Source: an optimization exercise on an open RTL-to-GDS flow (aim: small area and a short achievable clock period). Production flows keep margins and buffers that such runs may drop.
Where RTL was checked, it was by simulation tests only, not by an equivalence proof against the original.
The series may have gaps, and a smaller design here may also do less where the tests do not look.
For runs 9, 10 and 15 to 17, only the layout was checked, not whether the RTL still works.

run_1/met1.png
Supply wires on this layer in grey. Cells faint in the background.
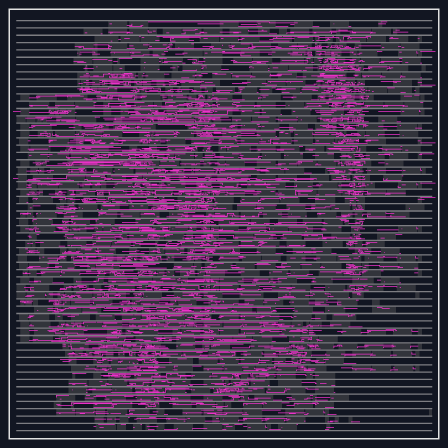
run_1/met2.png
Cells faint in the background.
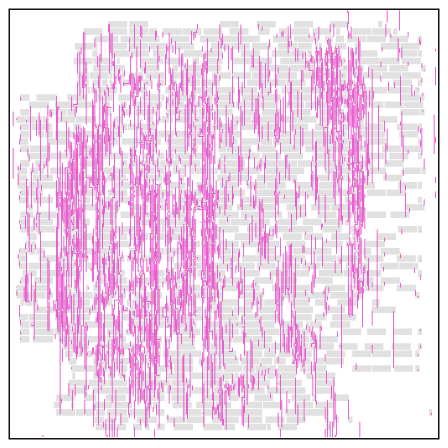
run_1/met3.png
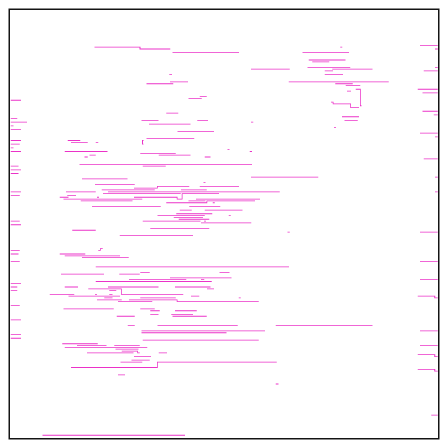
--- flow/config.mk ---
export PLATFORM = sky130hd
export DESIGN_NAME = wallace_mul
export DESIGN_NICKNAME = wallace_mul
export VERILOG_FILES = /design/flow/design.v
export SDC_FILE = /design/flow/constraint.sdc
export NUM_CORES = 4
export LEC_CHECK = 0
export CAP_MARGIN = 20
export CORE_MARGIN = 2
export CORE_UTILIZATION = 60
export CTS_BUF_LIST = sky130_fd_sc_hd__clkbuf_16
export CTS_CLUSTER_DIAMETER = 80
export CTS_CLUSTER_SIZE = 30
export PLACE_DENSITY = 0.8
export SETUP_SLACK_MARGIN = 2.5
export SLEW_MARGIN = 20
export SYNTH_HIERARCHICAL = 1
export SYNTH_MINIMUM_KEEP_SIZE = 0
--- flow/constraint.sdc ---
create_clock -name core_clock -period 4.4 [get_ports {clk}]
set_input_delay 0.8800 -clock core_clock [delete_from_list [all_inputs] [get_ports {clk}]]
set_output_delay 0.8800 -clock core_clock [all_outputs]
set_load 0.01 [all_outputs]
--- flow/design.v ---
module cla32(input [31:0] a, input [31:0] b, output [32:0] out);
  assign out = a + b;
endmodule
module wallace_mul(input [15:0] a, input [15:0] b, output [32:0] out, input clk);
  reg [15:0] ra1;
  wire [17:0] bx = {2'b00, b};
  wire [16:0] bl = {b, 1'b0};
  wire [7:0] e_neg, e_one, e_two;
  reg [7:0] rneg1;
  reg [7:0] rone1;
  reg [7:0] rtwo1;
  reg rb15_1;
  wire [17:0] ax = {1'b0, ra1, 1'b0};
  wire pp_0_0 = ((rone1[0] & ax[1]) | (rtwo1[0] & ax[0])) ^ rneg1[0];
  wire pp_0_1 = ((rone1[0] & ax[2]) | (rtwo1[0] & ax[1])) ^ rneg1[0];
  wire pp_0_2 = ((rone1[0] & ax[3]) | (rtwo1[0] & ax[2])) ^ rneg1[0];
  wire pp_0_3 = ((rone1[0] & ax[4]) | (rtwo1[0] & ax[3])) ^ rneg1[0];
  wire pp_0_4 = ((rone1[0] & ax[5]) | (rtwo1[0] & ax[4])) ^ rneg1[0];
  wire pp_0_5 = ((rone1[0] & ax[6]) | (rtwo1[0] & ax[5])) ^ rneg1[0];
  wire pp_0_6 = ((rone1[0] & ax[7]) | (rtwo1[0] & ax[6])) ^ rneg1[0];
  wire pp_0_7 = ((rone1[0] & ax[8]) | (rtwo1[0] & ax[7])) ^ rneg1[0];
  wire pp_0_8 = ((rone1[0] & ax[9]) | (rtwo1[0] & ax[8])) ^ rneg1[0];
  wire pp_0_9 = ((rone1[0] & ax[10]) | (rtwo1[0] & ax[9])) ^ rneg1[0];
  wire pp_0_10 = ((rone1[0] & ax[11]) | (rtwo1[0] & ax[10])) ^ rneg1[0];
  wire pp_0_11 = ((rone1[0] & ax[12]) | (rtwo1[0] & ax[11])) ^ rneg1[0];
  wire pp_0_12 = ((rone1[0] & ax[13]) | (rtwo1[0] & ax[12])) ^ rneg1[0];
  wire pp_0_13 = ((rone1[0] & ax[14]) | (rtwo1[0] & ax[13])) ^ rneg1[0];
  wire pp_0_14 = ((rone1[0] & ax[15]) | (rtwo1[0] & ax[14])) ^ rneg1[0];
  wire pp_0_15 = ((rone1[0] & ax[16]) | (rtwo1[0] & ax[15])) ^ rneg1[0];
  wire pp_0_16 = ((rone1[0] & ax[17]) | (rtwo1[0] & ax[16])) ^ rneg1[0];
  wire pp_1_0 = ((rone1[1] & ax[1]) | (rtwo1[1] & ax[0])) ^ rneg1[1];
  wire pp_1_1 = ((rone1[1] & ax[2]) | (rtwo1[1] & ax[1])) ^ rneg1[1];
  wire pp_1_2 = ((rone1[1] & ax[3]) | (rtwo1[1] & ax[2])) ^ rneg1[1];
  wire pp_1_3 = ((rone1[1] & ax[4]) | (rtwo1[1] & ax[3])) ^ rneg1[1];
  wire pp_1_4 = ((rone1[1] & ax[5]) | (rtwo1[1] & ax[4])) ^ rneg1[1];
  wire pp_1_5 = ((rone1[1] & ax[6]) | (rtwo1[1] & ax[5])) ^ rneg1[1];
  wire pp_1_6 = ((rone1[1] & ax[7]) | (rtwo1[1] & ax[6])) ^ rneg1[1];
  wire pp_1_7 = ((rone1[1] & ax[8]) | (rtwo1[1] & ax[7])) ^ rneg1[1];
  wire pp_1_8 = ((rone1[1] & ax[9]) | (rtwo1[1] & ax[8])) ^ rneg1[1];
  wire pp_1_9 = ((rone1[1] & ax[10]) | (rtwo1[1] & ax[9])) ^ rneg1[1];
  wire pp_1_10 = ((rone1[1] & ax[11]) | (rtwo1[1] & ax[10])) ^ rneg1[1];
  wire pp_1_11 = ((rone1[1] & ax[12]) | (rtwo1[1] & ax[11])) ^ rneg1[1];
  wire pp_1_12 = ((rone1[1] & ax[13]) | (rtwo1[1] & ax[12])) ^ rneg1[1];
  wire pp_1_13 = ((rone1[1] & ax[14]) | (rtwo1[1] & ax[13])) ^ rneg1[1];
  wire pp_1_14 = ((rone1[1] & ax[15]) | (rtwo1[1] & ax[14])) ^ rneg1[1];
  wire pp_1_15 = ((rone1[1] & ax[16]) | (rtwo1[1] & ax[15])) ^ rneg1[1];
  wire pp_1_16 = ((rone1[1] & ax[17]) | (rtwo1[1] & ax[16])) ^ rneg1[1];
  wire pp_2_0 = ((rone1[2] & ax[1]) | (rtwo1[2] & ax[0])) ^ rneg1[2];
  wire pp_2_1 = ((rone1[2] & ax[2]) | (rtwo1[2] & ax[1])) ^ rneg1[2];
  wire pp_2_2 = ((rone1[2] & ax[3]) | (rtwo1[2] & ax[2])) ^ rneg1[2];
  wire pp_2_3 = ((rone1[2] & ax[4]) | (rtwo1[2] & ax[3])) ^ rneg1[2];
  wire pp_2_4 = ((rone1[2] & ax[5]) | (rtwo1[2] & ax[4])) ^ rneg1[2];
  wire pp_2_5 = ((rone1[2] & ax[6]) | (rtwo1[2] & ax[5])) ^ rneg1[2];
  wire pp_2_6 = ((rone1[2] & ax[7]) | (rtwo1[2] & ax[6])) ^ rneg1[2];
  wire pp_2_7 = ((rone1[2] & ax[8]) | (rtwo1[2] & ax[7])) ^ rneg1[2];
  wire pp_2_8 = ((rone1[2] & ax[9]) | (rtwo1[2] & ax[8])) ^ rneg1[2];
  wire pp_2_9 = ((rone1[2] & ax[10]) | (rtwo1[2] & ax[9])) ^ rneg1[2];
  wire pp_2_10 = ((rone1[2] & ax[11]) | (rtwo1[2] & ax[10])) ^ rneg1[2];
  wire pp_2_11 = ((rone1[2] & ax[12]) | (rtwo1[2] & ax[11])) ^ rneg1[2];
  wire pp_2_12 = ((rone1[2] & ax[13]) | (rtwo1[2] & ax[12])) ^ rneg1[2];
  wire pp_2_13 = ((rone1[2] & ax[14]) | (rtwo1[2] & ax[13])) ^ rneg1[2];
  wire pp_2_14 = ((rone1[2] & ax[15]) | (rtwo1[2] & ax[14])) ^ rneg1[2];
  wire pp_2_15 = ((rone1[2] & ax[16]) | (rtwo1[2] & ax[15])) ^ rneg1[2];
  wire pp_2_16 = ((rone1[2] & ax[17]) | (rtwo1[2] & ax[16])) ^ rneg1[2];
  wire pp_3_0 = ((rone1[3] & ax[1]) | (rtwo1[3] & ax[0])) ^ rneg1[3];
  wire pp_3_1 = ((rone1[3] & ax[2]) | (rtwo1[3] & ax[1])) ^ rneg1[3];
  wire pp_3_2 = ((rone1[3] & ax[3]) | (rtwo1[3] & ax[2])) ^ rneg1[3];
  wire pp_3_3 = ((rone1[3] & ax[4]) | (rtwo1[3] & ax[3])) ^ rneg1[3];
  wire pp_3_4 = ((rone1[3] & ax[5]) | (rtwo1[3] & ax[4])) ^ rneg1[3];
  wire pp_3_5 = ((rone1[3] & ax[6]) | (rtwo1[3] & ax[5])) ^ rneg1[3];
  wire pp_3_6 = ((rone1[3] & ax[7]) | (rtwo1[3] & ax[6])) ^ rneg1[3];
  wire pp_3_7 = ((rone1[3] & ax[8]) | (rtwo1[3] & ax[7])) ^ rneg1[3];
  wire pp_3_8 = ((rone1[3] & ax[9]) | (rtwo1[3] & ax[8])) ^ rneg1[3];
  wire pp_3_9 = ((rone1[3] & ax[10]) | (rtwo1[3] & ax[9])) ^ rneg1[3];
  wire pp_3_10 = ((rone1[3] & ax[11]) | (rtwo1[3] & ax[10])) ^ rneg1[3];
  wire pp_3_11 = ((rone1[3] & ax[12]) | (rtwo1[3] & ax[11])) ^ rneg1[3];
  wire pp_3_12 = ((rone1[3] & ax[13]) | (rtwo1[3] & ax[12])) ^ rneg1[3];
  wire pp_3_13 = ((rone1[3] & ax[14]) | (rtwo1[3] & ax[13])) ^ rneg1[3];
  wire pp_3_14 = ((rone1[3] & ax[15]) | (rtwo1[3] & ax[14])) ^ rneg1[3];
  wire pp_3_15 = ((rone1[3] & ax[16]) | (rtwo1[3] & ax[15])) ^ rneg1[3];
  wire pp_3_16 = ((rone1[3] & ax[17]) | (rtwo1[3] & ax[16])) ^ rneg1[3];
  wire pp_4_0 = ((rone1[4] & ax[1]) | (rtwo1[4] & ax[0])) ^ rneg1[4];
  wire pp_4_1 = ((rone1[4] & ax[2]) | (rtwo1[4] & ax[1])) ^ rneg1[4];
  wire pp_4_2 = ((rone1[4] & ax[3]) | (rtwo1[4] & ax[2])) ^ rneg1[4];
  wire pp_4_3 = ((rone1[4] & ax[4]) | (rtwo1[4] & ax[3])) ^ rneg1[4];
  wire pp_4_4 = ((rone1[4] & ax[5]) | (rtwo1[4] & ax[4])) ^ rneg1[4];
  wire pp_4_5 = ((rone1[4] & ax[6]) | (rtwo1[4] & ax[5])) ^ rneg1[4];
  wire pp_4_6 = ((rone1[4] & ax[7]) | (rtwo1[4] & ax[6])) ^ rneg1[4];
  wire pp_4_7 = ((rone1[4] & ax[8]) | (rtwo1[4] & ax[7])) ^ rneg1[4];
  wire pp_4_8 = ((rone1[4] & ax[9]) | (rtwo1[4] & ax[8])) ^ rneg1[4];
  wire pp_4_9 = ((rone1[4] & ax[10]) | (rtwo1[4] & ax[9])) ^ rneg1[4];
  wire pp_4_10 = ((rone1[4] & ax[11]) | (rtwo1[4] & ax[10])) ^ rneg1[4];
  wire pp_4_11 = ((rone1[4] & ax[12]) | (rtwo1[4] & ax[11])) ^ rneg1[4];
  wire pp_4_12 = ((rone1[4] & ax[13]) | (rtwo1[4] & ax[12])) ^ rneg1[4];
  wire pp_4_13 = ((rone1[4] & ax[14]) | (rtwo1[4] & ax[13])) ^ rneg1[4];
  wire pp_4_14 = ((rone1[4] & ax[15]) | (rtwo1[4] & ax[14])) ^ rneg1[4];
  wire pp_4_15 = ((rone1[4] & ax[16]) | (rtwo1[4] & ax[15])) ^ rneg1[4];
  wire pp_4_16 = ((rone1[4] & ax[17]) | (rtwo1[4] & ax[16])) ^ rneg1[4];
  wire pp_5_0 = ((rone1[5] & ax[1]) | (rtwo1[5] & ax[0])) ^ rneg1[5];
  wire pp_5_1 = ((rone1[5] & ax[2]) | (rtwo1[5] & ax[1])) ^ rneg1[5];
  wire pp_5_2 = ((rone1[5] & ax[3]) | (rtwo1[5] & ax[2])) ^ rneg1[5];
  wire pp_5_3 = ((rone1[5] & ax[4]) | (rtwo1[5] & ax[3])) ^ rneg1[5];
  wire pp_5_4 = ((rone1[5] & ax[5]) | (rtwo1[5] & ax[4])) ^ rneg1[5];
  wire pp_5_5 = ((rone1[5] & ax[6]) | (rtwo1[5] & ax[5])) ^ rneg1[5];
  wire pp_5_6 = ((rone1[5] & ax[7]) | (rtwo1[5] & ax[6])) ^ rneg1[5];
  wire pp_5_7 = ((rone1[5] & ax[8]) | (rtwo1[5] & ax[7])) ^ rneg1[5];
  wire pp_5_8 = ((rone1[5] & ax[9]) | (rtwo1[5] & ax[8])) ^ rneg1[5];
  wire pp_5_9 = ((rone1[5] & ax[10]) | (rtwo1[5] & ax[9])) ^ rneg1[5];
  wire pp_5_10 = ((rone1[5] & ax[11]) | (rtwo1[5] & ax[10])) ^ rneg1[5];
  wire pp_5_11 = ((rone1[5] & ax[12]) | (rtwo1[5] & ax[11])) ^ rneg1[5];
  wire pp_5_12 = ((rone1[5] & ax[13]) | (rtwo1[5] & ax[12])) ^ rneg1[5];
  wire pp_5_13 = ((rone1[5] & ax[14]) | (rtwo1[5] & ax[13])) ^ rneg1[5];
  wire pp_5_14 = ((rone1[5] & ax[15]) | (rtwo1[5] & ax[14])) ^ rneg1[5];
  wire pp_5_15 = ((rone1[5] & ax[16]) | (rtwo1[5] & ax[15])) ^ rneg1[5];
  wire pp_5_16 = ((rone1[5] & ax[17]) | (rtwo1[5] & ax[16])) ^ rneg1[5];
  wire pp_6_0 = ((rone1[6] & ax[1]) | (rtwo1[6] & ax[0])) ^ rneg1[6];
  wire pp_6_1 = ((rone1[6] & ax[2]) | (rtwo1[6] & ax[1])) ^ rneg1[6];
  wire pp_6_2 = ((rone1[6] & ax[3]) | (rtwo1[6] & ax[2])) ^ rneg1[6];
  wire pp_6_3 = ((rone1[6] & ax[4]) | (rtwo1[6] & ax[3])) ^ rneg1[6];
  wire pp_6_4 = ((rone1[6] & ax[5]) | (rtwo1[6] & ax[4])) ^ rneg1[6];
  wire pp_6_5 = ((rone1[6] & ax[6]) | (rtwo1[6] & ax[5])) ^ rneg1[6];
  wire pp_6_6 = ((rone1[6] & ax[7]) | (rtwo1[6] & ax[6])) ^ rneg1[6];
  wire pp_6_7 = ((rone1[6] & ax[8]) | (rtwo1[6] & ax[7])) ^ rneg1[6];
  wire pp_6_8 = ((rone1[6] & ax[9]) | (rtwo1[6] & ax[8])) ^ rneg1[6];
  wire pp_6_9 = ((rone1[6] & ax[10]) | (rtwo1[6] & ax[9])) ^ rneg1[6];
  wire pp_6_10 = ((rone1[6] & ax[11]) | (rtwo1[6] & ax[10])) ^ rneg1[6];
  wire pp_6_11 = ((rone1[6] & ax[12]) | (rtwo1[6] & ax[11])) ^ rneg1[6];
  wire pp_6_12 = ((rone1[6] & ax[13]) | (rtwo1[6] & ax[12])) ^ rneg1[6];
  wire pp_6_13 = ((rone1[6] & ax[14]) | (rtwo1[6] & ax[13])) ^ rneg1[6];
  wire pp_6_14 = ((rone1[6] & ax[15]) | (rtwo1[6] & ax[14])) ^ rneg1[6];
  wire pp_6_15 = ((rone1[6] & ax[16]) | (rtwo1[6] & ax[15])) ^ rneg1[6];
  wire pp_6_16 = ((rone1[6] & ax[17]) | (rtwo1[6] & ax[16])) ^ rneg1[6];
  wire pp_7_0 = ((rone1[7] & ax[1]) | (rtwo1[7] & ax[0])) ^ rneg1[7];
  wire pp_7_1 = ((rone1[7] & ax[2]) | (rtwo1[7] & ax[1])) ^ rneg1[7];
  wire pp_7_2 = ((rone1[7] & ax[3]) | (rtwo1[7] & ax[2])) ^ rneg1[7];
  wire pp_7_3 = ((rone1[7] & ax[4]) | (rtwo1[7] & ax[3])) ^ rneg1[7];
  wire pp_7_4 = ((rone1[7] & ax[5]) | (rtwo1[7] & ax[4])) ^ rneg1[7];
  wire pp_7_5 = ((rone1[7] & ax[6]) | (rtwo1[7] & ax[5])) ^ rneg1[7];
  wire pp_7_6 = ((rone1[7] & ax[7]) | (rtwo1[7] & ax[6])) ^ rneg1[7];
  wire pp_7_7 = ((rone1[7] & ax[8]) | (rtwo1[7] & ax[7])) ^ rneg1[7];
  wire pp_7_8 = ((rone1[7] & ax[9]) | (rtwo1[7] & ax[8])) ^ rneg1[7];
  wire pp_7_9 = ((rone1[7] & ax[10]) | (rtwo1[7] & ax[9])) ^ rneg1[7];
  wire pp_7_10 = ((rone1[7] & ax[11]) | (rtwo1[7] & ax[10])) ^ rneg1[7];
  wire pp_7_11 = ((rone1[7] & ax[12]) | (rtwo1[7] & ax[11])) ^ rneg1[7];
  wire pp_7_12 = ((rone1[7] & ax[13]) | (rtwo1[7] & ax[12])) ^ rneg1[7];
  wire pp_7_13 = ((rone1[7] & ax[14]) | (rtwo1[7] & ax[13])) ^ rneg1[7];
  wire pp_7_14 = ((rone1[7] & ax[15]) | (rtwo1[7] & ax[14])) ^ rneg1[7];
  wire pp_7_15 = ((rone1[7] & ax[16]) | (rtwo1[7] & ax[15])) ^ rneg1[7];
  wire pp_7_16 = ((rone1[7] & ax[17]) | (rtwo1[7] & ax[16])) ^ rneg1[7];
  wire pp_8_0 = ra1[0] & rb15_1;
  wire pp_8_1 = ra1[1] & rb15_1;
  wire pp_8_2 = ra1[2] & rb15_1;
  wire pp_8_3 = ra1[3] & rb15_1;
  wire pp_8_4 = ra1[4] & rb15_1;
  wire pp_8_5 = ra1[5] & rb15_1;
  wire pp_8_6 = ra1[6] & rb15_1;
  wire pp_8_7 = ra1[7] & rb15_1;
  wire pp_8_8 = ra1[8] & rb15_1;
  wire pp_8_9 = ra1[9] & rb15_1;
  wire pp_8_10 = ra1[10] & rb15_1;
  wire pp_8_11 = ra1[11] & rb15_1;
  wire pp_8_12 = ra1[12] & rb15_1;
  wire pp_8_13 = ra1[13] & rb15_1;
  wire pp_8_14 = ra1[14] & rb15_1;
  wire pp_8_15 = ra1[15] & rb15_1;
  wire s1, c1;
  wire s2, c2;
  wire s3, c3;
  wire s4, c4;
  wire s5, c5;
  wire s6, c6;
  wire s7, c7;
  wire s8, c8;
  wire s9, c9;
  wire s10, c10;
  wire s11, c11;
  wire s12, c12;
  wire s13, c13;
  wire s14, c14;
  wire s15, c15;
  wire s16, c16;
  wire s17, c17;
  wire s18, c18;
  wire s19, c19;
  wire s20, c20;
  wire s21, c21;
  wire s22, c22;
  wire s23, c23;
  wire s24, c24;
  wire s25, c25;
  wire s26, c26;
  wire s27, c27;
  wire s28, c28;
  wire s29, c29;
  wire s30, c30;
  wire s31, c31;
  wire s32, c32;
  wire s33, c33;
  wire s34, c34;
  wire s35, c35;
  wire s36, c36;
  wire s37, c37;
  wire s38, c38;
  wire s39, c39;
  wire s40, c40;
  wire s41, c41;
  wire s42, c42;
  wire s43, c43;
  wire s44, c44;
  wire s45, c45;
  wire s46, c46;
  wire s47, c47;
  wire s48, c48;
  wire s49, c49;
  wire s50, c50;
  wire s51, c51;
  reg q2_pp_0_0;
  reg q2_rneg1_0;
  reg q2_pp_0_1;
  reg q2_s1;
  reg q2_c1;
  reg q2_pp_0_3;
  reg q2_pp_1_1;
  reg q2_s2;
  reg q2_rneg1_2;
  reg q2_c2;
  reg q2_s3;
  reg q2_c3;
  reg q2_s4;
  reg q2_pp_3_0;
  reg q2_rneg1_3;
  reg q2_c4;
  reg q2_s5;
  reg q2_pp_3_1;
  reg q2_c5;
  reg q2_s6;
  reg q2_s7;
  reg q2_c6;
  reg q2_c7;
  reg q2_s8;
  reg q2_pp_3_3;
  reg q2_pp_4_1;
  reg q2_c8;
  reg q2_s9;
  reg q2_s10;
  reg q2_rneg1_5;
  reg q2_c9;
  reg q2_c10;
  reg q2_s11;
  reg q2_s12;
  reg q2_c11;
  reg q2_c12;
  reg q2_s13;
  reg q2_s14;
  reg q2_pp_6_0;
  reg q2_rneg1_6;
  reg q2_c13;
  reg q2_c14;
  reg q2_s15;
  reg q2_s16;
  reg q2_pp_6_1;
  reg q2_c15;
  reg q2_c16;
  reg q2_s17;
  reg q2_s18;
  reg q2_s19;
  reg q2_c17;
  reg q2_c18;
  reg q2_c19;
  reg q2_s20;
  reg q2_s21;
  reg q2_s22;
  reg q2_c20;
  reg q2_c21;
  reg q2_c22;
  reg q2_s23;
  reg q2_s24;
  reg q2_s25;
  reg q2_c23;
  reg q2_c24;
  reg q2_c25;
  reg q2_s26;
  reg q2_s27;
  reg q2_s28;
  reg q2_c26;
  reg q2_c27;
  reg q2_c28;
  reg q2_s29;
  reg q2_s30;
  reg q2_s31;
  reg q2_c29;
  reg q2_c30;
  reg q2_c31;
  reg q2_s32;
  reg q2_s33;
  reg q2_s34;
  reg q2_c32;
  reg q2_c33;
  reg q2_c34;
  reg q2_s35;
  reg q2_s36;
  reg q2_s37;
  reg q2_c35;
  reg q2_c36;
  reg q2_c37;
  reg q2_s38;
  reg q2_s39;
  reg q2_pp_8_5;
  reg q2_c38;
  reg q2_c39;
  reg q2_s40;
  reg q2_s41;
  reg q2_pp_8_6;
  reg q2_c40;
  reg q2_c41;
  reg q2_s42;
  reg q2_s43;
  reg q2_c42;
  reg q2_c43;
  reg q2_s44;
  reg q2_s45;
  reg q2_c44;
  reg q2_c45;
  reg q2_s46;
  reg q2_pp_7_11;
  reg q2_pp_8_9;
  reg q2_c46;
  reg q2_s47;
  reg q2_pp_7_12;
  reg q2_pp_8_10;
  reg q2_c47;
  reg q2_s48;
  reg q2_pp_8_11;
  reg q2_c48;
  reg q2_s49;
  reg q2_pp_8_12;
  reg q2_c49;
  reg q2_s50;
  reg q2_c50;
  reg q2_s51;
  reg q2_c51;
  reg q2_nrneg1_7;
  reg q2_pp_8_15;
  wire s52, c52;
  wire s53, c53;
  wire s54, c54;
  wire s55, c55;
  wire s56, c56;
  wire s57, c57;
  wire s58, c58;
  wire s59, c59;
  wire s60, c60;
  wire s61, c61;
  wire s62, c62;
  wire s63, c63;
  wire s64, c64;
  wire s65, c65;
  wire s66, c66;
  wire s67, c67;
  wire s68, c68;
  wire s69, c69;
  wire s70, c70;
  wire s71, c71;
  wire s72, c72;
  wire s73, c73;
  wire s74, c74;
  wire s75, c75;
  wire s76, c76;
  wire s77, c77;
  wire s78, c78;
  wire s79, c79;
  wire s80, c80;
  wire s81, c81;
  wire s82, c82;
  wire s83, c83;
  wire s84, c84;
  wire s85, c85;
  wire s86, c86;
  wire s87, c87;
  wire s88, c88;
  wire s89, c89;
  wire s90, c90;
  wire s91, c91;
  wire s92, c92;
  wire s93, c93;
  wire s94, c94;
  wire s95, c95;
  wire s96, c96;
  wire s97, c97;
  wire s98, c98;
  wire s99, c99;
  wire s100, c100;
  wire s101, c101;
  wire s102, c102;
  wire s103, c103;
  wire s104, c104;
  wire s105, c105;
  wire s106, c106;
  wire s107, c107;
  reg q3_q2_pp_0_0;
  reg q3_q2_rneg1_0;
  reg q3_q2_pp_0_1;
  reg q3_q2_s1;
  reg q3_s52;
  reg q3_s88;
  reg q3_c88;
  reg q3_q2_c2;
  reg q3_q2_s3;
  reg q3_s53;
  reg q3_q2_rneg1_3;
  reg q3_c53;
  reg q3_s54;
  reg q3_c54;
  reg q3_s55;
  reg q3_s89;
  reg q3_q2_pp_4_1;
  reg q3_c89;
  reg q3_s90;
  reg q3_c90;
  reg q3_s91;
  reg q3_c91;
  reg q3_s92;
  reg q3_c92;
  reg q3_s93;
  reg q3_s62;
  reg q3_c93;
  reg q3_s94;
  reg q3_s64;
  reg q3_c94;
  reg q3_s95;
  reg q3_s66;
  reg q3_c95;
  reg q3_s96;
  reg q3_s68;
  reg q3_c96;
  reg q3_s97;
  reg q3_s70;
  reg q3_c97;
  reg q3_s98;
  reg q3_s72;
  reg q3_c98;
  reg q3_s99;
  reg q3_s74;
  reg q3_c99;
  reg q3_s100;
  reg q3_s76;
  reg q3_c100;
  reg q3_s101;
  reg q3_s78;
  reg q3_c101;
  reg q3_s102;
  reg q3_s80;
  reg q3_c102;
  reg q3_s103;
  reg q3_q2_s43;
  reg q3_c103;
  reg q3_s104;
  reg q3_c104;
  reg q3_s105;
  reg q3_q2_pp_8_9;
  reg q3_c105;
  reg q3_s106;
  reg q3_c106;
  reg q3_c84;
  reg q3_s85;
  reg q3_c85;
  reg q3_s86;
  reg q3_s107;
  reg q3_c107;
  reg q3_q2_c50;
  reg q3_q2_s51;
  reg q3_s87;
  wire s108, c108;
  wire s109, c109;
  wire s110, c110;
  wire s111, c111;
  wire s112, c112;
  wire s113, c113;
  wire s114, c114;
  wire s115, c115;
  wire s116, c116;
  wire s117, c117;
  wire s118, c118;
  wire s119, c119;
  wire s120, c120;
  wire s121, c121;
  wire s122, c122;
  wire s123, c123;
  wire s124, c124;
  wire s125, c125;
  wire s126, c126;
  wire s127, c127;
  wire s128, c128;
  wire s129, c129;
  wire s130, c130;
  wire s131, c131;
  wire s132, c132;
  wire [11:0] lx = {c113, c112, c111, c110, c109, c108, s108, q3_s88, q3_s52, q3_q2_s1, q3_q2_pp_0_1, q3_q2_pp_0_0};
  wire [11:0] ly = {s114, s113, s112, s111, s110, s109, 1'b0, 1'b0, 1'b0, 1'b0, 1'b0, q3_q2_rneg1_0};
  wire [12:0] lsum = lx + ly;
  reg [12:0] lo4;
  reg q4_c114;
  reg q4_s115;
  reg q4_c115;
  reg q4_s116;
  reg q4_c116;
  reg q4_s117;
  reg q4_c117;
  reg q4_s118;
  reg q4_c118;
  reg q4_s119;
  reg q4_c119;
  reg q4_s120;
  reg q4_c120;
  reg q4_s121;
  reg q4_c121;
  reg q4_s122;
  reg q4_c122;
  reg q4_s123;
  reg q4_c123;
  reg q4_s124;
  reg q4_c124;
  reg q4_s125;
  reg q4_c125;
  reg q4_s126;
  reg q4_c126;
  reg q4_s127;
  reg q4_c127;
  reg q4_s128;
  reg q4_c128;
  reg q4_s129;
  reg q4_c129;
  reg q4_s130;
  reg q4_c130;
  reg q4_s131;
  reg q4_c131;
  reg q4_q3_s107;
  reg q4_s132;
  reg q4_c132;
  reg q4_q3_s87;
  wire [19:0] hx = {q4_c132, q4_s132, q4_c131, q4_c130, q4_c129, q4_c128, q4_c127, q4_c126, q4_c125, q4_c124, q4_c123, q4_c122, q4_c121, q4_c120, q4_c119, q4_c118, q4_c117, q4_c116, q4_c115, q4_c114};
  wire [19:0] hy = {q4_q3_s87, 1'b0, q4_q3_s107, q4_s131, q4_s130, q4_s129, q4_s128, q4_s127, q4_s126, q4_s125, q4_s124, q4_s123, q4_s122, q4_s121, q4_s120, q4_s119, q4_s118, q4_s117, q4_s116, q4_s115};
  wire [20:0] hsum = {hx, lo4[12]} + {hy, lo4[12]};
  wire [32:0] fs = {1'b0, hsum[20:1], lo4[11:0]};
  reg [31:0] p5;
  reg [31:0] p6;
  reg [31:0] p7;
  always @(posedge clk) ra1 <= a;
  assign e_neg[0] = bx[1];
  assign e_one[0] = bx[0] ^ bl[0];
  assign e_two[0] = (bx[1] & ~bx[0] & ~bl[0]) | (~bx[1] & bx[0] & bl[0]);
  assign e_neg[1] = bx[3];
  assign e_one[1] = bx[2] ^ bl[2];
  assign e_two[1] = (bx[3] & ~bx[2] & ~bl[2]) | (~bx[3] & bx[2] & bl[2]);
  assign e_neg[2] = bx[5];
  assign e_one[2] = bx[4] ^ bl[4];
  assign e_two[2] = (bx[5] & ~bx[4] & ~bl[4]) | (~bx[5] & bx[4] & bl[4]);
  assign e_neg[3] = bx[7];
  assign e_one[3] = bx[6] ^ bl[6];
  assign e_two[3] = (bx[7] & ~bx[6] & ~bl[6]) | (~bx[7] & bx[6] & bl[6]);
  assign e_neg[4] = bx[9];
  assign e_one[4] = bx[8] ^ bl[8];
  assign e_two[4] = (bx[9] & ~bx[8] & ~bl[8]) | (~bx[9] & bx[8] & bl[8]);
  assign e_neg[5] = bx[11];
  assign e_one[5] = bx[10] ^ bl[10];
  assign e_two[5] = (bx[11] & ~bx[10] & ~bl[10]) | (~bx[11] & bx[10] & bl[10]);
  assign e_neg[6] = bx[13];
  assign e_one[6] = bx[12] ^ bl[12];
  assign e_two[6] = (bx[13] & ~bx[12] & ~bl[12]) | (~bx[13] & bx[12] & bl[12]);
  assign e_neg[7] = bx[15];
  assign e_one[7] = bx[14] ^ bl[14];
  assign e_two[7] = (bx[15] & ~bx[14] & ~bl[14]) | (~bx[15] & bx[14] & bl[14]);
  always @(posedge clk) rneg1 <= e_neg;
  always @(posedge clk) rone1 <= e_one;
  always @(posedge clk) rtwo1 <= e_two;
  always @(posedge clk) rb15_1 <= b[15];
  csa_fa u_s1(.x(pp_0_2), .y(pp_1_0), .z(rneg1[1]), .s(s1), .c(c1));
  csa_fa u_s2(.x(pp_0_4), .y(pp_1_2), .z(pp_2_0), .s(s2), .c(c2));
  csa_fa u_s3(.x(pp_0_5), .y(pp_1_3), .z(pp_2_1), .s(s3), .c(c3));
  csa_fa u_s4(.x(pp_0_6), .y(pp_1_4), .z(pp_2_2), .s(s4), .c(c4));
  csa_fa u_s5(.x(pp_0_7), .y(pp_1_5), .z(pp_2_3), .s(s5), .c(c5));
  csa_fa u_s6(.x(pp_0_8), .y(pp_1_6), .z(pp_2_4), .s(s6), .c(c6));
  csa_fa u_s7(.x(pp_3_2), .y(pp_4_0), .z(rneg1[4]), .s(s7), .c(c7));
  csa_fa u_s8(.x(pp_0_9), .y(pp_1_7), .z(pp_2_5), .s(s8), .c(c8));
  csa_fa u_s9(.x(pp_0_10), .y(pp_1_8), .z(pp_2_6), .s(s9), .c(c9));
  csa_fa u_s10(.x(pp_3_4), .y(pp_4_2), .z(pp_5_0), .s(s10), .c(c10));
  csa_fa u_s11(.x(pp_0_11), .y(pp_1_9), .z(pp_2_7), .s(s11), .c(c11));
  csa_fa u_s12(.x(pp_3_5), .y(pp_4_3), .z(pp_5_1), .s(s12), .c(c12));
  csa_fa u_s13(.x(pp_0_12), .y(pp_1_10), .z(pp_2_8), .s(s13), .c(c13));
  csa_fa u_s14(.x(pp_3_6), .y(pp_4_4), .z(pp_5_2), .s(s14), .c(c14));
  csa_fa u_s15(.x(pp_0_13), .y(pp_1_11), .z(pp_2_9), .s(s15), .c(c15));
  csa_fa u_s16(.x(pp_3_7), .y(pp_4_5), .z(pp_5_3), .s(s16), .c(c16));
  csa_fa u_s17(.x(pp_0_14), .y(pp_1_12), .z(pp_2_10), .s(s17), .c(c17));
  csa_fa u_s18(.x(pp_3_8), .y(pp_4_6), .z(pp_5_4), .s(s18), .c(c18));
  csa_fa u_s19(.x(pp_6_2), .y(pp_7_0), .z(rneg1[7]), .s(s19), .c(c19));
  csa_fa u_s20(.x(pp_0_15), .y(pp_1_13), .z(pp_2_11), .s(s20), .c(c20));
  csa_fa u_s21(.x(pp_3_9), .y(pp_4_7), .z(pp_5_5), .s(s21), .c(c21));
  csa_ha u_s22(.x(pp_6_3), .y(pp_7_1), .s(s22), .c(c22));
  csa_fa u_s23(.x(pp_0_16), .y(pp_1_14), .z(pp_2_12), .s(s23), .c(c23));
  csa_fa u_s24(.x(pp_3_10), .y(pp_4_8), .z(pp_5_6), .s(s24), .c(c24));
  csa_fa u_s25(.x(pp_6_4), .y(pp_7_2), .z(pp_8_0), .s(s25), .c(c25));
  csa_fa u_s26(.x(rneg1[0]), .y(pp_1_15), .z(pp_2_13), .s(s26), .c(c26));
  csa_fa u_s27(.x(pp_3_11), .y(pp_4_9), .z(pp_5_7), .s(s27), .c(c27));
  csa_fa u_s28(.x(pp_6_5), .y(pp_7_3), .z(pp_8_1), .s(s28), .c(c28));
  csa_fa u_s29(.x(rneg1[0]), .y(pp_1_16), .z(pp_2_14), .s(s29), .c(c29));
  csa_fa u_s30(.x(pp_3_12), .y(pp_4_10), .z(pp_5_8), .s(s30), .c(c30));
  csa_fa u_s31(.x(pp_6_6), .y(pp_7_4), .z(pp_8_2), .s(s31), .c(c31));
  csa_fa u_s32(.x(~rneg1[0]), .y(~rneg1[1]), .z(pp_2_15), .s(s32), .c(c32));
  csa_fa u_s33(.x(pp_3_13), .y(pp_4_11), .z(pp_5_9), .s(s33), .c(c33));
  csa_fa u_s34(.x(pp_6_7), .y(pp_7_5), .z(pp_8_3), .s(s34), .c(c34));
  assign s35 = ~(pp_2_16 ^ pp_3_14);
  assign c35 = pp_2_16 | pp_3_14;
  csa_fa u_s36(.x(pp_4_12), .y(pp_5_10), .z(pp_6_8), .s(s36), .c(c36));
  csa_ha u_s37(.x(pp_7_6), .y(pp_8_4), .s(s37), .c(c37));
  csa_fa u_s38(.x(~rneg1[2]), .y(pp_3_15), .z(pp_4_13), .s(s38), .c(c38));
  csa_fa u_s39(.x(pp_5_11), .y(pp_6_9), .z(pp_7_7), .s(s39), .c(c39));
  assign s40 = ~(pp_3_16 ^ pp_4_14);
  assign c40 = pp_3_16 | pp_4_14;
  csa_fa u_s41(.x(pp_5_12), .y(pp_6_10), .z(pp_7_8), .s(s41), .c(c41));
  csa_fa u_s42(.x(~rneg1[3]), .y(pp_4_15), .z(pp_5_13), .s(s42), .c(c42));
  csa_fa u_s43(.x(pp_6_11), .y(pp_7_9), .z(pp_8_7), .s(s43), .c(c43));
  assign s44 = ~(pp_4_16 ^ pp_5_14);
  assign c44 = pp_4_16 | pp_5_14;
  csa_fa u_s45(.x(pp_6_12), .y(pp_7_10), .z(pp_8_8), .s(s45), .c(c45));
  csa_fa u_s46(.x(~rneg1[4]), .y(pp_5_15), .z(pp_6_13), .s(s46), .c(c46));
  assign s47 = ~(pp_5_16 ^ pp_6_14);
  assign c47 = pp_5_16 | pp_6_14;
  csa_fa u_s48(.x(~rneg1[5]), .y(pp_6_15), .z(pp_7_13), .s(s48), .c(c48));
  assign s49 = ~(pp_6_16 ^ pp_7_14);
  assign c49 = pp_6_16 | pp_7_14;
  csa_fa u_s50(.x(~rneg1[6]), .y(pp_7_15), .z(pp_8_13), .s(s50), .c(c50));
  assign s51 = ~(pp_7_16 ^ pp_8_14);
  assign c51 = pp_7_16 | pp_8_14;
  always @(posedge clk) q2_pp_0_0 <= pp_0_0;
  always @(posedge clk) q2_rneg1_0 <= rneg1[0];
  always @(posedge clk) q2_pp_0_1 <= pp_0_1;
  always @(posedge clk) q2_s1 <= s1;
  always @(posedge clk) q2_c1 <= c1;
  always @(posedge clk) q2_pp_0_3 <= pp_0_3;
  always @(posedge clk) q2_pp_1_1 <= pp_1_1;
  always @(posedge clk) q2_s2 <= s2;
  always @(posedge clk) q2_rneg1_2 <= rneg1[2];
  always @(posedge clk) q2_c2 <= c2;
  always @(posedge clk) q2_s3 <= s3;
  always @(posedge clk) q2_c3 <= c3;
  always @(posedge clk) q2_s4 <= s4;
  always @(posedge clk) q2_pp_3_0 <= pp_3_0;
  always @(posedge clk) q2_rneg1_3 <= rneg1[3];
  always @(posedge clk) q2_c4 <= c4;
  always @(posedge clk) q2_s5 <= s5;
  always @(posedge clk) q2_pp_3_1 <= pp_3_1;
  always @(posedge clk) q2_c5 <= c5;
  always @(posedge clk) q2_s6 <= s6;
  always @(posedge clk) q2_s7 <= s7;
  always @(posedge clk) q2_c6 <= c6;
  always @(posedge clk) q2_c7 <= c7;
  always @(posedge clk) q2_s8 <= s8;
  always @(posedge clk) q2_pp_3_3 <= pp_3_3;
  always @(posedge clk) q2_pp_4_1 <= pp_4_1;
  always @(posedge clk) q2_c8 <= c8;
  always @(posedge clk) q2_s9 <= s9;
  always @(posedge clk) q2_s10 <= s10;
  always @(posedge clk) q2_rneg1_5 <= rneg1[5];
  always @(posedge clk) q2_c9 <= c9;
  always @(posedge clk) q2_c10 <= c10;
  always @(posedge clk) q2_s11 <= s11;
  always @(posedge clk) q2_s12 <= s12;
  always @(posedge clk) q2_c11 <= c11;
  always @(posedge clk) q2_c12 <= c12;
  always @(posedge clk) q2_s13 <= s13;
  always @(posedge clk) q2_s14 <= s14;
  always @(posedge clk) q2_pp_6_0 <= pp_6_0;
  always @(posedge clk) q2_rneg1_6 <= rneg1[6];
  always @(posedge clk) q2_c13 <= c13;
  always @(posedge clk) q2_c14 <= c14;
  always @(posedge clk) q2_s15 <= s15;
  always @(posedge clk) q2_s16 <= s16;
  always @(posedge clk) q2_pp_6_1 <= pp_6_1;
  always @(posedge clk) q2_c15 <= c15;
  always @(posedge clk) q2_c16 <= c16;
  always @(posedge clk) q2_s17 <= s17;
  always @(posedge clk) q2_s18 <= s18;
  always @(posedge clk) q2_s19 <= s19;
  always @(posedge clk) q2_c17 <= c17;
  always @(posedge clk) q2_c18 <= c18;
  always @(posedge clk) q2_c19 <= c19;
  always @(posedge clk) q2_s20 <= s20;
  always @(posedge clk) q2_s21 <= s21;
  always @(posedge clk) q2_s22 <= s22;
  always @(posedge clk) q2_c20 <= c20;
  always @(posedge clk) q2_c21 <= c21;
  always @(posedge clk) q2_c22 <= c22;
  always @(posedge clk) q2_s23 <= s23;
  always @(posedge clk) q2_s24 <= s24;
  always @(posedge clk) q2_s25 <= s25;
  always @(posedge clk) q2_c23 <= c23;
  always @(posedge clk) q2_c24 <= c24;
  always @(posedge clk) q2_c25 <= c25;
  always @(posedge clk) q2_s26 <= s26;
  always @(posedge clk) q2_s27 <= s27;
  always @(posedge clk) q2_s28 <= s28;
  always @(posedge clk) q2_c26 <= c26;
  always @(posedge clk) q2_c27 <= c27;
  always @(posedge clk) q2_c28 <= c28;
  always @(posedge clk) q2_s29 <= s29;
  always @(posedge clk) q2_s30 <= s30;
  always @(posedge clk) q2_s31 <= s31;
  always @(posedge clk) q2_c29 <= c29;
  always @(posedge clk) q2_c30 <= c30;
  always @(posedge clk) q2_c31 <= c31;
  always @(posedge clk) q2_s32 <= s32;
  always @(posedge clk) q2_s33 <= s33;
  always @(posedge clk) q2_s34 <= s34;
  always @(posedge clk) q2_c32 <= c32;
  always @(posedge clk) q2_c33 <= c33;
  always @(posedge clk) q2_c34 <= c34;
  always @(posedge clk) q2_s35 <= s35;
  always @(posedge clk) q2_s36 <= s36;
  always @(posedge clk) q2_s37 <= s37;
  always @(posedge clk) q2_c35 <= c35;
  always @(posedge clk) q2_c36 <= c36;
  always @(posedge clk) q2_c37 <= c37;
  always @(posedge clk) q2_s38 <= s38;
  always @(posedge clk) q2_s39 <= s39;
  always @(posedge clk) q2_pp_8_5 <= pp_8_5;
  always @(posedge clk) q2_c38 <= c38;
  always @(posedge clk) q2_c39 <= c39;
  always @(posedge clk) q2_s40 <= s40;
  always @(posedge clk) q2_s41 <= s41;
  always @(posedge clk) q2_pp_8_6 <= pp_8_6;
  always @(posedge clk) q2_c40 <= c40;
  always @(posedge clk) q2_c41 <= c41;
  always @(posedge clk) q2_s42 <= s42;
  always @(posedge clk) q2_s43 <= s43;
  always @(posedge clk) q2_c42 <= c42;
  always @(posedge clk) q2_c43 <= c43;
  always @(posedge clk) q2_s44 <= s44;
  always @(posedge clk) q2_s45 <= s45;
  always @(posedge clk) q2_c44 <= c44;
  always @(posedge clk) q2_c45 <= c45;
  always @(posedge clk) q2_s46 <= s46;
  always @(posedge clk) q2_pp_7_11 <= pp_7_11;
  always @(posedge clk) q2_pp_8_9 <= pp_8_9;
  always @(posedge clk) q2_c46 <= c46;
  always @(posedge clk) q2_s47 <= s47;
  always @(posedge clk) q2_pp_7_12 <= pp_7_12;
  always @(posedge clk) q2_pp_8_10 <= pp_8_10;
  always @(posedge clk) q2_c47 <= c47;
  always @(posedge clk) q2_s48 <= s48;
  always @(posedge clk) q2_pp_8_11 <= pp_8_11;
  always @(posedge clk) q2_c48 <= c48;
  always @(posedge clk) q2_s49 <= s49;
  always @(posedge clk) q2_pp_8_12 <= pp_8_12;
  always @(posedge clk) q2_c49 <= c49;
  always @(posedge clk) q2_s50 <= s50;
  always @(posedge clk) q2_c50 <= c50;
  always @(posedge clk) q2_s51 <= s51;
  always @(posedge clk) q2_c51 <= c51;
  always @(posedge clk) q2_nrneg1_7 <= ~rneg1[7];
  always @(posedge clk) q2_pp_8_15 <= pp_8_15;
  csa_fa u_s52(.x(q2_c1), .y(q2_pp_0_3), .z(q2_pp_1_1), .s(s52), .c(c52));
  csa_fa u_s53(.x(q2_c3), .y(q2_s4), .z(q2_pp_3_0), .s(s53), .c(c53));
  csa_fa u_s54(.x(q2_c4), .y(q2_s5), .z(q2_pp_3_1), .s(s54), .c(c54));
  csa_fa u_s55(.x(q2_c5), .y(q2_s6), .z(q2_s7), .s(s55), .c(c55));
  csa_fa u_s56(.x(q2_c6), .y(q2_c7), .z(q2_s8), .s(s56), .c(c56));
  csa_fa u_s57(.x(q2_c8), .y(q2_s9), .z(q2_s10), .s(s57), .c(c57));
  csa_fa u_s58(.x(q2_c9), .y(q2_c10), .z(q2_s11), .s(s58), .c(c58));
  csa_fa u_s59(.x(q2_c11), .y(q2_c12), .z(q2_s13), .s(s59), .c(c59));
  csa_fa u_s60(.x(q2_s14), .y(q2_pp_6_0), .z(q2_rneg1_6), .s(s60), .c(c60));
  csa_fa u_s61(.x(q2_c13), .y(q2_c14), .z(q2_s15), .s(s61), .c(c61));
  csa_ha u_s62(.x(q2_s16), .y(q2_pp_6_1), .s(s62), .c(c62));
  csa_fa u_s63(.x(q2_c15), .y(q2_c16), .z(q2_s17), .s(s63), .c(c63));
  csa_ha u_s64(.x(q2_s18), .y(q2_s19), .s(s64), .c(c64));
  csa_fa u_s65(.x(q2_c17), .y(q2_c18), .z(q2_c19), .s(s65), .c(c65));
  csa_fa u_s66(.x(q2_s20), .y(q2_s21), .z(q2_s22), .s(s66), .c(c66));
  csa_fa u_s67(.x(q2_c20), .y(q2_c21), .z(q2_c22), .s(s67), .c(c67));
  csa_fa u_s68(.x(q2_s23), .y(q2_s24), .z(q2_s25), .s(s68), .c(c68));
  csa_fa u_s69(.x(q2_c23), .y(q2_c24), .z(q2_c25), .s(s69), .c(c69));
  csa_fa u_s70(.x(q2_s26), .y(q2_s27), .z(q2_s28), .s(s70), .c(c70));
  csa_fa u_s71(.x(q2_c26), .y(q2_c27), .z(q2_c28), .s(s71), .c(c71));
  csa_fa u_s72(.x(q2_s29), .y(q2_s30), .z(q2_s31), .s(s72), .c(c72));
  csa_fa u_s73(.x(q2_c29), .y(q2_c30), .z(q2_c31), .s(s73), .c(c73));
  csa_fa u_s74(.x(q2_s32), .y(q2_s33), .z(q2_s34), .s(s74), .c(c74));
  csa_fa u_s75(.x(q2_c32), .y(q2_c33), .z(q2_c34), .s(s75), .c(c75));
  csa_fa u_s76(.x(q2_s35), .y(q2_s36), .z(q2_s37), .s(s76), .c(c76));
  csa_fa u_s77(.x(q2_c35), .y(q2_c36), .z(q2_c37), .s(s77), .c(c77));
  csa_fa u_s78(.x(q2_s38), .y(q2_s39), .z(q2_pp_8_5), .s(s78), .c(c78));
  csa_fa u_s79(.x(q2_c38), .y(q2_c39), .z(q2_s40), .s(s79), .c(c79));
  csa_ha u_s80(.x(q2_s41), .y(q2_pp_8_6), .s(s80), .c(c80));
  csa_fa u_s81(.x(q2_c40), .y(q2_c41), .z(q2_s42), .s(s81), .c(c81));
  csa_fa u_s82(.x(q2_c42), .y(q2_c43), .z(q2_s44), .s(s82), .c(c82));
  csa_fa u_s83(.x(q2_c44), .y(q2_c45), .z(q2_s46), .s(s83), .c(c83));
  csa_fa u_s84(.x(q2_c46), .y(q2_s47), .z(q2_pp_7_12), .s(s84), .c(c84));
  csa_fa u_s85(.x(q2_c47), .y(q2_s48), .z(q2_pp_8_11), .s(s85), .c(c85));
  csa_fa u_s86(.x(q2_c48), .y(q2_s49), .z(q2_pp_8_12), .s(s86), .c(c86));
  csa_fa u_s87(.x(q2_c51), .y(q2_nrneg1_7), .z(q2_pp_8_15), .s(s87), .c(c87));
  csa_fa u_s88(.x(c52), .y(q2_s2), .z(q2_rneg1_2), .s(s88), .c(c88));
  csa_fa u_s89(.x(c55), .y(s56), .z(q2_pp_3_3), .s(s89), .c(c89));
  csa_fa u_s90(.x(c56), .y(s57), .z(q2_rneg1_5), .s(s90), .c(c90));
  csa_fa u_s91(.x(c57), .y(s58), .z(q2_s12), .s(s91), .c(c91));
  csa_fa u_s92(.x(c58), .y(s59), .z(s60), .s(s92), .c(c92));
  csa_fa u_s93(.x(c59), .y(c60), .z(s61), .s(s93), .c(c93));
  csa_fa u_s94(.x(c61), .y(c62), .z(s63), .s(s94), .c(c94));
  csa_fa u_s95(.x(c63), .y(c64), .z(s65), .s(s95), .c(c95));
  csa_fa u_s96(.x(c65), .y(c66), .z(s67), .s(s96), .c(c96));
  csa_fa u_s97(.x(c67), .y(c68), .z(s69), .s(s97), .c(c97));
  csa_fa u_s98(.x(c69), .y(c70), .z(s71), .s(s98), .c(c98));
  csa_fa u_s99(.x(c71), .y(c72), .z(s73), .s(s99), .c(c99));
  csa_fa u_s100(.x(c73), .y(c74), .z(s75), .s(s100), .c(c100));
  csa_fa u_s101(.x(c75), .y(c76), .z(s77), .s(s101), .c(c101));
  csa_fa u_s102(.x(c77), .y(c78), .z(s79), .s(s102), .c(c102));
  csa_fa u_s103(.x(c79), .y(c80), .z(s81), .s(s103), .c(c103));
  csa_fa u_s104(.x(c81), .y(s82), .z(q2_s45), .s(s104), .c(c104));
  csa_fa u_s105(.x(c82), .y(s83), .z(q2_pp_7_11), .s(s105), .c(c105));
  csa_fa u_s106(.x(c83), .y(s84), .z(q2_pp_8_10), .s(s106), .c(c106));
  csa_fa u_s107(.x(c86), .y(q2_c49), .z(q2_s50), .s(s107), .c(c107));
  always @(posedge clk) q3_q2_pp_0_0 <= q2_pp_0_0;
  always @(posedge clk) q3_q2_rneg1_0 <= q2_rneg1_0;
  always @(posedge clk) q3_q2_pp_0_1 <= q2_pp_0_1;
  always @(posedge clk) q3_q2_s1 <= q2_s1;
  always @(posedge clk) q3_s52 <= s52;
  always @(posedge clk) q3_s88 <= s88;
  always @(posedge clk) q3_c88 <= c88;
  always @(posedge clk) q3_q2_c2 <= q2_c2;
  always @(posedge clk) q3_q2_s3 <= q2_s3;
  always @(posedge clk) q3_s53 <= s53;
  always @(posedge clk) q3_q2_rneg1_3 <= q2_rneg1_3;
  always @(posedge clk) q3_c53 <= c53;
  always @(posedge clk) q3_s54 <= s54;
  always @(posedge clk) q3_c54 <= c54;
  always @(posedge clk) q3_s55 <= s55;
  always @(posedge clk) q3_s89 <= s89;
  always @(posedge clk) q3_q2_pp_4_1 <= q2_pp_4_1;
  always @(posedge clk) q3_c89 <= c89;
  always @(posedge clk) q3_s90 <= s90;
  always @(posedge clk) q3_c90 <= c90;
  always @(posedge clk) q3_s91 <= s91;
  always @(posedge clk) q3_c91 <= c91;
  always @(posedge clk) q3_s92 <= s92;
  always @(posedge clk) q3_c92 <= c92;
  always @(posedge clk) q3_s93 <= s93;
  always @(posedge clk) q3_s62 <= s62;
  always @(posedge clk) q3_c93 <= c93;
  always @(posedge clk) q3_s94 <= s94;
  always @(posedge clk) q3_s64 <= s64;
  always @(posedge clk) q3_c94 <= c94;
  always @(posedge clk) q3_s95 <= s95;
  always @(posedge clk) q3_s66 <= s66;
  always @(posedge clk) q3_c95 <= c95;
  always @(posedge clk) q3_s96 <= s96;
  always @(posedge clk) q3_s68 <= s68;
  always @(posedge clk) q3_c96 <= c96;
  always @(posedge clk) q3_s97 <= s97;
  always @(posedge clk) q3_s70 <= s70;
  always @(posedge clk) q3_c97 <= c97;
  always @(posedge clk) q3_s98 <= s98;
  always @(posedge clk) q3_s72 <= s72;
  always @(posedge clk) q3_c98 <= c98;
  always @(posedge clk) q3_s99 <= s99;
  always @(posedge clk) q3_s74 <= s74;
  always @(posedge clk) q3_c99 <= c99;
  always @(posedge clk) q3_s100 <= s100;
  always @(posedge clk) q3_s76 <= s76;
  always @(posedge clk) q3_c100 <= c100;
  always @(posedge clk) q3_s101 <= s101;
  always @(posedge clk) q3_s78 <= s78;
  always @(posedge clk) q3_c101 <= c101;
  always @(posedge clk) q3_s102 <= s102;
  always @(posedge clk) q3_s80 <= s80;
  always @(posedge clk) q3_c102 <= c102;
  always @(posedge clk) q3_s103 <= s103;
  always @(posedge clk) q3_q2_s43 <= q2_s43;
  always @(posedge clk) q3_c103 <= c103;
  always @(posedge clk) q3_s104 <= s104;
  always @(posedge clk) q3_c104 <= c104;
  always @(posedge clk) q3_s105 <= s105;
  always @(posedge clk) q3_q2_pp_8_9 <= q2_pp_8_9;
  always @(posedge clk) q3_c105 <= c105;
  always @(posedge clk) q3_s106 <= s106;
  always @(posedge clk) q3_c106 <= c106;
  always @(posedge clk) q3_c84 <= c84;
  always @(posedge clk) q3_s85 <= s85;
  always @(posedge clk) q3_c85 <= c85;
  always @(posedge clk) q3_s86 <= s86;
  always @(posedge clk) q3_s107 <= s107;
  always @(posedge clk) q3_c107 <= c107;
  always @(posedge clk) q3_q2_c50 <= q2_c50;
  always @(posedge clk) q3_q2_s51 <= q2_s51;
  always @(posedge clk) q3_s87 <= s87;
  csa_fa u_s108(.x(q3_c88), .y(q3_q2_c2), .z(q3_q2_s3), .s(s108), .c(c108));
  csa_ha u_s109(.x(q3_s53), .y(q3_q2_rneg1_3), .s(s109), .c(c109));
  csa_ha u_s110(.x(q3_c53), .y(q3_s54), .s(s110), .c(c110));
  csa_ha u_s111(.x(q3_c54), .y(q3_s55), .s(s111), .c(c111));
  csa_ha u_s112(.x(q3_s89), .y(q3_q2_pp_4_1), .s(s112), .c(c112));
  csa_ha u_s113(.x(q3_c89), .y(q3_s90), .s(s113), .c(c113));
  csa_ha u_s114(.x(q3_c90), .y(q3_s91), .s(s114), .c(c114));
  csa_ha u_s115(.x(q3_c91), .y(q3_s92), .s(s115), .c(c115));
  csa_fa u_s116(.x(q3_c92), .y(q3_s93), .z(q3_s62), .s(s116), .c(c116));
  csa_fa u_s117(.x(q3_c93), .y(q3_s94), .z(q3_s64), .s(s117), .c(c117));
  csa_fa u_s118(.x(q3_c94), .y(q3_s95), .z(q3_s66), .s(s118), .c(c118));
  csa_fa u_s119(.x(q3_c95), .y(q3_s96), .z(q3_s68), .s(s119), .c(c119));
  csa_fa u_s120(.x(q3_c96), .y(q3_s97), .z(q3_s70), .s(s120), .c(c120));
  csa_fa u_s121(.x(q3_c97), .y(q3_s98), .z(q3_s72), .s(s121), .c(c121));
  csa_fa u_s122(.x(q3_c98), .y(q3_s99), .z(q3_s74), .s(s122), .c(c122));
  csa_fa u_s123(.x(q3_c99), .y(q3_s100), .z(q3_s76), .s(s123), .c(c123));
  csa_fa u_s124(.x(q3_c100), .y(q3_s101), .z(q3_s78), .s(s124), .c(c124));
  csa_fa u_s125(.x(q3_c101), .y(q3_s102), .z(q3_s80), .s(s125), .c(c125));
  csa_fa u_s126(.x(q3_c102), .y(q3_s103), .z(q3_q2_s43), .s(s126), .c(c126));
  csa_ha u_s127(.x(q3_c103), .y(q3_s104), .s(s127), .c(c127));
  csa_fa u_s128(.x(q3_c104), .y(q3_s105), .z(q3_q2_pp_8_9), .s(s128), .c(c128));
  csa_ha u_s129(.x(q3_c105), .y(q3_s106), .s(s129), .c(c129));
  csa_fa u_s130(.x(q3_c106), .y(q3_c84), .z(q3_s85), .s(s130), .c(c130));
  csa_ha u_s131(.x(q3_c85), .y(q3_s86), .s(s131), .c(c131));
  csa_fa u_s132(.x(q3_c107), .y(q3_q2_c50), .z(q3_q2_s51), .s(s132), .c(c132));
  always @(posedge clk) lo4 <= lsum;
  always @(posedge clk) q4_c114 <= c114;
  always @(posedge clk) q4_s115 <= s115;
  always @(posedge clk) q4_c115 <= c115;
  always @(posedge clk) q4_s116 <= s116;
  always @(posedge clk) q4_c116 <= c116;
  always @(posedge clk) q4_s117 <= s117;
  always @(posedge clk) q4_c117 <= c117;
  always @(posedge clk) q4_s118 <= s118;
  always @(posedge clk) q4_c118 <= c118;
  always @(posedge clk) q4_s119 <= s119;
  always @(posedge clk) q4_c119 <= c119;
  always @(posedge clk) q4_s120 <= s120;
  always @(posedge clk) q4_c120 <= c120;
  always @(posedge clk) q4_s121 <= s121;
  always @(posedge clk) q4_c121 <= c121;
  always @(posedge clk) q4_s122 <= s122;
  always @(posedge clk) q4_c122 <= c122;
  always @(posedge clk) q4_s123 <= s123;
  always @(posedge clk) q4_c123 <= c123;
  always @(posedge clk) q4_s124 <= s124;
  always @(posedge clk) q4_c124 <= c124;
  always @(posedge clk) q4_s125 <= s125;
  always @(posedge clk) q4_c125 <= c125;
  always @(posedge clk) q4_s126 <= s126;
  always @(posedge clk) q4_c126 <= c126;
  always @(posedge clk) q4_s127 <= s127;
  always @(posedge clk) q4_c127 <= c127;
  always @(posedge clk) q4_s128 <= s128;
  always @(posedge clk) q4_c128 <= c128;
  always @(posedge clk) q4_s129 <= s129;
  always @(posedge clk) q4_c129 <= c129;
  always @(posedge clk) q4_s130 <= s130;
  always @(posedge clk) q4_c130 <= c130;
  always @(posedge clk) q4_s131 <= s131;
  always @(posedge clk) q4_c131 <= c131;
  always @(posedge clk) q4_q3_s107 <= q3_s107;
  always @(posedge clk) q4_s132 <= s132;
  always @(posedge clk) q4_c132 <= c132;
  always @(posedge clk) q4_q3_s87 <= q3_s87;
  always @(posedge clk) p5 <= fs[31:0];
  always @(posedge clk) p6 <= p5;
  always @(posedge clk) p7 <= p6;
  assign out = {1'b0, p7};
endmodule
module csa_fa(input x, input y, input z, output s, output c);
  assign s = x ^ y ^ z;
  assign c = (x & y) | (x & z) | (y & z);
endmodule
module csa_ha(input x, input y, output s, output c);
  assign s = x ^ y;
  assign c = x & y;
endmodule
--- flow/run.sh ---
#!/bin/bash
# synth_recipe.tcl (not shown) runs the flow's synth.tcl, then flattens the netlist and writes it again
# the make line also repeats each setting of config.mk as NAME=value (left out here)
make -C /OpenROAD-flow-scripts/flow DESIGN_CONFIG=/design/flow/config.mk WORK_HOME=/design/flow/orfs CLKGATE_MAP_FILE= SYNTH_SCRIPT=/design/flow/synth_recipe.tcl finish
==> flow_summary.toml, run 1 <==
[run_status]
status = "timing/DRC/antenna clean"

[floorplan]
die_area_um2 = 25300
io_pins = 66
die_h_um = 159
core-area_um2 = 23500
num_tap_cells = 319

[setup_path]
crit_path_start = "q4_s127"
reg2reg_depth = 7
path_class = "flip-flop to flip-flop"
critical_path_buf_inv_count = 0
crit_family = "compound AO/OA/AOI/OAI gates"
cp_slowest_cell = "dfxtp_1"
rr_endpoint = "p5[30]"
endpoint = "p5[30]"
crit_chain = "ha_4 > o21ai_0 > o21ai_1 > a211o_1 > o2111ai_1 > o211ai_1 > xor2_1"
worstSetupEndpointType = "flip-flop"
slowest_delay_ps = 340
required_ps = 4790

[cells_and_area]
final_cells = 1448
multi_input_area_um2 = 6430
sh_seq_area = 0.496
fin_util = 0.670
largestClassByArea = "sequential cells"
comb.multi_input.count = 620
final_common_cell = "dfxtp_1"
clkbuf_count = 17
nonClockBufferCount = 73
n_antenna_cell = 0
syn2layout_area_growth_pct = 9.52
buf_share = 0.0347
n_sequential_cell = 388

[clock_network]
htreeDepth = 1
cts.sinks = 388
ctsRootBufferMaster = "clkbuf_16"
clk_latency_ps = 510
ctsResizeCount = 153

[route]
wl_per_cell_um = 18.0
drc = 0
wl_met1_mm = 11.2
first_pass_iters = 6
wl_met2_mm = 12.3
drt.antenna.violating_nets = 0
highest_layer = "met4"
routed-wl-met3_mm = 2.13

[worst_hold_path]
worst_hold_path_type = "flip-flop to flip-flop"
hp-start = "p6[0]"
whs_endpoint = "p7[0]"

[logic_synthesis]
syn_inst = 1121
yosys.area_share.simple = 0.0353
synth-seq-cells = 388
synth_compound_area_frac = 0.0932
synth.top_cell.area_share = 0.539
yosysWarnings = 7
muxShareOfSynthArea = 0
yosysSeqAreaShare = 0.539
syn-cell-area_um2 = 14400
synth_adder_area_share = 0.196
synth.most_common_cell = "dfxtp_1"
synth_xor_area_frac = 0.105
synth_area_leaders = "dfxtp_1, fa_1, xnor2_1, a22oi_1, ha_1"
synth_edf_count = 0
synth_flop_cell = "dfxtp_1"

[timing]
slew_violations = 0
hold_slack_ps = 332
final.setup.worst_slack_ps = 2470
finalHoldViolCount = 0
fin_skew_ps = 14.4
setup_violations = 0
period_share = 0.439
layout_min_cycle_time_ps = 1930

[power]
leakage_uw = 0.00617
clock_power_share = 0.159
maxPowerGroup = "registers"
switching_share = 0.324
pg_comb_uw = 3870
p_int_uw = 7630
p_comb_frac = 0.343

[global_route]
grtUsageTotal = 0.202

[placed_design]
dpl.cell_count = 1418
dp_slack_ps = 2320
-- met1.png (at the start) --
1,171 nets have wire on it. The layer carries 11,200 µm of wire.
global-route met1 utilization: 0.275
drt total wl: 26.1 mm
DR vias: 7,860

-- met2.png (at the start) --
The wires run mostly vertical. The longest straight run is 75.8 µm. 1,059 nets have wire on it. The layer carries 12,300 µm of wire.
GR Layer Usage met2: 0.333

-- met3.png (at the start) --
The longest straight run is 71.5 µm. The layer carries 2,130 µm of wire. The wires run mostly horizontal.
met3 Use GR: 0.0380

run_1/pins.png
Pins as bars across the die edge, other pins in grey.
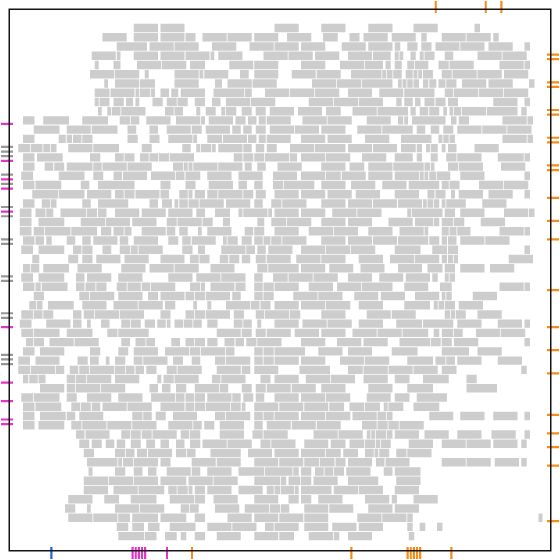

==> run 2, diff against run 1 <==
--- a/flow/config.mk
+++ b/flow/config.mk
@@ -7,5 +7,6 @@
 export LEC_CHECK = 0
+export ABC_AREA = 1
 export CAP_MARGIN = 20
 export CORE_MARGIN = 2
-export CORE_UTILIZATION = 60
+export CORE_UTILIZATION = 40
 export CTS_BUF_LIST = sky130_fd_sc_hd__clkbuf_16
@@ -13,3 +14,3 @@
 export CTS_CLUSTER_SIZE = 30
-export PLACE_DENSITY = 0.8
+export PLACE_DENSITY = 0.6
 export SETUP_SLACK_MARGIN = 2.5
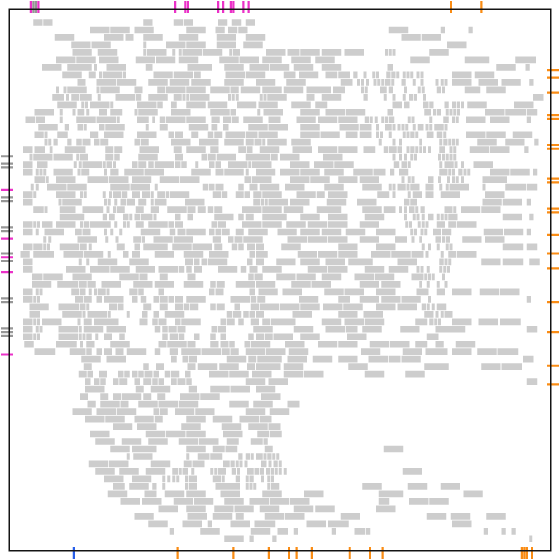
run_2/pins.png
Pins as bars across the die edge, other pins in grey.
Blue stands for clk, pins 1, direction input, edge south. Magenta stands for a, pins 16, direction input, edge 11 north, 5 west. Orange stands for out, pins 33, direction output, edge 18 east, 13 south, 2 north.
Die H: 196 µm
die width: 196 µm
port bufs: 64

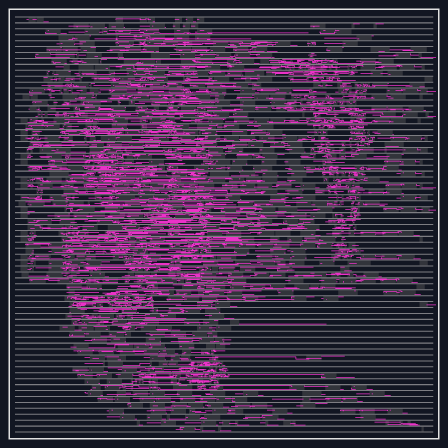
run_2/met1.png
Supply wires on this layer in grey. Cells faint in the background.
DR vias: 8,667
global-route met1 utilization: 0.211
drt total wl: 29.2 mm

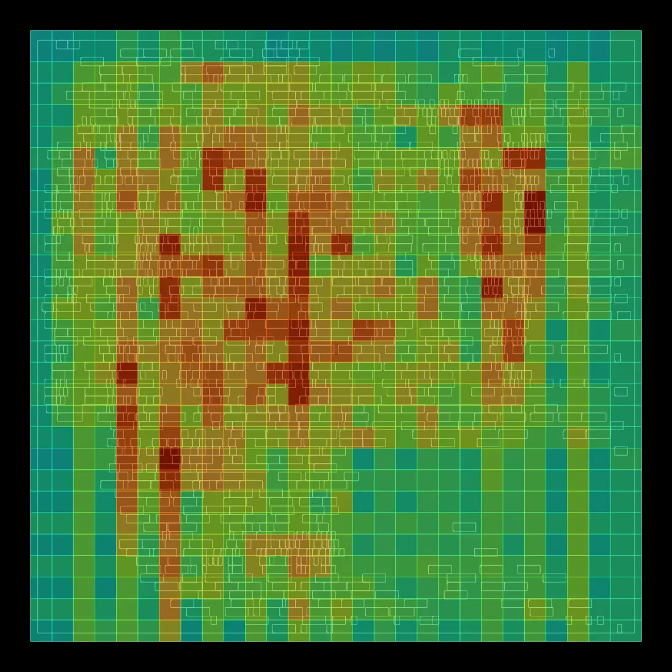
run_2/final_congestion.png
routed length per instance: 16.0 µm
post-layout util: 0.456

==> flow_summary.toml, run 2 <==
[route]
highest_layer = "met4"
drc = 0
wl_met2_mm = 13.6
drt.antenna.violating_nets = 0
first_pass_iters = 6

[setup_path]
rr_endpoint = "q2_s25"
cp_slowest_cell = "dfxtp_1"
critical_path_buf_inv_count = 1
path_class = "flip-flop to output port"
crit_chain = "clkbuf_2"
reg2reg_depth = 4
required_ps = 3520
slowest_delay_ps = 330
crit_family = "flip-flops"

[global_route]
met3_usage = 0.0241
grtUsageTotal = 0.152
met2_usage = 0.248

[power]
switching_share = 0.351
maxPowerGroup = "registers"
leakage_uw = 0.00739
clock_power_share = 0.181
pg_comb_uw = 3930

[logic_synthesis]
synth_flop_cell = "dfxtp_1"
yosysSeqAreaShare = 0.525
synth-seq-cells = 388
synth.most_common_cell = "dfxtp_1"
muxShareOfSynthArea = 0.00533
yosys.area_share.simple = 0.0770
synth_adder_area_share = 0.191
syn_inst = 1295
syn-cell-area_um2 = 14800
yosysWarnings = 7
synth_area_leaders = "dfxtp_1, fa_1, xor2_1, o22ai_1, nand2_1"
synth.top_cell.area_share = 0.525
synth_edf_count = 0
synth_compound_area_frac = 0.0610

[timing]
layout_min_cycle_time_ps = 1860
setup_violations = 0
hold_slack_ps = 331
slew_violations = 0
period_share = 0.422
final.setup.worst_slack_ps = 2540
finalHoldViolCount = 0
fin_skew_ps = 30.1

[cells_and_area]
clkbuf_count = 19
buf_share = 0.0487
final_common_cell = "dfxtp_1"
largestClassByArea = "sequential cells"
final_cells = 1824
sh_seq_area = 0.468
comb.multi_input.count = 725
syn2layout_area_growth_pct = 12.5
n_sequential_cell = 388
n_antenna_cell = 0

[worst_hold_path]
hp-start = "p6[30]"
worst_hold_path_type = "flip-flop to flip-flop"
whs_endpoint = "p7[30]"

[placed_design]
dpl.cell_count = 1778
dp_slack_ps = 2310

[run_status]
status = "timing/DRC/antenna clean"

[floorplan]
die_area_um2 = 38500
io_pins = 66
num_tap_cells = 468

[clock_network]
htreeDepth = 1
clk_latency_ps = 550
ctsRootBufferMaster = "clkbuf_16"
ctsResizeCount = 134
cts.sinks = 388
run_2/met3.png
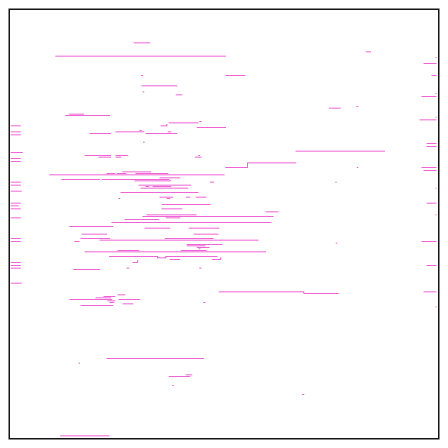

==> run 3, diff against run 2 <==
--- a/flow/config.mk
+++ b/flow/config.mk
@@ -7,3 +7,2 @@
 export LEC_CHECK = 0
-export ABC_AREA = 1
 export CAP_MARGIN = 20
@@ -15,3 +14,3 @@
 export PLACE_DENSITY = 0.6
-export SETUP_SLACK_MARGIN = 2.5
+export SETUP_SLACK_MARGIN = 2.65
 export SLEW_MARGIN = 20
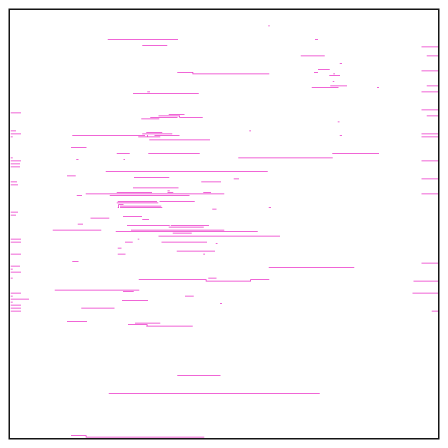
run_3/met3.png
The longest straight run is 95.2 µm. The layer holds 6.1% of the routed length.
drt total wl: 27.2 mm
DR vias: 7,816
met3 Use GR: 0.0249

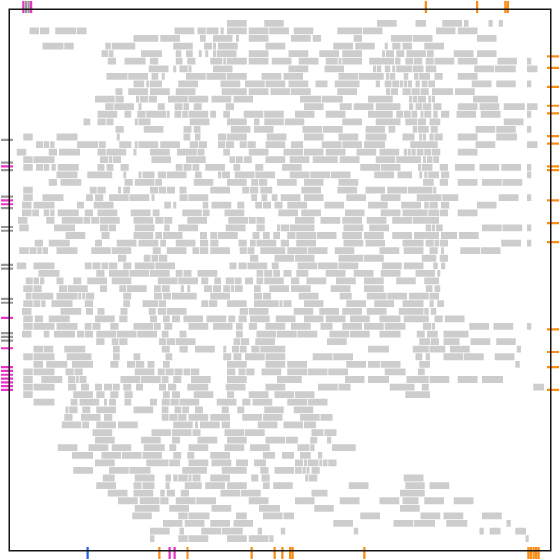
run_3/pins.png
Pins as bars across the die edge, other pins in grey.
Magenta stands for a, pins 16, direction input, edge 12 west, 2 north, 2 south. Orange stands for out, pins 33, direction output, edge 16 east, 13 south, 4 north. Blue stands for clk, pins 1, direction input, edge south.
Die H: 194 µm
die width: 194 µm

==> flow_summary.toml, run 3 <==
[cells_and_area]
layout_common_cells = "dfxtp_1, xnor2_1, a22oi_1"
buf_share = 0.0428
nonClockBufferCount = 84
n_antenna_cell = 0
clock_tree_area_fraction = 0.0339
reg_top3 = "p5 x32, p6 x32, p7 x32"
fin_util = 0.461
inverters_excl_clock = 25
regArea_um2 = 7850
n_sequential_cell = 388
syn2layout_area_growth_pct = 13.8
nets = 1329
final_cell_area_um2 = 16400
sh_seq_area = 0.479
drive_gt1_frac = 0.176
multi_input_area_um2 = 6620
clkbuf_count = 19
final_common_cell = "dfxtp_1"
final_cells = 1604
multi_input_area_share = 0.404
nFillCells = 3231
comb.multi_input.count = 620
largestClassByArea = "sequential cells"

[floorplan]
rows = 69
start_util = 0.405
core-area_um2 = 35600
die_area_um2 = 37600
num_tap_cells = 461
io_pins = 66

[power]
clock_power_share = 0.161
maxPowerGroup = "registers"
p_int_uw = 8010
finalPower_uw = 12000
switching_share = 0.331
p_switching_uw = 3960
pg_comb_uw = 4370
p_comb_frac = 0.365
p_seq_uw = 5670
p_seq_frac = 0.473
leakage_uw = 0.00632
ir_worst_vdd_uv = 332
power.density_nw_per_um2 = 730
p_clk_uw = 1930

[logic_synthesis]
yosysWarnings = 7
yosys.area_share.simple = 0.0353
synth_edf_count = 0
synth_adder_area_share = 0.196
synth.top_cell.area_share = 0.539
syn_inst = 1121
synth.distinct_cells = 47
synth.most_common_cell = "dfxtp_1"
syn_area_per_cell_um2 = 12.9
muxShareOfSynthArea = 0
synth_flop_cell = "dfxtp_1"
async_flop_share = 0
syn-cell-area_um2 = 14400
synth_common_cells = "dfxtp_1, xnor2_1, a22oi_1"
syn_nets = 1313
synth_top_family_by_area = "adder cells"
synth_compound_area_frac = 0.0932
synth_area_leaders = "dfxtp_1, fa_1, xnor2_1, a22oi_1, ha_1"
yosysSeqAreaShare = 0.539
synth-seq-cells = 388
yosysTopAreaCell = "dfxtp_1"
synth_xor_area_frac = 0.105

[run_status]
status = "timing/DRC/antenna clean"

[setup_path]
crit_family = "compound AO/OA/AOI/OAI gates"
r2r-start = "q3_c88"
crit_path_start = "q3_c88"
worstSetupEndpointType = "flip-flop"
rr_endpoint = "lo4[10]"
reg2reg_depth = 7
cp_slowest_cell = "fa_2"
crit_chain = "fa_2 > ha_4 > a31o_4 > a21o_1 > a21o_1 > a21oi_2 > xnor2_1"
reg2reg_setup_slack_ps = 2490
required_ps = 4850
endpoint = "lo4[10]"
path_class = "flip-flop to flip-flop"
slowest_delay_ps = 400
cp_num_cells = 7
critical_path_buf_inv_count = 0
worst_setup_path_start_kind = "flip-flop"
crit_top_cell = "a21o_1"
arrival_ps = 2350
crit_fanout = 3

[global_route]
grtUsageTotal = 0.143
gr-total-overflow = 0
antenna_found_initial = 0
busiest_layer = "met1"
grt_pass1_vias = 7991
grt_max_degree = 31
grt_pass1_wl_mm = 43.9
met2_usage = 0.212

[clock_network]
ctsResizeCount = 222
cts.path.max_buffers = 3
htreeDepth = 1
cts.sinks = 388
cts_buffers = 18
path_clk_slew_ps = 100
ctsHoldBuffers = 0
clk_latency_ps = 540
postCtsSetupBuffers = 14
ctsRootBufferMaster = "clkbuf_16"
cts_tree = "built"

[placed_design]
gp_congestion = 0.826
dp_slack_ps = 2360
placed_cell_area_um2 = 15400
port_buffers = 64
hpwl_mm = 18.4
dpl.cell_count = 1559

[worst_hold_path]
hold_path_depth = 0
hp-start = "p6[4]"
whs_endpoint = "p7[4]"
worst_hold_path_type = "flip-flop to flip-flop"

[timing]
setup_violations = 0
layout_min_cycle_time_ps = 1910
slew_violations = 0
final.setup.worst_slack_ps = 2490
slew_headroom = 0.584
fin_skew_ps = 20.6
period_share = 0.433
hold_slack_ps = 321
fin_tns_setup_ps = 0
clock.fmax_mhz = 525
rsz0062_at_grt = "yes"
finalHoldViolCount = 0
tightest_slew_ps = 624

[job]
maxCapViolations = 0

[route]
drc = 0
drt_iter0_drc = 571
post_drt_via_cell_ratio = 4.87
wl_met1_mm = 13.6
highest_layer = "met4"
routed-wl-met3_mm = 1.66
wl_per_cell_um = 17.0
first_pass_iters = 5
wl_met2_mm = 11.5
drt.antenna.violating_nets = 0
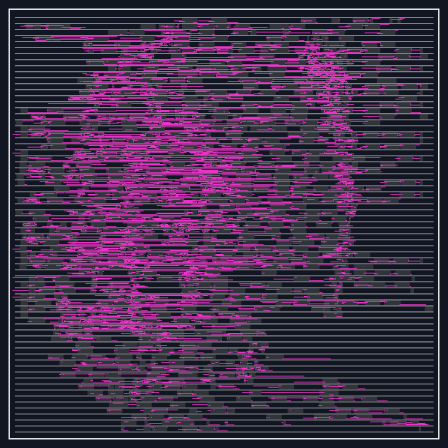
run_3/met1.png
Supply wires on this layer in grey. Cells faint in the background.
global-route met1 utilization: 0.215

run_3/final_all.png
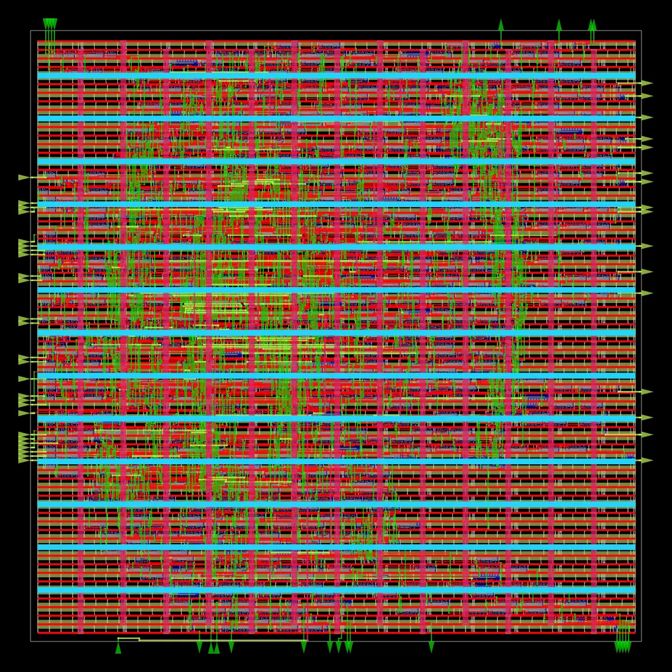

==> run 4, diff against run 3 <==
--- a/flow/config.mk
+++ b/flow/config.mk
@@ -14,3 +14,3 @@
 export PLACE_DENSITY = 0.6
-export SETUP_SLACK_MARGIN = 2.65
+export SETUP_SLACK_MARGIN = 2.4
 export SLEW_MARGIN = 20
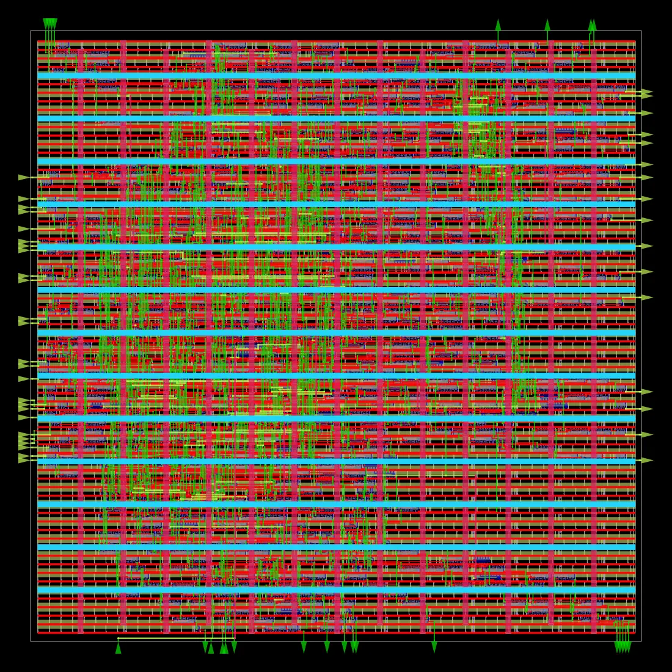
run_4/final_all.png
post-layout util: 0.448
drt total wl: 26.6 mm
Ports: 66

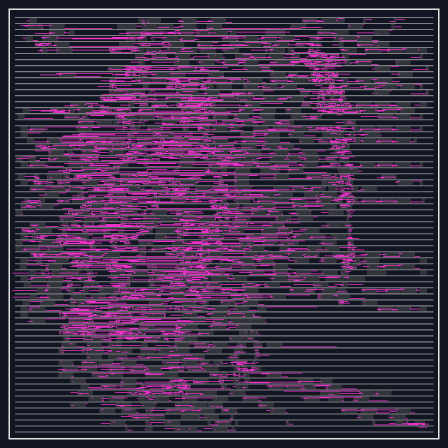
run_4/met1.png
Supply wires on this layer in grey. Cells faint in the background.
1,163 nets have wire on it. The layer carries 13,100 µm of wire. The wires run mostly horizontal. The longest straight run is 70.8 µm. The layer holds 49% of the routed length.
global-route met1 utilization: 0.209
DR vias: 7,665

==> flow_summary.toml, run 4 <==
[timing]
period_share = 0.446
slew_violations = 0
tightest_slew_ps = 818
clock.fmax_mhz = 509
finalHoldViolCount = 0
setup_violations = 0
hold_slack_ps = 333
fin_tns_setup_ps = 0
fin_skew_ps = 12.8
rsz0062_at_grt = "yes"

[logic_synthesis]
synth.distinct_cells = 47
synth_compound_area_frac = 0.0932
synth-seq-cells = 388
synth_common_cells = "dfxtp_1, xnor2_1, a22oi_1"
yosysSeqAreaShare = 0.539
async_flop_share = 0
yosysTopAreaCell = "dfxtp_1"
synth_edf_count = 0
synth.most_common_cell = "dfxtp_1"
synth_top_family_by_area = "adder cells"
yosys.area_share.simple = 0.0353
yosysWarnings = 7
synth_xor_area_frac = 0.105
synth_adder_area_share = 0.196
synth_area_leaders = "dfxtp_1, fa_1, xnor2_1, a22oi_1, ha_1"
synth.top_cell.area_share = 0.539
synth_flop_cell = "dfxtp_1"
syn_inst = 1121
syn-cell-area_um2 = 14400
syn_area_per_cell_um2 = 12.9
syn_nets = 1313

[cells_and_area]
inverters_excl_clock = 25
nonClockBufferCount = 67
multi_input_area_um2 = 6300
clkbuf_count = 19
largestClassByArea = "sequential cells"
regArea_um2 = 7790
nFillCells = 3293
comb.multi_input.count = 620
final_common_cell = "dfxtp_1"
sh_seq_area = 0.489
n_antenna_cell = 0
final_cell_area_um2 = 15900
layout_common_cells = "dfxtp_1, xnor2_1, a22oi_1"
syn2layout_area_growth_pct = 10.5
reg_top3 = "p5 x32, p6 x32, p7 x32"
nets = 1313

[job]
maxCapViolations = 0

[setup_path]
crit_fanout = 3
crit_chain = "fa_1 > and4_4 > a31o_2 > a21o_1 > a21o_1 > a21oi_2 > xnor2_1"
worstSetupEndpointType = "flip-flop"
path_class = "flip-flop to flip-flop"
required_ps = 4860
reg2reg_setup_slack_ps = 2440
cp_num_cells = 7
crit_path_start = "q3_c88"
worst_setup_path_start_kind = "flip-flop"
slowest_delay_ps = 510
crit_family = "compound AO/OA/AOI/OAI gates"
r2r-start = "q3_c88"
cp_slowest_cell = "fa_1"
crit_top_cell = "a21o_1"
critical_path_buf_inv_count = 0
reg2reg_depth = 7
rr_endpoint = "lo4[10]"

[floorplan]
num_tap_cells = 461
rows = 69
die_area_um2 = 37600
die_w_um = 194
core-area_um2 = 35600

[global_route]
busiest_layer = "met2"
met3_usage = 0.0169
grt_pass1_vias = 7801
grtUsageTotal = 0.141
grt_pass1_wl_mm = 43.2
gr-total-overflow = 0

[route]
drc = 0
drt_iter0_drc = 514
wl_met2_mm = 11.5
first_pass_iters = 5
drt.antenna.violating_nets = 0
post_drt_via_cell_ratio = 4.81
wl_met1_mm = 13.1
highest_layer = "met4"

[power]
finalPower_uw = 11200
maxPowerGroup = "registers"
pg_comb_uw = 3630
p_seq_frac = 0.497
p_comb_frac = 0.324
ir_worst_vdd_uv = 272
clock_power_share = 0.180
leakage_uw = 0.00621
p_seq_uw = 5570
p_int_uw = 7500
power.density_nw_per_um2 = 703
p_switching_uw = 3700

[worst_hold_path]
worst_hold_path_type = "flip-flop to flip-flop"
whs_endpoint = "p7[29]"

[clock_network]
cts.path.max_buffers = 3
cts.sinks = 388
postCtsSetupBuffers = 1
ctsResizeCount = 72
ctsRootBufferMaster = "clkbuf_16"
htreeDepth = 1
ctsHoldBuffers = 0
clk_latency_ps = 530
path_clk_slew_ps = 100
cts_buffers = 19

[run_status]
status = "timing/DRC/antenna clean"

[placed_design]
hpwl_mm = 17.9
port_buffers = 64
placed_cell_area_um2 = 15300
dp_slack_ps = 2320
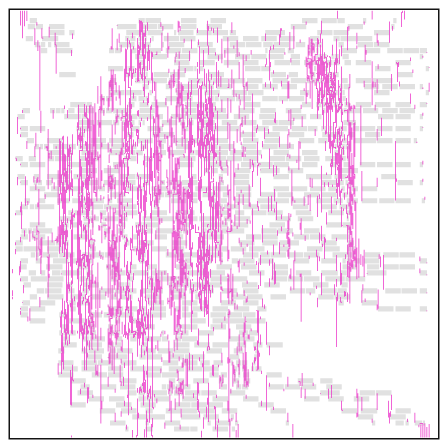
run_4/met2.png
Cells faint in the background.
The layer holds 43% of the routed length. The wires run mostly vertical. 1,014 nets have wire on it. The longest straight run is 61.5 µm.
GR Layer Usage met2: 0.215

run_4/pins.png
Pins as bars across the die edge, other pins in grey.
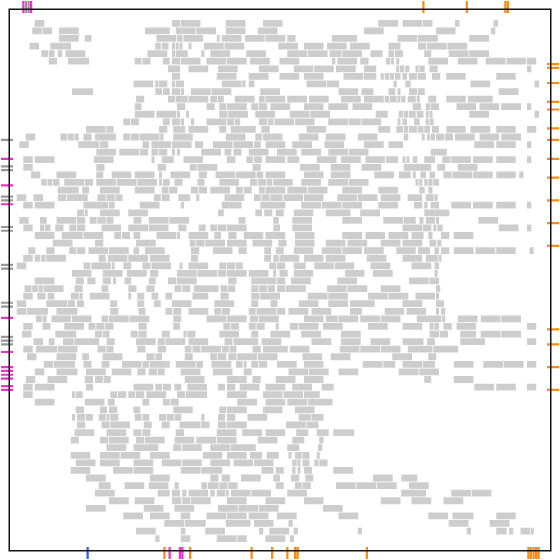

==> run 5, diff against run 4 <==
--- a/flow/config.mk
+++ b/flow/config.mk
@@ -14,3 +14,3 @@
 export PLACE_DENSITY = 0.6
-export SETUP_SLACK_MARGIN = 2.4
+export SETUP_SLACK_MARGIN = 2.5
 export SLEW_MARGIN = 20
@@ -18 +18,2 @@
 export SYNTH_MINIMUM_KEEP_SIZE = 0
+export TNS_END_PERCENT = 0
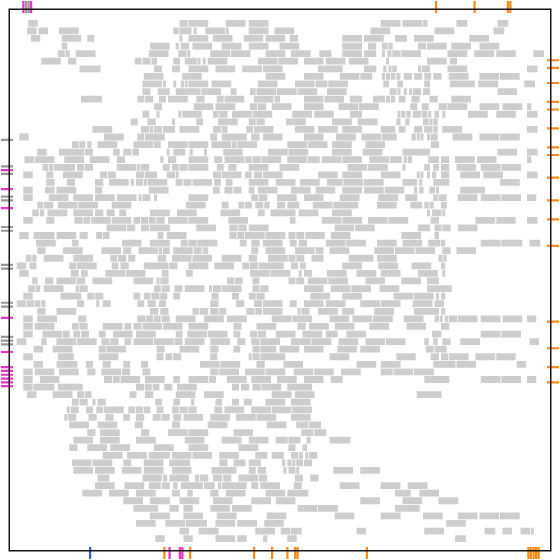
run_5/pins.png
Pins as bars across the die edge, other pins in grey.
Blue stands for clk, pins 1, direction input, edge south. Orange stands for out, pins 33, direction output, edge 16 east, 13 south, 4 north. Magenta stands for a, pins 16, direction input, edge 11 west, 3 south, 2 north.
All pins by edge: 25 west, 17 south, 16 east, 8 north.

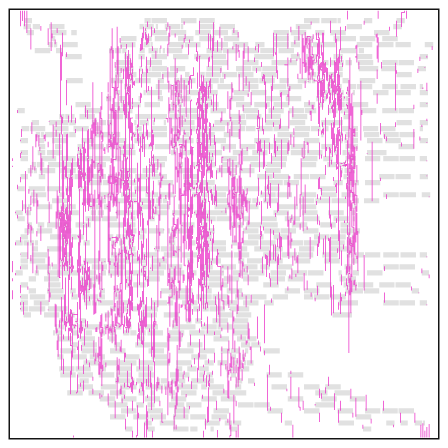
run_5/met2.png
Cells faint in the background.
1,022 nets have wire on it. The layer holds 43% of the routed length.
drt total wl: 26.8 mm
DR vias: 7,630

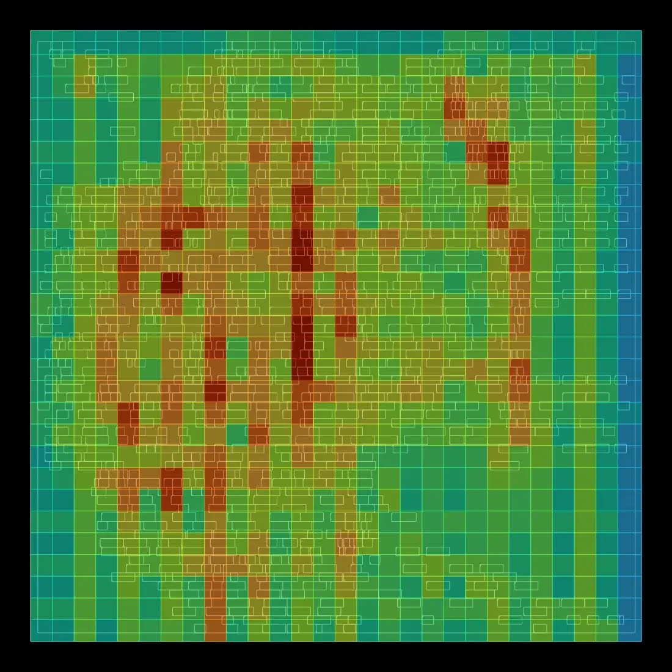
run_5/final_congestion.png
Most Crowded Layer GR: met2
post-layout util: 0.449

==> flow_summary.toml, run 5 <==
[run_status]
status = "timing/DRC/antenna clean"

[power]
leakage_uw = 0.00619
power.density_nw_per_um2 = 698
ir_worst_vdd_uv = 306
p_int_uw = 7490
maxPowerGroup = "registers"
p_switching_uw = 3660
clock_power_share = 0.171
p_seq_uw = 5590
pg_comb_uw = 3660
p_seq_frac = 0.501

[route]
drt_iter0_drc = 608
wl_met1_mm = 13.4
drc = 0
wl_met2_mm = 11.5
drt.antenna.violating_nets = 0
first_pass_iters = 5
post_drt_via_cell_ratio = 4.80
highest_layer = "met4"

[logic_synthesis]
yosys.area_share.simple = 0.0353
syn_nets = 1313
synth.most_common_cell = "dfxtp_1"
yosysSeqAreaShare = 0.539
yosysTopAreaCell = "dfxtp_1"
synth_compound_area_frac = 0.0932
syn-cell-area_um2 = 14400
synth_area_leaders = "dfxtp_1, fa_1, xnor2_1, a22oi_1, ha_1"
async_flop_share = 0
syn_area_per_cell_um2 = 12.9
synth_flop_cell = "dfxtp_1"
synth-seq-cells = 388
syn_inst = 1121
synth_xor_area_frac = 0.105
synth_top_family_by_area = "adder cells"

[timing]
clock.fmax_mhz = 510
rsz0062_at_grt = "yes"
fin_tns_setup_ps = 0
hold_slack_ps = 322
finalHoldViolCount = 0
slew_violations = 0
fin_skew_ps = 40.6

[placed_design]
port_buffers = 64
dp_slack_ps = 2340
placed_cell_area_um2 = 15300
hpwl_mm = 18.4

[global_route]
use_met1 = 0.211
grt_pass1_vias = 7897
met2_usage = 0.215
grtUsageTotal = 0.141
grt_pass1_wl_mm = 43.1

[worst_hold_path]
whs_endpoint = "p7[6]"
worst_hold_path_type = "flip-flop to flip-flop"

[cells_and_area]
n_antenna_cell = 0
inverters_excl_clock = 25
multi_input_area_um2 = 6290
final_cell_area_um2 = 16000
regArea_um2 = 7780
layout_common_cells = "dfxtp_1, xnor2_1, a22oi_1"
final_common_cell = "dfxtp_1"
clkbuf_count = 18
sh_seq_area = 0.487
reg_top3 = "p5 x32, p6 x32, p7 x32"
largestClassByArea = "sequential cells"
comb.multi_input.count = 620
syn2layout_area_growth_pct = 10.9

[setup_path]
slowest_delay_ps = 880
rr_endpoint = "q2_c11"
required_ps = 4790
reg2reg_setup_slack_ps = 2440
worstSetupEndpointType = "flip-flop"
cp_slowest_cell = "dfxtp_1"
reg2reg_depth = 3
cp_num_cells = 3
crit_family = "flip-flops"

[floorplan]
rows = 69
die_w_um = 194
core-area_um2 = 35600
num_tap_cells = 461
io_pins = 66
die_area_um2 = 37600

[clock_network]
path_clk_slew_ps = 110
postCtsSetupBuffers = 1
clk_latency_ps = 550
cts.sinks = 388
cts.path.max_buffers = 3
ctsResizeCount = 86
cts_buffers = 18

[job]
maxCapViolations = 0
run_5/met1.png
Supply wires on this layer in grey. Cells faint in the background.
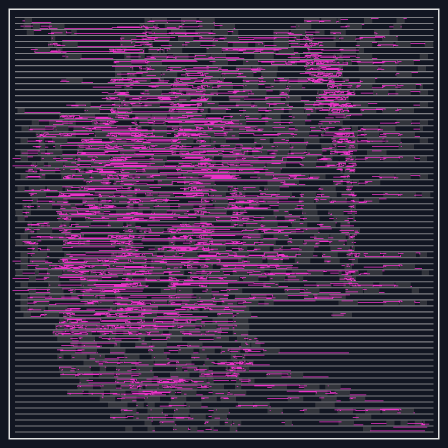

==> run 6, diff against run 5 <==
--- a/flow/config.mk
+++ b/flow/config.mk
@@ -18,2 +18,2 @@
 export SYNTH_MINIMUM_KEEP_SIZE = 0
-export TNS_END_PERCENT = 0
+export TNS_END_PERCENT = 10
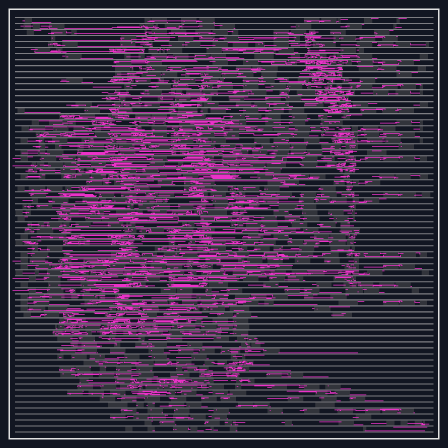
run_6/met1.png
Supply wires on this layer in grey. Cells faint in the background.
global-route met1 utilization: 0.211
drt total wl: 26.9 mm
DR vias: 7,709

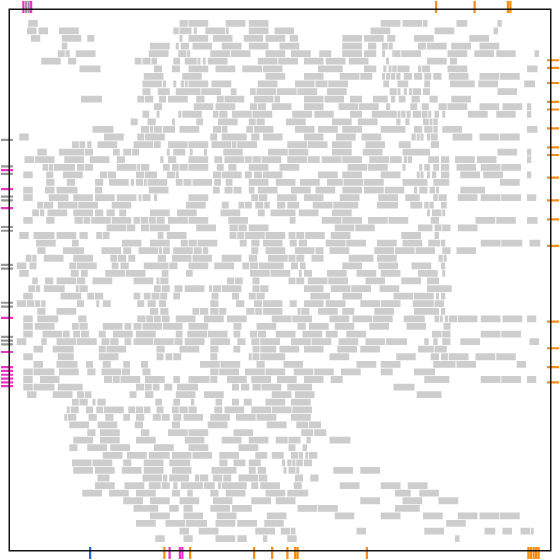
run_6/pins.png
Pins as bars across the die edge, other pins in grey.
Orange stands for out, pins 33, direction output, edge 16 east, 13 south, 4 north. Magenta stands for a, pins 16, direction input, edge 11 west, 3 south, 2 north. Blue stands for clk, pins 1, direction input, edge south.

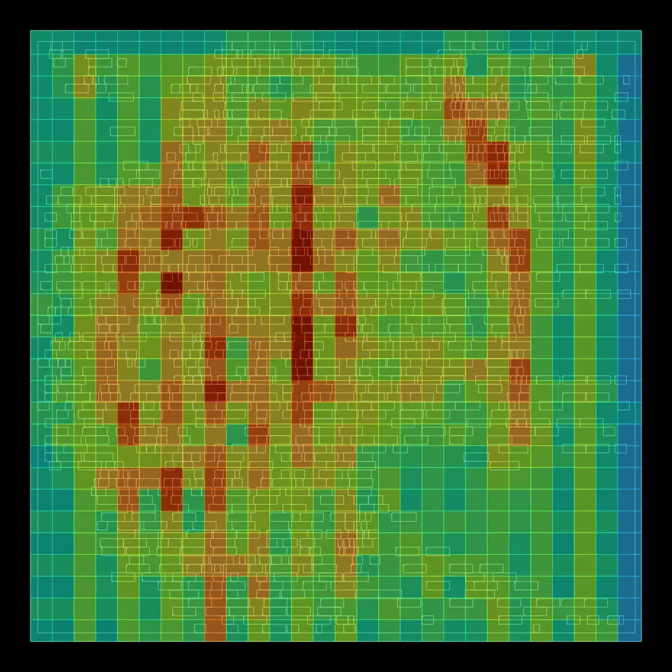
run_6/final_congestion.png
met3 Use GR: 0.0179
routed length per instance: 16.9 µm
GR Layer Usage met2: 0.215
post-layout util: 0.450

==> flow_summary.toml, run 6 <==
[run_status]
status = "timing/DRC/antenna clean"

[timing]
clock.fmax_mhz = 510
final.setup.worst_slack_ps = 2440
fin_tns_setup_ps = 0
setup_violations = 0
finalHoldViolCount = 0
fin_skew_ps = 42.0
slew_violations = 0
slew_headroom = 0.282
hold_slack_ps = 322
tightest_slew_ps = 1080
layout_min_cycle_time_ps = 1960
period_share = 0.446
rsz0062_at_grt = "yes"

[power]
p_switching_uw = 3700
clock_power_share = 0.169
pg_comb_uw = 3740
power.density_nw_per_um2 = 703
ir_worst_vdd_uv = 305
p_int_uw = 7550
p_seq_uw = 5610
p_comb_frac = 0.332
finalPower_uw = 11300
leakage_uw = 0.00620
switching_share = 0.329
maxPowerGroup = "registers"
p_seq_frac = 0.499
p_clk_uw = 1910

[global_route]
grt_pass1_wl_mm = 43.1
busiest_layer = "met2"
grtUsageTotal = 0.141
grt_max_degree = 34
gr-total-overflow = 0
antenna_found_initial = 0
grt_pass1_vias = 7897

[setup_path]
slowest_delay_ps = 320
crit_path_start = "p7[16]"
crit_family = "flip-flops"
path_class = "flip-flop to output port"
required_ps = 3520
r2r-start = "rneg1[3]"
reg2reg_setup_slack_ps = 2440
endpoint = "out[16]"
cp_num_cells = 1
worstSetupEndpointType = "output port"
crit_fanout = 1
crit_chain = "clkdlybuf4s15_1"
rr_endpoint = "q2_s42"
cp_slowest_cell = "dfxtp_1"
critical_path_buf_inv_count = 1
reg2reg_depth = 2
arrival_ps = 1080
worst_setup_path_start_kind = "flip-flop"

[clock_network]
ctsResizeCount = 95
cts.sinks = 388
ctsRootBufferMaster = "clkbuf_16"
cts_buffers = 18
path_clk_slew_ps = 110
clk_latency_ps = 550
cts_tree = "built"
htreeDepth = 1
ctsHoldBuffers = 0
postCtsSetupBuffers = 1
cts.path.max_buffers = 3

[floorplan]
start_util = 0.405
die_h_um = 194
num_tap_cells = 461
die_w_um = 194
rows = 69
io_pins = 66
die_area_um2 = 37600
core-area_um2 = 35600

[cells_and_area]
drive_gt1_frac = 0.0982
regArea_um2 = 7800
nets = 1315
sh_seq_area = 0.487
n_sequential_cell = 388
n_antenna_cell = 0
nonClockBufferCount = 70
multi_input_area_um2 = 6360
layout_common_cells = "dfxtp_1, xnor2_1, a22oi_1"
final_cells = 1591
multi_input_area_share = 0.397
nFillCells = 3280
inverters_excl_clock = 25
buf_share = 0.0396
clock_tree_area_fraction = 0.0344
reg_top3 = "p5 x32, p6 x32, p7 x32"
largestClassByArea = "sequential cells"
final_cell_area_um2 = 16000
clkbuf_count = 18
final_common_cell = "dfxtp_1"
comb.multi_input.count = 620
syn2layout_area_growth_pct = 11.1

[worst_hold_path]
hp-start = "p6[6]"
worst_hold_path_type = "flip-flop to flip-flop"
hold_path_depth = 0
whs_endpoint = "p7[6]"

[route]
wl_met2_mm = 11.6
routed-wl-met3_mm = 1.62
wl_met1_mm = 13.2
drt_iter0_drc = 633
drt.antenna.violating_nets = 0
drc = 0
highest_layer = "met4"
first_pass_iters = 5
post_drt_via_cell_ratio = 4.85

[logic_synthesis]
synth_edf_count = 0
synth.most_common_cell = "dfxtp_1"
muxShareOfSynthArea = 0
synth_flop_cell = "dfxtp_1"
synth_area_leaders = "dfxtp_1, fa_1, xnor2_1, a22oi_1, ha_1"
synth-seq-cells = 388
synth_xor_area_frac = 0.105
synth_common_cells = "dfxtp_1, xnor2_1, a22oi_1"
synth_top_family_by_area = "adder cells"
synth.distinct_cells = 47
yosysSeqAreaShare = 0.539
syn-cell-area_um2 = 14400
syn_inst = 1121
async_flop_share = 0
yosysTopAreaCell = "dfxtp_1"
syn_area_per_cell_um2 = 12.9
synth_compound_area_frac = 0.0932
synth_adder_area_share = 0.196
yosysWarnings = 7
yosys.area_share.simple = 0.0353
synth.top_cell.area_share = 0.539
syn_nets = 1313

[placed_design]
dp_slack_ps = 2340
gp_congestion = 0.780
dpl.cell_count = 1560
hpwl_mm = 18.4
port_buffers = 64
placed_cell_area_um2 = 15300

[job]
maxCapViolations = 0
run_6/met2.png
Cells faint in the background.
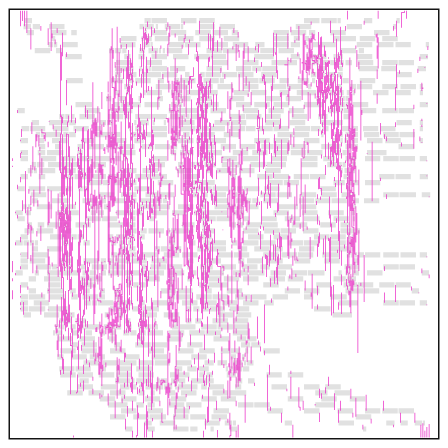

==> run 7, diff against run 6 <==
--- a/flow/config.mk
+++ b/flow/config.mk
@@ -18,2 +18 @@
 export SYNTH_MINIMUM_KEEP_SIZE = 0
-export TNS_END_PERCENT = 10
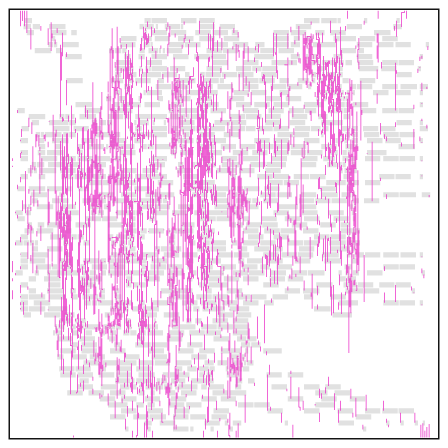
run_7/met2.png
Cells faint in the background.
drt total wl: 26.8 mm
DR vias: 7,623

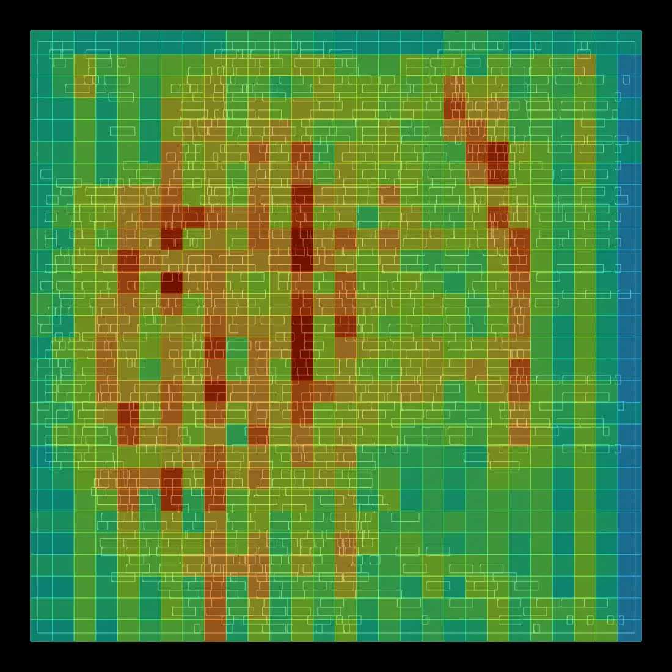
run_7/final_congestion.png
GRT Util Overall: 0.142
global-route met1 utilization: 0.212
routed length per instance: 16.9 µm
met3 Use GR: 0.0181
GR Layer Usage met2: 0.216

==> flow_summary.toml, run 7 <==
[run_status]
status = "timing/DRC/antenna clean"

[power]
maxPowerGroup = "registers"
power.density_nw_per_um2 = 704
ir_worst_vdd_uv = 323
p_seq_uw = 5620
finalPower_uw = 11200
pg_comb_uw = 3720
p_switching_uw = 3700
p_comb_frac = 0.331

[clock_network]
cts.sinks = 388
ctsResizeCount = 156
clk_latency_ps = 550
path_clk_slew_ps = 110
ctsRootBufferMaster = "clkbuf_16"
htreeDepth = 1

[setup_path]
crit_chain = "ha_1 > a21o_1 > and4_2 > o21ba_2 > nor2_2 > o211ai_1 > xor2_1"
crit_fanout = 3
cp_slowest_cell = "dfxtp_2"
worst_setup_path_start_kind = "flip-flop"
required_ps = 4830
endpoint = "p5[30]"
reg2reg_depth = 7
slowest_delay_ps = 350
cp_num_cells = 7
rr_endpoint = "p5[30]"
arrival_ps = 2310
critical_path_buf_inv_count = 0

[timing]
final.setup.worst_slack_ps = 2520
fin_tns_setup_ps = 0
period_share = 0.428
clock.fmax_mhz = 531
finalHoldViolCount = 0
setup_violations = 0
hold_slack_ps = 322

[logic_synthesis]
synth_flop_cell = "dfxtp_1"
syn_nets = 1313
synth.distinct_cells = 47
syn_inst = 1121
synth.top_cell.area_share = 0.539
yosys.area_share.simple = 0.0353
yosysSeqAreaShare = 0.539
yosysTopAreaCell = "dfxtp_1"
synth_edf_count = 0
syn-cell-area_um2 = 14400

[cells_and_area]
n_antenna_cell = 0
fin_util = 0.449
clock_tree_area_fraction = 0.0345
layout_common_cells = "dfxtp_1, xnor2_1, a22oi_1"
largestClassByArea = "sequential cells"
multi_input_area_share = 0.397
syn2layout_area_growth_pct = 10.8

[global_route]
gr-total-overflow = 0
grt_pass1_vias = 7948

[route]
wl_met2_mm = 11.5
drt_iter0_drc = 551
highest_layer = "met4"
drt.antenna.violating_nets = 0
post_drt_via_cell_ratio = 4.79

[placed_design]
hpwl_mm = 18.4
placed_cell_area_um2 = 15300
dpl.cell_count = 1560

[job]
maxCapViolations = 0

[worst_hold_path]
hp-start = "p6[6]"
whs_endpoint = "p7[6]"

[floorplan]
num_tap_cells = 461
die_w_um = 194
io_pins = 66
rows = 69
die_area_um2 = 37600
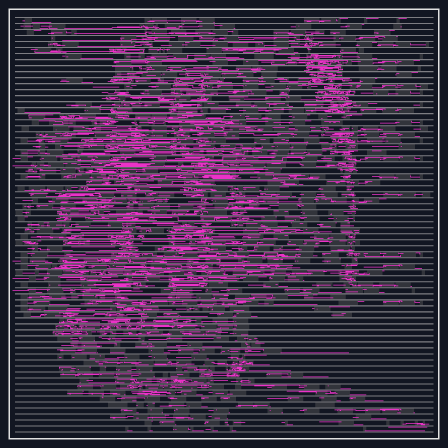
run_7/met1.png
Supply wires on this layer in grey. Cells faint in the background.
The layer holds 50% of the routed length. The layer carries 13,400 µm of wire. The wires run mostly horizontal. 1,194 nets have wire on it. The longest straight run is 44.2 µm.

run_7/pins.png
Pins as bars across the die edge, other pins in grey.
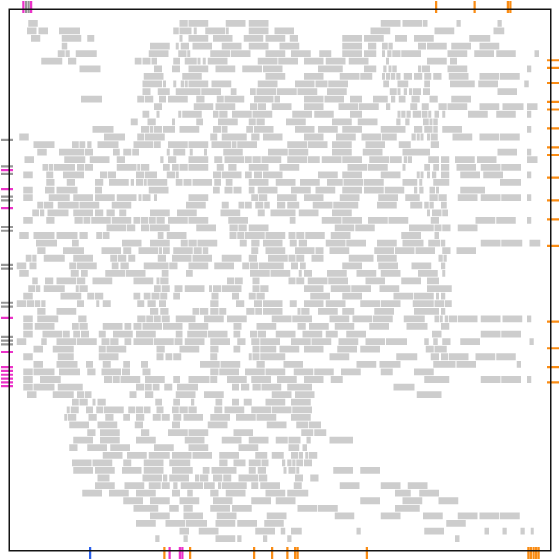

==> run 8, diff against run 7 <==
--- a/flow/config.mk
+++ b/flow/config.mk
@@ -13,3 +13,3 @@
 export CTS_CLUSTER_SIZE = 30
-export PLACE_DENSITY = 0.6
+export PLACE_DENSITY = 0.7
 export SETUP_SLACK_MARGIN = 2.5
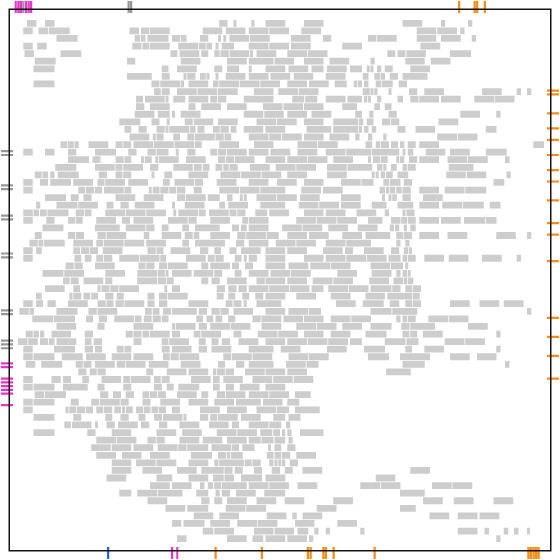
run_8/pins.png
Pins as bars across the die edge, other pins in grey.

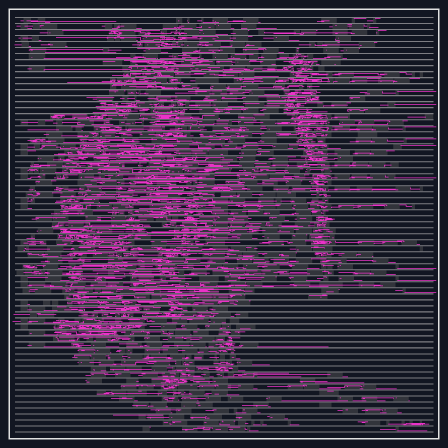
run_8/met1.png
Supply wires on this layer in grey. Cells faint in the background.
DR vias: 7,845
global-route met1 utilization: 0.200
drt total wl: 26.6 mm

==> flow_summary.toml, run 8 <==
[route]
highest_layer = "met4"
first_pass_iters = 6
post_drt_via_cell_ratio = 4.89
drt_iter0_drc = 520
drc = 0
wl_met2_mm = 11.8
routed-wl-met3_mm = 1.54
wl_per_cell_um = 16.6
wl_met1_mm = 12.6
drt.antenna.violating_nets = 0

[cells_and_area]
clkbuf_count = 21
n_sequential_cell = 388
multi_input_area_um2 = 6390
sh_seq_area = 0.482
buf_share = 0.0387
largestClassByArea = "sequential cells"
layout_common_cells = "dfxtp_1, xnor2_1, a22oi_1"
inverters_excl_clock = 25
final_common_cell = "dfxtp_1"
clock_tree_area_fraction = 0.0448
nonClockBufferCount = 77
nFillCells = 3212
multi_input_area_share = 0.393
drive_gt1_frac = 0.147
n_antenna_cell = 0
syn2layout_area_growth_pct = 12.7
reg_top3 = "p5 x32, p6 x32, p7 x32"

[power]
p_seq_uw = 5640
finalPower_uw = 11700
power.density_nw_per_um2 = 722
clock_power_share = 0.191
p_comb_frac = 0.329
ir_worst_vdd_uv = 289
pg_comb_uw = 3860
p_int_uw = 7920
switching_share = 0.325
p_switching_uw = 3810
maxPowerGroup = "registers"
p_clk_uw = 2230

[job]
maxCapViolations = 0

[setup_path]
path_class = "flip-flop to flip-flop"
rr_endpoint = "lo4[11]"
critical_path_buf_inv_count = 0
cp_slowest_cell = "fa_2"
required_ps = 4810
endpoint = "lo4[11]"
crit_fanout = 3
r2r-start = "q3_q2_c2"
cp_num_cells = 7
crit_family = "adder cells"
reg2reg_setup_slack_ps = 2490
crit_chain = "fa_2 > and4_4 > a41o_1 > a21oi_2 > o21ai_1 > a21oi_1 > xnor2_1"
worstSetupEndpointType = "flip-flop"
worst_setup_path_start_kind = "flip-flop"
reg2reg_depth = 7
slowest_delay_ps = 570
arrival_ps = 2320

[logic_synthesis]
synth_common_cells = "dfxtp_1, xnor2_1, a22oi_1"
yosysTopAreaCell = "dfxtp_1"
synth_area_leaders = "dfxtp_1, fa_1, xnor2_1, a22oi_1, ha_1"
yosysSeqAreaShare = 0.539
syn_nets = 1313
synth_compound_area_frac = 0.0932
synth.most_common_cell = "dfxtp_1"
yosys.area_share.simple = 0.0353
synth_xor_area_frac = 0.105
synth.top_cell.area_share = 0.539
synth-seq-cells = 388
muxShareOfSynthArea = 0
synth_edf_count = 0
synth_top_family_by_area = "adder cells"
synth_flop_cell = "dfxtp_1"
yosysWarnings = 7
synth.distinct_cells = 47
syn_area_per_cell_um2 = 12.9
synth_adder_area_share = 0.196
syn_inst = 1121
syn-cell-area_um2 = 14400

[placed_design]
placed_cell_area_um2 = 15300
dp_slack_ps = 2340
port_buffers = 64
gp_congestion = 0.850
hpwl_mm = 18.2
dpl.cell_count = 1559

[worst_hold_path]
worst_hold_path_type = "flip-flop to flip-flop"
hp-start = "p6[0]"
whs_endpoint = "p7[0]"
hold_path_depth = 0

[timing]
layout_min_cycle_time_ps = 1910
tightest_slew_ps = 748
setup_violations = 0
slew_headroom = 0.500
fin_skew_ps = 22.7
final.setup.worst_slack_ps = 2490
hold_slack_ps = 320
period_share = 0.434
clock.fmax_mhz = 524
fin_tns_setup_ps = 0
finalHoldViolCount = 0

[floorplan]
io_pins = 66
start_util = 0.405
core-area_um2 = 35600
die_w_um = 194
die_h_um = 194
num_tap_cells = 461

[global_route]
busiest_layer = "met2"
grtUsageTotal = 0.139
grt_pass1_wl_mm = 43.0
antenna_found_initial = 0
grt_max_degree = 31
met2_usage = 0.217
met3_usage = 0.0226
gr-total-overflow = 0
grt_pass1_vias = 8110

[clock_network]
clk_latency_ps = 540
cts_buffers = 20
ctsRootBufferMaster = "clkbuf_16"
ctsHoldBuffers = 0
postCtsSetupBuffers = 4
cts.sinks = 388
path_clk_slew_ps = 100
ctsResizeCount = 165
cts.path.max_buffers = 3
cts_tree = "built"
htreeDepth = 1

[run_status]
status = "timing/DRC/antenna clean"
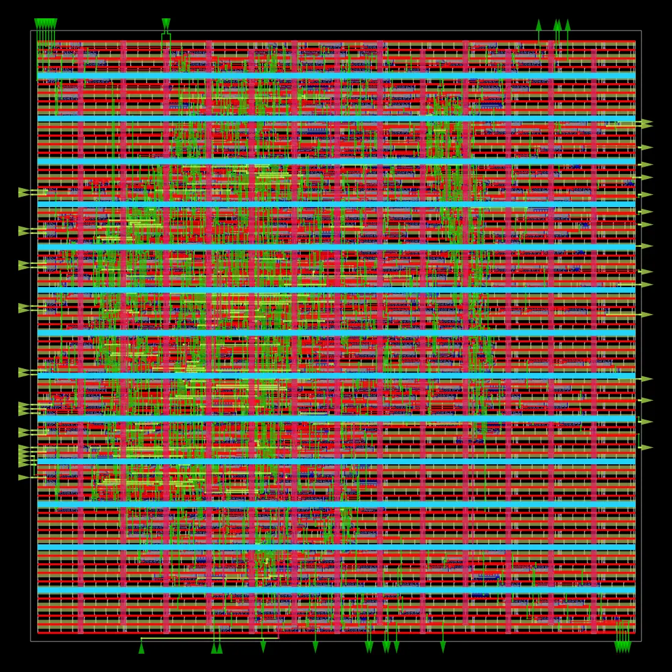
run_8/final_all.png
Row Count: 69
die area: 37,600 µm²
Final Cell Area: 16,200 µm²
fin cells: 1,604
post-layout util: 0.457

run_8/met3.png
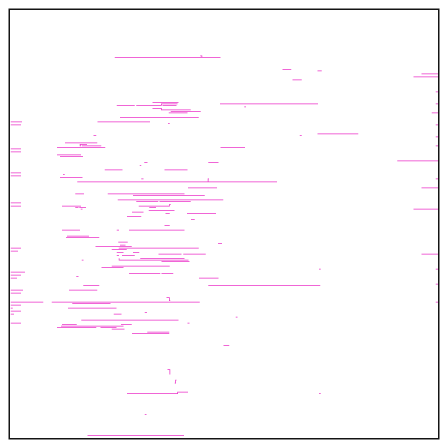

==> run 9, diff against run 8 <==
--- a/flow/design.v
+++ b/flow/design.v
@@ -497,10 +497,6 @@
   wire s132, c132;
-  wire [11:0] lx = {c113, c112, c111, c110, c109, c108, s108, q3_s88, q3_s52, q3_q2_s1, q3_q2_pp_0_1, q3_q2_pp_0_0};
-  wire [11:0] ly = {s114, s113, s112, s111, s110, s109, 1'b0, 1'b0, 1'b0, 1'b0, 1'b0, q3_q2_rneg1_0};
-  wire [12:0] lsum = lx + ly;
-  reg [12:0] lo4;
-  reg q4_c114;
-  reg q4_s115;
-  reg q4_c115;
-  reg q4_s116;
+  wire [13:0] lx = {c115, c114, c113, c112, c111, c110, c109, c108, s108, q3_s88, q3_s52, q3_q2_s1, q3_q2_pp_0_1, q3_q2_pp_0_0};
+  wire [13:0] ly = {s116, s115, s114, s113, s112, s111, s110, s109, 1'b0, 1'b0, 1'b0, 1'b0, 1'b0, q3_q2_rneg1_0};
+  wire [14:0] lsum = lx + ly;
+  reg [14:0] lo4;
   reg q4_c116;
@@ -540,6 +536,6 @@
   reg q4_q3_s87;
-  wire [19:0] hx = {q4_c132, q4_s132, q4_c131, q4_c130, q4_c129, q4_c128, q4_c127, q4_c126, q4_c125, q4_c124, q4_c123, q4_c122, q4_c121, q4_c120, q4_c119, q4_c118, q4_c117, q4_c116, q4_c115, q4_c114};
-  wire [19:0] hy = {q4_q3_s87, 1'b0, q4_q3_s107, q4_s131, q4_s130, q4_s129, q4_s128, q4_s127, q4_s126, q4_s125, q4_s124, q4_s123, q4_s122, q4_s121, q4_s120, q4_s119, q4_s118, q4_s117, q4_s116, q4_s115};
-  wire [20:0] hsum = {hx, lo4[12]} + {hy, lo4[12]};
-  wire [32:0] fs = {1'b0, hsum[20:1], lo4[11:0]};
+  wire [17:0] hx = {q4_c132, q4_s132, q4_c131, q4_c130, q4_c129, q4_c128, q4_c127, q4_c126, q4_c125, q4_c124, q4_c123, q4_c122, q4_c121, q4_c120, q4_c119, q4_c118, q4_c117, q4_c116};
+  wire [17:0] hy = {q4_q3_s87, 1'b0, q4_q3_s107, q4_s131, q4_s130, q4_s129, q4_s128, q4_s127, q4_s126, q4_s125, q4_s124, q4_s123, q4_s122, q4_s121, q4_s120, q4_s119, q4_s118, q4_s117};
+  wire [18:0] hsum = {hx, lo4[14]} + {hy, lo4[14]};
+  wire [32:0] fs = {1'b0, hsum[18:1], lo4[13:0]};
   reg [31:0] p5;
@@ -915,6 +911,2 @@
   always @(posedge clk) lo4 <= lsum;
-  always @(posedge clk) q4_c114 <= c114;
-  always @(posedge clk) q4_s115 <= s115;
-  always @(posedge clk) q4_c115 <= c115;
-  always @(posedge clk) q4_s116 <= s116;
   always @(posedge clk) q4_c116 <= c116;
--- a/flow/config.mk
+++ b/flow/config.mk
@@ -13,3 +13,3 @@
 export CTS_CLUSTER_SIZE = 30
-export PLACE_DENSITY = 0.7
+export PLACE_DENSITY = 0.6
 export SETUP_SLACK_MARGIN = 2.5
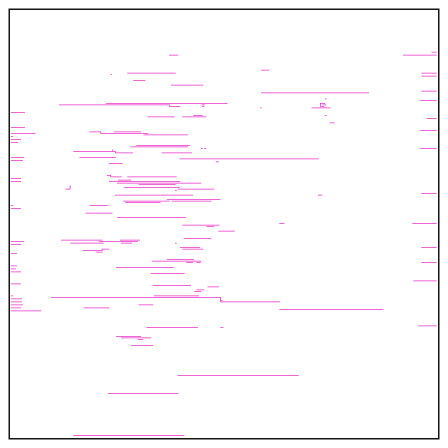
run_9/met3.png
88 nets have wire on it. The longest straight run is 76.6 µm. The layer holds 6.3% of the routed length.
DR vias: 7,712
drt total wl: 26.7 mm

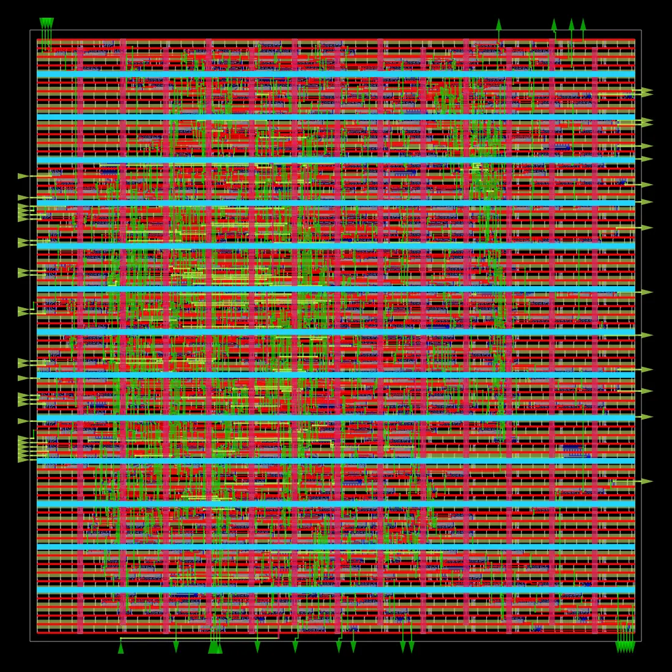
run_9/final_all.png
fin cells: 1,593
post-layout util: 0.454
Die H: 193 µm
Final Cell Area: 16,100 µm²

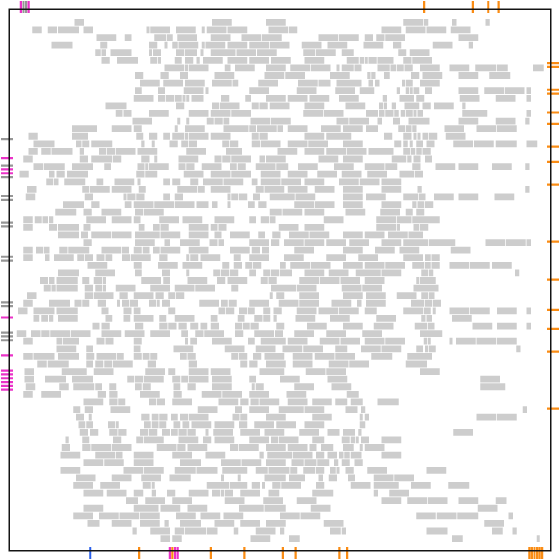
run_9/pins.png
Pins as bars across the die edge, other pins in grey.
Orange stands for out, pins 33, direction output, edge 15 east, 14 south, 4 north. Blue stands for clk, pins 1, direction input, edge south. Magenta stands for a, pins 16, direction input, edge 11 west, 3 south, 2 north.
die width: 193 µm

==> flow_summary.toml, run 9 <==
[run_status]
status = "timing/DRC/antenna clean"

[route]
drt_iter0_drc = 484
wl_met2_mm = 11.3
first_pass_iters = 5
drc = 0
highest_layer = "met4"
drt.antenna.violating_nets = 0
wl_per_cell_um = 16.7
routed-wl-met3_mm = 1.68
post_drt_via_cell_ratio = 4.84
wl_met1_mm = 13.2

[clock_network]
ctsRootBufferMaster = "clkbuf_16"
ctsResizeCount = 161
cts_buffers = 18
htreeDepth = 1
cts_tree = "built"
ctsHoldBuffers = 0
clk_latency_ps = 540
path_clk_slew_ps = 100
cts.sinks = 386
cts.path.max_buffers = 3
postCtsSetupBuffers = 2

[cells_and_area]
multi_input_area_share = 0.400
buf_share = 0.0403
nFillCells = 3181
clock_tree_area_fraction = 0.0353
layout_common_cells = "dfxtp_1, xnor2_1, a22oi_1"
multi_input_area_um2 = 6450
nets = 1315
final_common_cell = "dfxtp_1"
clkbuf_count = 19
drive_gt1_frac = 0.141
sh_seq_area = 0.483
regArea_um2 = 7790
comb.multi_input.count = 614
largestClassByArea = "sequential cells"
inverters_excl_clock = 24
n_sequential_cell = 386
syn2layout_area_growth_pct = 12.3
reg_top3 = "p5 x32, p6 x32, p7 x32"
n_antenna_cell = 0
nonClockBufferCount = 79

[power]
switching_share = 0.328
p_comb_frac = 0.350
p_clk_uw = 1930
leakage_uw = 0.00625
finalPower_uw = 11500
pg_comb_uw = 4040
p_int_uw = 7750
p_seq_frac = 0.483
ir_worst_vdd_uv = 254
p_seq_uw = 5560
p_switching_uw = 3780
maxPowerGroup = "registers"
power.density_nw_per_um2 = 715
clock_power_share = 0.167

[logic_synthesis]
yosysTopAreaCell = "dfxtp_1"
yosys.area_share.simple = 0.0360
synth-seq-cells = 386
synth_xor_area_frac = 0.105
synth_edf_count = 0
synth_top_family_by_area = "adder cells"
synth_area_leaders = "dfxtp_1, fa_1, xnor2_1, a22oi_1, ha_1"
syn_inst = 1109
syn-cell-area_um2 = 14400
synth_compound_area_frac = 0.0944
synth_flop_cell = "dfxtp_1"
syn_nets = 1301
async_flop_share = 0
yosysSeqAreaShare = 0.538
synth_common_cells = "dfxtp_1, xnor2_1, a22oi_1"
synth.distinct_cells = 48
synth_adder_area_share = 0.197
synth.most_common_cell = "dfxtp_1"
muxShareOfSynthArea = 0
yosysWarnings = 7
synth.top_cell.area_share = 0.538
syn_area_per_cell_um2 = 12.9

[timing]
slew_headroom = 0.508
hold_slack_ps = 328
tightest_slew_ps = 737
period_share = 0.519
fin_tns_setup_ps = 0
slew_violations = 0
setup_violations = 0
finalHoldViolCount = 0
rsz0062_at_grt = "yes"
layout_min_cycle_time_ps = 2290
clock.fmax_mhz = 438
final.setup.worst_slack_ps = 2110
fin_skew_ps = 26.5

[global_route]
grt_max_degree = 34
busiest_layer = "met1"
grt_pass1_wl_mm = 42.6
met3_usage = 0.0268
antenna_found_initial = 0
use_met1 = 0.209
met2_usage = 0.205
grt_pass1_vias = 7821
gr-total-overflow = 0
grtUsageTotal = 0.140

[setup_path]
arrival_ps = 2710
reg2reg_setup_slack_ps = 2110
cp_slowest_cell = "fa_2"
crit_chain = "fa_2 > ha_4 > a21oi_4 > o31ai_4 > and4_1 > a311o_1 > o41a_1 > xor2_1"
path_class = "flip-flop to flip-flop"
crit_fanout = 2
crit_path_start = "q3_q2_c2"
rr_endpoint = "lo4[13]"
required_ps = 4820
reg2reg_depth = 8
critical_path_buf_inv_count = 0
crit_family = "compound AO/OA/AOI/OAI gates"
r2r-start = "q3_q2_c2"
worst_setup_path_start_kind = "flip-flop"
slowest_delay_ps = 410
worstSetupEndpointType = "flip-flop"
cp_num_cells = 8
endpoint = "lo4[13]"

[job]
maxCapViolations = 0

[floorplan]
rows = 69
core-area_um2 = 35500
io_pins = 66
start_util = 0.405
num_tap_cells = 461
die_area_um2 = 37400

[placed_design]
gp_congestion = 0.799
dpl.cell_count = 1550
placed_cell_area_um2 = 15300
port_buffers = 64
dp_slack_ps = 2140
hpwl_mm = 17.8

[worst_hold_path]
worst_hold_path_type = "flip-flop to flip-flop"
hp-start = "lo4[4]"
hold_path_depth = 0
whs_endpoint = "p5[4]"
run_9/met2.png
Cells faint in the background.
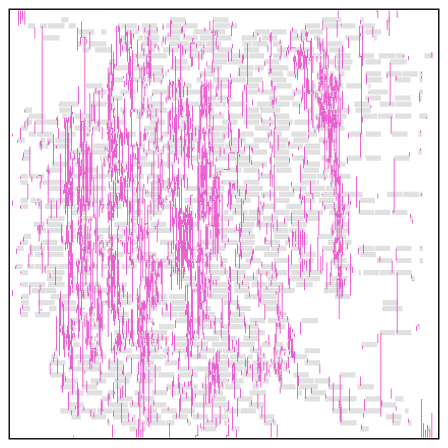

==> run 10, diff against run 9 <==
--- a/flow/design.v
+++ b/flow/design.v
@@ -497,10 +497,6 @@
   wire s132, c132;
-  wire [13:0] lx = {c115, c114, c113, c112, c111, c110, c109, c108, s108, q3_s88, q3_s52, q3_q2_s1, q3_q2_pp_0_1, q3_q2_pp_0_0};
-  wire [13:0] ly = {s116, s115, s114, s113, s112, s111, s110, s109, 1'b0, 1'b0, 1'b0, 1'b0, 1'b0, q3_q2_rneg1_0};
-  wire [14:0] lsum = lx + ly;
-  reg [14:0] lo4;
-  reg q4_c116;
-  reg q4_s117;
-  reg q4_c117;
-  reg q4_s118;
+  wire [15:0] lx = {c117, c116, c115, c114, c113, c112, c111, c110, c109, c108, s108, q3_s88, q3_s52, q3_q2_s1, q3_q2_pp_0_1, q3_q2_pp_0_0};
+  wire [15:0] ly = {s118, s117, s116, s115, s114, s113, s112, s111, s110, s109, 1'b0, 1'b0, 1'b0, 1'b0, 1'b0, q3_q2_rneg1_0};
+  wire [16:0] lsum = lx + ly;
+  reg [16:0] lo4;
   reg q4_c118;
@@ -536,6 +532,6 @@
   reg q4_q3_s87;
-  wire [17:0] hx = {q4_c132, q4_s132, q4_c131, q4_c130, q4_c129, q4_c128, q4_c127, q4_c126, q4_c125, q4_c124, q4_c123, q4_c122, q4_c121, q4_c120, q4_c119, q4_c118, q4_c117, q4_c116};
-  wire [17:0] hy = {q4_q3_s87, 1'b0, q4_q3_s107, q4_s131, q4_s130, q4_s129, q4_s128, q4_s127, q4_s126, q4_s125, q4_s124, q4_s123, q4_s122, q4_s121, q4_s120, q4_s119, q4_s118, q4_s117};
-  wire [18:0] hsum = {hx, lo4[14]} + {hy, lo4[14]};
-  wire [32:0] fs = {1'b0, hsum[18:1], lo4[13:0]};
+  wire [15:0] hx = {q4_c132, q4_s132, q4_c131, q4_c130, q4_c129, q4_c128, q4_c127, q4_c126, q4_c125, q4_c124, q4_c123, q4_c122, q4_c121, q4_c120, q4_c119, q4_c118};
+  wire [15:0] hy = {q4_q3_s87, 1'b0, q4_q3_s107, q4_s131, q4_s130, q4_s129, q4_s128, q4_s127, q4_s126, q4_s125, q4_s124, q4_s123, q4_s122, q4_s121, q4_s120, q4_s119};
+  wire [16:0] hsum = {hx, lo4[16]} + {hy, lo4[16]};
+  wire [32:0] fs = {1'b0, hsum[16:1], lo4[15:0]};
   reg [31:0] p5;
@@ -911,6 +907,2 @@
   always @(posedge clk) lo4 <= lsum;
-  always @(posedge clk) q4_c116 <= c116;
-  always @(posedge clk) q4_s117 <= s117;
-  always @(posedge clk) q4_c117 <= c117;
-  always @(posedge clk) q4_s118 <= s118;
   always @(posedge clk) q4_c118 <= c118;
--- a/flow/config.mk
+++ b/flow/config.mk
@@ -10,5 +10,5 @@
 export CORE_UTILIZATION = 40
-export CTS_BUF_LIST = sky130_fd_sc_hd__clkbuf_16
-export CTS_CLUSTER_DIAMETER = 80
-export CTS_CLUSTER_SIZE = 30
+export CTS_BUF_LIST = sky130_fd_sc_hd__clkbuf_8
+export CTS_CLUSTER_DIAMETER = 60
+export CTS_CLUSTER_SIZE = 20
 export PLACE_DENSITY = 0.6
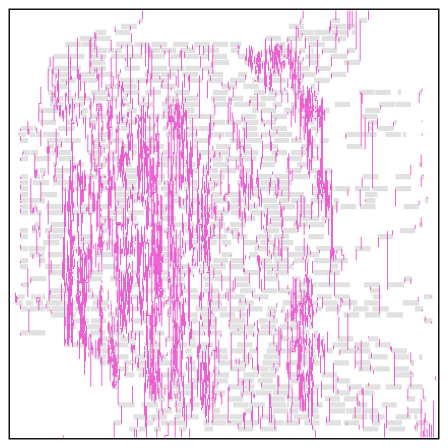
run_10/met2.png
Cells faint in the background.
drt total wl: 26.8 mm
DR vias: 7,807
GR Layer Usage met2: 0.225

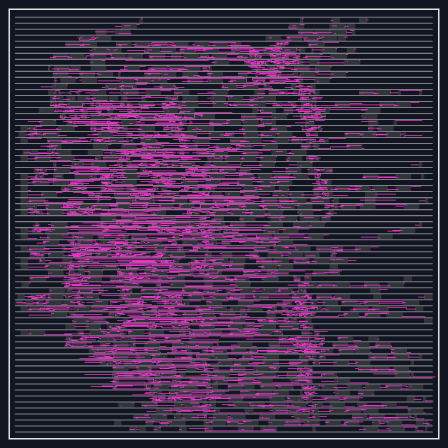
run_10/met1.png
Supply wires on this layer in grey. Cells faint in the background.
The layer carries 13,200 µm of wire. The longest straight run is 58.9 µm.
global-route met1 utilization: 0.206

==> flow_summary.toml, run 10 <==
[route]
drt_iter0_drc = 403
drc = 0
highest_layer = "met4"
routed-wl-met3_mm = 1.33
drt.antenna.violating_nets = 0
post_drt_via_cell_ratio = 4.81

[setup_path]
crit_path_start = "q3_q2_c2"
endpoint = "lo4[12]"
crit_fanout = 3
worstSetupEndpointType = "flip-flop"
path_class = "flip-flop to flip-flop"
crit_chain = "fa_2 > ha_4 > a2111o_1 > a41oi_4 > o21bai_2 > a21oi_2 > xnor2_1"
cp_num_cells = 7
reg2reg_setup_slack_ps = 2290
arrival_ps = 2620
crit_family = "compound AO/OA/AOI/OAI gates"
worst_setup_path_start_kind = "flip-flop"
slowest_delay_ps = 410

[power]
p_clk_uw = 2000
p_seq_frac = 0.473
p_seq_uw = 5530
leakage_uw = 0.00633
switching_share = 0.341
pg_comb_uw = 4160
ir_worst_vdd_uv = 265
finalPower_uw = 11700

[logic_synthesis]
yosys.area_share.simple = 0.0353
synth_area_leaders = "dfxtp_1, fa_1, xnor2_1, a22oi_1, ha_1"
syn_area_per_cell_um2 = 12.9
synth_top_family_by_area = "adder cells"
syn-cell-area_um2 = 14400
synth_adder_area_share = 0.197
async_flop_share = 0
synth_common_cells = "dfxtp_1, xnor2_1, a22oi_1"
synth_flop_cell = "dfxtp_1"
syn_nets = 1310
synth_xor_area_frac = 0.103
synth.distinct_cells = 54
synth.top_cell.area_share = 0.534
muxShareOfSynthArea = 0
synth_compound_area_frac = 0.100
syn_inst = 1118
synth_edf_count = 0

[cells_and_area]
n_antenna_cell = 0
comb.multi_input.count = 622
n_sequential_cell = 384
drive_gt1_frac = 0.151
regArea_um2 = 7750
largestClassByArea = "sequential cells"
final_cell_area_um2 = 16200
inverters_excl_clock = 25
reg_top3 = "p5 x32, p6 x32, p7 x32"
multi_input_area_share = 0.398
clkbuf_count = 32
nFillCells = 3221
final_cells = 1622

[placed_design]
dpl.cell_count = 1559
hpwl_mm = 18.2
gp_congestion = 0.813
dp_slack_ps = 2180

[global_route]
grtUsageTotal = 0.143
grt_pass1_vias = 8336
busiest_layer = "met2"
antenna_found_initial = 0
grt_pass1_wl_mm = 43.8
grt_max_degree = 24
met3_usage = 0.0195

[timing]
hold_slack_ps = 322
layout_min_cycle_time_ps = 2110
tightest_slew_ps = 680
final.setup.worst_slack_ps = 2290
rsz0062_at_grt = "yes"
setup_violations = 0

[clock_network]
postCtsSetupBuffers = 6
ctsHoldBuffers = 0
cts.sinks = 384
path_clk_slew_ps = 110
cts_tree = "built"

[floorplan]
io_pins = 66
start_util = 0.406

[run_status]
status = "timing/DRC/antenna clean"

[worst_hold_path]
worst_hold_path_type = "flip-flop to flip-flop"

[job]
maxCapViolations = 0
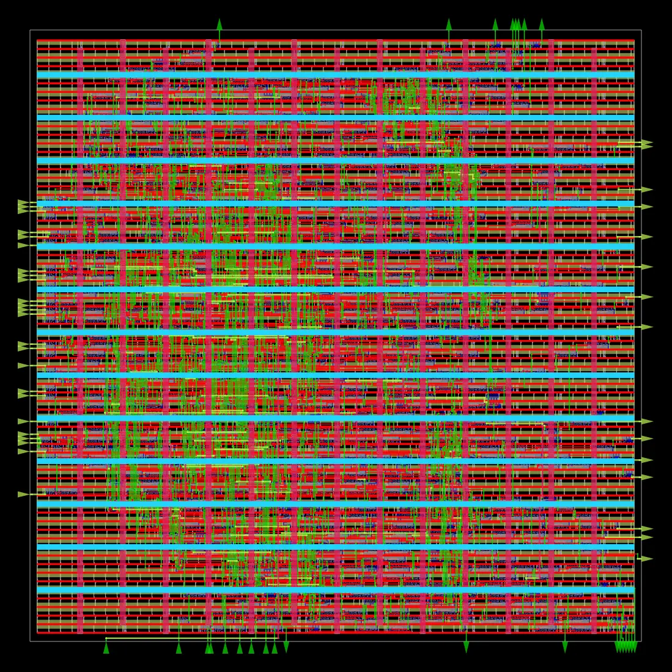
run_10/final_all.png
die area: 37,500 µm²
die width: 194 µm
Die H: 194 µm
post-layout util: 0.455

run_10/pins.png
Pins as bars across the die edge, other pins in grey.
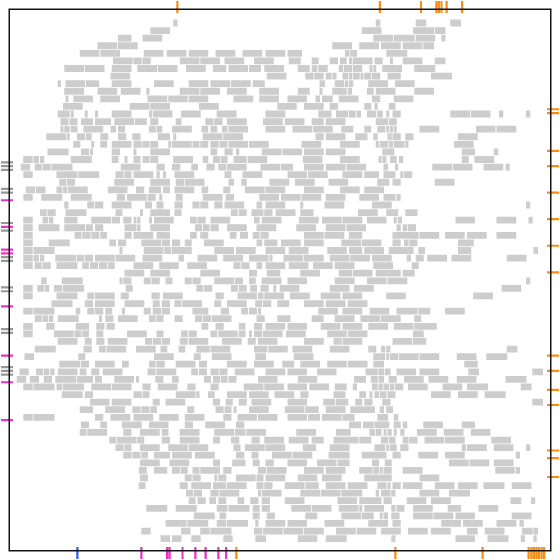

==> run 11: a larger rewrite; changed files in full <==
==> flow/design.v <==
module cla32(input [31:0] a, input [31:0] b, output [32:0] out);
  assign out = a + b;
endmodule
module wallace_mul(input [15:0] a, input [15:0] b, output [32:0] out, input clk);
  reg [15:0] ra1;
  wire [17:0] bx = {2'b00, b};
  wire [16:0] bl = {b, 1'b0};
  wire [7:0] e_neg, e_one, e_two;
  reg [7:0] rneg1;
  reg [7:0] rone1;
  reg [7:0] rtwo1;
  reg rb15_1;
  wire [17:0] ax = {1'b0, ra1, 1'b0};
  wire pp_0_0 = rone1[0] & ax[1];
  wire nc_0 = rneg1[0] & ~pp_0_0;
  wire pp_0_1 = ((rone1[0] & ax[2]) | (rtwo1[0] & ax[1])) ^ rneg1[0];
  wire pp_0_2 = ((rone1[0] & ax[3]) | (rtwo1[0] & ax[2])) ^ rneg1[0];
  wire pp_0_3 = ((rone1[0] & ax[4]) | (rtwo1[0] & ax[3])) ^ rneg1[0];
  wire pp_0_4 = ((rone1[0] & ax[5]) | (rtwo1[0] & ax[4])) ^ rneg1[0];
  wire pp_0_5 = ((rone1[0] & ax[6]) | (rtwo1[0] & ax[5])) ^ rneg1[0];
  wire pp_0_6 = ((rone1[0] & ax[7]) | (rtwo1[0] & ax[6])) ^ rneg1[0];
  wire pp_0_7 = ((rone1[0] & ax[8]) | (rtwo1[0] & ax[7])) ^ rneg1[0];
  wire pp_0_8 = ((rone1[0] & ax[9]) | (rtwo1[0] & ax[8])) ^ rneg1[0];
  wire pp_0_9 = ((rone1[0] & ax[10]) | (rtwo1[0] & ax[9])) ^ rneg1[0];
  wire pp_0_10 = ((rone1[0] & ax[11]) | (rtwo1[0] & ax[10])) ^ rneg1[0];
  wire pp_0_11 = ((rone1[0] & ax[12]) | (rtwo1[0] & ax[11])) ^ rneg1[0];
  wire pp_0_12 = ((rone1[0] & ax[13]) | (rtwo1[0] & ax[12])) ^ rneg1[0];
  wire pp_0_13 = ((rone1[0] & ax[14]) | (rtwo1[0] & ax[13])) ^ rneg1[0];
  wire pp_0_14 = ((rone1[0] & ax[15]) | (rtwo1[0] & ax[14])) ^ rneg1[0];
  wire pp_0_15 = ((rone1[0] & ax[16]) | (rtwo1[0] & ax[15])) ^ rneg1[0];
  wire pp_0_16 = ((rone1[0] & ax[17]) | (rtwo1[0] & ax[16])) ^ rneg1[0];
  wire pp_1_0 = rone1[1] & ax[1];
  wire nc_1 = rneg1[1] & ~pp_1_0;
  wire pp_1_1 = ((rone1[1] & ax[2]) | (rtwo1[1] & ax[1])) ^ rneg1[1];
  wire pp_1_2 = ((rone1[1] & ax[3]) | (rtwo1[1] & ax[2])) ^ rneg1[1];
  wire pp_1_3 = ((rone1[1] & ax[4]) | (rtwo1[1] & ax[3])) ^ rneg1[1];
  wire pp_1_4 = ((rone1[1] & ax[5]) | (rtwo1[1] & ax[4])) ^ rneg1[1];
  wire pp_1_5 = ((rone1[1] & ax[6]) | (rtwo1[1] & ax[5])) ^ rneg1[1];
  wire pp_1_6 = ((rone1[1] & ax[7]) | (rtwo1[1] & ax[6])) ^ rneg1[1];
  wire pp_1_7 = ((rone1[1] & ax[8]) | (rtwo1[1] & ax[7])) ^ rneg1[1];
  wire pp_1_8 = ((rone1[1] & ax[9]) | (rtwo1[1] & ax[8])) ^ rneg1[1];
  wire pp_1_9 = ((rone1[1] & ax[10]) | (rtwo1[1] & ax[9])) ^ rneg1[1];
  wire pp_1_10 = ((rone1[1] & ax[11]) | (rtwo1[1] & ax[10])) ^ rneg1[1];
  wire pp_1_11 = ((rone1[1] & ax[12]) | (rtwo1[1] & ax[11])) ^ rneg1[1];
  wire pp_1_12 = ((rone1[1] & ax[13]) | (rtwo1[1] & ax[12])) ^ rneg1[1];
  wire pp_1_13 = ((rone1[1] & ax[14]) | (rtwo1[1] & ax[13])) ^ rneg1[1];
  wire pp_1_14 = ((rone1[1] & ax[15]) | (rtwo1[1] & ax[14])) ^ rneg1[1];
  wire pp_1_15 = ((rone1[1] & ax[16]) | (rtwo1[1] & ax[15])) ^ rneg1[1];
  wire pp_1_16 = ((rone1[1] & ax[17]) | (rtwo1[1] & ax[16])) ^ rneg1[1];
  wire pp_2_0 = rone1[2] & ax[1];
  wire nc_2 = rneg1[2] & ~pp_2_0;
  wire pp_2_1 = ((rone1[2] & ax[2]) | (rtwo1[2] & ax[1])) ^ rneg1[2];
  wire pp_2_2 = ((rone1[2] & ax[3]) | (rtwo1[2] & ax[2])) ^ rneg1[2];
  wire pp_2_3 = ((rone1[2] & ax[4]) | (rtwo1[2] & ax[3])) ^ rneg1[2];
  wire pp_2_4 = ((rone1[2] & ax[5]) | (rtwo1[2] & ax[4])) ^ rneg1[2];
  wire pp_2_5 = ((rone1[2] & ax[6]) | (rtwo1[2] & ax[5])) ^ rneg1[2];
  wire pp_2_6 = ((rone1[2] & ax[7]) | (rtwo1[2] & ax[6])) ^ rneg1[2];
  wire pp_2_7 = ((rone1[2] & ax[8]) | (rtwo1[2] & ax[7])) ^ rneg1[2];
  wire pp_2_8 = ((rone1[2] & ax[9]) | (rtwo1[2] & ax[8])) ^ rneg1[2];
  wire pp_2_9 = ((rone1[2] & ax[10]) | (rtwo1[2] & ax[9])) ^ rneg1[2];
  wire pp_2_10 = ((rone1[2] & ax[11]) | (rtwo1[2] & ax[10])) ^ rneg1[2];
  wire pp_2_11 = ((rone1[2] & ax[12]) | (rtwo1[2] & ax[11])) ^ rneg1[2];
  wire pp_2_12 = ((rone1[2] & ax[13]) | (rtwo1[2] & ax[12])) ^ rneg1[2];
  wire pp_2_13 = ((rone1[2] & ax[14]) | (rtwo1[2] & ax[13])) ^ rneg1[2];
  wire pp_2_14 = ((rone1[2] & ax[15]) | (rtwo1[2] & ax[14])) ^ rneg1[2];
  wire pp_2_15 = ((rone1[2] & ax[16]) | (rtwo1[2] & ax[15])) ^ rneg1[2];
  wire pp_2_16 = ((rone1[2] & ax[17]) | (rtwo1[2] & ax[16])) ^ rneg1[2];
  wire pp_3_0 = rone1[3] & ax[1];
  wire nc_3 = rneg1[3] & ~pp_3_0;
  wire pp_3_1 = ((rone1[3] & ax[2]) | (rtwo1[3] & ax[1])) ^ rneg1[3];
  wire pp_3_2 = ((rone1[3] & ax[3]) | (rtwo1[3] & ax[2])) ^ rneg1[3];
  wire pp_3_3 = ((rone1[3] & ax[4]) | (rtwo1[3] & ax[3])) ^ rneg1[3];
  wire pp_3_4 = ((rone1[3] & ax[5]) | (rtwo1[3] & ax[4])) ^ rneg1[3];
  wire pp_3_5 = ((rone1[3] & ax[6]) | (rtwo1[3] & ax[5])) ^ rneg1[3];
  wire pp_3_6 = ((rone1[3] & ax[7]) | (rtwo1[3] & ax[6])) ^ rneg1[3];
  wire pp_3_7 = ((rone1[3] & ax[8]) | (rtwo1[3] & ax[7])) ^ rneg1[3];
  wire pp_3_8 = ((rone1[3] & ax[9]) | (rtwo1[3] & ax[8])) ^ rneg1[3];
  wire pp_3_9 = ((rone1[3] & ax[10]) | (rtwo1[3] & ax[9])) ^ rneg1[3];
  wire pp_3_10 = ((rone1[3] & ax[11]) | (rtwo1[3] & ax[10])) ^ rneg1[3];
  wire pp_3_11 = ((rone1[3] & ax[12]) | (rtwo1[3] & ax[11])) ^ rneg1[3];
  wire pp_3_12 = ((rone1[3] & ax[13]) | (rtwo1[3] & ax[12])) ^ rneg1[3];
  wire pp_3_13 = ((rone1[3] & ax[14]) | (rtwo1[3] & ax[13])) ^ rneg1[3];
  wire pp_3_14 = ((rone1[3] & ax[15]) | (rtwo1[3] & ax[14])) ^ rneg1[3];
  wire pp_3_15 = ((rone1[3] & ax[16]) | (rtwo1[3] & ax[15])) ^ rneg1[3];
  wire pp_3_16 = ((rone1[3] & ax[17]) | (rtwo1[3] & ax[16])) ^ rneg1[3];
  wire pp_4_0 = rone1[4] & ax[1];
  wire nc_4 = rneg1[4] & ~pp_4_0;
  wire pp_4_1 = ((rone1[4] & ax[2]) | (rtwo1[4] & ax[1])) ^ rneg1[4];
  wire pp_4_2 = ((rone1[4] & ax[3]) | (rtwo1[4] & ax[2])) ^ rneg1[4];
  wire pp_4_3 = ((rone1[4] & ax[4]) | (rtwo1[4] & ax[3])) ^ rneg1[4];
  wire pp_4_4 = ((rone1[4] & ax[5]) | (rtwo1[4] & ax[4])) ^ rneg1[4];
  wire pp_4_5 = ((rone1[4] & ax[6]) | (rtwo1[4] & ax[5])) ^ rneg1[4];
  wire pp_4_6 = ((rone1[4] & ax[7]) | (rtwo1[4] & ax[6])) ^ rneg1[4];
  wire pp_4_7 = ((rone1[4] & ax[8]) | (rtwo1[4] & ax[7])) ^ rneg1[4];
  wire pp_4_8 = ((rone1[4] & ax[9]) | (rtwo1[4] & ax[8])) ^ rneg1[4];
  wire pp_4_9 = ((rone1[4] & ax[10]) | (rtwo1[4] & ax[9])) ^ rneg1[4];
  wire pp_4_10 = ((rone1[4] & ax[11]) | (rtwo1[4] & ax[10])) ^ rneg1[4];
  wire pp_4_11 = ((rone1[4] & ax[12]) | (rtwo1[4] & ax[11])) ^ rneg1[4];
  wire pp_4_12 = ((rone1[4] & ax[13]) | (rtwo1[4] & ax[12])) ^ rneg1[4];
  wire pp_4_13 = ((rone1[4] & ax[14]) | (rtwo1[4] & ax[13])) ^ rneg1[4];
  wire pp_4_14 = ((rone1[4] & ax[15]) | (rtwo1[4] & ax[14])) ^ rneg1[4];
  wire pp_4_15 = ((rone1[4] & ax[16]) | (rtwo1[4] & ax[15])) ^ rneg1[4];
  wire pp_4_16 = ((rone1[4] & ax[17]) | (rtwo1[4] & ax[16])) ^ rneg1[4];
  wire pp_5_0 = rone1[5] & ax[1];
  wire nc_5 = rneg1[5] & ~pp_5_0;
  wire pp_5_1 = ((rone1[5] & ax[2]) | (rtwo1[5] & ax[1])) ^ rneg1[5];
  wire pp_5_2 = ((rone1[5] & ax[3]) | (rtwo1[5] & ax[2])) ^ rneg1[5];
  wire pp_5_3 = ((rone1[5] & ax[4]) | (rtwo1[5] & ax[3])) ^ rneg1[5];
  wire pp_5_4 = ((rone1[5] & ax[5]) | (rtwo1[5] & ax[4])) ^ rneg1[5];
  wire pp_5_5 = ((rone1[5] & ax[6]) | (rtwo1[5] & ax[5])) ^ rneg1[5];
  wire pp_5_6 = ((rone1[5] & ax[7]) | (rtwo1[5] & ax[6])) ^ rneg1[5];
  wire pp_5_7 = ((rone1[5] & ax[8]) | (rtwo1[5] & ax[7])) ^ rneg1[5];
  wire pp_5_8 = ((rone1[5] & ax[9]) | (rtwo1[5] & ax[8])) ^ rneg1[5];
  wire pp_5_9 = ((rone1[5] & ax[10]) | (rtwo1[5] & ax[9])) ^ rneg1[5];
  wire pp_5_10 = ((rone1[5] & ax[11]) | (rtwo1[5] & ax[10])) ^ rneg1[5];
  wire pp_5_11 = ((rone1[5] & ax[12]) | (rtwo1[5] & ax[11])) ^ rneg1[5];
  wire pp_5_12 = ((rone1[5] & ax[13]) | (rtwo1[5] & ax[12])) ^ rneg1[5];
  wire pp_5_13 = ((rone1[5] & ax[14]) | (rtwo1[5] & ax[13])) ^ rneg1[5];
  wire pp_5_14 = ((rone1[5] & ax[15]) | (rtwo1[5] & ax[14])) ^ rneg1[5];
  wire pp_5_15 = ((rone1[5] & ax[16]) | (rtwo1[5] & ax[15])) ^ rneg1[5];
  wire pp_5_16 = ((rone1[5] & ax[17]) | (rtwo1[5] & ax[16])) ^ rneg1[5];
  wire pp_6_0 = rone1[6] & ax[1];
  wire nc_6 = rneg1[6] & ~pp_6_0;
  wire pp_6_1 = ((rone1[6] & ax[2]) | (rtwo1[6] & ax[1])) ^ rneg1[6];
  wire pp_6_2 = ((rone1[6] & ax[3]) | (rtwo1[6] & ax[2])) ^ rneg1[6];
  wire pp_6_3 = ((rone1[6] & ax[4]) | (rtwo1[6] & ax[3])) ^ rneg1[6];
  wire pp_6_4 = ((rone1[6] & ax[5]) | (rtwo1[6] & ax[4])) ^ rneg1[6];
  wire pp_6_5 = ((rone1[6] & ax[6]) | (rtwo1[6] & ax[5])) ^ rneg1[6];
  wire pp_6_6 = ((rone1[6] & ax[7]) | (rtwo1[6] & ax[6])) ^ rneg1[6];
  wire pp_6_7 = ((rone1[6] & ax[8]) | (rtwo1[6] & ax[7])) ^ rneg1[6];
  wire pp_6_8 = ((rone1[6] & ax[9]) | (rtwo1[6] & ax[8])) ^ rneg1[6];
  wire pp_6_9 = ((rone1[6] & ax[10]) | (rtwo1[6] & ax[9])) ^ rneg1[6];
  wire pp_6_10 = ((rone1[6] & ax[11]) | (rtwo1[6] & ax[10])) ^ rneg1[6];
  wire pp_6_11 = ((rone1[6] & ax[12]) | (rtwo1[6] & ax[11])) ^ rneg1[6];
  wire pp_6_12 = ((rone1[6] & ax[13]) | (rtwo1[6] & ax[12])) ^ rneg1[6];
  wire pp_6_13 = ((rone1[6] & ax[14]) | (rtwo1[6] & ax[13])) ^ rneg1[6];
  wire pp_6_14 = ((rone1[6] & ax[15]) | (rtwo1[6] & ax[14])) ^ rneg1[6];
  wire pp_6_15 = ((rone1[6] & ax[16]) | (rtwo1[6] & ax[15])) ^ rneg1[6];
  wire pp_6_16 = ((rone1[6] & ax[17]) | (rtwo1[6] & ax[16])) ^ rneg1[6];
  wire pp_7_0 = rone1[7] & ax[1];
  wire nc_7 = rneg1[7] & ~pp_7_0;
  wire pp_7_1 = ((rone1[7] & ax[2]) | (rtwo1[7] & ax[1])) ^ rneg1[7];
  wire pp_7_2 = ((rone1[7] & ax[3]) | (rtwo1[7] & ax[2])) ^ rneg1[7];
  wire pp_7_3 = ((rone1[7] & ax[4]) | (rtwo1[7] & ax[3])) ^ rneg1[7];
  wire pp_7_4 = ((rone1[7] & ax[5]) | (rtwo1[7] & ax[4])) ^ rneg1[7];
  wire pp_7_5 = ((rone1[7] & ax[6]) | (rtwo1[7] & ax[5])) ^ rneg1[7];
  wire pp_7_6 = ((rone1[7] & ax[7]) | (rtwo1[7] & ax[6])) ^ rneg1[7];
  wire pp_7_7 = ((rone1[7] & ax[8]) | (rtwo1[7] & ax[7])) ^ rneg1[7];
  wire pp_7_8 = ((rone1[7] & ax[9]) | (rtwo1[7] & ax[8])) ^ rneg1[7];
  wire pp_7_9 = ((rone1[7] & ax[10]) | (rtwo1[7] & ax[9])) ^ rneg1[7];
  wire pp_7_10 = ((rone1[7] & ax[11]) | (rtwo1[7] & ax[10])) ^ rneg1[7];
  wire pp_7_11 = ((rone1[7] & ax[12]) | (rtwo1[7] & ax[11])) ^ rneg1[7];
  wire pp_7_12 = ((rone1[7] & ax[13]) | (rtwo1[7] & ax[12])) ^ rneg1[7];
  wire pp_7_13 = ((rone1[7] & ax[14]) | (rtwo1[7] & ax[13])) ^ rneg1[7];
  wire pp_7_14 = ((rone1[7] & ax[15]) | (rtwo1[7] & ax[14])) ^ rneg1[7];
  wire pp_7_15 = ((rone1[7] & ax[16]) | (rtwo1[7] & ax[15])) ^ rneg1[7];
  wire pp_7_16 = ((rone1[7] & ax[17]) | (rtwo1[7] & ax[16])) ^ rneg1[7];
  wire pp_8_0 = ra1[0] & rb15_1;
  wire pp_8_1 = ra1[1] & rb15_1;
  wire pp_8_2 = ra1[2] & rb15_1;
  wire pp_8_3 = ra1[3] & rb15_1;
  wire pp_8_4 = ra1[4] & rb15_1;
  wire pp_8_5 = ra1[5] & rb15_1;
  wire pp_8_6 = ra1[6] & rb15_1;
  wire pp_8_7 = ra1[7] & rb15_1;
  wire pp_8_8 = ra1[8] & rb15_1;
  wire pp_8_9 = ra1[9] & rb15_1;
  wire pp_8_10 = ra1[10] & rb15_1;
  wire pp_8_11 = ra1[11] & rb15_1;
  wire pp_8_12 = ra1[12] & rb15_1;
  wire pp_8_13 = ra1[13] & rb15_1;
  wire pp_8_14 = ra1[14] & rb15_1;
  wire pp_8_15 = ra1[15] & rb15_1;
  wire s1, c1;
  wire s2, c2;
  wire s3, c3;
  wire s4, c4;
  wire s5, c5;
  wire s6, c6;
  wire s7, c7;
  wire s8, c8;
  wire s9, c9;
  wire s10, c10;
  wire s11, c11;
  wire s12, c12;
  wire s13, c13;
  wire s14, c14;
  wire s15, c15;
  wire s16, c16;
  wire s17, c17;
  wire s18, c18;
  wire s19, c19;
  wire s20, c20;
  wire s21, c21;
  wire s22, c22;
  wire s23, c23;
  wire s24, c24;
  wire s25, c25;
  wire s26, c26;
  wire s27, c27;
  wire s28, c28;
  wire s29, c29;
  wire s30, c30;
  wire s31, c31;
  wire s32, c32;
  wire s33, c33;
  wire s34, c34;
  wire s35, c35;
  wire s36, c36;
  wire s37, c37;
  wire s38, c38;
  wire s39, c39;
  wire s40, c40;
  wire s41, c41;
  wire s42, c42;
  wire s43, c43;
  wire s44, c44;
  wire s45, c45;
  wire s46, c46;
  wire s47, c47;
  wire s48, c48;
  wire s49, c49;
  wire s50, c50;
  reg q2_pp_0_0;
  reg q2_nc_0;
  reg q2_pp_0_1;
  reg q2_pp_0_2;
  reg q2_pp_1_0;
  reg q2_s1;
  reg q2_c1;
  reg q2_s2;
  reg q2_c2;
  reg q2_s3;
  reg q2_pp_2_1;
  reg q2_c3;
  reg q2_s4;
  reg q2_pp_3_0;
  reg q2_c4;
  reg q2_s5;
  reg q2_nc_3;
  reg q2_pp_3_1;
  reg q2_c5;
  reg q2_s6;
  reg q2_pp_3_2;
  reg q2_pp_4_0;
  reg q2_c6;
  reg q2_s7;
  reg q2_s8;
  reg q2_c7;
  reg q2_c8;
  reg q2_s9;
  reg q2_s10;
  reg q2_c9;
  reg q2_c10;
  reg q2_s11;
  reg q2_s12;
  reg q2_pp_5_1;
  reg q2_c11;
  reg q2_c12;
  reg q2_s13;
  reg q2_s14;
  reg q2_pp_6_0;
  reg q2_c13;
  reg q2_c14;
  reg q2_s15;
  reg q2_s16;
  reg q2_nc_6;
  reg q2_pp_6_1;
  reg q2_c15;
  reg q2_c16;
  reg q2_s17;
  reg q2_s18;
  reg q2_pp_6_2;
  reg q2_pp_7_0;
  reg q2_c17;
  reg q2_c18;
  reg q2_s19;
  reg q2_s20;
  reg q2_s21;
  reg q2_c19;
  reg q2_c20;
  reg q2_c21;
  reg q2_s22;
  reg q2_s23;
  reg q2_s24;
  reg q2_c22;
  reg q2_c23;
  reg q2_c24;
  reg q2_s25;
  reg q2_s26;
  reg q2_s27;
  reg q2_c25;
  reg q2_c26;
  reg q2_c27;
  reg q2_s28;
  reg q2_s29;
  reg q2_s30;
  reg q2_c28;
  reg q2_c29;
  reg q2_c30;
  reg q2_s31;
  reg q2_s32;
  reg q2_s33;
  reg q2_c31;
  reg q2_c32;
  reg q2_c33;
  reg q2_s34;
  reg q2_s35;
  reg q2_s36;
  reg q2_c34;
  reg q2_c35;
  reg q2_c36;
  reg q2_s37;
  reg q2_s38;
  reg q2_pp_8_5;
  reg q2_c37;
  reg q2_c38;
  reg q2_s39;
  reg q2_s40;
  reg q2_pp_8_6;
  reg q2_c39;
  reg q2_c40;
  reg q2_s41;
  reg q2_s42;
  reg q2_c41;
  reg q2_c42;
  reg q2_s43;
  reg q2_s44;
  reg q2_c43;
  reg q2_c44;
  reg q2_s45;
  reg q2_pp_7_11;
  reg q2_pp_8_9;
  reg q2_c45;
  reg q2_s46;
  reg q2_pp_7_12;
  reg q2_pp_8_10;
  reg q2_c46;
  reg q2_s47;
  reg q2_pp_8_11;
  reg q2_c47;
  reg q2_s48;
  reg q2_pp_8_12;
  reg q2_c48;
  reg q2_s49;
  reg q2_c49;
  reg q2_s50;
  reg q2_c50;
  reg q2_nrneg1_7;
  reg q2_pp_8_15;
  wire s51, c51;
  wire s52, c52;
  wire s53, c53;
  wire s54, c54;
  wire s55, c55;
  wire s56, c56;
  wire s57, c57;
  wire s58, c58;
  wire s59, c59;
  wire s60, c60;
  wire s61, c61;
  wire s62, c62;
  wire s63, c63;
  wire s64, c64;
  wire s65, c65;
  wire s66, c66;
  wire s67, c67;
  wire s68, c68;
  wire s69, c69;
  wire s70, c70;
  wire s71, c71;
  wire s72, c72;
  wire s73, c73;
  wire s74, c74;
  wire s75, c75;
  wire s76, c76;
  wire s77, c77;
  wire s78, c78;
  wire s79, c79;
  wire s80, c80;
  wire s81, c81;
  wire s82, c82;
  wire s83, c83;
  wire s84, c84;
  wire s85, c85;
  wire s86, c86;
  wire s87, c87;
  wire s88, c88;
  wire s89, c89;
  wire s90, c90;
  wire s91, c91;
  wire s92, c92;
  wire s93, c93;
  wire s94, c94;
  wire s95, c95;
  wire s96, c96;
  wire s97, c97;
  wire s98, c98;
  wire s99, c99;
  wire s100, c100;
  wire s101, c101;
  wire s102, c102;
  wire s103, c103;
  wire s104, c104;
  wire s105, c105;
  reg q3_q2_pp_0_0;
  reg q3_q2_nc_0;
  reg q3_q2_pp_0_1;
  reg q3_q2_pp_0_2;
  reg q3_q2_pp_1_0;
  reg q3_q2_s1;
  reg q3_q2_c1;
  reg q3_q2_s2;
  reg q3_s51;
  reg q3_c51;
  reg q3_s52;
  reg q3_s86;
  reg q3_c86;
  reg q3_s87;
  reg q3_c87;
  reg q3_c54;
  reg q3_s55;
  reg q3_s88;
  reg q3_c88;
  reg q3_s89;
  reg q3_q2_pp_5_1;
  reg q3_c89;
  reg q3_s90;
  reg q3_q2_pp_6_0;
  reg q3_c90;
  reg q3_s91;
  reg q3_c91;
  reg q3_s92;
  reg q3_s62;
  reg q3_c92;
  reg q3_s93;
  reg q3_s64;
  reg q3_c93;
  reg q3_s94;
  reg q3_s66;
  reg q3_c94;
  reg q3_s95;
  reg q3_s68;
  reg q3_c95;
  reg q3_s96;
  reg q3_s70;
  reg q3_c96;
  reg q3_s97;
  reg q3_s72;
  reg q3_c97;
  reg q3_s98;
  reg q3_s74;
  reg q3_c98;
  reg q3_s99;
  reg q3_s76;
  reg q3_c99;
  reg q3_s100;
  reg q3_s78;
  reg q3_c100;
  reg q3_s101;
  reg q3_q2_s42;
  reg q3_c101;
  reg q3_s102;
  reg q3_c102;
  reg q3_s103;
  reg q3_q2_pp_8_9;
  reg q3_c103;
  reg q3_s104;
  reg q3_c104;
  reg q3_c82;
  reg q3_s83;
  reg q3_c83;
  reg q3_s84;
  reg q3_s105;
  reg q3_c105;
  reg q3_q2_c49;
  reg q3_q2_s50;
  reg q3_s85;
  wire s106, c106;
  wire s107, c107;
  wire s108, c108;
  wire s109, c109;
  wire s110, c110;
  wire s111, c111;
  wire s112, c112;
  wire s113, c113;
  wire s114, c114;
  wire s115, c115;
  wire s116, c116;
  wire s117, c117;
  wire s118, c118;
  wire s119, c119;
  wire s120, c120;
  wire s121, c121;
  wire s122, c122;
  wire s123, c123;
  wire s124, c124;
  wire s125, c125;
  wire [11:0] lx = {s107, c106, s106, q3_c86, q3_s86, q3_c51, q3_s51, q3_q2_c1, q3_q2_s1, q3_q2_pp_0_2, q3_q2_nc_0, q3_q2_pp_0_0};
  wire [11:0] ly = {1'b0, q3_s88, 1'b0, q3_s87, 1'b0, q3_s52, 1'b0, q3_q2_s2, 1'b0, q3_q2_pp_1_0, q3_q2_pp_0_1, 1'b0};
  wire [12:0] lsum = lx + ly;
  reg [12:0] lo4;
  reg q4_c107;
  reg q4_s108;
  reg q4_c108;
  reg q4_s109;
  reg q4_c109;
  reg q4_s110;
  reg q4_c110;
  reg q4_s111;
  reg q4_c111;
  reg q4_s112;
  reg q4_c112;
  reg q4_s113;
  reg q4_c113;
  reg q4_s114;
  reg q4_c114;
  reg q4_s115;
  reg q4_c115;
  reg q4_s116;
  reg q4_c116;
  reg q4_s117;
  reg q4_c117;
  reg q4_s118;
  reg q4_c118;
  reg q4_s119;
  reg q4_c119;
  reg q4_s120;
  reg q4_c120;
  reg q4_s121;
  reg q4_c121;
  reg q4_s122;
  reg q4_c122;
  reg q4_s123;
  reg q4_c123;
  reg q4_s124;
  reg q4_c124;
  reg q4_q3_s105;
  reg q4_s125;
  reg q4_c125;
  reg q4_q3_s85;
  wire [19:0] hx = {q4_c125, q4_s125, q4_c124, q4_c123, q4_c122, q4_c121, q4_c120, q4_c119, q4_c118, q4_c117, q4_c116, q4_c115, q4_c114, q4_c113, q4_c112, q4_c111, q4_c110, q4_c109, q4_c108, q4_c107};
  wire [19:0] hy = {q4_q3_s85, 1'b0, q4_q3_s105, q4_s124, q4_s123, q4_s122, q4_s121, q4_s120, q4_s119, q4_s118, q4_s117, q4_s116, q4_s115, q4_s114, q4_s113, q4_s112, q4_s111, q4_s110, q4_s109, q4_s108};
  wire [20:0] hsum = {hx, lo4[12]} + {hy, lo4[12]};
  wire [32:0] fs = {1'b0, hsum[20:1], lo4[11:0]};
  reg [31:0] p5;
  reg [31:0] p6;
  reg [31:0] p7;
  always @(posedge clk) ra1 <= a;
  assign e_neg[0] = bx[1];
  assign e_one[0] = bx[0] ^ bl[0];
  assign e_two[0] = (bx[1] & ~bx[0] & ~bl[0]) | (~bx[1] & bx[0] & bl[0]);
  assign e_neg[1] = bx[3];
  assign e_one[1] = bx[2] ^ bl[2];
  assign e_two[1] = (bx[3] & ~bx[2] & ~bl[2]) | (~bx[3] & bx[2] & bl[2]);
  assign e_neg[2] = bx[5];
  assign e_one[2] = bx[4] ^ bl[4];
  assign e_two[2] = (bx[5] & ~bx[4] & ~bl[4]) | (~bx[5] & bx[4] & bl[4]);
  assign e_neg[3] = bx[7];
  assign e_one[3] = bx[6] ^ bl[6];
  assign e_two[3] = (bx[7] & ~bx[6] & ~bl[6]) | (~bx[7] & bx[6] & bl[6]);
  assign e_neg[4] = bx[9];
  assign e_one[4] = bx[8] ^ bl[8];
  assign e_two[4] = (bx[9] & ~bx[8] & ~bl[8]) | (~bx[9] & bx[8] & bl[8]);
  assign e_neg[5] = bx[11];
  assign e_one[5] = bx[10] ^ bl[10];
  assign e_two[5] = (bx[11] & ~bx[10] & ~bl[10]) | (~bx[11] & bx[10] & bl[10]);
  assign e_neg[6] = bx[13];
  assign e_one[6] = bx[12] ^ bl[12];
  assign e_two[6] = (bx[13] & ~bx[12] & ~bl[12]) | (~bx[13] & bx[12] & bl[12]);
  assign e_neg[7] = bx[15];
  assign e_one[7] = bx[14] ^ bl[14];
  assign e_two[7] = (bx[15] & ~bx[14] & ~bl[14]) | (~bx[15] & bx[14] & bl[14]);
  always @(posedge clk) rneg1 <= e_neg;
  always @(posedge clk) rone1 <= e_one;
  always @(posedge clk) rtwo1 <= e_two;
  always @(posedge clk) rb15_1 <= b[15];
  csa_fa u_s1(.x(pp_0_3), .y(nc_1), .z(pp_1_1), .s(s1), .c(c1));
  csa_fa u_s2(.x(pp_0_4), .y(pp_1_2), .z(pp_2_0), .s(s2), .c(c2));
  csa_fa u_s3(.x(pp_0_5), .y(pp_1_3), .z(nc_2), .s(s3), .c(c3));
  csa_fa u_s4(.x(pp_0_6), .y(pp_1_4), .z(pp_2_2), .s(s4), .c(c4));
  csa_fa u_s5(.x(pp_0_7), .y(pp_1_5), .z(pp_2_3), .s(s5), .c(c5));
  csa_fa u_s6(.x(pp_0_8), .y(pp_1_6), .z(pp_2_4), .s(s6), .c(c6));
  csa_fa u_s7(.x(pp_0_9), .y(pp_1_7), .z(pp_2_5), .s(s7), .c(c7));
  csa_fa u_s8(.x(pp_3_3), .y(nc_4), .z(pp_4_1), .s(s8), .c(c8));
  csa_fa u_s9(.x(pp_0_10), .y(pp_1_8), .z(pp_2_6), .s(s9), .c(c9));
  csa_fa u_s10(.x(pp_3_4), .y(pp_4_2), .z(pp_5_0), .s(s10), .c(c10));
  csa_fa u_s11(.x(pp_0_11), .y(pp_1_9), .z(pp_2_7), .s(s11), .c(c11));
  csa_fa u_s12(.x(pp_3_5), .y(pp_4_3), .z(nc_5), .s(s12), .c(c12));
  csa_fa u_s13(.x(pp_0_12), .y(pp_1_10), .z(pp_2_8), .s(s13), .c(c13));
  csa_fa u_s14(.x(pp_3_6), .y(pp_4_4), .z(pp_5_2), .s(s14), .c(c14));
  csa_fa u_s15(.x(pp_0_13), .y(pp_1_11), .z(pp_2_9), .s(s15), .c(c15));
  csa_fa u_s16(.x(pp_3_7), .y(pp_4_5), .z(pp_5_3), .s(s16), .c(c16));
  csa_fa u_s17(.x(pp_0_14), .y(pp_1_12), .z(pp_2_10), .s(s17), .c(c17));
  csa_fa u_s18(.x(pp_3_8), .y(pp_4_6), .z(pp_5_4), .s(s18), .c(c18));
  csa_fa u_s19(.x(pp_0_15), .y(pp_1_13), .z(pp_2_11), .s(s19), .c(c19));
  csa_fa u_s20(.x(pp_3_9), .y(pp_4_7), .z(pp_5_5), .s(s20), .c(c20));
  csa_fa u_s21(.x(pp_6_3), .y(nc_7), .z(pp_7_1), .s(s21), .c(c21));
  csa_fa u_s22(.x(pp_0_16), .y(pp_1_14), .z(pp_2_12), .s(s22), .c(c22));
  csa_fa u_s23(.x(pp_3_10), .y(pp_4_8), .z(pp_5_6), .s(s23), .c(c23));
  csa_fa u_s24(.x(pp_6_4), .y(pp_7_2), .z(pp_8_0), .s(s24), .c(c24));
  csa_fa u_s25(.x(rneg1[0]), .y(pp_1_15), .z(pp_2_13), .s(s25), .c(c25));
  csa_fa u_s26(.x(pp_3_11), .y(pp_4_9), .z(pp_5_7), .s(s26), .c(c26));
  csa_fa u_s27(.x(pp_6_5), .y(pp_7_3), .z(pp_8_1), .s(s27), .c(c27));
  csa_fa u_s28(.x(rneg1[0]), .y(pp_1_16), .z(pp_2_14), .s(s28), .c(c28));
  csa_fa u_s29(.x(pp_3_12), .y(pp_4_10), .z(pp_5_8), .s(s29), .c(c29));
  csa_fa u_s30(.x(pp_6_6), .y(pp_7_4), .z(pp_8_2), .s(s30), .c(c30));
  csa_fa u_s31(.x(~rneg1[0]), .y(~rneg1[1]), .z(pp_2_15), .s(s31), .c(c31));
  csa_fa u_s32(.x(pp_3_13), .y(pp_4_11), .z(pp_5_9), .s(s32), .c(c32));
  csa_fa u_s33(.x(pp_6_7), .y(pp_7_5), .z(pp_8_3), .s(s33), .c(c33));
  assign s34 = ~(pp_2_16 ^ pp_3_14);
  assign c34 = pp_2_16 | pp_3_14;
  csa_fa u_s35(.x(pp_4_12), .y(pp_5_10), .z(pp_6_8), .s(s35), .c(c35));
  csa_ha u_s36(.x(pp_7_6), .y(pp_8_4), .s(s36), .c(c36));
  csa_fa u_s37(.x(~rneg1[2]), .y(pp_3_15), .z(pp_4_13), .s(s37), .c(c37));
  csa_fa u_s38(.x(pp_5_11), .y(pp_6_9), .z(pp_7_7), .s(s38), .c(c38));
  assign s39 = ~(pp_3_16 ^ pp_4_14);
  assign c39 = pp_3_16 | pp_4_14;
  csa_fa u_s40(.x(pp_5_12), .y(pp_6_10), .z(pp_7_8), .s(s40), .c(c40));
  csa_fa u_s41(.x(~rneg1[3]), .y(pp_4_15), .z(pp_5_13), .s(s41), .c(c41));
  csa_fa u_s42(.x(pp_6_11), .y(pp_7_9), .z(pp_8_7), .s(s42), .c(c42));
  assign s43 = ~(pp_4_16 ^ pp_5_14);
  assign c43 = pp_4_16 | pp_5_14;
  csa_fa u_s44(.x(pp_6_12), .y(pp_7_10), .z(pp_8_8), .s(s44), .c(c44));
  csa_fa u_s45(.x(~rneg1[4]), .y(pp_5_15), .z(pp_6_13), .s(s45), .c(c45));
  assign s46 = ~(pp_5_16 ^ pp_6_14);
  assign c46 = pp_5_16 | pp_6_14;
  csa_fa u_s47(.x(~rneg1[5]), .y(pp_6_15), .z(pp_7_13), .s(s47), .c(c47));
  assign s48 = ~(pp_6_16 ^ pp_7_14);
  assign c48 = pp_6_16 | pp_7_14;
  csa_fa u_s49(.x(~rneg1[6]), .y(pp_7_15), .z(pp_8_13), .s(s49), .c(c49));
  assign s50 = ~(pp_7_16 ^ pp_8_14);
  assign c50 = pp_7_16 | pp_8_14;
  always @(posedge clk) q2_pp_0_0 <= pp_0_0;
  always @(posedge clk) q2_nc_0 <= nc_0;
  always @(posedge clk) q2_pp_0_1 <= pp_0_1;
  always @(posedge clk) q2_pp_0_2 <= pp_0_2;
  always @(posedge clk) q2_pp_1_0 <= pp_1_0;
  always @(posedge clk) q2_s1 <= s1;
  always @(posedge clk) q2_c1 <= c1;
  always @(posedge clk) q2_s2 <= s2;
  always @(posedge clk) q2_c2 <= c2;
  always @(posedge clk) q2_s3 <= s3;
  always @(posedge clk) q2_pp_2_1 <= pp_2_1;
  always @(posedge clk) q2_c3 <= c3;
  always @(posedge clk) q2_s4 <= s4;
  always @(posedge clk) q2_pp_3_0 <= pp_3_0;
  always @(posedge clk) q2_c4 <= c4;
  always @(posedge clk) q2_s5 <= s5;
  always @(posedge clk) q2_nc_3 <= nc_3;
  always @(posedge clk) q2_pp_3_1 <= pp_3_1;
  always @(posedge clk) q2_c5 <= c5;
  always @(posedge clk) q2_s6 <= s6;
  always @(posedge clk) q2_pp_3_2 <= pp_3_2;
  always @(posedge clk) q2_pp_4_0 <= pp_4_0;
  always @(posedge clk) q2_c6 <= c6;
  always @(posedge clk) q2_s7 <= s7;
  always @(posedge clk) q2_s8 <= s8;
  always @(posedge clk) q2_c7 <= c7;
  always @(posedge clk) q2_c8 <= c8;
  always @(posedge clk) q2_s9 <= s9;
  always @(posedge clk) q2_s10 <= s10;
  always @(posedge clk) q2_c9 <= c9;
  always @(posedge clk) q2_c10 <= c10;
  always @(posedge clk) q2_s11 <= s11;
  always @(posedge clk) q2_s12 <= s12;
  always @(posedge clk) q2_pp_5_1 <= pp_5_1;
  always @(posedge clk) q2_c11 <= c11;
  always @(posedge clk) q2_c12 <= c12;
  always @(posedge clk) q2_s13 <= s13;
  always @(posedge clk) q2_s14 <= s14;
  always @(posedge clk) q2_pp_6_0 <= pp_6_0;
  always @(posedge clk) q2_c13 <= c13;
  always @(posedge clk) q2_c14 <= c14;
  always @(posedge clk) q2_s15 <= s15;
  always @(posedge clk) q2_s16 <= s16;
  always @(posedge clk) q2_nc_6 <= nc_6;
  always @(posedge clk) q2_pp_6_1 <= pp_6_1;
  always @(posedge clk) q2_c15 <= c15;
  always @(posedge clk) q2_c16 <= c16;
  always @(posedge clk) q2_s17 <= s17;
  always @(posedge clk) q2_s18 <= s18;
  always @(posedge clk) q2_pp_6_2 <= pp_6_2;
  always @(posedge clk) q2_pp_7_0 <= pp_7_0;
  always @(posedge clk) q2_c17 <= c17;
  always @(posedge clk) q2_c18 <= c18;
  always @(posedge clk) q2_s19 <= s19;
  always @(posedge clk) q2_s20 <= s20;
  always @(posedge clk) q2_s21 <= s21;
  always @(posedge clk) q2_c19 <= c19;
  always @(posedge clk) q2_c20 <= c20;
  always @(posedge clk) q2_c21 <= c21;
  always @(posedge clk) q2_s22 <= s22;
  always @(posedge clk) q2_s23 <= s23;
  always @(posedge clk) q2_s24 <= s24;
  always @(posedge clk) q2_c22 <= c22;
  always @(posedge clk) q2_c23 <= c23;
  always @(posedge clk) q2_c24 <= c24;
  always @(posedge clk) q2_s25 <= s25;
  always @(posedge clk) q2_s26 <= s26;
  always @(posedge clk) q2_s27 <= s27;
  always @(posedge clk) q2_c25 <= c25;
  always @(posedge clk) q2_c26 <= c26;
  always @(posedge clk) q2_c27 <= c27;
  always @(posedge clk) q2_s28 <= s28;
  always @(posedge clk) q2_s29 <= s29;
  always @(posedge clk) q2_s30 <= s30;
  always @(posedge clk) q2_c28 <= c28;
  always @(posedge clk) q2_c29 <= c29;
  always @(posedge clk) q2_c30 <= c30;
  always @(posedge clk) q2_s31 <= s31;
  always @(posedge clk) q2_s32 <= s32;
  always @(posedge clk) q2_s33 <= s33;
  always @(posedge clk) q2_c31 <= c31;
  always @(posedge clk) q2_c32 <= c32;
  always @(posedge clk) q2_c33 <= c33;
  always @(posedge clk) q2_s34 <= s34;
  always @(posedge clk) q2_s35 <= s35;
  always @(posedge clk) q2_s36 <= s36;
  always @(posedge clk) q2_c34 <= c34;
  always @(posedge clk) q2_c35 <= c35;
  always @(posedge clk) q2_c36 <= c36;
  always @(posedge clk) q2_s37 <= s37;
  always @(posedge clk) q2_s38 <= s38;
  always @(posedge clk) q2_pp_8_5 <= pp_8_5;
  always @(posedge clk) q2_c37 <= c37;
  always @(posedge clk) q2_c38 <= c38;
  always @(posedge clk) q2_s39 <= s39;
  always @(posedge clk) q2_s40 <= s40;
  always @(posedge clk) q2_pp_8_6 <= pp_8_6;
  always @(posedge clk) q2_c39 <= c39;
  always @(posedge clk) q2_c40 <= c40;
  always @(posedge clk) q2_s41 <= s41;
  always @(posedge clk) q2_s42 <= s42;
  always @(posedge clk) q2_c41 <= c41;
  always @(posedge clk) q2_c42 <= c42;
  always @(posedge clk) q2_s43 <= s43;
  always @(posedge clk) q2_s44 <= s44;
  always @(posedge clk) q2_c43 <= c43;
  always @(posedge clk) q2_c44 <= c44;
  always @(posedge clk) q2_s45 <= s45;
  always @(posedge clk) q2_pp_7_11 <= pp_7_11;
  always @(posedge clk) q2_pp_8_9 <= pp_8_9;
  always @(posedge clk) q2_c45 <= c45;
  always @(posedge clk) q2_s46 <= s46;
  always @(posedge clk) q2_pp_7_12 <= pp_7_12;
  always @(posedge clk) q2_pp_8_10 <= pp_8_10;
  always @(posedge clk) q2_c46 <= c46;
  always @(posedge clk) q2_s47 <= s47;
  always @(posedge clk) q2_pp_8_11 <= pp_8_11;
  always @(posedge clk) q2_c47 <= c47;
  always @(posedge clk) q2_s48 <= s48;
  always @(posedge clk) q2_pp_8_12 <= pp_8_12;
  always @(posedge clk) q2_c48 <= c48;
  always @(posedge clk) q2_s49 <= s49;
  always @(posedge clk) q2_c49 <= c49;
  always @(posedge clk) q2_s50 <= s50;
  always @(posedge clk) q2_c50 <= c50;
  always @(posedge clk) q2_nrneg1_7 <= ~rneg1[7];
  always @(posedge clk) q2_pp_8_15 <= pp_8_15;
  csa_fa u_s51(.x(q2_c2), .y(q2_s3), .z(q2_pp_2_1), .s(s51), .c(c51));
  csa_fa u_s52(.x(q2_c3), .y(q2_s4), .z(q2_pp_3_0), .s(s52), .c(c52));
  csa_fa u_s53(.x(q2_c4), .y(q2_s5), .z(q2_nc_3), .s(s53), .c(c53));
  csa_fa u_s54(.x(q2_c5), .y(q2_s6), .z(q2_pp_3_2), .s(s54), .c(c54));
  csa_fa u_s55(.x(q2_c6), .y(q2_s7), .z(q2_s8), .s(s55), .c(c55));
  csa_fa u_s56(.x(q2_c7), .y(q2_c8), .z(q2_s9), .s(s56), .c(c56));
  csa_fa u_s57(.x(q2_c9), .y(q2_c10), .z(q2_s11), .s(s57), .c(c57));
  csa_fa u_s58(.x(q2_c11), .y(q2_c12), .z(q2_s13), .s(s58), .c(c58));
  csa_fa u_s59(.x(q2_c13), .y(q2_c14), .z(q2_s15), .s(s59), .c(c59));
  csa_fa u_s60(.x(q2_s16), .y(q2_nc_6), .z(q2_pp_6_1), .s(s60), .c(c60));
  csa_fa u_s61(.x(q2_c15), .y(q2_c16), .z(q2_s17), .s(s61), .c(c61));
  csa_fa u_s62(.x(q2_s18), .y(q2_pp_6_2), .z(q2_pp_7_0), .s(s62), .c(c62));
  csa_fa u_s63(.x(q2_c17), .y(q2_c18), .z(q2_s19), .s(s63), .c(c63));
  csa_ha u_s64(.x(q2_s20), .y(q2_s21), .s(s64), .c(c64));
  csa_fa u_s65(.x(q2_c19), .y(q2_c20), .z(q2_c21), .s(s65), .c(c65));
  csa_fa u_s66(.x(q2_s22), .y(q2_s23), .z(q2_s24), .s(s66), .c(c66));
  csa_fa u_s67(.x(q2_c22), .y(q2_c23), .z(q2_c24), .s(s67), .c(c67));
  csa_fa u_s68(.x(q2_s25), .y(q2_s26), .z(q2_s27), .s(s68), .c(c68));
  csa_fa u_s69(.x(q2_c25), .y(q2_c26), .z(q2_c27), .s(s69), .c(c69));
  csa_fa u_s70(.x(q2_s28), .y(q2_s29), .z(q2_s30), .s(s70), .c(c70));
  csa_fa u_s71(.x(q2_c28), .y(q2_c29), .z(q2_c30), .s(s71), .c(c71));
  csa_fa u_s72(.x(q2_s31), .y(q2_s32), .z(q2_s33), .s(s72), .c(c72));
  csa_fa u_s73(.x(q2_c31), .y(q2_c32), .z(q2_c33), .s(s73), .c(c73));
  csa_fa u_s74(.x(q2_s34), .y(q2_s35), .z(q2_s36), .s(s74), .c(c74));
  csa_fa u_s75(.x(q2_c34), .y(q2_c35), .z(q2_c36), .s(s75), .c(c75));
  csa_fa u_s76(.x(q2_s37), .y(q2_s38), .z(q2_pp_8_5), .s(s76), .c(c76));
  csa_fa u_s77(.x(q2_c37), .y(q2_c38), .z(q2_s39), .s(s77), .c(c77));
  csa_ha u_s78(.x(q2_s40), .y(q2_pp_8_6), .s(s78), .c(c78));
  csa_fa u_s79(.x(q2_c39), .y(q2_c40), .z(q2_s41), .s(s79), .c(c79));
  csa_fa u_s80(.x(q2_c41), .y(q2_c42), .z(q2_s43), .s(s80), .c(c80));
  csa_fa u_s81(.x(q2_c43), .y(q2_c44), .z(q2_s45), .s(s81), .c(c81));
  csa_fa u_s82(.x(q2_c45), .y(q2_s46), .z(q2_pp_7_12), .s(s82), .c(c82));
  csa_fa u_s83(.x(q2_c46), .y(q2_s47), .z(q2_pp_8_11), .s(s83), .c(c83));
  csa_fa u_s84(.x(q2_c47), .y(q2_s48), .z(q2_pp_8_12), .s(s84), .c(c84));
  csa_fa u_s85(.x(q2_c50), .y(q2_nrneg1_7), .z(q2_pp_8_15), .s(s85), .c(c85));
  csa_fa u_s86(.x(c52), .y(s53), .z(q2_pp_3_1), .s(s86), .c(c86));
  csa_fa u_s87(.x(c53), .y(s54), .z(q2_pp_4_0), .s(s87), .c(c87));
  csa_fa u_s88(.x(c55), .y(s56), .z(q2_s10), .s(s88), .c(c88));
  csa_fa u_s89(.x(c56), .y(s57), .z(q2_s12), .s(s89), .c(c89));
  csa_fa u_s90(.x(c57), .y(s58), .z(q2_s14), .s(s90), .c(c90));
  csa_fa u_s91(.x(c58), .y(s59), .z(s60), .s(s91), .c(c91));
  csa_fa u_s92(.x(c59), .y(c60), .z(s61), .s(s92), .c(c92));
  csa_fa u_s93(.x(c61), .y(c62), .z(s63), .s(s93), .c(c93));
  csa_fa u_s94(.x(c63), .y(c64), .z(s65), .s(s94), .c(c94));
  csa_fa u_s95(.x(c65), .y(c66), .z(s67), .s(s95), .c(c95));
  csa_fa u_s96(.x(c67), .y(c68), .z(s69), .s(s96), .c(c96));
  csa_fa u_s97(.x(c69), .y(c70), .z(s71), .s(s97), .c(c97));
  csa_fa u_s98(.x(c71), .y(c72), .z(s73), .s(s98), .c(c98));
  csa_fa u_s99(.x(c73), .y(c74), .z(s75), .s(s99), .c(c99));
  csa_fa u_s100(.x(c75), .y(c76), .z(s77), .s(s100), .c(c100));
  csa_fa u_s101(.x(c77), .y(c78), .z(s79), .s(s101), .c(c101));
  csa_fa u_s102(.x(c79), .y(s80), .z(q2_s44), .s(s102), .c(c102));
  csa_fa u_s103(.x(c80), .y(s81), .z(q2_pp_7_11), .s(s103), .c(c103));
  csa_fa u_s104(.x(c81), .y(s82), .z(q2_pp_8_10), .s(s104), .c(c104));
  csa_fa u_s105(.x(c84), .y(q2_c48), .z(q2_s49), .s(s105), .c(c105));
  always @(posedge clk) q3_q2_pp_0_0 <= q2_pp_0_0;
  always @(posedge clk) q3_q2_nc_0 <= q2_nc_0;
  always @(posedge clk) q3_q2_pp_0_1 <= q2_pp_0_1;
  always @(posedge clk) q3_q2_pp_0_2 <= q2_pp_0_2;
  always @(posedge clk) q3_q2_pp_1_0 <= q2_pp_1_0;
  always @(posedge clk) q3_q2_s1 <= q2_s1;
  always @(posedge clk) q3_q2_c1 <= q2_c1;
  always @(posedge clk) q3_q2_s2 <= q2_s2;
  always @(posedge clk) q3_s51 <= s51;
  always @(posedge clk) q3_c51 <= c51;
  always @(posedge clk) q3_s52 <= s52;
  always @(posedge clk) q3_s86 <= s86;
  always @(posedge clk) q3_c86 <= c86;
  always @(posedge clk) q3_s87 <= s87;
  always @(posedge clk) q3_c87 <= c87;
  always @(posedge clk) q3_c54 <= c54;
  always @(posedge clk) q3_s55 <= s55;
  always @(posedge clk) q3_s88 <= s88;
  always @(posedge clk) q3_c88 <= c88;
  always @(posedge clk) q3_s89 <= s89;
  always @(posedge clk) q3_q2_pp_5_1 <= q2_pp_5_1;
  always @(posedge clk) q3_c89 <= c89;
  always @(posedge clk) q3_s90 <= s90;
  always @(posedge clk) q3_q2_pp_6_0 <= q2_pp_6_0;
  always @(posedge clk) q3_c90 <= c90;
  always @(posedge clk) q3_s91 <= s91;
  always @(posedge clk) q3_c91 <= c91;
  always @(posedge clk) q3_s92 <= s92;
  always @(posedge clk) q3_s62 <= s62;
  always @(posedge clk) q3_c92 <= c92;
  always @(posedge clk) q3_s93 <= s93;
  always @(posedge clk) q3_s64 <= s64;
  always @(posedge clk) q3_c93 <= c93;
  always @(posedge clk) q3_s94 <= s94;
  always @(posedge clk) q3_s66 <= s66;
  always @(posedge clk) q3_c94 <= c94;
  always @(posedge clk) q3_s95 <= s95;
  always @(posedge clk) q3_s68 <= s68;
  always @(posedge clk) q3_c95 <= c95;
  always @(posedge clk) q3_s96 <= s96;
  always @(posedge clk) q3_s70 <= s70;
  always @(posedge clk) q3_c96 <= c96;
  always @(posedge clk) q3_s97 <= s97;
  always @(posedge clk) q3_s72 <= s72;
  always @(posedge clk) q3_c97 <= c97;
  always @(posedge clk) q3_s98 <= s98;
  always @(posedge clk) q3_s74 <= s74;
  always @(posedge clk) q3_c98 <= c98;
  always @(posedge clk) q3_s99 <= s99;
  always @(posedge clk) q3_s76 <= s76;
  always @(posedge clk) q3_c99 <= c99;
  always @(posedge clk) q3_s100 <= s100;
  always @(posedge clk) q3_s78 <= s78;
  always @(posedge clk) q3_c100 <= c100;
  always @(posedge clk) q3_s101 <= s101;
  always @(posedge clk) q3_q2_s42 <= q2_s42;
  always @(posedge clk) q3_c101 <= c101;
  always @(posedge clk) q3_s102 <= s102;
  always @(posedge clk) q3_c102 <= c102;
  always @(posedge clk) q3_s103 <= s103;
  always @(posedge clk) q3_q2_pp_8_9 <= q2_pp_8_9;
  always @(posedge clk) q3_c103 <= c103;
  always @(posedge clk) q3_s104 <= s104;
  always @(posedge clk) q3_c104 <= c104;
  always @(posedge clk) q3_c82 <= c82;
  always @(posedge clk) q3_s83 <= s83;
  always @(posedge clk) q3_c83 <= c83;
  always @(posedge clk) q3_s84 <= s84;
  always @(posedge clk) q3_s105 <= s105;
  always @(posedge clk) q3_c105 <= c105;
  always @(posedge clk) q3_q2_c49 <= q2_c49;
  always @(posedge clk) q3_q2_s50 <= q2_s50;
  always @(posedge clk) q3_s85 <= s85;
  csa_fa u_s106(.x(q3_c87), .y(q3_c54), .z(q3_s55), .s(s106), .c(c106));
  csa_fa u_s107(.x(q3_c88), .y(q3_s89), .z(q3_q2_pp_5_1), .s(s107), .c(c107));
  csa_fa u_s108(.x(q3_c89), .y(q3_s90), .z(q3_q2_pp_6_0), .s(s108), .c(c108));
  csa_ha u_s109(.x(q3_c90), .y(q3_s91), .s(s109), .c(c109));
  csa_fa u_s110(.x(q3_c91), .y(q3_s92), .z(q3_s62), .s(s110), .c(c110));
  csa_fa u_s111(.x(q3_c92), .y(q3_s93), .z(q3_s64), .s(s111), .c(c111));
  csa_fa u_s112(.x(q3_c93), .y(q3_s94), .z(q3_s66), .s(s112), .c(c112));
  csa_fa u_s113(.x(q3_c94), .y(q3_s95), .z(q3_s68), .s(s113), .c(c113));
  csa_fa u_s114(.x(q3_c95), .y(q3_s96), .z(q3_s70), .s(s114), .c(c114));
  csa_fa u_s115(.x(q3_c96), .y(q3_s97), .z(q3_s72), .s(s115), .c(c115));
  csa_fa u_s116(.x(q3_c97), .y(q3_s98), .z(q3_s74), .s(s116), .c(c116));
  csa_fa u_s117(.x(q3_c98), .y(q3_s99), .z(q3_s76), .s(s117), .c(c117));
  csa_fa u_s118(.x(q3_c99), .y(q3_s100), .z(q3_s78), .s(s118), .c(c118));
  csa_fa u_s119(.x(q3_c100), .y(q3_s101), .z(q3_q2_s42), .s(s119), .c(c119));
  csa_ha u_s120(.x(q3_c101), .y(q3_s102), .s(s120), .c(c120));
  csa_fa u_s121(.x(q3_c102), .y(q3_s103), .z(q3_q2_pp_8_9), .s(s121), .c(c121));
  csa_ha u_s122(.x(q3_c103), .y(q3_s104), .s(s122), .c(c122));
  csa_fa u_s123(.x(q3_c104), .y(q3_c82), .z(q3_s83), .s(s123), .c(c123));
  csa_ha u_s124(.x(q3_c83), .y(q3_s84), .s(s124), .c(c124));
  csa_fa u_s125(.x(q3_c105), .y(q3_q2_c49), .z(q3_q2_s50), .s(s125), .c(c125));
  always @(posedge clk) lo4 <= lsum;
  always @(posedge clk) q4_c107 <= c107;
  always @(posedge clk) q4_s108 <= s108;
  always @(posedge clk) q4_c108 <= c108;
  always @(posedge clk) q4_s109 <= s109;
  always @(posedge clk) q4_c109 <= c109;
  always @(posedge clk) q4_s110 <= s110;
  always @(posedge clk) q4_c110 <= c110;
  always @(posedge clk) q4_s111 <= s111;
  always @(posedge clk) q4_c111 <= c111;
  always @(posedge clk) q4_s112 <= s112;
  always @(posedge clk) q4_c112 <= c112;
  always @(posedge clk) q4_s113 <= s113;
  always @(posedge clk) q4_c113 <= c113;
  always @(posedge clk) q4_s114 <= s114;
  always @(posedge clk) q4_c114 <= c114;
  always @(posedge clk) q4_s115 <= s115;
  always @(posedge clk) q4_c115 <= c115;
  always @(posedge clk) q4_s116 <= s116;
  always @(posedge clk) q4_c116 <= c116;
  always @(posedge clk) q4_s117 <= s117;
  always @(posedge clk) q4_c117 <= c117;
  always @(posedge clk) q4_s118 <= s118;
  always @(posedge clk) q4_c118 <= c118;
  always @(posedge clk) q4_s119 <= s119;
  always @(posedge clk) q4_c119 <= c119;
  always @(posedge clk) q4_s120 <= s120;
  always @(posedge clk) q4_c120 <= c120;
  always @(posedge clk) q4_s121 <= s121;
  always @(posedge clk) q4_c121 <= c121;
  always @(posedge clk) q4_s122 <= s122;
  always @(posedge clk) q4_c122 <= c122;
  always @(posedge clk) q4_s123 <= s123;
  always @(posedge clk) q4_c123 <= c123;
  always @(posedge clk) q4_s124 <= s124;
  always @(posedge clk) q4_c124 <= c124;
  always @(posedge clk) q4_q3_s105 <= q3_s105;
  always @(posedge clk) q4_s125 <= s125;
  always @(posedge clk) q4_c125 <= c125;
  always @(posedge clk) q4_q3_s85 <= q3_s85;
  always @(posedge clk) p5 <= fs[31:0];
  always @(posedge clk) p6 <= p5;
  always @(posedge clk) p7 <= p6;
  assign out = {1'b0, p7};
endmodule
module csa_fa(input x, input y, input z, output s, output c);
  assign s = x ^ y ^ z;
  assign c = (x & y) | (x & z) | (y & z);
endmodule
module csa_ha(input x, input y, output s, output c);
  assign s = x ^ y;
  assign c = x & y;
endmodule
==> flow/config.mk <==
export PLATFORM = sky130hd
export DESIGN_NAME = wallace_mul
export DESIGN_NICKNAME = wallace_mul
export VERILOG_FILES = /design/flow/design.v
export SDC_FILE = /design/flow/constraint.sdc
export NUM_CORES = 4
export LEC_CHECK = 0
export CAP_MARGIN = 20
export CORE_MARGIN = 2
export CORE_UTILIZATION = 40
export CTS_BUF_LIST = sky130_fd_sc_hd__clkbuf_16
export CTS_CLUSTER_DIAMETER = 60
export CTS_CLUSTER_SIZE = 40
export PLACE_DENSITY = 0.6
export SETUP_SLACK_MARGIN = 2.5
export SLEW_MARGIN = 20
export SYNTH_HIERARCHICAL = 1
export SYNTH_MINIMUM_KEEP_SIZE = 0
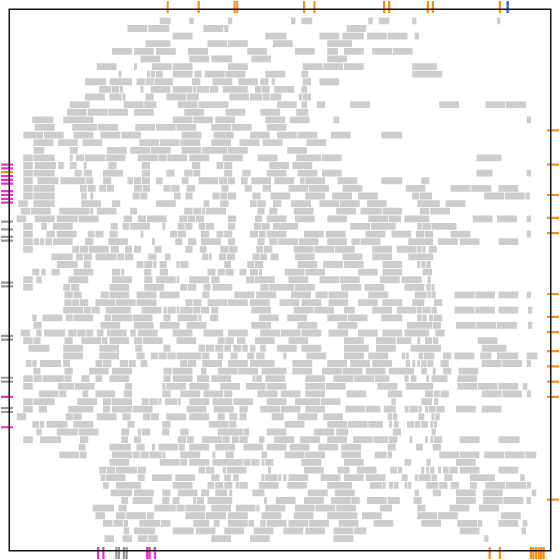
run_11/pins.png
Pins as bars across the die edge, other pins in grey.
Orange stands for out, pins 33, direction output, edge 13 east, 11 north, 8 south, 1 west. Blue stands for clk, pins 1, direction input, edge north. Magenta stands for a, pins 16, direction input, edge 11 west, 5 south.
All pins by edge: 24 west, 17 south, 13 east, 12 north.
die width: 193 µm
Die H: 193 µm

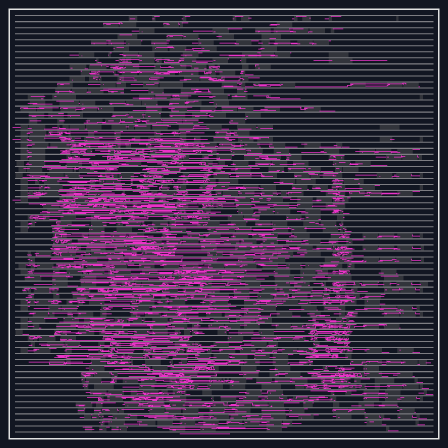
run_11/met1.png
Supply wires on this layer in grey. Cells faint in the background.
1,173 nets have wire on it. The wires run mostly horizontal.
DR vias: 7,691
global-route met1 utilization: 0.219
drt total wl: 27.6 mm

==> flow_summary.toml, run 11 <==
[logic_synthesis]
yosys.area_share.simple = 0.0378
synth_common_cells = "dfxtp_1, xnor2_1, a22oi_1"
async_flop_share = 0
yosysSeqAreaShare = 0.544
synth_edf_count = 0
synth_compound_area_frac = 0.0933
synth.distinct_cells = 47
synth_area_leaders = "dfxtp_1, fa_1, xnor2_1, a22oi_1, ha_1"
yosysTopAreaCell = "dfxtp_1"
syn_nets = 1292
syn-cell-area_um2 = 14300
syn_area_per_cell_um2 = 12.9
yosysWarnings = 7
synth.top_cell.area_share = 0.544
synth_adder_area_share = 0.192
synth-seq-cells = 388
synth.most_common_cell = "dfxtp_1"
synth_top_family_by_area = "adder cells"
synth_flop_cell = "dfxtp_1"
muxShareOfSynthArea = 0
synth_xor_area_frac = 0.101
syn_inst = 1108

[placed_design]
port_buffers = 64
dpl.cell_count = 1549
placed_cell_area_um2 = 15200
gp_congestion = 0.850
dp_slack_ps = 2370
hpwl_mm = 18.8

[cells_and_area]
clock_tree_area_fraction = 0.0673
nFillCells = 3197
layout_common_cells = "dfxtp_1, xnor2_1, a22oi_1"
drive_gt1_frac = 0.142
clkbuf_count = 27
regArea_um2 = 7820
n_sequential_cell = 388
syn2layout_area_growth_pct = 14.8
sh_seq_area = 0.477
final_common_cell = "dfxtp_1"
nonClockBufferCount = 70
inverters_excl_clock = 28
nets = 1304
reg_top3 = "p5 x32, p6 x32, p7 x32"
buf_share = 0.0344
n_antenna_cell = 0
final_cells = 1602
multi_input_area_share = 0.380
comb.multi_input.count = 605
largestClassByArea = "sequential cells"
fin_util = 0.463
multi_input_area_um2 = 6220

[power]
switching_share = 0.331
ir_worst_vdd_uv = 423
finalPower_uw = 12100
leakage_uw = 0.00637
p_clk_uw = 2930
p_switching_uw = 3990
maxPowerGroup = "registers"
power.density_nw_per_um2 = 736
p_seq_frac = 0.459
clock_power_share = 0.242
p_int_uw = 8080
pg_comb_uw = 3600
p_comb_frac = 0.298
p_seq_uw = 5540

[clock_network]
cts_buffers = 27
ctsRootBufferMaster = "clkbuf_16"
clk_latency_ps = 570
ctsHoldBuffers = 0
cts.path.max_buffers = 3
ctsResizeCount = 165
postCtsSetupBuffers = 1
cts.sinks = 388
path_clk_slew_ps = 90
cts_tree = "built"
htreeDepth = 1

[timing]
hold_slack_ps = 327
setup_violations = 0
slew_headroom = 0.556
fin_tns_setup_ps = 0
period_share = 0.430
rsz0062_at_grt = "yes"
final.setup.worst_slack_ps = 2510
clock.fmax_mhz = 529
slew_violations = 0
fin_skew_ps = 25.4
layout_min_cycle_time_ps = 1890
finalHoldViolCount = 0
tightest_slew_ps = 665

[route]
wl_per_cell_um = 17.2
highest_layer = "met4"
drt_iter0_drc = 405
drt.antenna.violating_nets = 0
drc = 0
wl_met2_mm = 12.5
routed-wl-met3_mm = 1.34
post_drt_via_cell_ratio = 4.80
wl_met1_mm = 13.2
first_pass_iters = 5

[setup_path]
endpoint = "out[26]"
crit_path_start = "p7[26]"
crit_fanout = 1
critical_path_buf_inv_count = 1
reg2reg_setup_slack_ps = 2520
worstSetupEndpointType = "output port"
r2r-start = "q4_c107"
arrival_ps = 1010
crit_chain = "buf_2"
cp_num_cells = 1
rr_endpoint = "p5[30]"
slowest_delay_ps = 320
path_class = "flip-flop to output port"
reg2reg_depth = 7
required_ps = 3520
crit_family = "flip-flops"
cp_slowest_cell = "dfxtp_1"
worst_setup_path_start_kind = "flip-flop"

[worst_hold_path]
hp-start = "p5[18]"
whs_endpoint = "p6[18]"
hold_path_depth = 0
worst_hold_path_type = "flip-flop to flip-flop"

[floorplan]
core-area_um2 = 35400
rows = 69
num_tap_cells = 461
start_util = 0.403
io_pins = 66

[global_route]
grt_max_degree = 32
gr-total-overflow = 0
met2_usage = 0.241
grtUsageTotal = 0.153
met3_usage = 0.0244
grt_pass1_vias = 7896
busiest_layer = "met2"
grt_pass1_wl_mm = 44.1
antenna_found_initial = 0

[job]
maxCapViolations = 0

[run_status]
status = "timing/DRC/antenna clean"
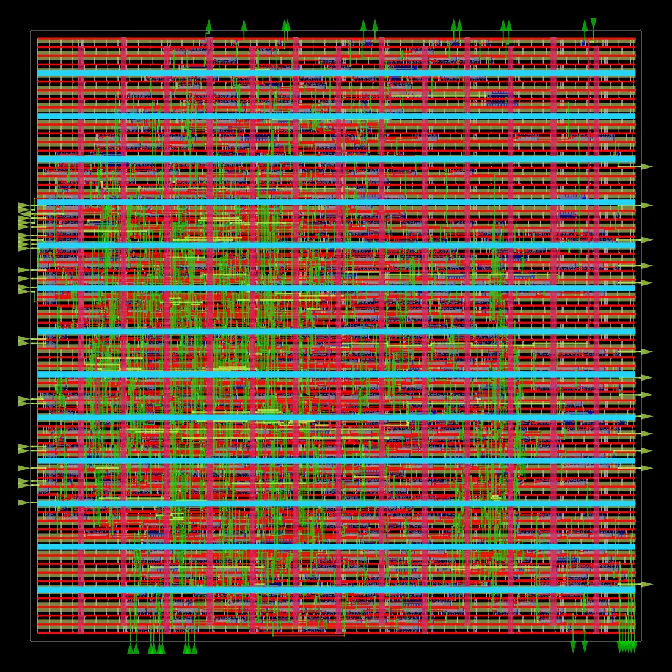
run_11/final_all.png
die area: 37,200 µm²
Final Cell Area: 16,400 µm²

run_11/final_congestion.png
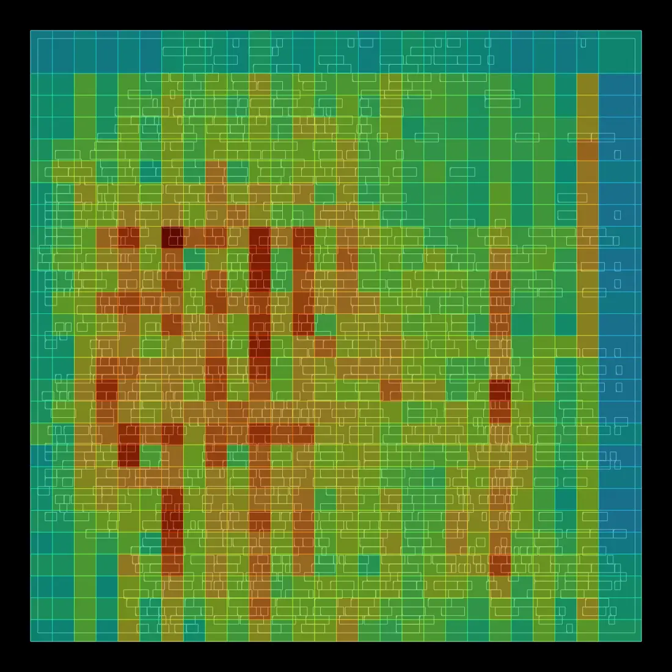

==> run 12, diff against run 11 <==
--- a/flow/config.mk
+++ b/flow/config.mk
@@ -11,4 +11,4 @@
 export CTS_BUF_LIST = sky130_fd_sc_hd__clkbuf_16
-export CTS_CLUSTER_DIAMETER = 60
-export CTS_CLUSTER_SIZE = 40
+export CTS_CLUSTER_DIAMETER = 80
+export CTS_CLUSTER_SIZE = 30
 export PLACE_DENSITY = 0.6
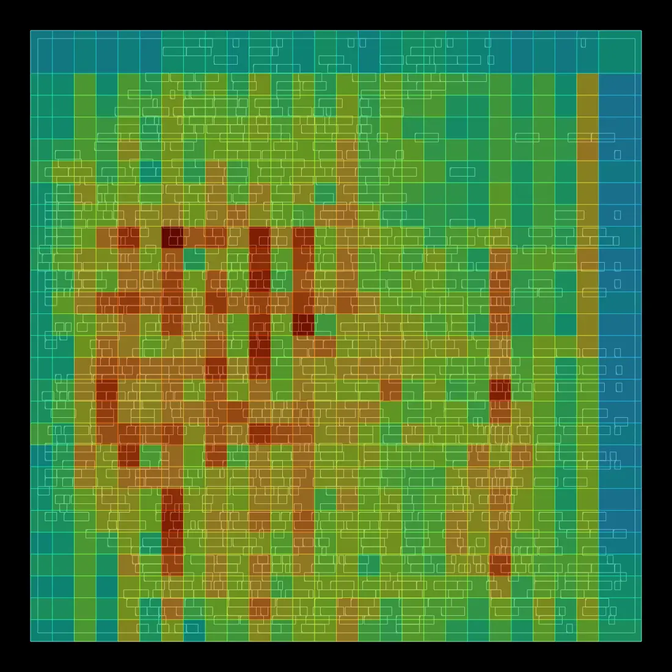
run_12/final_congestion.png
post-layout util: 0.451
routed length per instance: 17.4 µm
GRT Util Overall: 0.152

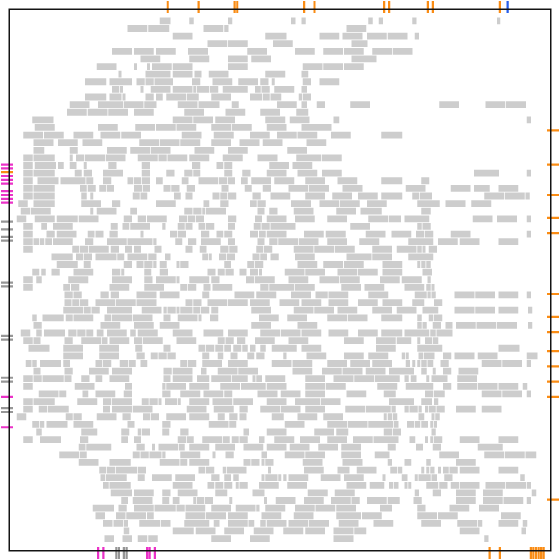
run_12/pins.png
Pins as bars across the die edge, other pins in grey.
Blue stands for clk, pins 1, direction input, edge north. Orange stands for out, pins 33, direction output, edge 13 east, 11 north, 8 south, 1 west. Magenta stands for a, pins 16, direction input, edge 11 west, 5 south.
All pins by edge: 24 west, 17 south, 13 east, 12 north.

==> flow_summary.toml, run 12 <==
[power]
p_seq_frac = 0.492
leakage_uw = 0.00615
ir_worst_vdd_uv = 307
p_seq_uw = 5560
finalPower_uw = 11300
power.density_nw_per_um2 = 708
p_int_uw = 7610
pg_comb_uw = 3710

[placed_design]
gp_congestion = 0.850
hpwl_mm = 18.8
dp_slack_ps = 2370
dpl.cell_count = 1549

[setup_path]
crit_fanout = 3
rr_endpoint = "p5[28]"
required_ps = 4810
crit_path_start = "q4_c107"
worst_setup_path_start_kind = "flip-flop"
r2r-start = "q4_c107"
reg2reg_depth = 7
worstSetupEndpointType = "flip-flop"
arrival_ps = 2270
path_class = "flip-flop to flip-flop"
reg2reg_setup_slack_ps = 2550

[global_route]
antenna_found_initial = 0
grt_max_degree = 32
met2_usage = 0.240
met3_usage = 0.0256

[logic_synthesis]
yosysSeqAreaShare = 0.544
syn_inst = 1108
syn_area_per_cell_um2 = 12.9
synth_flop_cell = "dfxtp_1"
yosysTopAreaCell = "dfxtp_1"
async_flop_share = 0
synth.distinct_cells = 47
synth_top_family_by_area = "adder cells"

[run_status]
status = "timing/DRC/antenna clean"

[cells_and_area]
nonClockBufferCount = 71
reg_top3 = "p5 x32, p6 x32, p7 x32"
multi_input_area_share = 0.395
comb.multi_input.count = 605
clock_tree_area_fraction = 0.0380
multi_input_area_um2 = 6310
n_sequential_cell = 388
buf_share = 0.0349
final_cells = 1580
regArea_um2 = 7820
syn2layout_area_growth_pct = 11.9
sh_seq_area = 0.489

[clock_network]
ctsHoldBuffers = 0
postCtsSetupBuffers = 1
path_clk_slew_ps = 100
cts_tree = "built"
cts_buffers = 19

[floorplan]
die_area_um2 = 37200
start_util = 0.403
num_tap_cells = 461
die_h_um = 193

[route]
drt_iter0_drc = 464
wl_met2_mm = 12.4
routed_wl_mm = 27.6
highest_layer = "met4"
post_drt_via_cell_ratio = 4.80
first_pass_iters = 5

[job]
maxCapViolations = 0

[timing]
final.setup.worst_slack_ps = 2550
clock.fmax_mhz = 540

[worst_hold_path]
hold_path_depth = 0
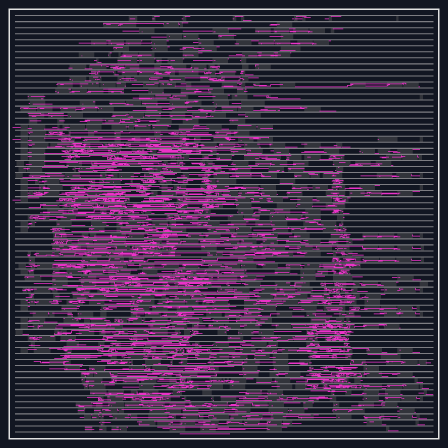
run_12/met1.png
Supply wires on this layer in grey. Cells faint in the background.
1,178 nets have wire on it. The layer holds 47% of the routed length. The wires run mostly horizontal.
DR vias: 7,585
global-route met1 utilization: 0.217

run_12/met2.png
Cells faint in the background.
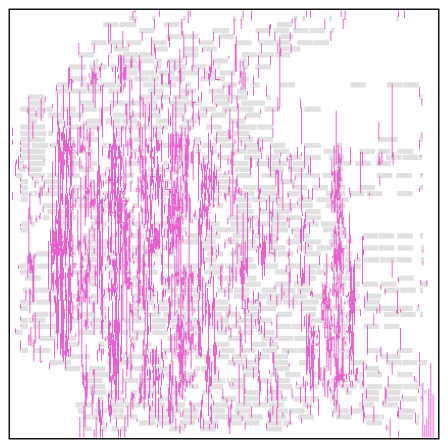

==> run 13, diff against run 12 <==
--- a/flow/config.mk
+++ b/flow/config.mk
@@ -11,4 +11,4 @@
 export CTS_BUF_LIST = sky130_fd_sc_hd__clkbuf_16
-export CTS_CLUSTER_DIAMETER = 80
-export CTS_CLUSTER_SIZE = 30
+export CTS_CLUSTER_DIAMETER = 120
+export CTS_CLUSTER_SIZE = 28
 export PLACE_DENSITY = 0.6
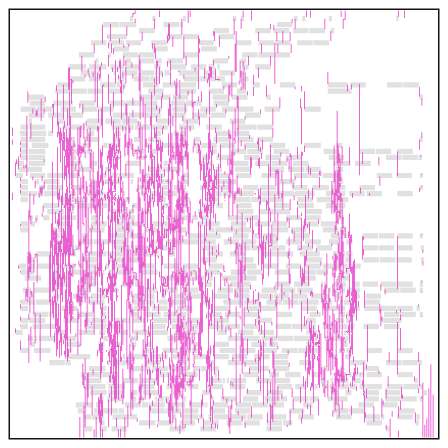
run_13/met2.png
Cells faint in the background.
The wires run mostly vertical. 1,027 nets have wire on it.
drt total wl: 27.3 mm
GR Layer Usage met2: 0.238
DR vias: 7,580

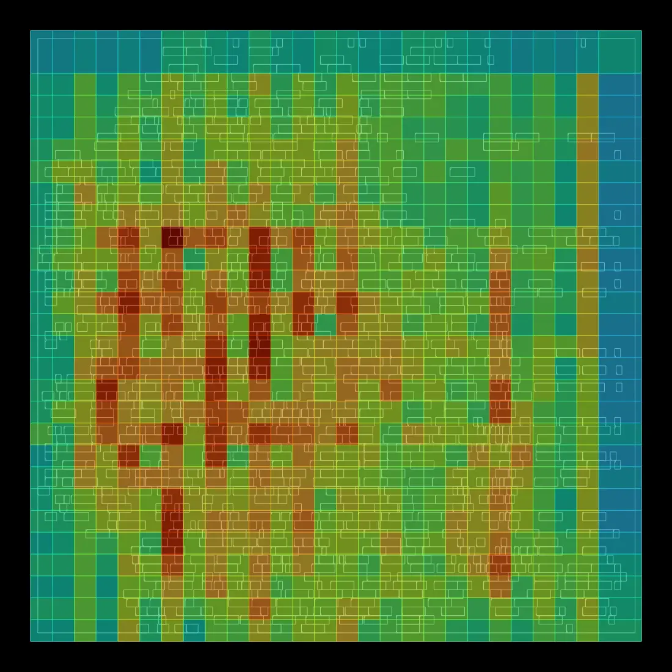
run_13/final_congestion.png
global-route met1 utilization: 0.215
post-layout util: 0.446
GRT Util Overall: 0.152
routed length per instance: 17.4 µm

==> flow_summary.toml, run 13 <==
[placed_design]
dp_slack_ps = 2370
placed_cell_area_um2 = 15200
dpl.cell_count = 1549
hpwl_mm = 18.8
gp_congestion = 0.850

[global_route]
antenna_found_initial = 1
grt_max_degree = 32
met3_usage = 0.0300
gr-total-overflow = 0

[setup_path]
arrival_ps = 2300
worst_setup_path_start_kind = "flip-flop"
crit_fanout = 5
r2r-start = "q4_s110"
reg2reg_setup_slack_ps = 2540
worstSetupEndpointType = "flip-flop"
rr_endpoint = "p5[27]"
reg2reg_depth = 7
path_class = "flip-flop to flip-flop"
required_ps = 4840
crit_path_start = "q4_s110"
crit_family = "simple AND/OR/NAND/NOR gates"

[route]
wl_met1_mm = 12.7
highest_layer = "met5"
wl_met2_mm = 12.2
drt_iter0_drc = 442
first_pass_iters = 5
post_drt_via_cell_ratio = 4.83

[power]
ir_worst_vdd_uv = 339
finalPower_uw = 11000
p_int_uw = 7440
pg_comb_uw = 3690
p_seq_uw = 5550
power.density_nw_per_um2 = 697
p_seq_frac = 0.505
maxPowerGroup = "registers"
switching_share = 0.323
leakage_uw = 0.00607

[floorplan]
start_util = 0.403
core-area_um2 = 35400
io_pins = 66
die_area_um2 = 37200
die_h_um = 193
num_tap_cells = 461

[cells_and_area]
multi_input_area_um2 = 6300
final_cells = 1570
nonClockBufferCount = 70
regArea_um2 = 7820
clock_tree_area_fraction = 0.0289
sh_seq_area = 0.496
nets = 1294
multi_input_area_share = 0.399
syn2layout_area_growth_pct = 10.5
n_sequential_cell = 388
drive_gt1_frac = 0.122
comb.multi_input.count = 605
buf_share = 0.0333
reg_top3 = "p5 x32, p6 x32, p7 x32"

[run_status]
status = "timing/DRC/antenna clean"

[logic_synthesis]
synth.distinct_cells = 47
async_flop_share = 0
synth_common_cells = "dfxtp_1, xnor2_1, a22oi_1"
synth_adder_area_share = 0.192
syn_inst = 1108
yosysTopAreaCell = "dfxtp_1"
syn-cell-area_um2 = 14300
yosysSeqAreaShare = 0.544
syn_area_per_cell_um2 = 12.9
synth_flop_cell = "dfxtp_1"
synth_top_family_by_area = "adder cells"

[clock_network]
cts_buffers = 17
cts.path.max_buffers = 3
cts_tree = "built"
ctsHoldBuffers = 0
path_clk_slew_ps = 100
postCtsSetupBuffers = 1
cts.sinks = 388

[timing]
clock.fmax_mhz = 537
setup_violations = 0
tightest_slew_ps = 663
hold_slack_ps = 325
rsz0062_at_grt = "yes"
fin_tns_setup_ps = 0
slew_violations = 0
final.setup.worst_slack_ps = 2540
layout_min_cycle_time_ps = 1860

[job]
maxCapViolations = 0

[worst_hold_path]
worst_hold_path_type = "flip-flop to flip-flop"
hold_path_depth = 0
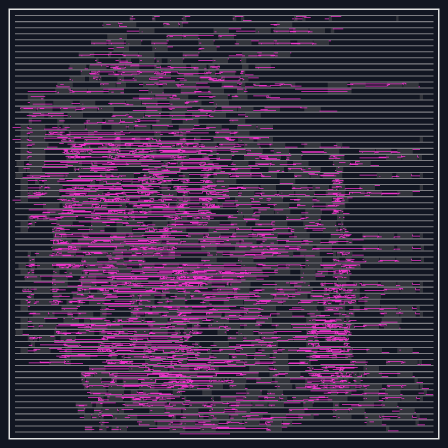
run_13/met1.png
Supply wires on this layer in grey. Cells faint in the background.
The layer carries 12,700 µm of wire. The longest straight run is 52.4 µm. 1,161 nets have wire on it. The wires run mostly horizontal.

run_13/pins.png
Pins as bars across the die edge, other pins in grey.
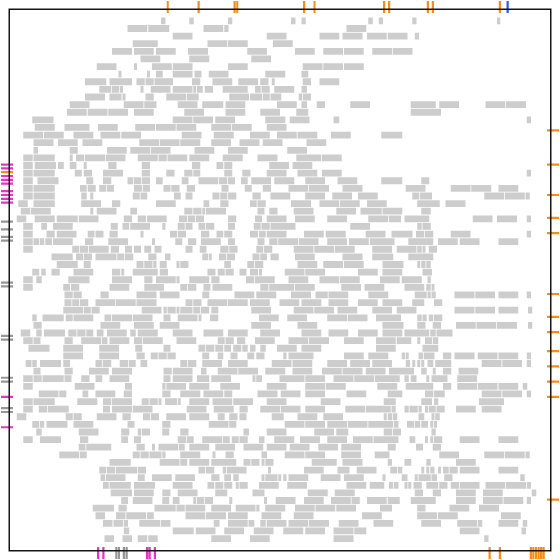

==> run 14, diff against run 13 <==
--- a/flow/config.mk
+++ b/flow/config.mk
@@ -14,3 +14,3 @@
 export PLACE_DENSITY = 0.6
-export SETUP_SLACK_MARGIN = 2.5
+export SETUP_SLACK_MARGIN = 2.6
 export SLEW_MARGIN = 20
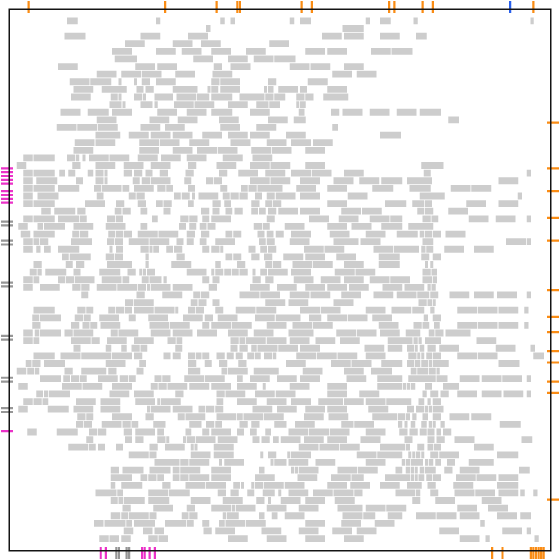
run_14/pins.png
Pins as bars across the die edge, other pins in grey.
Blue stands for clk, pins 1, direction input, edge north. Magenta stands for a, pins 16, direction input, edge 10 west, 6 south. Orange stands for out, pins 33, direction output, edge 13 east, 12 north, 8 south.
All pins by edge: 22 west, 18 south, 13 north, 13 east.

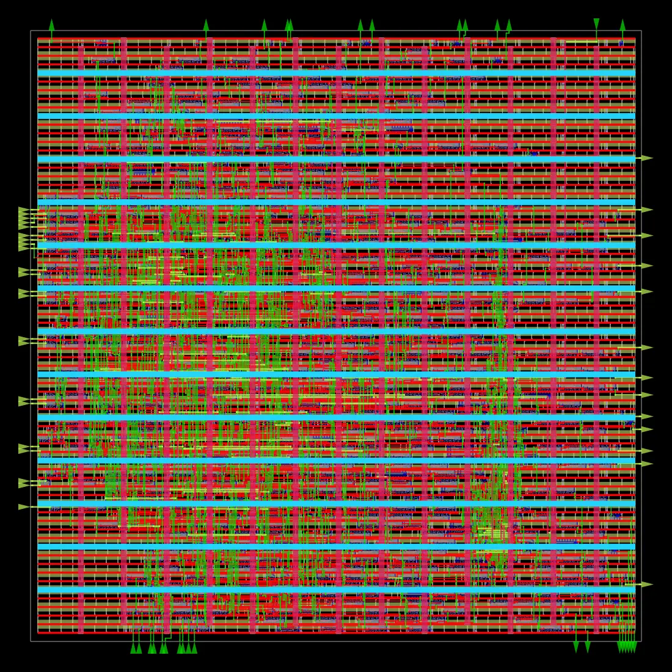
run_14/final_all.png
fin cells: 1,584
post-layout util: 0.452
Final Cell Area: 16,000 µm²

==> flow_summary.toml, run 14 <==
[logic_synthesis]
synth_top_family_by_area = "adder cells"
syn-cell-area_um2 = 14300
yosysSeqAreaShare = 0.544
syn_area_per_cell_um2 = 12.9
synth_common_cells = "dfxtp_1, xnor2_1, a22oi_1"
synth_adder_area_share = 0.192
async_flop_share = 0
syn_inst = 1108
yosysTopAreaCell = "dfxtp_1"
synth_flop_cell = "dfxtp_1"

[placed_design]
dp_slack_ps = 2380
hpwl_mm = 18.7
dpl.cell_count = 1550
placed_cell_area_um2 = 15200
gp_congestion = 0.837

[cells_and_area]
multi_input_area_um2 = 6350
comb.multi_input.count = 605
sh_seq_area = 0.490
clock_tree_area_fraction = 0.0290
reg_top3 = "p5 x32, p6 x32, p7 x32"
nonClockBufferCount = 83
regArea_um2 = 7840
multi_input_area_share = 0.396
n_sequential_cell = 388
nets = 1307

[clock_network]
cts_tree = "built"
ctsHoldBuffers = 0
path_clk_slew_ps = 100
cts.path.max_buffers = 3
cts.sinks = 388
postCtsSetupBuffers = 8

[setup_path]
crit_fanout = 4
crit_path_start = "q4_s111"
r2r-start = "q4_s111"
worst_setup_path_start_kind = "flip-flop"
arrival_ps = 2260
rr_endpoint = "p5[31]"
crit_family = "compound AO/OA/AOI/OAI gates"
reg2reg_depth = 7
worstSetupEndpointType = "flip-flop"
path_class = "flip-flop to flip-flop"
required_ps = 4810

[floorplan]
num_tap_cells = 461
core-area_um2 = 35400
die_h_um = 193
start_util = 0.403
die_area_um2 = 37200
io_pins = 66

[timing]
rsz0062_at_grt = "yes"
slew_violations = 0
setup_violations = 0
layout_min_cycle_time_ps = 1840
clock.fmax_mhz = 543
hold_slack_ps = 329
fin_tns_setup_ps = 0
tightest_slew_ps = 568

[global_route]
antenna_found_initial = 1
grt_max_degree = 32
gr-total-overflow = 0
use_met1 = 0.210

[power]
ir_worst_vdd_uv = 277
p_seq_frac = 0.495
power.density_nw_per_um2 = 706
switching_share = 0.322
leakage_uw = 0.00616
p_seq_uw = 5590
maxPowerGroup = "registers"

[route]
wl_met2_mm = 12.3
post_drt_via_cell_ratio = 4.84
routed_wl_mm = 27.4
highest_layer = "met4"
first_pass_iters = 5

[worst_hold_path]
worst_hold_path_type = "flip-flop to flip-flop"
hold_path_depth = 0

[run_status]
status = "timing/DRC/antenna clean"

[job]
maxCapViolations = 0
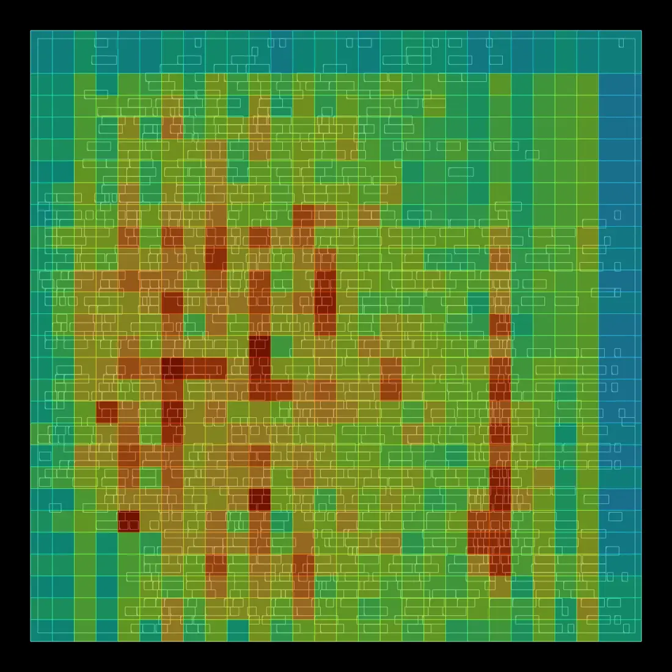
run_14/final_congestion.png
routed length per instance: 17.3 µm
met3 Use GR: 0.0249
GR Layer Usage met2: 0.241

run_14/met2.png
Cells faint in the background.
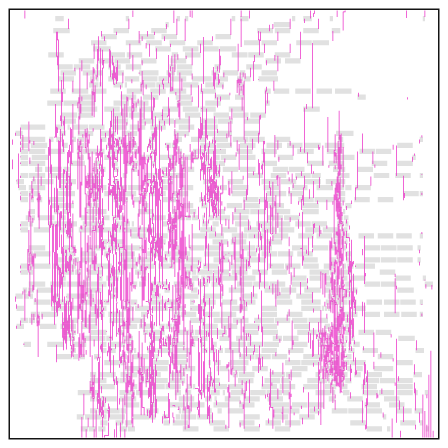

==> run 15, diff against run 14 <==
--- a/flow/design.v
+++ b/flow/design.v
@@ -498,8 +498,6 @@
   wire s125, c125;
-  wire [11:0] lx = {s107, c106, s106, q3_c86, q3_s86, q3_c51, q3_s51, q3_q2_c1, q3_q2_s1, q3_q2_pp_0_2, q3_q2_nc_0, q3_q2_pp_0_0};
-  wire [11:0] ly = {1'b0, q3_s88, 1'b0, q3_s87, 1'b0, q3_s52, 1'b0, q3_q2_s2, 1'b0, q3_q2_pp_1_0, q3_q2_pp_0_1, 1'b0};
-  wire [12:0] lsum = lx + ly;
-  reg [12:0] lo4;
-  reg q4_c107;
-  reg q4_s108;
+  wire [12:0] lx = {c107, s107, c106, s106, q3_c86, q3_s86, q3_c51, q3_s51, q3_q2_c1, q3_q2_s1, q3_q2_pp_0_2, q3_q2_nc_0, q3_q2_pp_0_0};
+  wire [12:0] ly = {s108, 1'b0, q3_s88, 1'b0, q3_s87, 1'b0, q3_s52, 1'b0, q3_q2_s2, 1'b0, q3_q2_pp_1_0, q3_q2_pp_0_1, 1'b0};
+  wire [13:0] lsum = lx + ly;
+  reg [13:0] lo4;
   reg q4_c108;
@@ -541,6 +539,6 @@
   reg q4_q3_s85;
-  wire [19:0] hx = {q4_c125, q4_s125, q4_c124, q4_c123, q4_c122, q4_c121, q4_c120, q4_c119, q4_c118, q4_c117, q4_c116, q4_c115, q4_c114, q4_c113, q4_c112, q4_c111, q4_c110, q4_c109, q4_c108, q4_c107};
-  wire [19:0] hy = {q4_q3_s85, 1'b0, q4_q3_s105, q4_s124, q4_s123, q4_s122, q4_s121, q4_s120, q4_s119, q4_s118, q4_s117, q4_s116, q4_s115, q4_s114, q4_s113, q4_s112, q4_s111, q4_s110, q4_s109, q4_s108};
-  wire [20:0] hsum = {hx, lo4[12]} + {hy, lo4[12]};
-  wire [32:0] fs = {1'b0, hsum[20:1], lo4[11:0]};
+  wire [18:0] hx = {q4_c125, q4_s125, q4_c124, q4_c123, q4_c122, q4_c121, q4_c120, q4_c119, q4_c118, q4_c117, q4_c116, q4_c115, q4_c114, q4_c113, q4_c112, q4_c111, q4_c110, q4_c109, q4_c108};
+  wire [18:0] hy = {q4_q3_s85, 1'b0, q4_q3_s105, q4_s124, q4_s123, q4_s122, q4_s121, q4_s120, q4_s119, q4_s118, q4_s117, q4_s116, q4_s115, q4_s114, q4_s113, q4_s112, q4_s111, q4_s110, q4_s109};
+  wire [19:0] hsum = {hx, lo4[13]} + {hy, lo4[13]};
+  wire [32:0] fs = {1'b0, hsum[19:1], lo4[12:0]};
   reg [31:0] p5;
@@ -909,4 +907,2 @@
   always @(posedge clk) lo4 <= lsum;
-  always @(posedge clk) q4_c107 <= c107;
-  always @(posedge clk) q4_s108 <= s108;
   always @(posedge clk) q4_c108 <= c108;
--- a/flow/config.mk
+++ b/flow/config.mk
@@ -11,6 +11,6 @@
 export CTS_BUF_LIST = sky130_fd_sc_hd__clkbuf_16
-export CTS_CLUSTER_DIAMETER = 120
-export CTS_CLUSTER_SIZE = 28
+export CTS_CLUSTER_DIAMETER = 80
+export CTS_CLUSTER_SIZE = 30
 export PLACE_DENSITY = 0.6
-export SETUP_SLACK_MARGIN = 2.6
+export SETUP_SLACK_MARGIN = 2.5
 export SLEW_MARGIN = 20
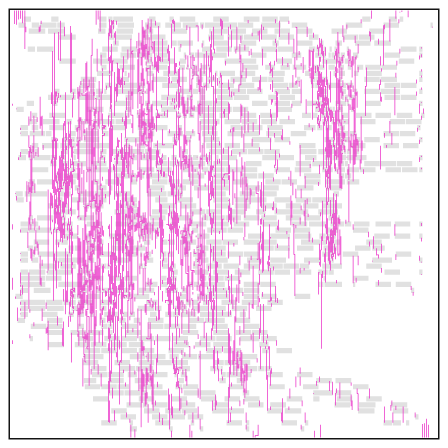
run_15/met2.png
Cells faint in the background.
drt total wl: 27.5 mm
DR vias: 7,739
GR Layer Usage met2: 0.231

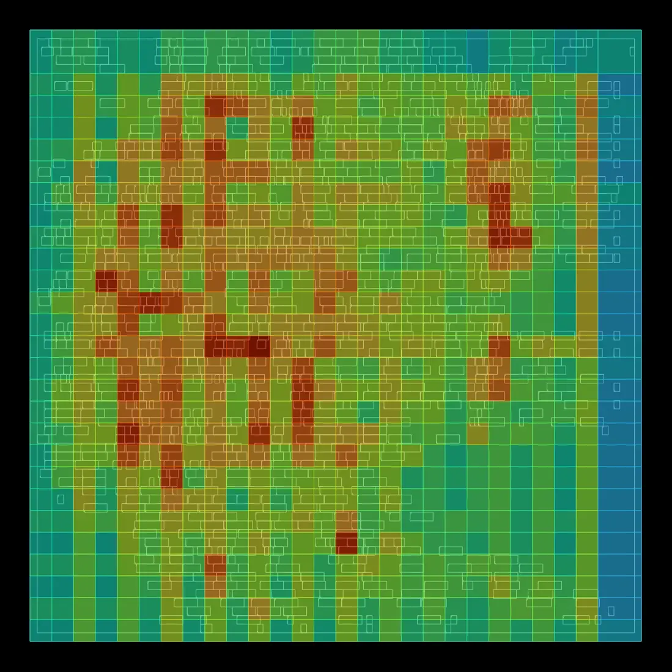
run_15/final_congestion.png
post-layout util: 0.454
met3 Use GR: 0.0295
routed length per instance: 17.2 µm

==> flow_summary.toml, run 15 <==
[cells_and_area]
multi_input_area_share = 0.395
multi_input_area_um2 = 6340
layout_common_cells = "dfxtp_1, xnor2_1, a22oi_1"
nets = 1313
inverters_excl_clock = 30
nFillCells = 3219
final_cells = 1598
syn2layout_area_growth_pct = 12.2
drive_gt1_frac = 0.145
buf_share = 0.0380
comb.multi_input.count = 613
regArea_um2 = 7810
reg_top3 = "p5 x32, p6 x32, p7 x32"
n_antenna_cell = 0
final_cell_area_um2 = 16100
sh_seq_area = 0.487
n_sequential_cell = 387
final_common_cell = "dfxtp_1"
nonClockBufferCount = 78
clkbuf_count = 19
largestClassByArea = "sequential cells"
clock_tree_area_fraction = 0.0379

[clock_network]
cts.path.max_buffers = 3
postCtsSetupBuffers = 6
ctsHoldBuffers = 0
cts_tree = "built"
cts.sinks = 387
ctsRootBufferMaster = "clkbuf_16"
cts_buffers = 19
path_clk_slew_ps = 110
ctsResizeCount = 168
htreeDepth = 1
clk_latency_ps = 530

[global_route]
grt_pass1_vias = 7929
busiest_layer = "met2"
grtUsageTotal = 0.150
grt_max_degree = 31
antenna_found_initial = 0
gr-total-overflow = 0
use_met1 = 0.213
grt_pass1_wl_mm = 43.5

[timing]
period_share = 0.423
layout_min_cycle_time_ps = 1860
slew_violations = 0
rsz0062_at_grt = "yes"
setup_violations = 0
clock.fmax_mhz = 537
finalHoldViolCount = 0
tightest_slew_ps = 689
slew_headroom = 0.540
fin_skew_ps = 23.9
hold_slack_ps = 320
final.setup.worst_slack_ps = 2540
fin_tns_setup_ps = 0

[setup_path]
reg2reg_setup_slack_ps = 2540
path_class = "flip-flop to flip-flop"
rr_endpoint = "q2_s14"
crit_fanout = 16
r2r-start = "rtwo1[3]"
worst_setup_path_start_kind = "flip-flop"
arrival_ps = 2240
crit_chain = "a22oi_1 > xnor2_1 > fa_1"
cp_slowest_cell = "dfxtp_1"
slowest_delay_ps = 780
crit_family = "flip-flops"
crit_path_start = "rtwo1[3]"
reg2reg_depth = 3
required_ps = 4780
worstSetupEndpointType = "flip-flop"
endpoint = "q2_s14"
cp_num_cells = 3

[route]
post_drt_via_cell_ratio = 4.84
wl_met1_mm = 13.1
drt.antenna.violating_nets = 0
drc = 0
wl_met2_mm = 12.2
highest_layer = "met4"
routed-wl-met3_mm = 1.62
first_pass_iters = 5
drt_iter0_drc = 514

[logic_synthesis]
synth_xor_area_frac = 0.0986
synth_compound_area_frac = 0.0966
yosysSeqAreaShare = 0.542
synth.most_common_cell = "dfxtp_1"
synth_top_family_by_area = "adder cells"
synth.distinct_cells = 47
synth_adder_area_share = 0.192
syn_area_per_cell_um2 = 12.8
syn_inst = 1116
syn-cell-area_um2 = 14300
synth_area_leaders = "dfxtp_1, fa_1, xnor2_1, a22oi_1, ha_1"
synth-seq-cells = 387
yosys.area_share.simple = 0.0397
muxShareOfSynthArea = 0
yosysWarnings = 7
async_flop_share = 0
syn_nets = 1300
synth_edf_count = 0
synth_common_cells = "dfxtp_1, xnor2_1, a22oi_1"
yosysTopAreaCell = "dfxtp_1"
synth_flop_cell = "dfxtp_1"
synth.top_cell.area_share = 0.542

[run_status]
status = "timing/DRC/antenna clean"

[power]
clock_power_share = 0.177
p_seq_frac = 0.486
p_comb_frac = 0.337
finalPower_uw = 11400
power.density_nw_per_um2 = 713
p_clk_uw = 2030
p_seq_uw = 5560
maxPowerGroup = "registers"
leakage_uw = 0.00626
pg_comb_uw = 3850
p_int_uw = 7690
ir_worst_vdd_uv = 348
switching_share = 0.328

[floorplan]
die_w_um = 193
io_pins = 66
core-area_um2 = 35400
num_tap_cells = 461
die_area_um2 = 37300
start_util = 0.404
die_h_um = 193
rows = 69

[placed_design]
dpl.cell_count = 1559
hpwl_mm = 19.1
placed_cell_area_um2 = 15200
port_buffers = 64
dp_slack_ps = 2310
gp_congestion = 0.847

[worst_hold_path]
whs_endpoint = "q3_q2_pp_0_1"
worst_hold_path_type = "flip-flop to flip-flop"
hold_path_depth = 0
hp-start = "q2_pp_0_1"

[job]
maxCapViolations = 0
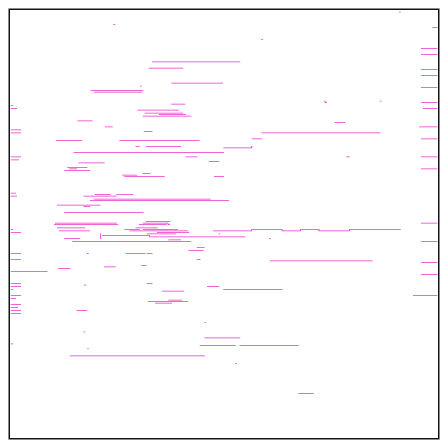
run_15/met3.png
The layer holds 5.9% of the routed length. The longest straight run is 67.6 µm.

run_15/final_all.png
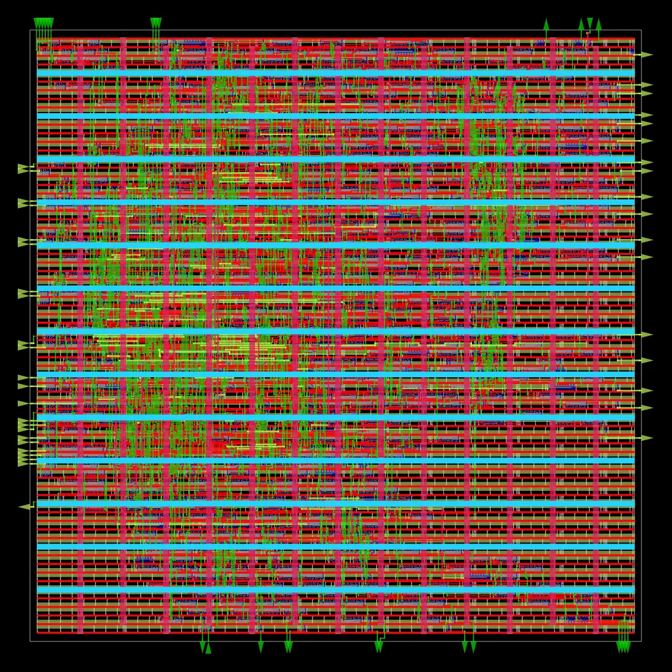

==> run 16, diff against run 15 <==
--- a/flow/design.v
+++ b/flow/design.v
@@ -498,6 +498,9 @@
   wire s125, c125;
-  wire [12:0] lx = {c107, s107, c106, s106, q3_c86, q3_s86, q3_c51, q3_s51, q3_q2_c1, q3_q2_s1, q3_q2_pp_0_2, q3_q2_nc_0, q3_q2_pp_0_0};
-  wire [12:0] ly = {s108, 1'b0, q3_s88, 1'b0, q3_s87, 1'b0, q3_s52, 1'b0, q3_q2_s2, 1'b0, q3_q2_pp_1_0, q3_q2_pp_0_1, 1'b0};
-  wire [13:0] lsum = lx + ly;
-  reg [13:0] lo4;
+  wire [10:0] lx = {c106, s106, q3_c86, q3_s86, q3_c51, q3_s51, q3_q2_c1, q3_q2_s1, q3_q2_pp_0_2, q3_q2_nc_0, q3_q2_pp_0_0};
+  wire [10:0] ly = {q3_s88, 1'b0, q3_s87, 1'b0, q3_s52, 1'b0, q3_q2_s2, 1'b0, q3_q2_pp_1_0, q3_q2_pp_0_1, 1'b0};
+  wire [11:0] lsum = lx + ly;
+  reg [11:0] lo4;
+  reg q4_s107;
+  reg q4_c107;
+  reg q4_s108;
   reg q4_c108;
@@ -539,6 +542,6 @@
   reg q4_q3_s85;
-  wire [18:0] hx = {q4_c125, q4_s125, q4_c124, q4_c123, q4_c122, q4_c121, q4_c120, q4_c119, q4_c118, q4_c117, q4_c116, q4_c115, q4_c114, q4_c113, q4_c112, q4_c111, q4_c110, q4_c109, q4_c108};
-  wire [18:0] hy = {q4_q3_s85, 1'b0, q4_q3_s105, q4_s124, q4_s123, q4_s122, q4_s121, q4_s120, q4_s119, q4_s118, q4_s117, q4_s116, q4_s115, q4_s114, q4_s113, q4_s112, q4_s111, q4_s110, q4_s109};
-  wire [19:0] hsum = {hx, lo4[13]} + {hy, lo4[13]};
-  wire [32:0] fs = {1'b0, hsum[19:1], lo4[12:0]};
+  wire [20:0] hx = {q4_c125, q4_s125, q4_c124, q4_c123, q4_c122, q4_c121, q4_c120, q4_c119, q4_c118, q4_c117, q4_c116, q4_c115, q4_c114, q4_c113, q4_c112, q4_c111, q4_c110, q4_c109, q4_c108, q4_c107, q4_s107};
+  wire [20:0] hy = {q4_q3_s85, 1'b0, q4_q3_s105, q4_s124, q4_s123, q4_s122, q4_s121, q4_s120, q4_s119, q4_s118, q4_s117, q4_s116, q4_s115, q4_s114, q4_s113, q4_s112, q4_s111, q4_s110, q4_s109, q4_s108, 1'b0};
+  wire [21:0] hsum = {hx, lo4[11]} + {hy, lo4[11]};
+  wire [32:0] fs = {1'b0, hsum[21:1], lo4[10:0]};
   reg [31:0] p5;
@@ -907,2 +910,5 @@
   always @(posedge clk) lo4 <= lsum;
+  always @(posedge clk) q4_s107 <= s107;
+  always @(posedge clk) q4_c107 <= c107;
+  always @(posedge clk) q4_s108 <= s108;
   always @(posedge clk) q4_c108 <= c108;
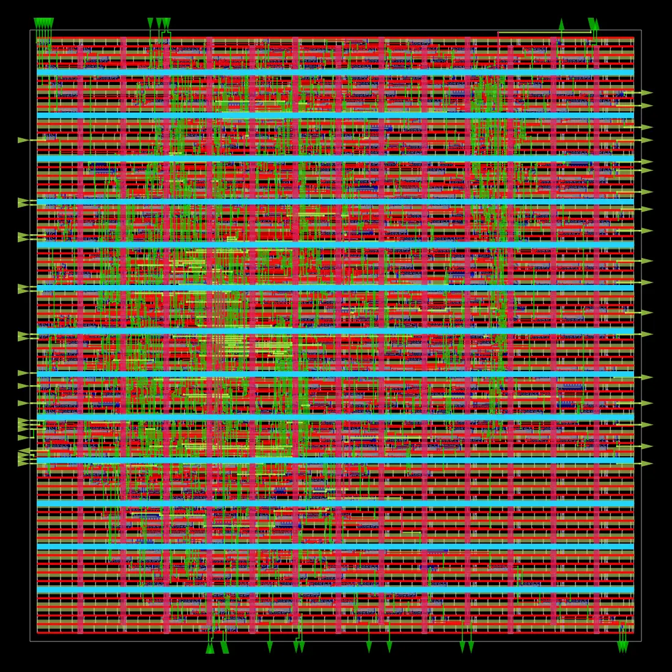
run_16/final_all.png
Die H: 193 µm
post-layout util: 0.449
die area: 37,200 µm²

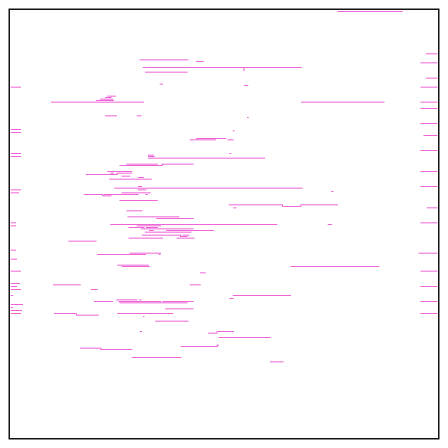
run_16/met3.png
The layer holds 5.7% of the routed length. The wires run mostly horizontal. The layer carries 1,520 µm of wire. The longest straight run is 84.6 µm.
drt total wl: 27.0 mm
DR vias: 7,545
met3 Use GR: 0.0262

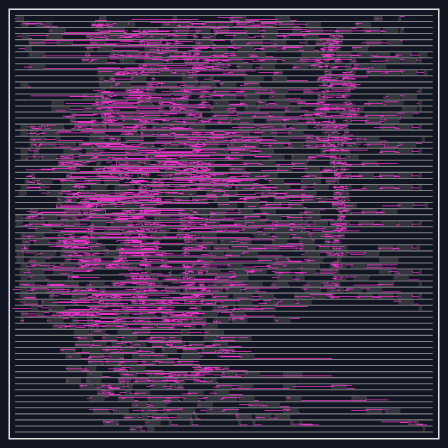
run_16/met1.png
Supply wires on this layer in grey. Cells faint in the background.
The wires run mostly horizontal. The layer carries 13,100 µm of wire. 1,185 nets have wire on it. The longest straight run is 53.4 µm. The layer holds 49% of the routed length.
global-route met1 utilization: 0.207

==> flow_summary.toml, run 16 <==
[logic_synthesis]
synth_xor_area_frac = 0.0988
muxShareOfSynthArea = 0.00228
syn_area_per_cell_um2 = 12.9
yosysWarnings = 7
syn_nets = 1287
synth.distinct_cells = 48
syn_inst = 1103
synth.top_cell.area_share = 0.544
async_flop_share = 0
synth_compound_area_frac = 0.0976
synth_adder_area_share = 0.192
synth_edf_count = 0
synth_flop_cell = "dfxtp_1"
synth-seq-cells = 388
yosysSeqAreaShare = 0.544
syn-cell-area_um2 = 14300
synth_top_family_by_area = "adder cells"
synth_common_cells = "dfxtp_1, xnor2_1, a22oi_1"

[job]
maxCapViolations = 0

[clock_network]
cts_buffers = 19
ctsResizeCount = 158
clk_latency_ps = 530
path_clk_slew_ps = 100
cts.sinks = 388
cts.path.max_buffers = 3
postCtsSetupBuffers = 1
ctsHoldBuffers = 0
cts_tree = "built"

[route]
wl_per_cell_um = 17.0
routed-wl-met3_mm = 1.52
post_drt_via_cell_ratio = 4.77
first_pass_iters = 5
drc = 0
drt.antenna.violating_nets = 0
wl_met1_mm = 13.1
wl_met2_mm = 11.6
highest_layer = "met4"

[setup_path]
crit_chain = "ha_2 > a21o_1 > nand4_1 > a21oi_4 > o21ai_2 > o31ai_2 > xor2_1"
endpoint = "p5[28]"
arrival_ps = 2340
worst_setup_path_start_kind = "flip-flop"
path_class = "flip-flop to flip-flop"
slowest_delay_ps = 330
crit_family = "compound AO/OA/AOI/OAI gates"
required_ps = 4860
cp_slowest_cell = "dfxtp_1"
worstSetupEndpointType = "flip-flop"
crit_path_start = "q4_c107"
rr_endpoint = "p5[28]"
reg2reg_setup_slack_ps = 2520
reg2reg_depth = 7
cp_num_cells = 7

[global_route]
antenna_found_initial = 1
grt_max_degree = 32
grt_pass1_vias = 7517
grt_pass1_wl_mm = 41.7
grtUsageTotal = 0.146
met2_usage = 0.225
busiest_layer = "met2"
gr-total-overflow = 0

[power]
maxPowerGroup = "registers"
p_comb_frac = 0.324
p_clk_uw = 1980
p_int_uw = 7460
pg_comb_uw = 3600
p_seq_uw = 5520
finalPower_uw = 11100
leakage_uw = 0.00617
switching_share = 0.327
ir_worst_vdd_uv = 357
power.density_nw_per_um2 = 700

[cells_and_area]
sh_seq_area = 0.493
nFillCells = 3196
clkbuf_count = 19
multi_input_area_share = 0.393
regArea_um2 = 7810
comb.multi_input.count = 607
syn2layout_area_growth_pct = 11.1
layout_common_cells = "dfxtp_1, xnor2_1, a22oi_1"
drive_gt1_frac = 0.121
multi_input_area_um2 = 6230
clock_tree_area_fraction = 0.0373
final_cell_area_um2 = 15800
n_sequential_cell = 388
reg_top3 = "p5 x32, p6 x32, p7 x32"
final_common_cell = "dfxtp_1"
buf_share = 0.0349
nets = 1295
largestClassByArea = "sequential cells"

[timing]
hold_slack_ps = 326
slew_headroom = 0.521
layout_min_cycle_time_ps = 1880
period_share = 0.428
setup_violations = 0
tightest_slew_ps = 717
clock.fmax_mhz = 531
fin_tns_setup_ps = 0
final.setup.worst_slack_ps = 2520
rsz0062_at_grt = "yes"
slew_violations = 0

[placed_design]
placed_cell_area_um2 = 15200
dpl.cell_count = 1547
gp_congestion = 0.841
port_buffers = 64
dp_slack_ps = 2360
hpwl_mm = 18.5

[worst_hold_path]
whs_endpoint = "p7[1]"
worst_hold_path_type = "flip-flop to flip-flop"
hp-start = "p6[1]"
hold_path_depth = 0

[floorplan]
start_util = 0.404
core-area_um2 = 35300
rows = 69
io_pins = 66
die_w_um = 193

[run_status]
status = "timing/DRC/antenna clean"
run_16/final_congestion.png
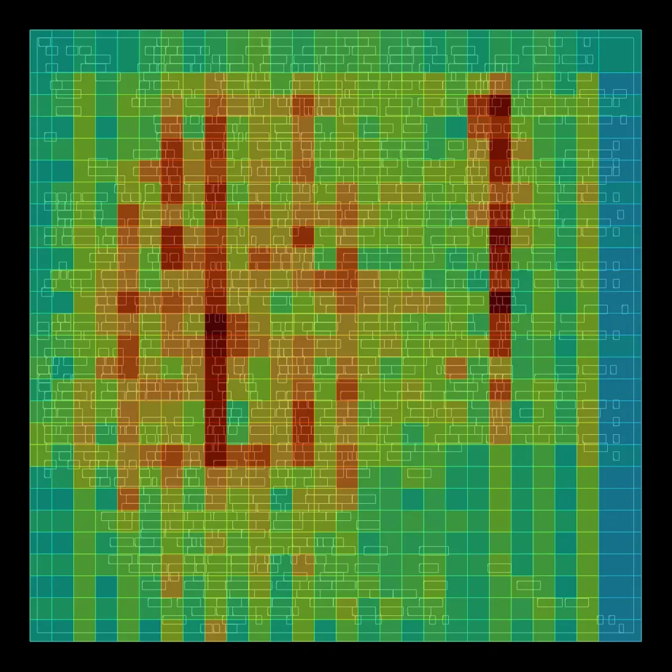

## Run 17: large edit since run 16, in outline
flow/design.v: 963 -> 1214 lines; modules unchanged: 1
  wallace_mul: edited, 952 -> 1211 lines
  removed: csa_fa, csa_ha
==> flow/config.mk (replaced) <==
export PLATFORM = sky130hd
export DESIGN_NAME = wallace_mul
export DESIGN_NICKNAME = wallace_mul
export VERILOG_FILES = /design/flow/design.v
export SDC_FILE = /design/flow/constraint.sdc
export NUM_CORES = 4
export LEC_CHECK = 0
export CAP_MARGIN = 20
export CORE_MARGIN = 2
export CORE_UTILIZATION = 40
export PLACE_DENSITY = 0.6
export SLEW_MARGIN = 20
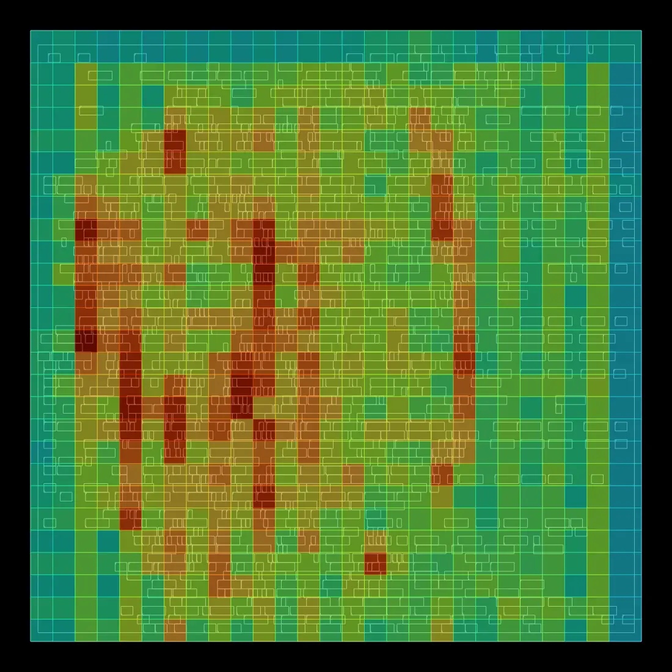
run_17/final_congestion.png
global-route met1 utilization: 0.206
met3 Use GR: 0.0258
post-layout util: 0.475

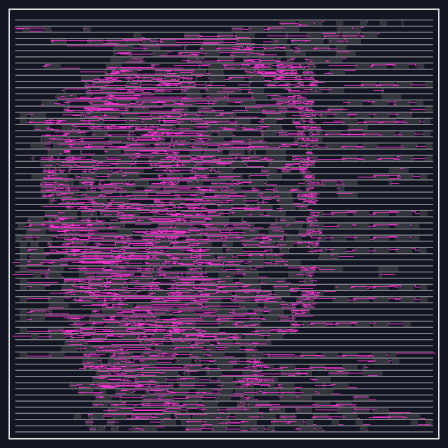
run_17/met1.png
Supply wires on this layer in grey. Cells faint in the background.
The layer holds 48% of the routed length. The wires run mostly horizontal. The longest straight run is 41.9 µm. 1,334 nets have wire on it. The layer carries 12,200 µm of wire.
DR vias: 7,396
drt total wl: 25.5 mm

==> flow_summary.toml, run 17 <==
[run_status]
status = "timing/DRC/antenna clean"

[logic_synthesis]
yosysSeqAreaShare = 0.457
synth_edf_count = 0
yosysTopAreaCell = "dfxtp_1"
synth_compound_area_frac = 0.0329
syn_nets = 1423
syn_inst = 1155
synth_area_leaders = "dfxtp_1, fa_1, and2_1, inv_1, nand2_1"
muxShareOfSynthArea = 0.000819
syn_area_per_cell_um2 = 11.9
synth_adder_area_share = 0.324
synth_xor_area_frac = 0.0153
synth_flop_cell = "dfxtp_1"
syn-cell-area_um2 = 13700
synth.distinct_cells = 45
async_flop_share = 0
synth_top_family_by_area = "adder cells"
synth.most_common_cell = "dfxtp_1"
synth.top_cell.area_share = 0.457
yosys.area_share.simple = 0.116
synth-seq-cells = 314
synth_common_cells = "dfxtp_1, fa_1, inv_1"
yosysWarnings = 1

[worst_hold_path]
hp-start = "q2_pp_15_15"
hold_path_depth = 0
whs_endpoint = "q3_q2_pp_15_15"
worst_hold_path_type = "flip-flop to flip-flop"

[timing]
setup_violations = 0
fin_tns_setup_ps = 0
hold_slack_ps = 315
slew_violations = 0
clock.fmax_mhz = 371
rsz0062_at_grt = "no"
period_share = 0.612
tightest_slew_ps = 856
slew_headroom = 0.429
finalHoldViolCount = 0
final.setup.worst_slack_ps = 1710
fin_skew_ps = 13.4
layout_min_cycle_time_ps = 2690

[clock_network]
cts.sinks = 314
postCtsSetupBuffers = 0
ctsResizeCount = 0
clk_latency_ps = 510
cts_tree = "built"
ctsRootBufferMaster = "clkbuf_16"
cts.path.max_buffers = 3
htreeDepth = 2
ctsHoldBuffers = 0
cts_buffers = 35
path_clk_slew_ps = 60

[setup_path]
crit_top_cell = "fa_1"
endpoint = "q2_s279"
slowest_delay_ps = 870
reg2reg_depth = 6
crit_path_start = "ra1[8]"
worstSetupEndpointType = "flip-flop"
required_ps = 4780
worst_setup_path_start_kind = "flip-flop"
cp_num_cells = 6
r2r-start = "ra1[8]"
rr_endpoint = "q2_s279"
crit_family = "adder cells"
path_class = "flip-flop to flip-flop"
crit_chain = "and2_1 > fa_1 > inv_1 > fa_1 > inv_1 > fa_1"
arrival_ps = 3080
reg2reg_setup_slack_ps = 1710
cp_slowest_cell = "dfxtp_1"
critical_path_buf_inv_count = 2
crit_fanout = 16

[floorplan]
die_area_um2 = 35900
core-area_um2 = 33700
start_util = 0.408
num_tap_cells = 448
io_pins = 66
rows = 67

[power]
switching_share = 0.311
p_seq_frac = 0.412
ir_worst_vdd_uv = 288
clock_power_share = 0.276
leakage_uw = 0.00733
p_int_uw = 7310
pg_comb_uw = 3310
p_seq_uw = 4370
finalPower_uw = 10600
p_comb_frac = 0.312
power.density_nw_per_um2 = 663
p_switching_uw = 3300
maxPowerGroup = "registers"
p_clk_uw = 2930

[route]
wl_met2_mm = 11.2
drc = 0
post_drt_via_cell_ratio = 4.36
drt.antenna.violating_nets = 0
highest_layer = "met4"
first_pass_iters = 4
wl_met1_mm = 12.2
drt_iter0_drc = 308
routed-wl-met3_mm = 1.49
wl_per_cell_um = 15.1

[cells_and_area]
sh_seq_area = 0.393
n_sequential_cell = 314
layout_common_cells = "dfxtp_1, fa_1, inv_1"
buf_share = 0.0401
n_antenna_cell = 0
nets = 1488
final_cells = 1695
clock_tree_area_fraction = 0.0740
final_cell_area_um2 = 16000
multi_input_area_share = 0.421
largestClassByArea = "multi-input combinational cells"
drive_gt1_frac = 0.0553
syn2layout_area_growth_pct = 16.3
nFillCells = 3061
regArea_um2 = 6290
final_common_cell = "dfxtp_1"
comb.multi_input.count = 646
clkbuf_count = 48
multi_input_area_um2 = 6730
nonClockBufferCount = 64

[job]
maxCapViolations = 0

[placed_design]
placed_cell_area_um2 = 14800
dp_slack_ps = 1670
dpl.cell_count = 1631
hpwl_mm = 17.7
port_buffers = 64
gp_congestion = 0.812

[global_route]
met2_usage = 0.234
grt_pass1_vias = 7998
gr-total-overflow = 0
grt_max_degree = 17
grt_pass1_wl_mm = 41.7
grtUsageTotal = 0.148
busiest_layer = "met2"
antenna_found_initial = 1
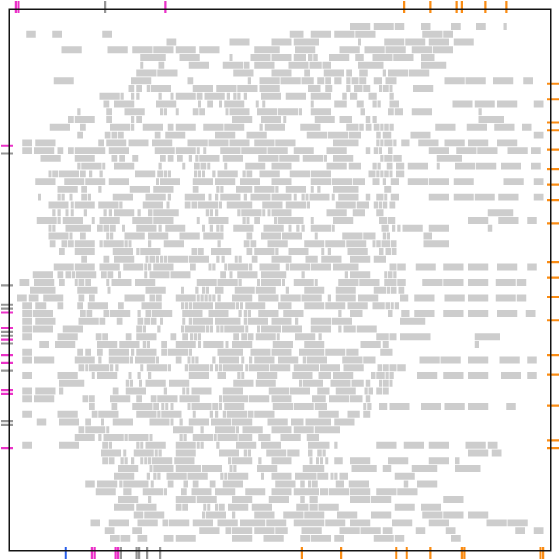
run_17/pins.png
Pins as bars across the die edge, other pins in grey.
Blue stands for clk, pins 1, direction input, edge south. Magenta stands for a, pins 16, direction input, edge 9 west, 4 south, 3 north. Orange stands for out, pins 33, direction output, edge 18 east, 9 south, 6 north.
All pins by edge: 19 south, 19 west, 18 east, 10 north.
die width: 189 µm
Die H: 189 µm


==> screenshots <==
The whole layout, all layers.
(a)
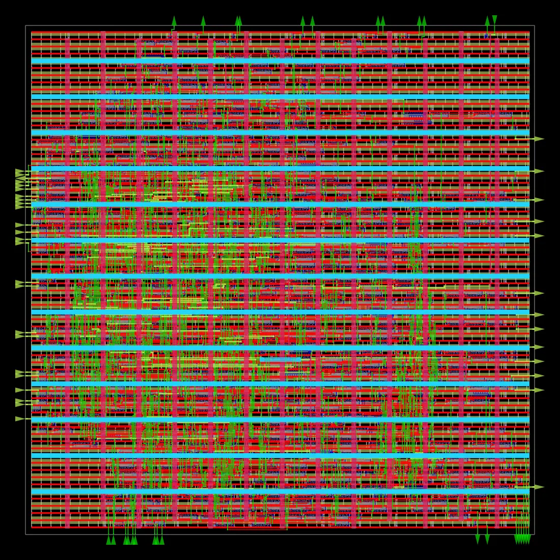
(b)
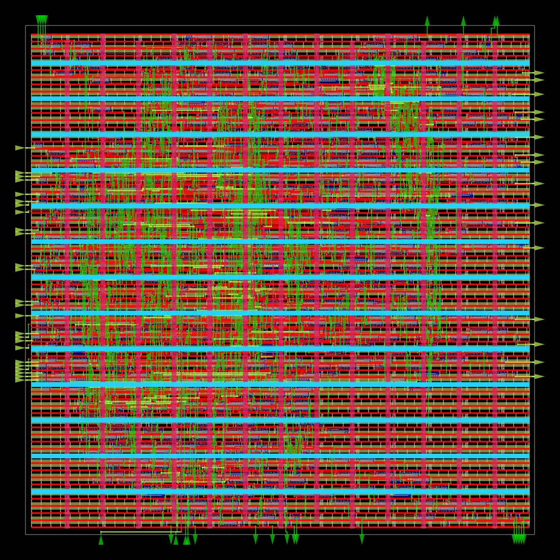
(c)
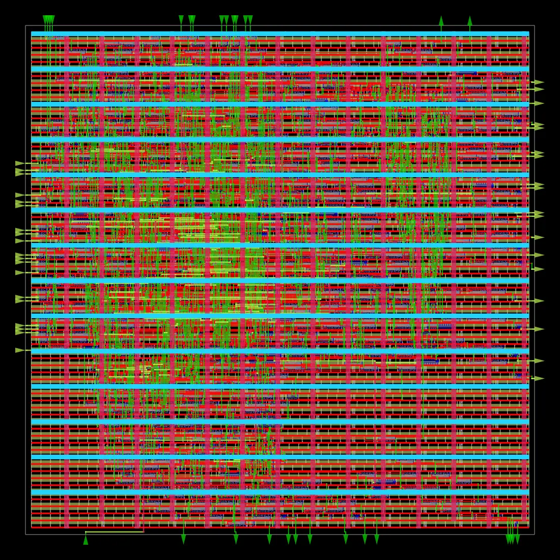
(d)
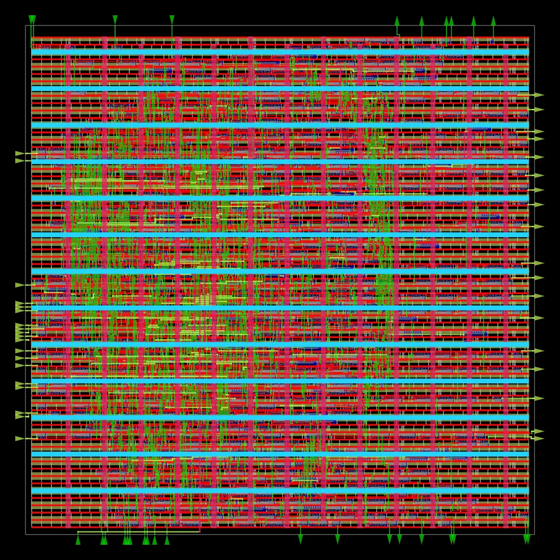
| picture | from |
|---|---|
| (d) | run 17 |
| (b) | run 7 |
| (c) | run 2 |
| (a) | run 13 |

==> re-timing with driven ports <==
Ports are ideal in the flow. The routed layouts listed here were re-timed in OpenROAD.
Step 1 (the two cells are an assumption about what drives the block):
set clk [get_ports {clk}]
set_driving_cell -lib_cell sky130_fd_sc_hd__clkbuf_16 $clk
set_driving_cell -lib_cell sky130_fd_sc_hd__buf_2 [delete_from_list [all_inputs] $clk]
Step 2 times the ports against the registers' clock, not the clock port: input delays grow and output delays shrink by t, the midpoint of the rising clock arrivals with the driver on.
Three values: ideal ports, drivers, drivers and shift; two values: the first two.
run	t, ns	slack for setup (ns)	worst setup path after step 2
run 1	0.552	2.467 / 2.467 / 2.467	register to register
run 2	0.581	2.544 / 2.494 / 2.483	input to register
run 3	0.567	2.493 / 2.493 / 2.493	register to register
run 4	0.576	2.435 / 2.401 / 2.435	register to register
run 5	0.579	2.438 / 2.390 / 2.438	register to register
run 6	0.582	2.439 / 2.388 / 2.444	register to register
run 7	0.579	2.518 / 2.491 / 2.518	register to register
run 8	0.570	2.492 / 2.492 / 2.492	register to register
run 9	0.574	2.115 / 2.115 / 2.115	register to register
run 10	0.643	2.287 / 2.287 / 2.287	register to register
run 11	0.603	2.508 / 2.459 / 2.523	register to register
run 12	0.569	2.547 / 2.501 / 2.547	register to register
run 13	0.557	2.539 / 2.505 / 2.539	register to register
run 14	0.568	2.558 / 2.512 / 2.558	register to register
run 15	0.567	2.538 / 2.503 / 2.538	register to register
run 16	0.571	2.517 / 2.499 / 2.517	register to register
run 17	0.555	1.706 / 1.706 / 1.706	register to register
After both steps setup and hold are still met in every run listed. The setup slack of run 2, which loses most, moves by -0.050 ns with the drivers and by -0.061 ns with both steps.
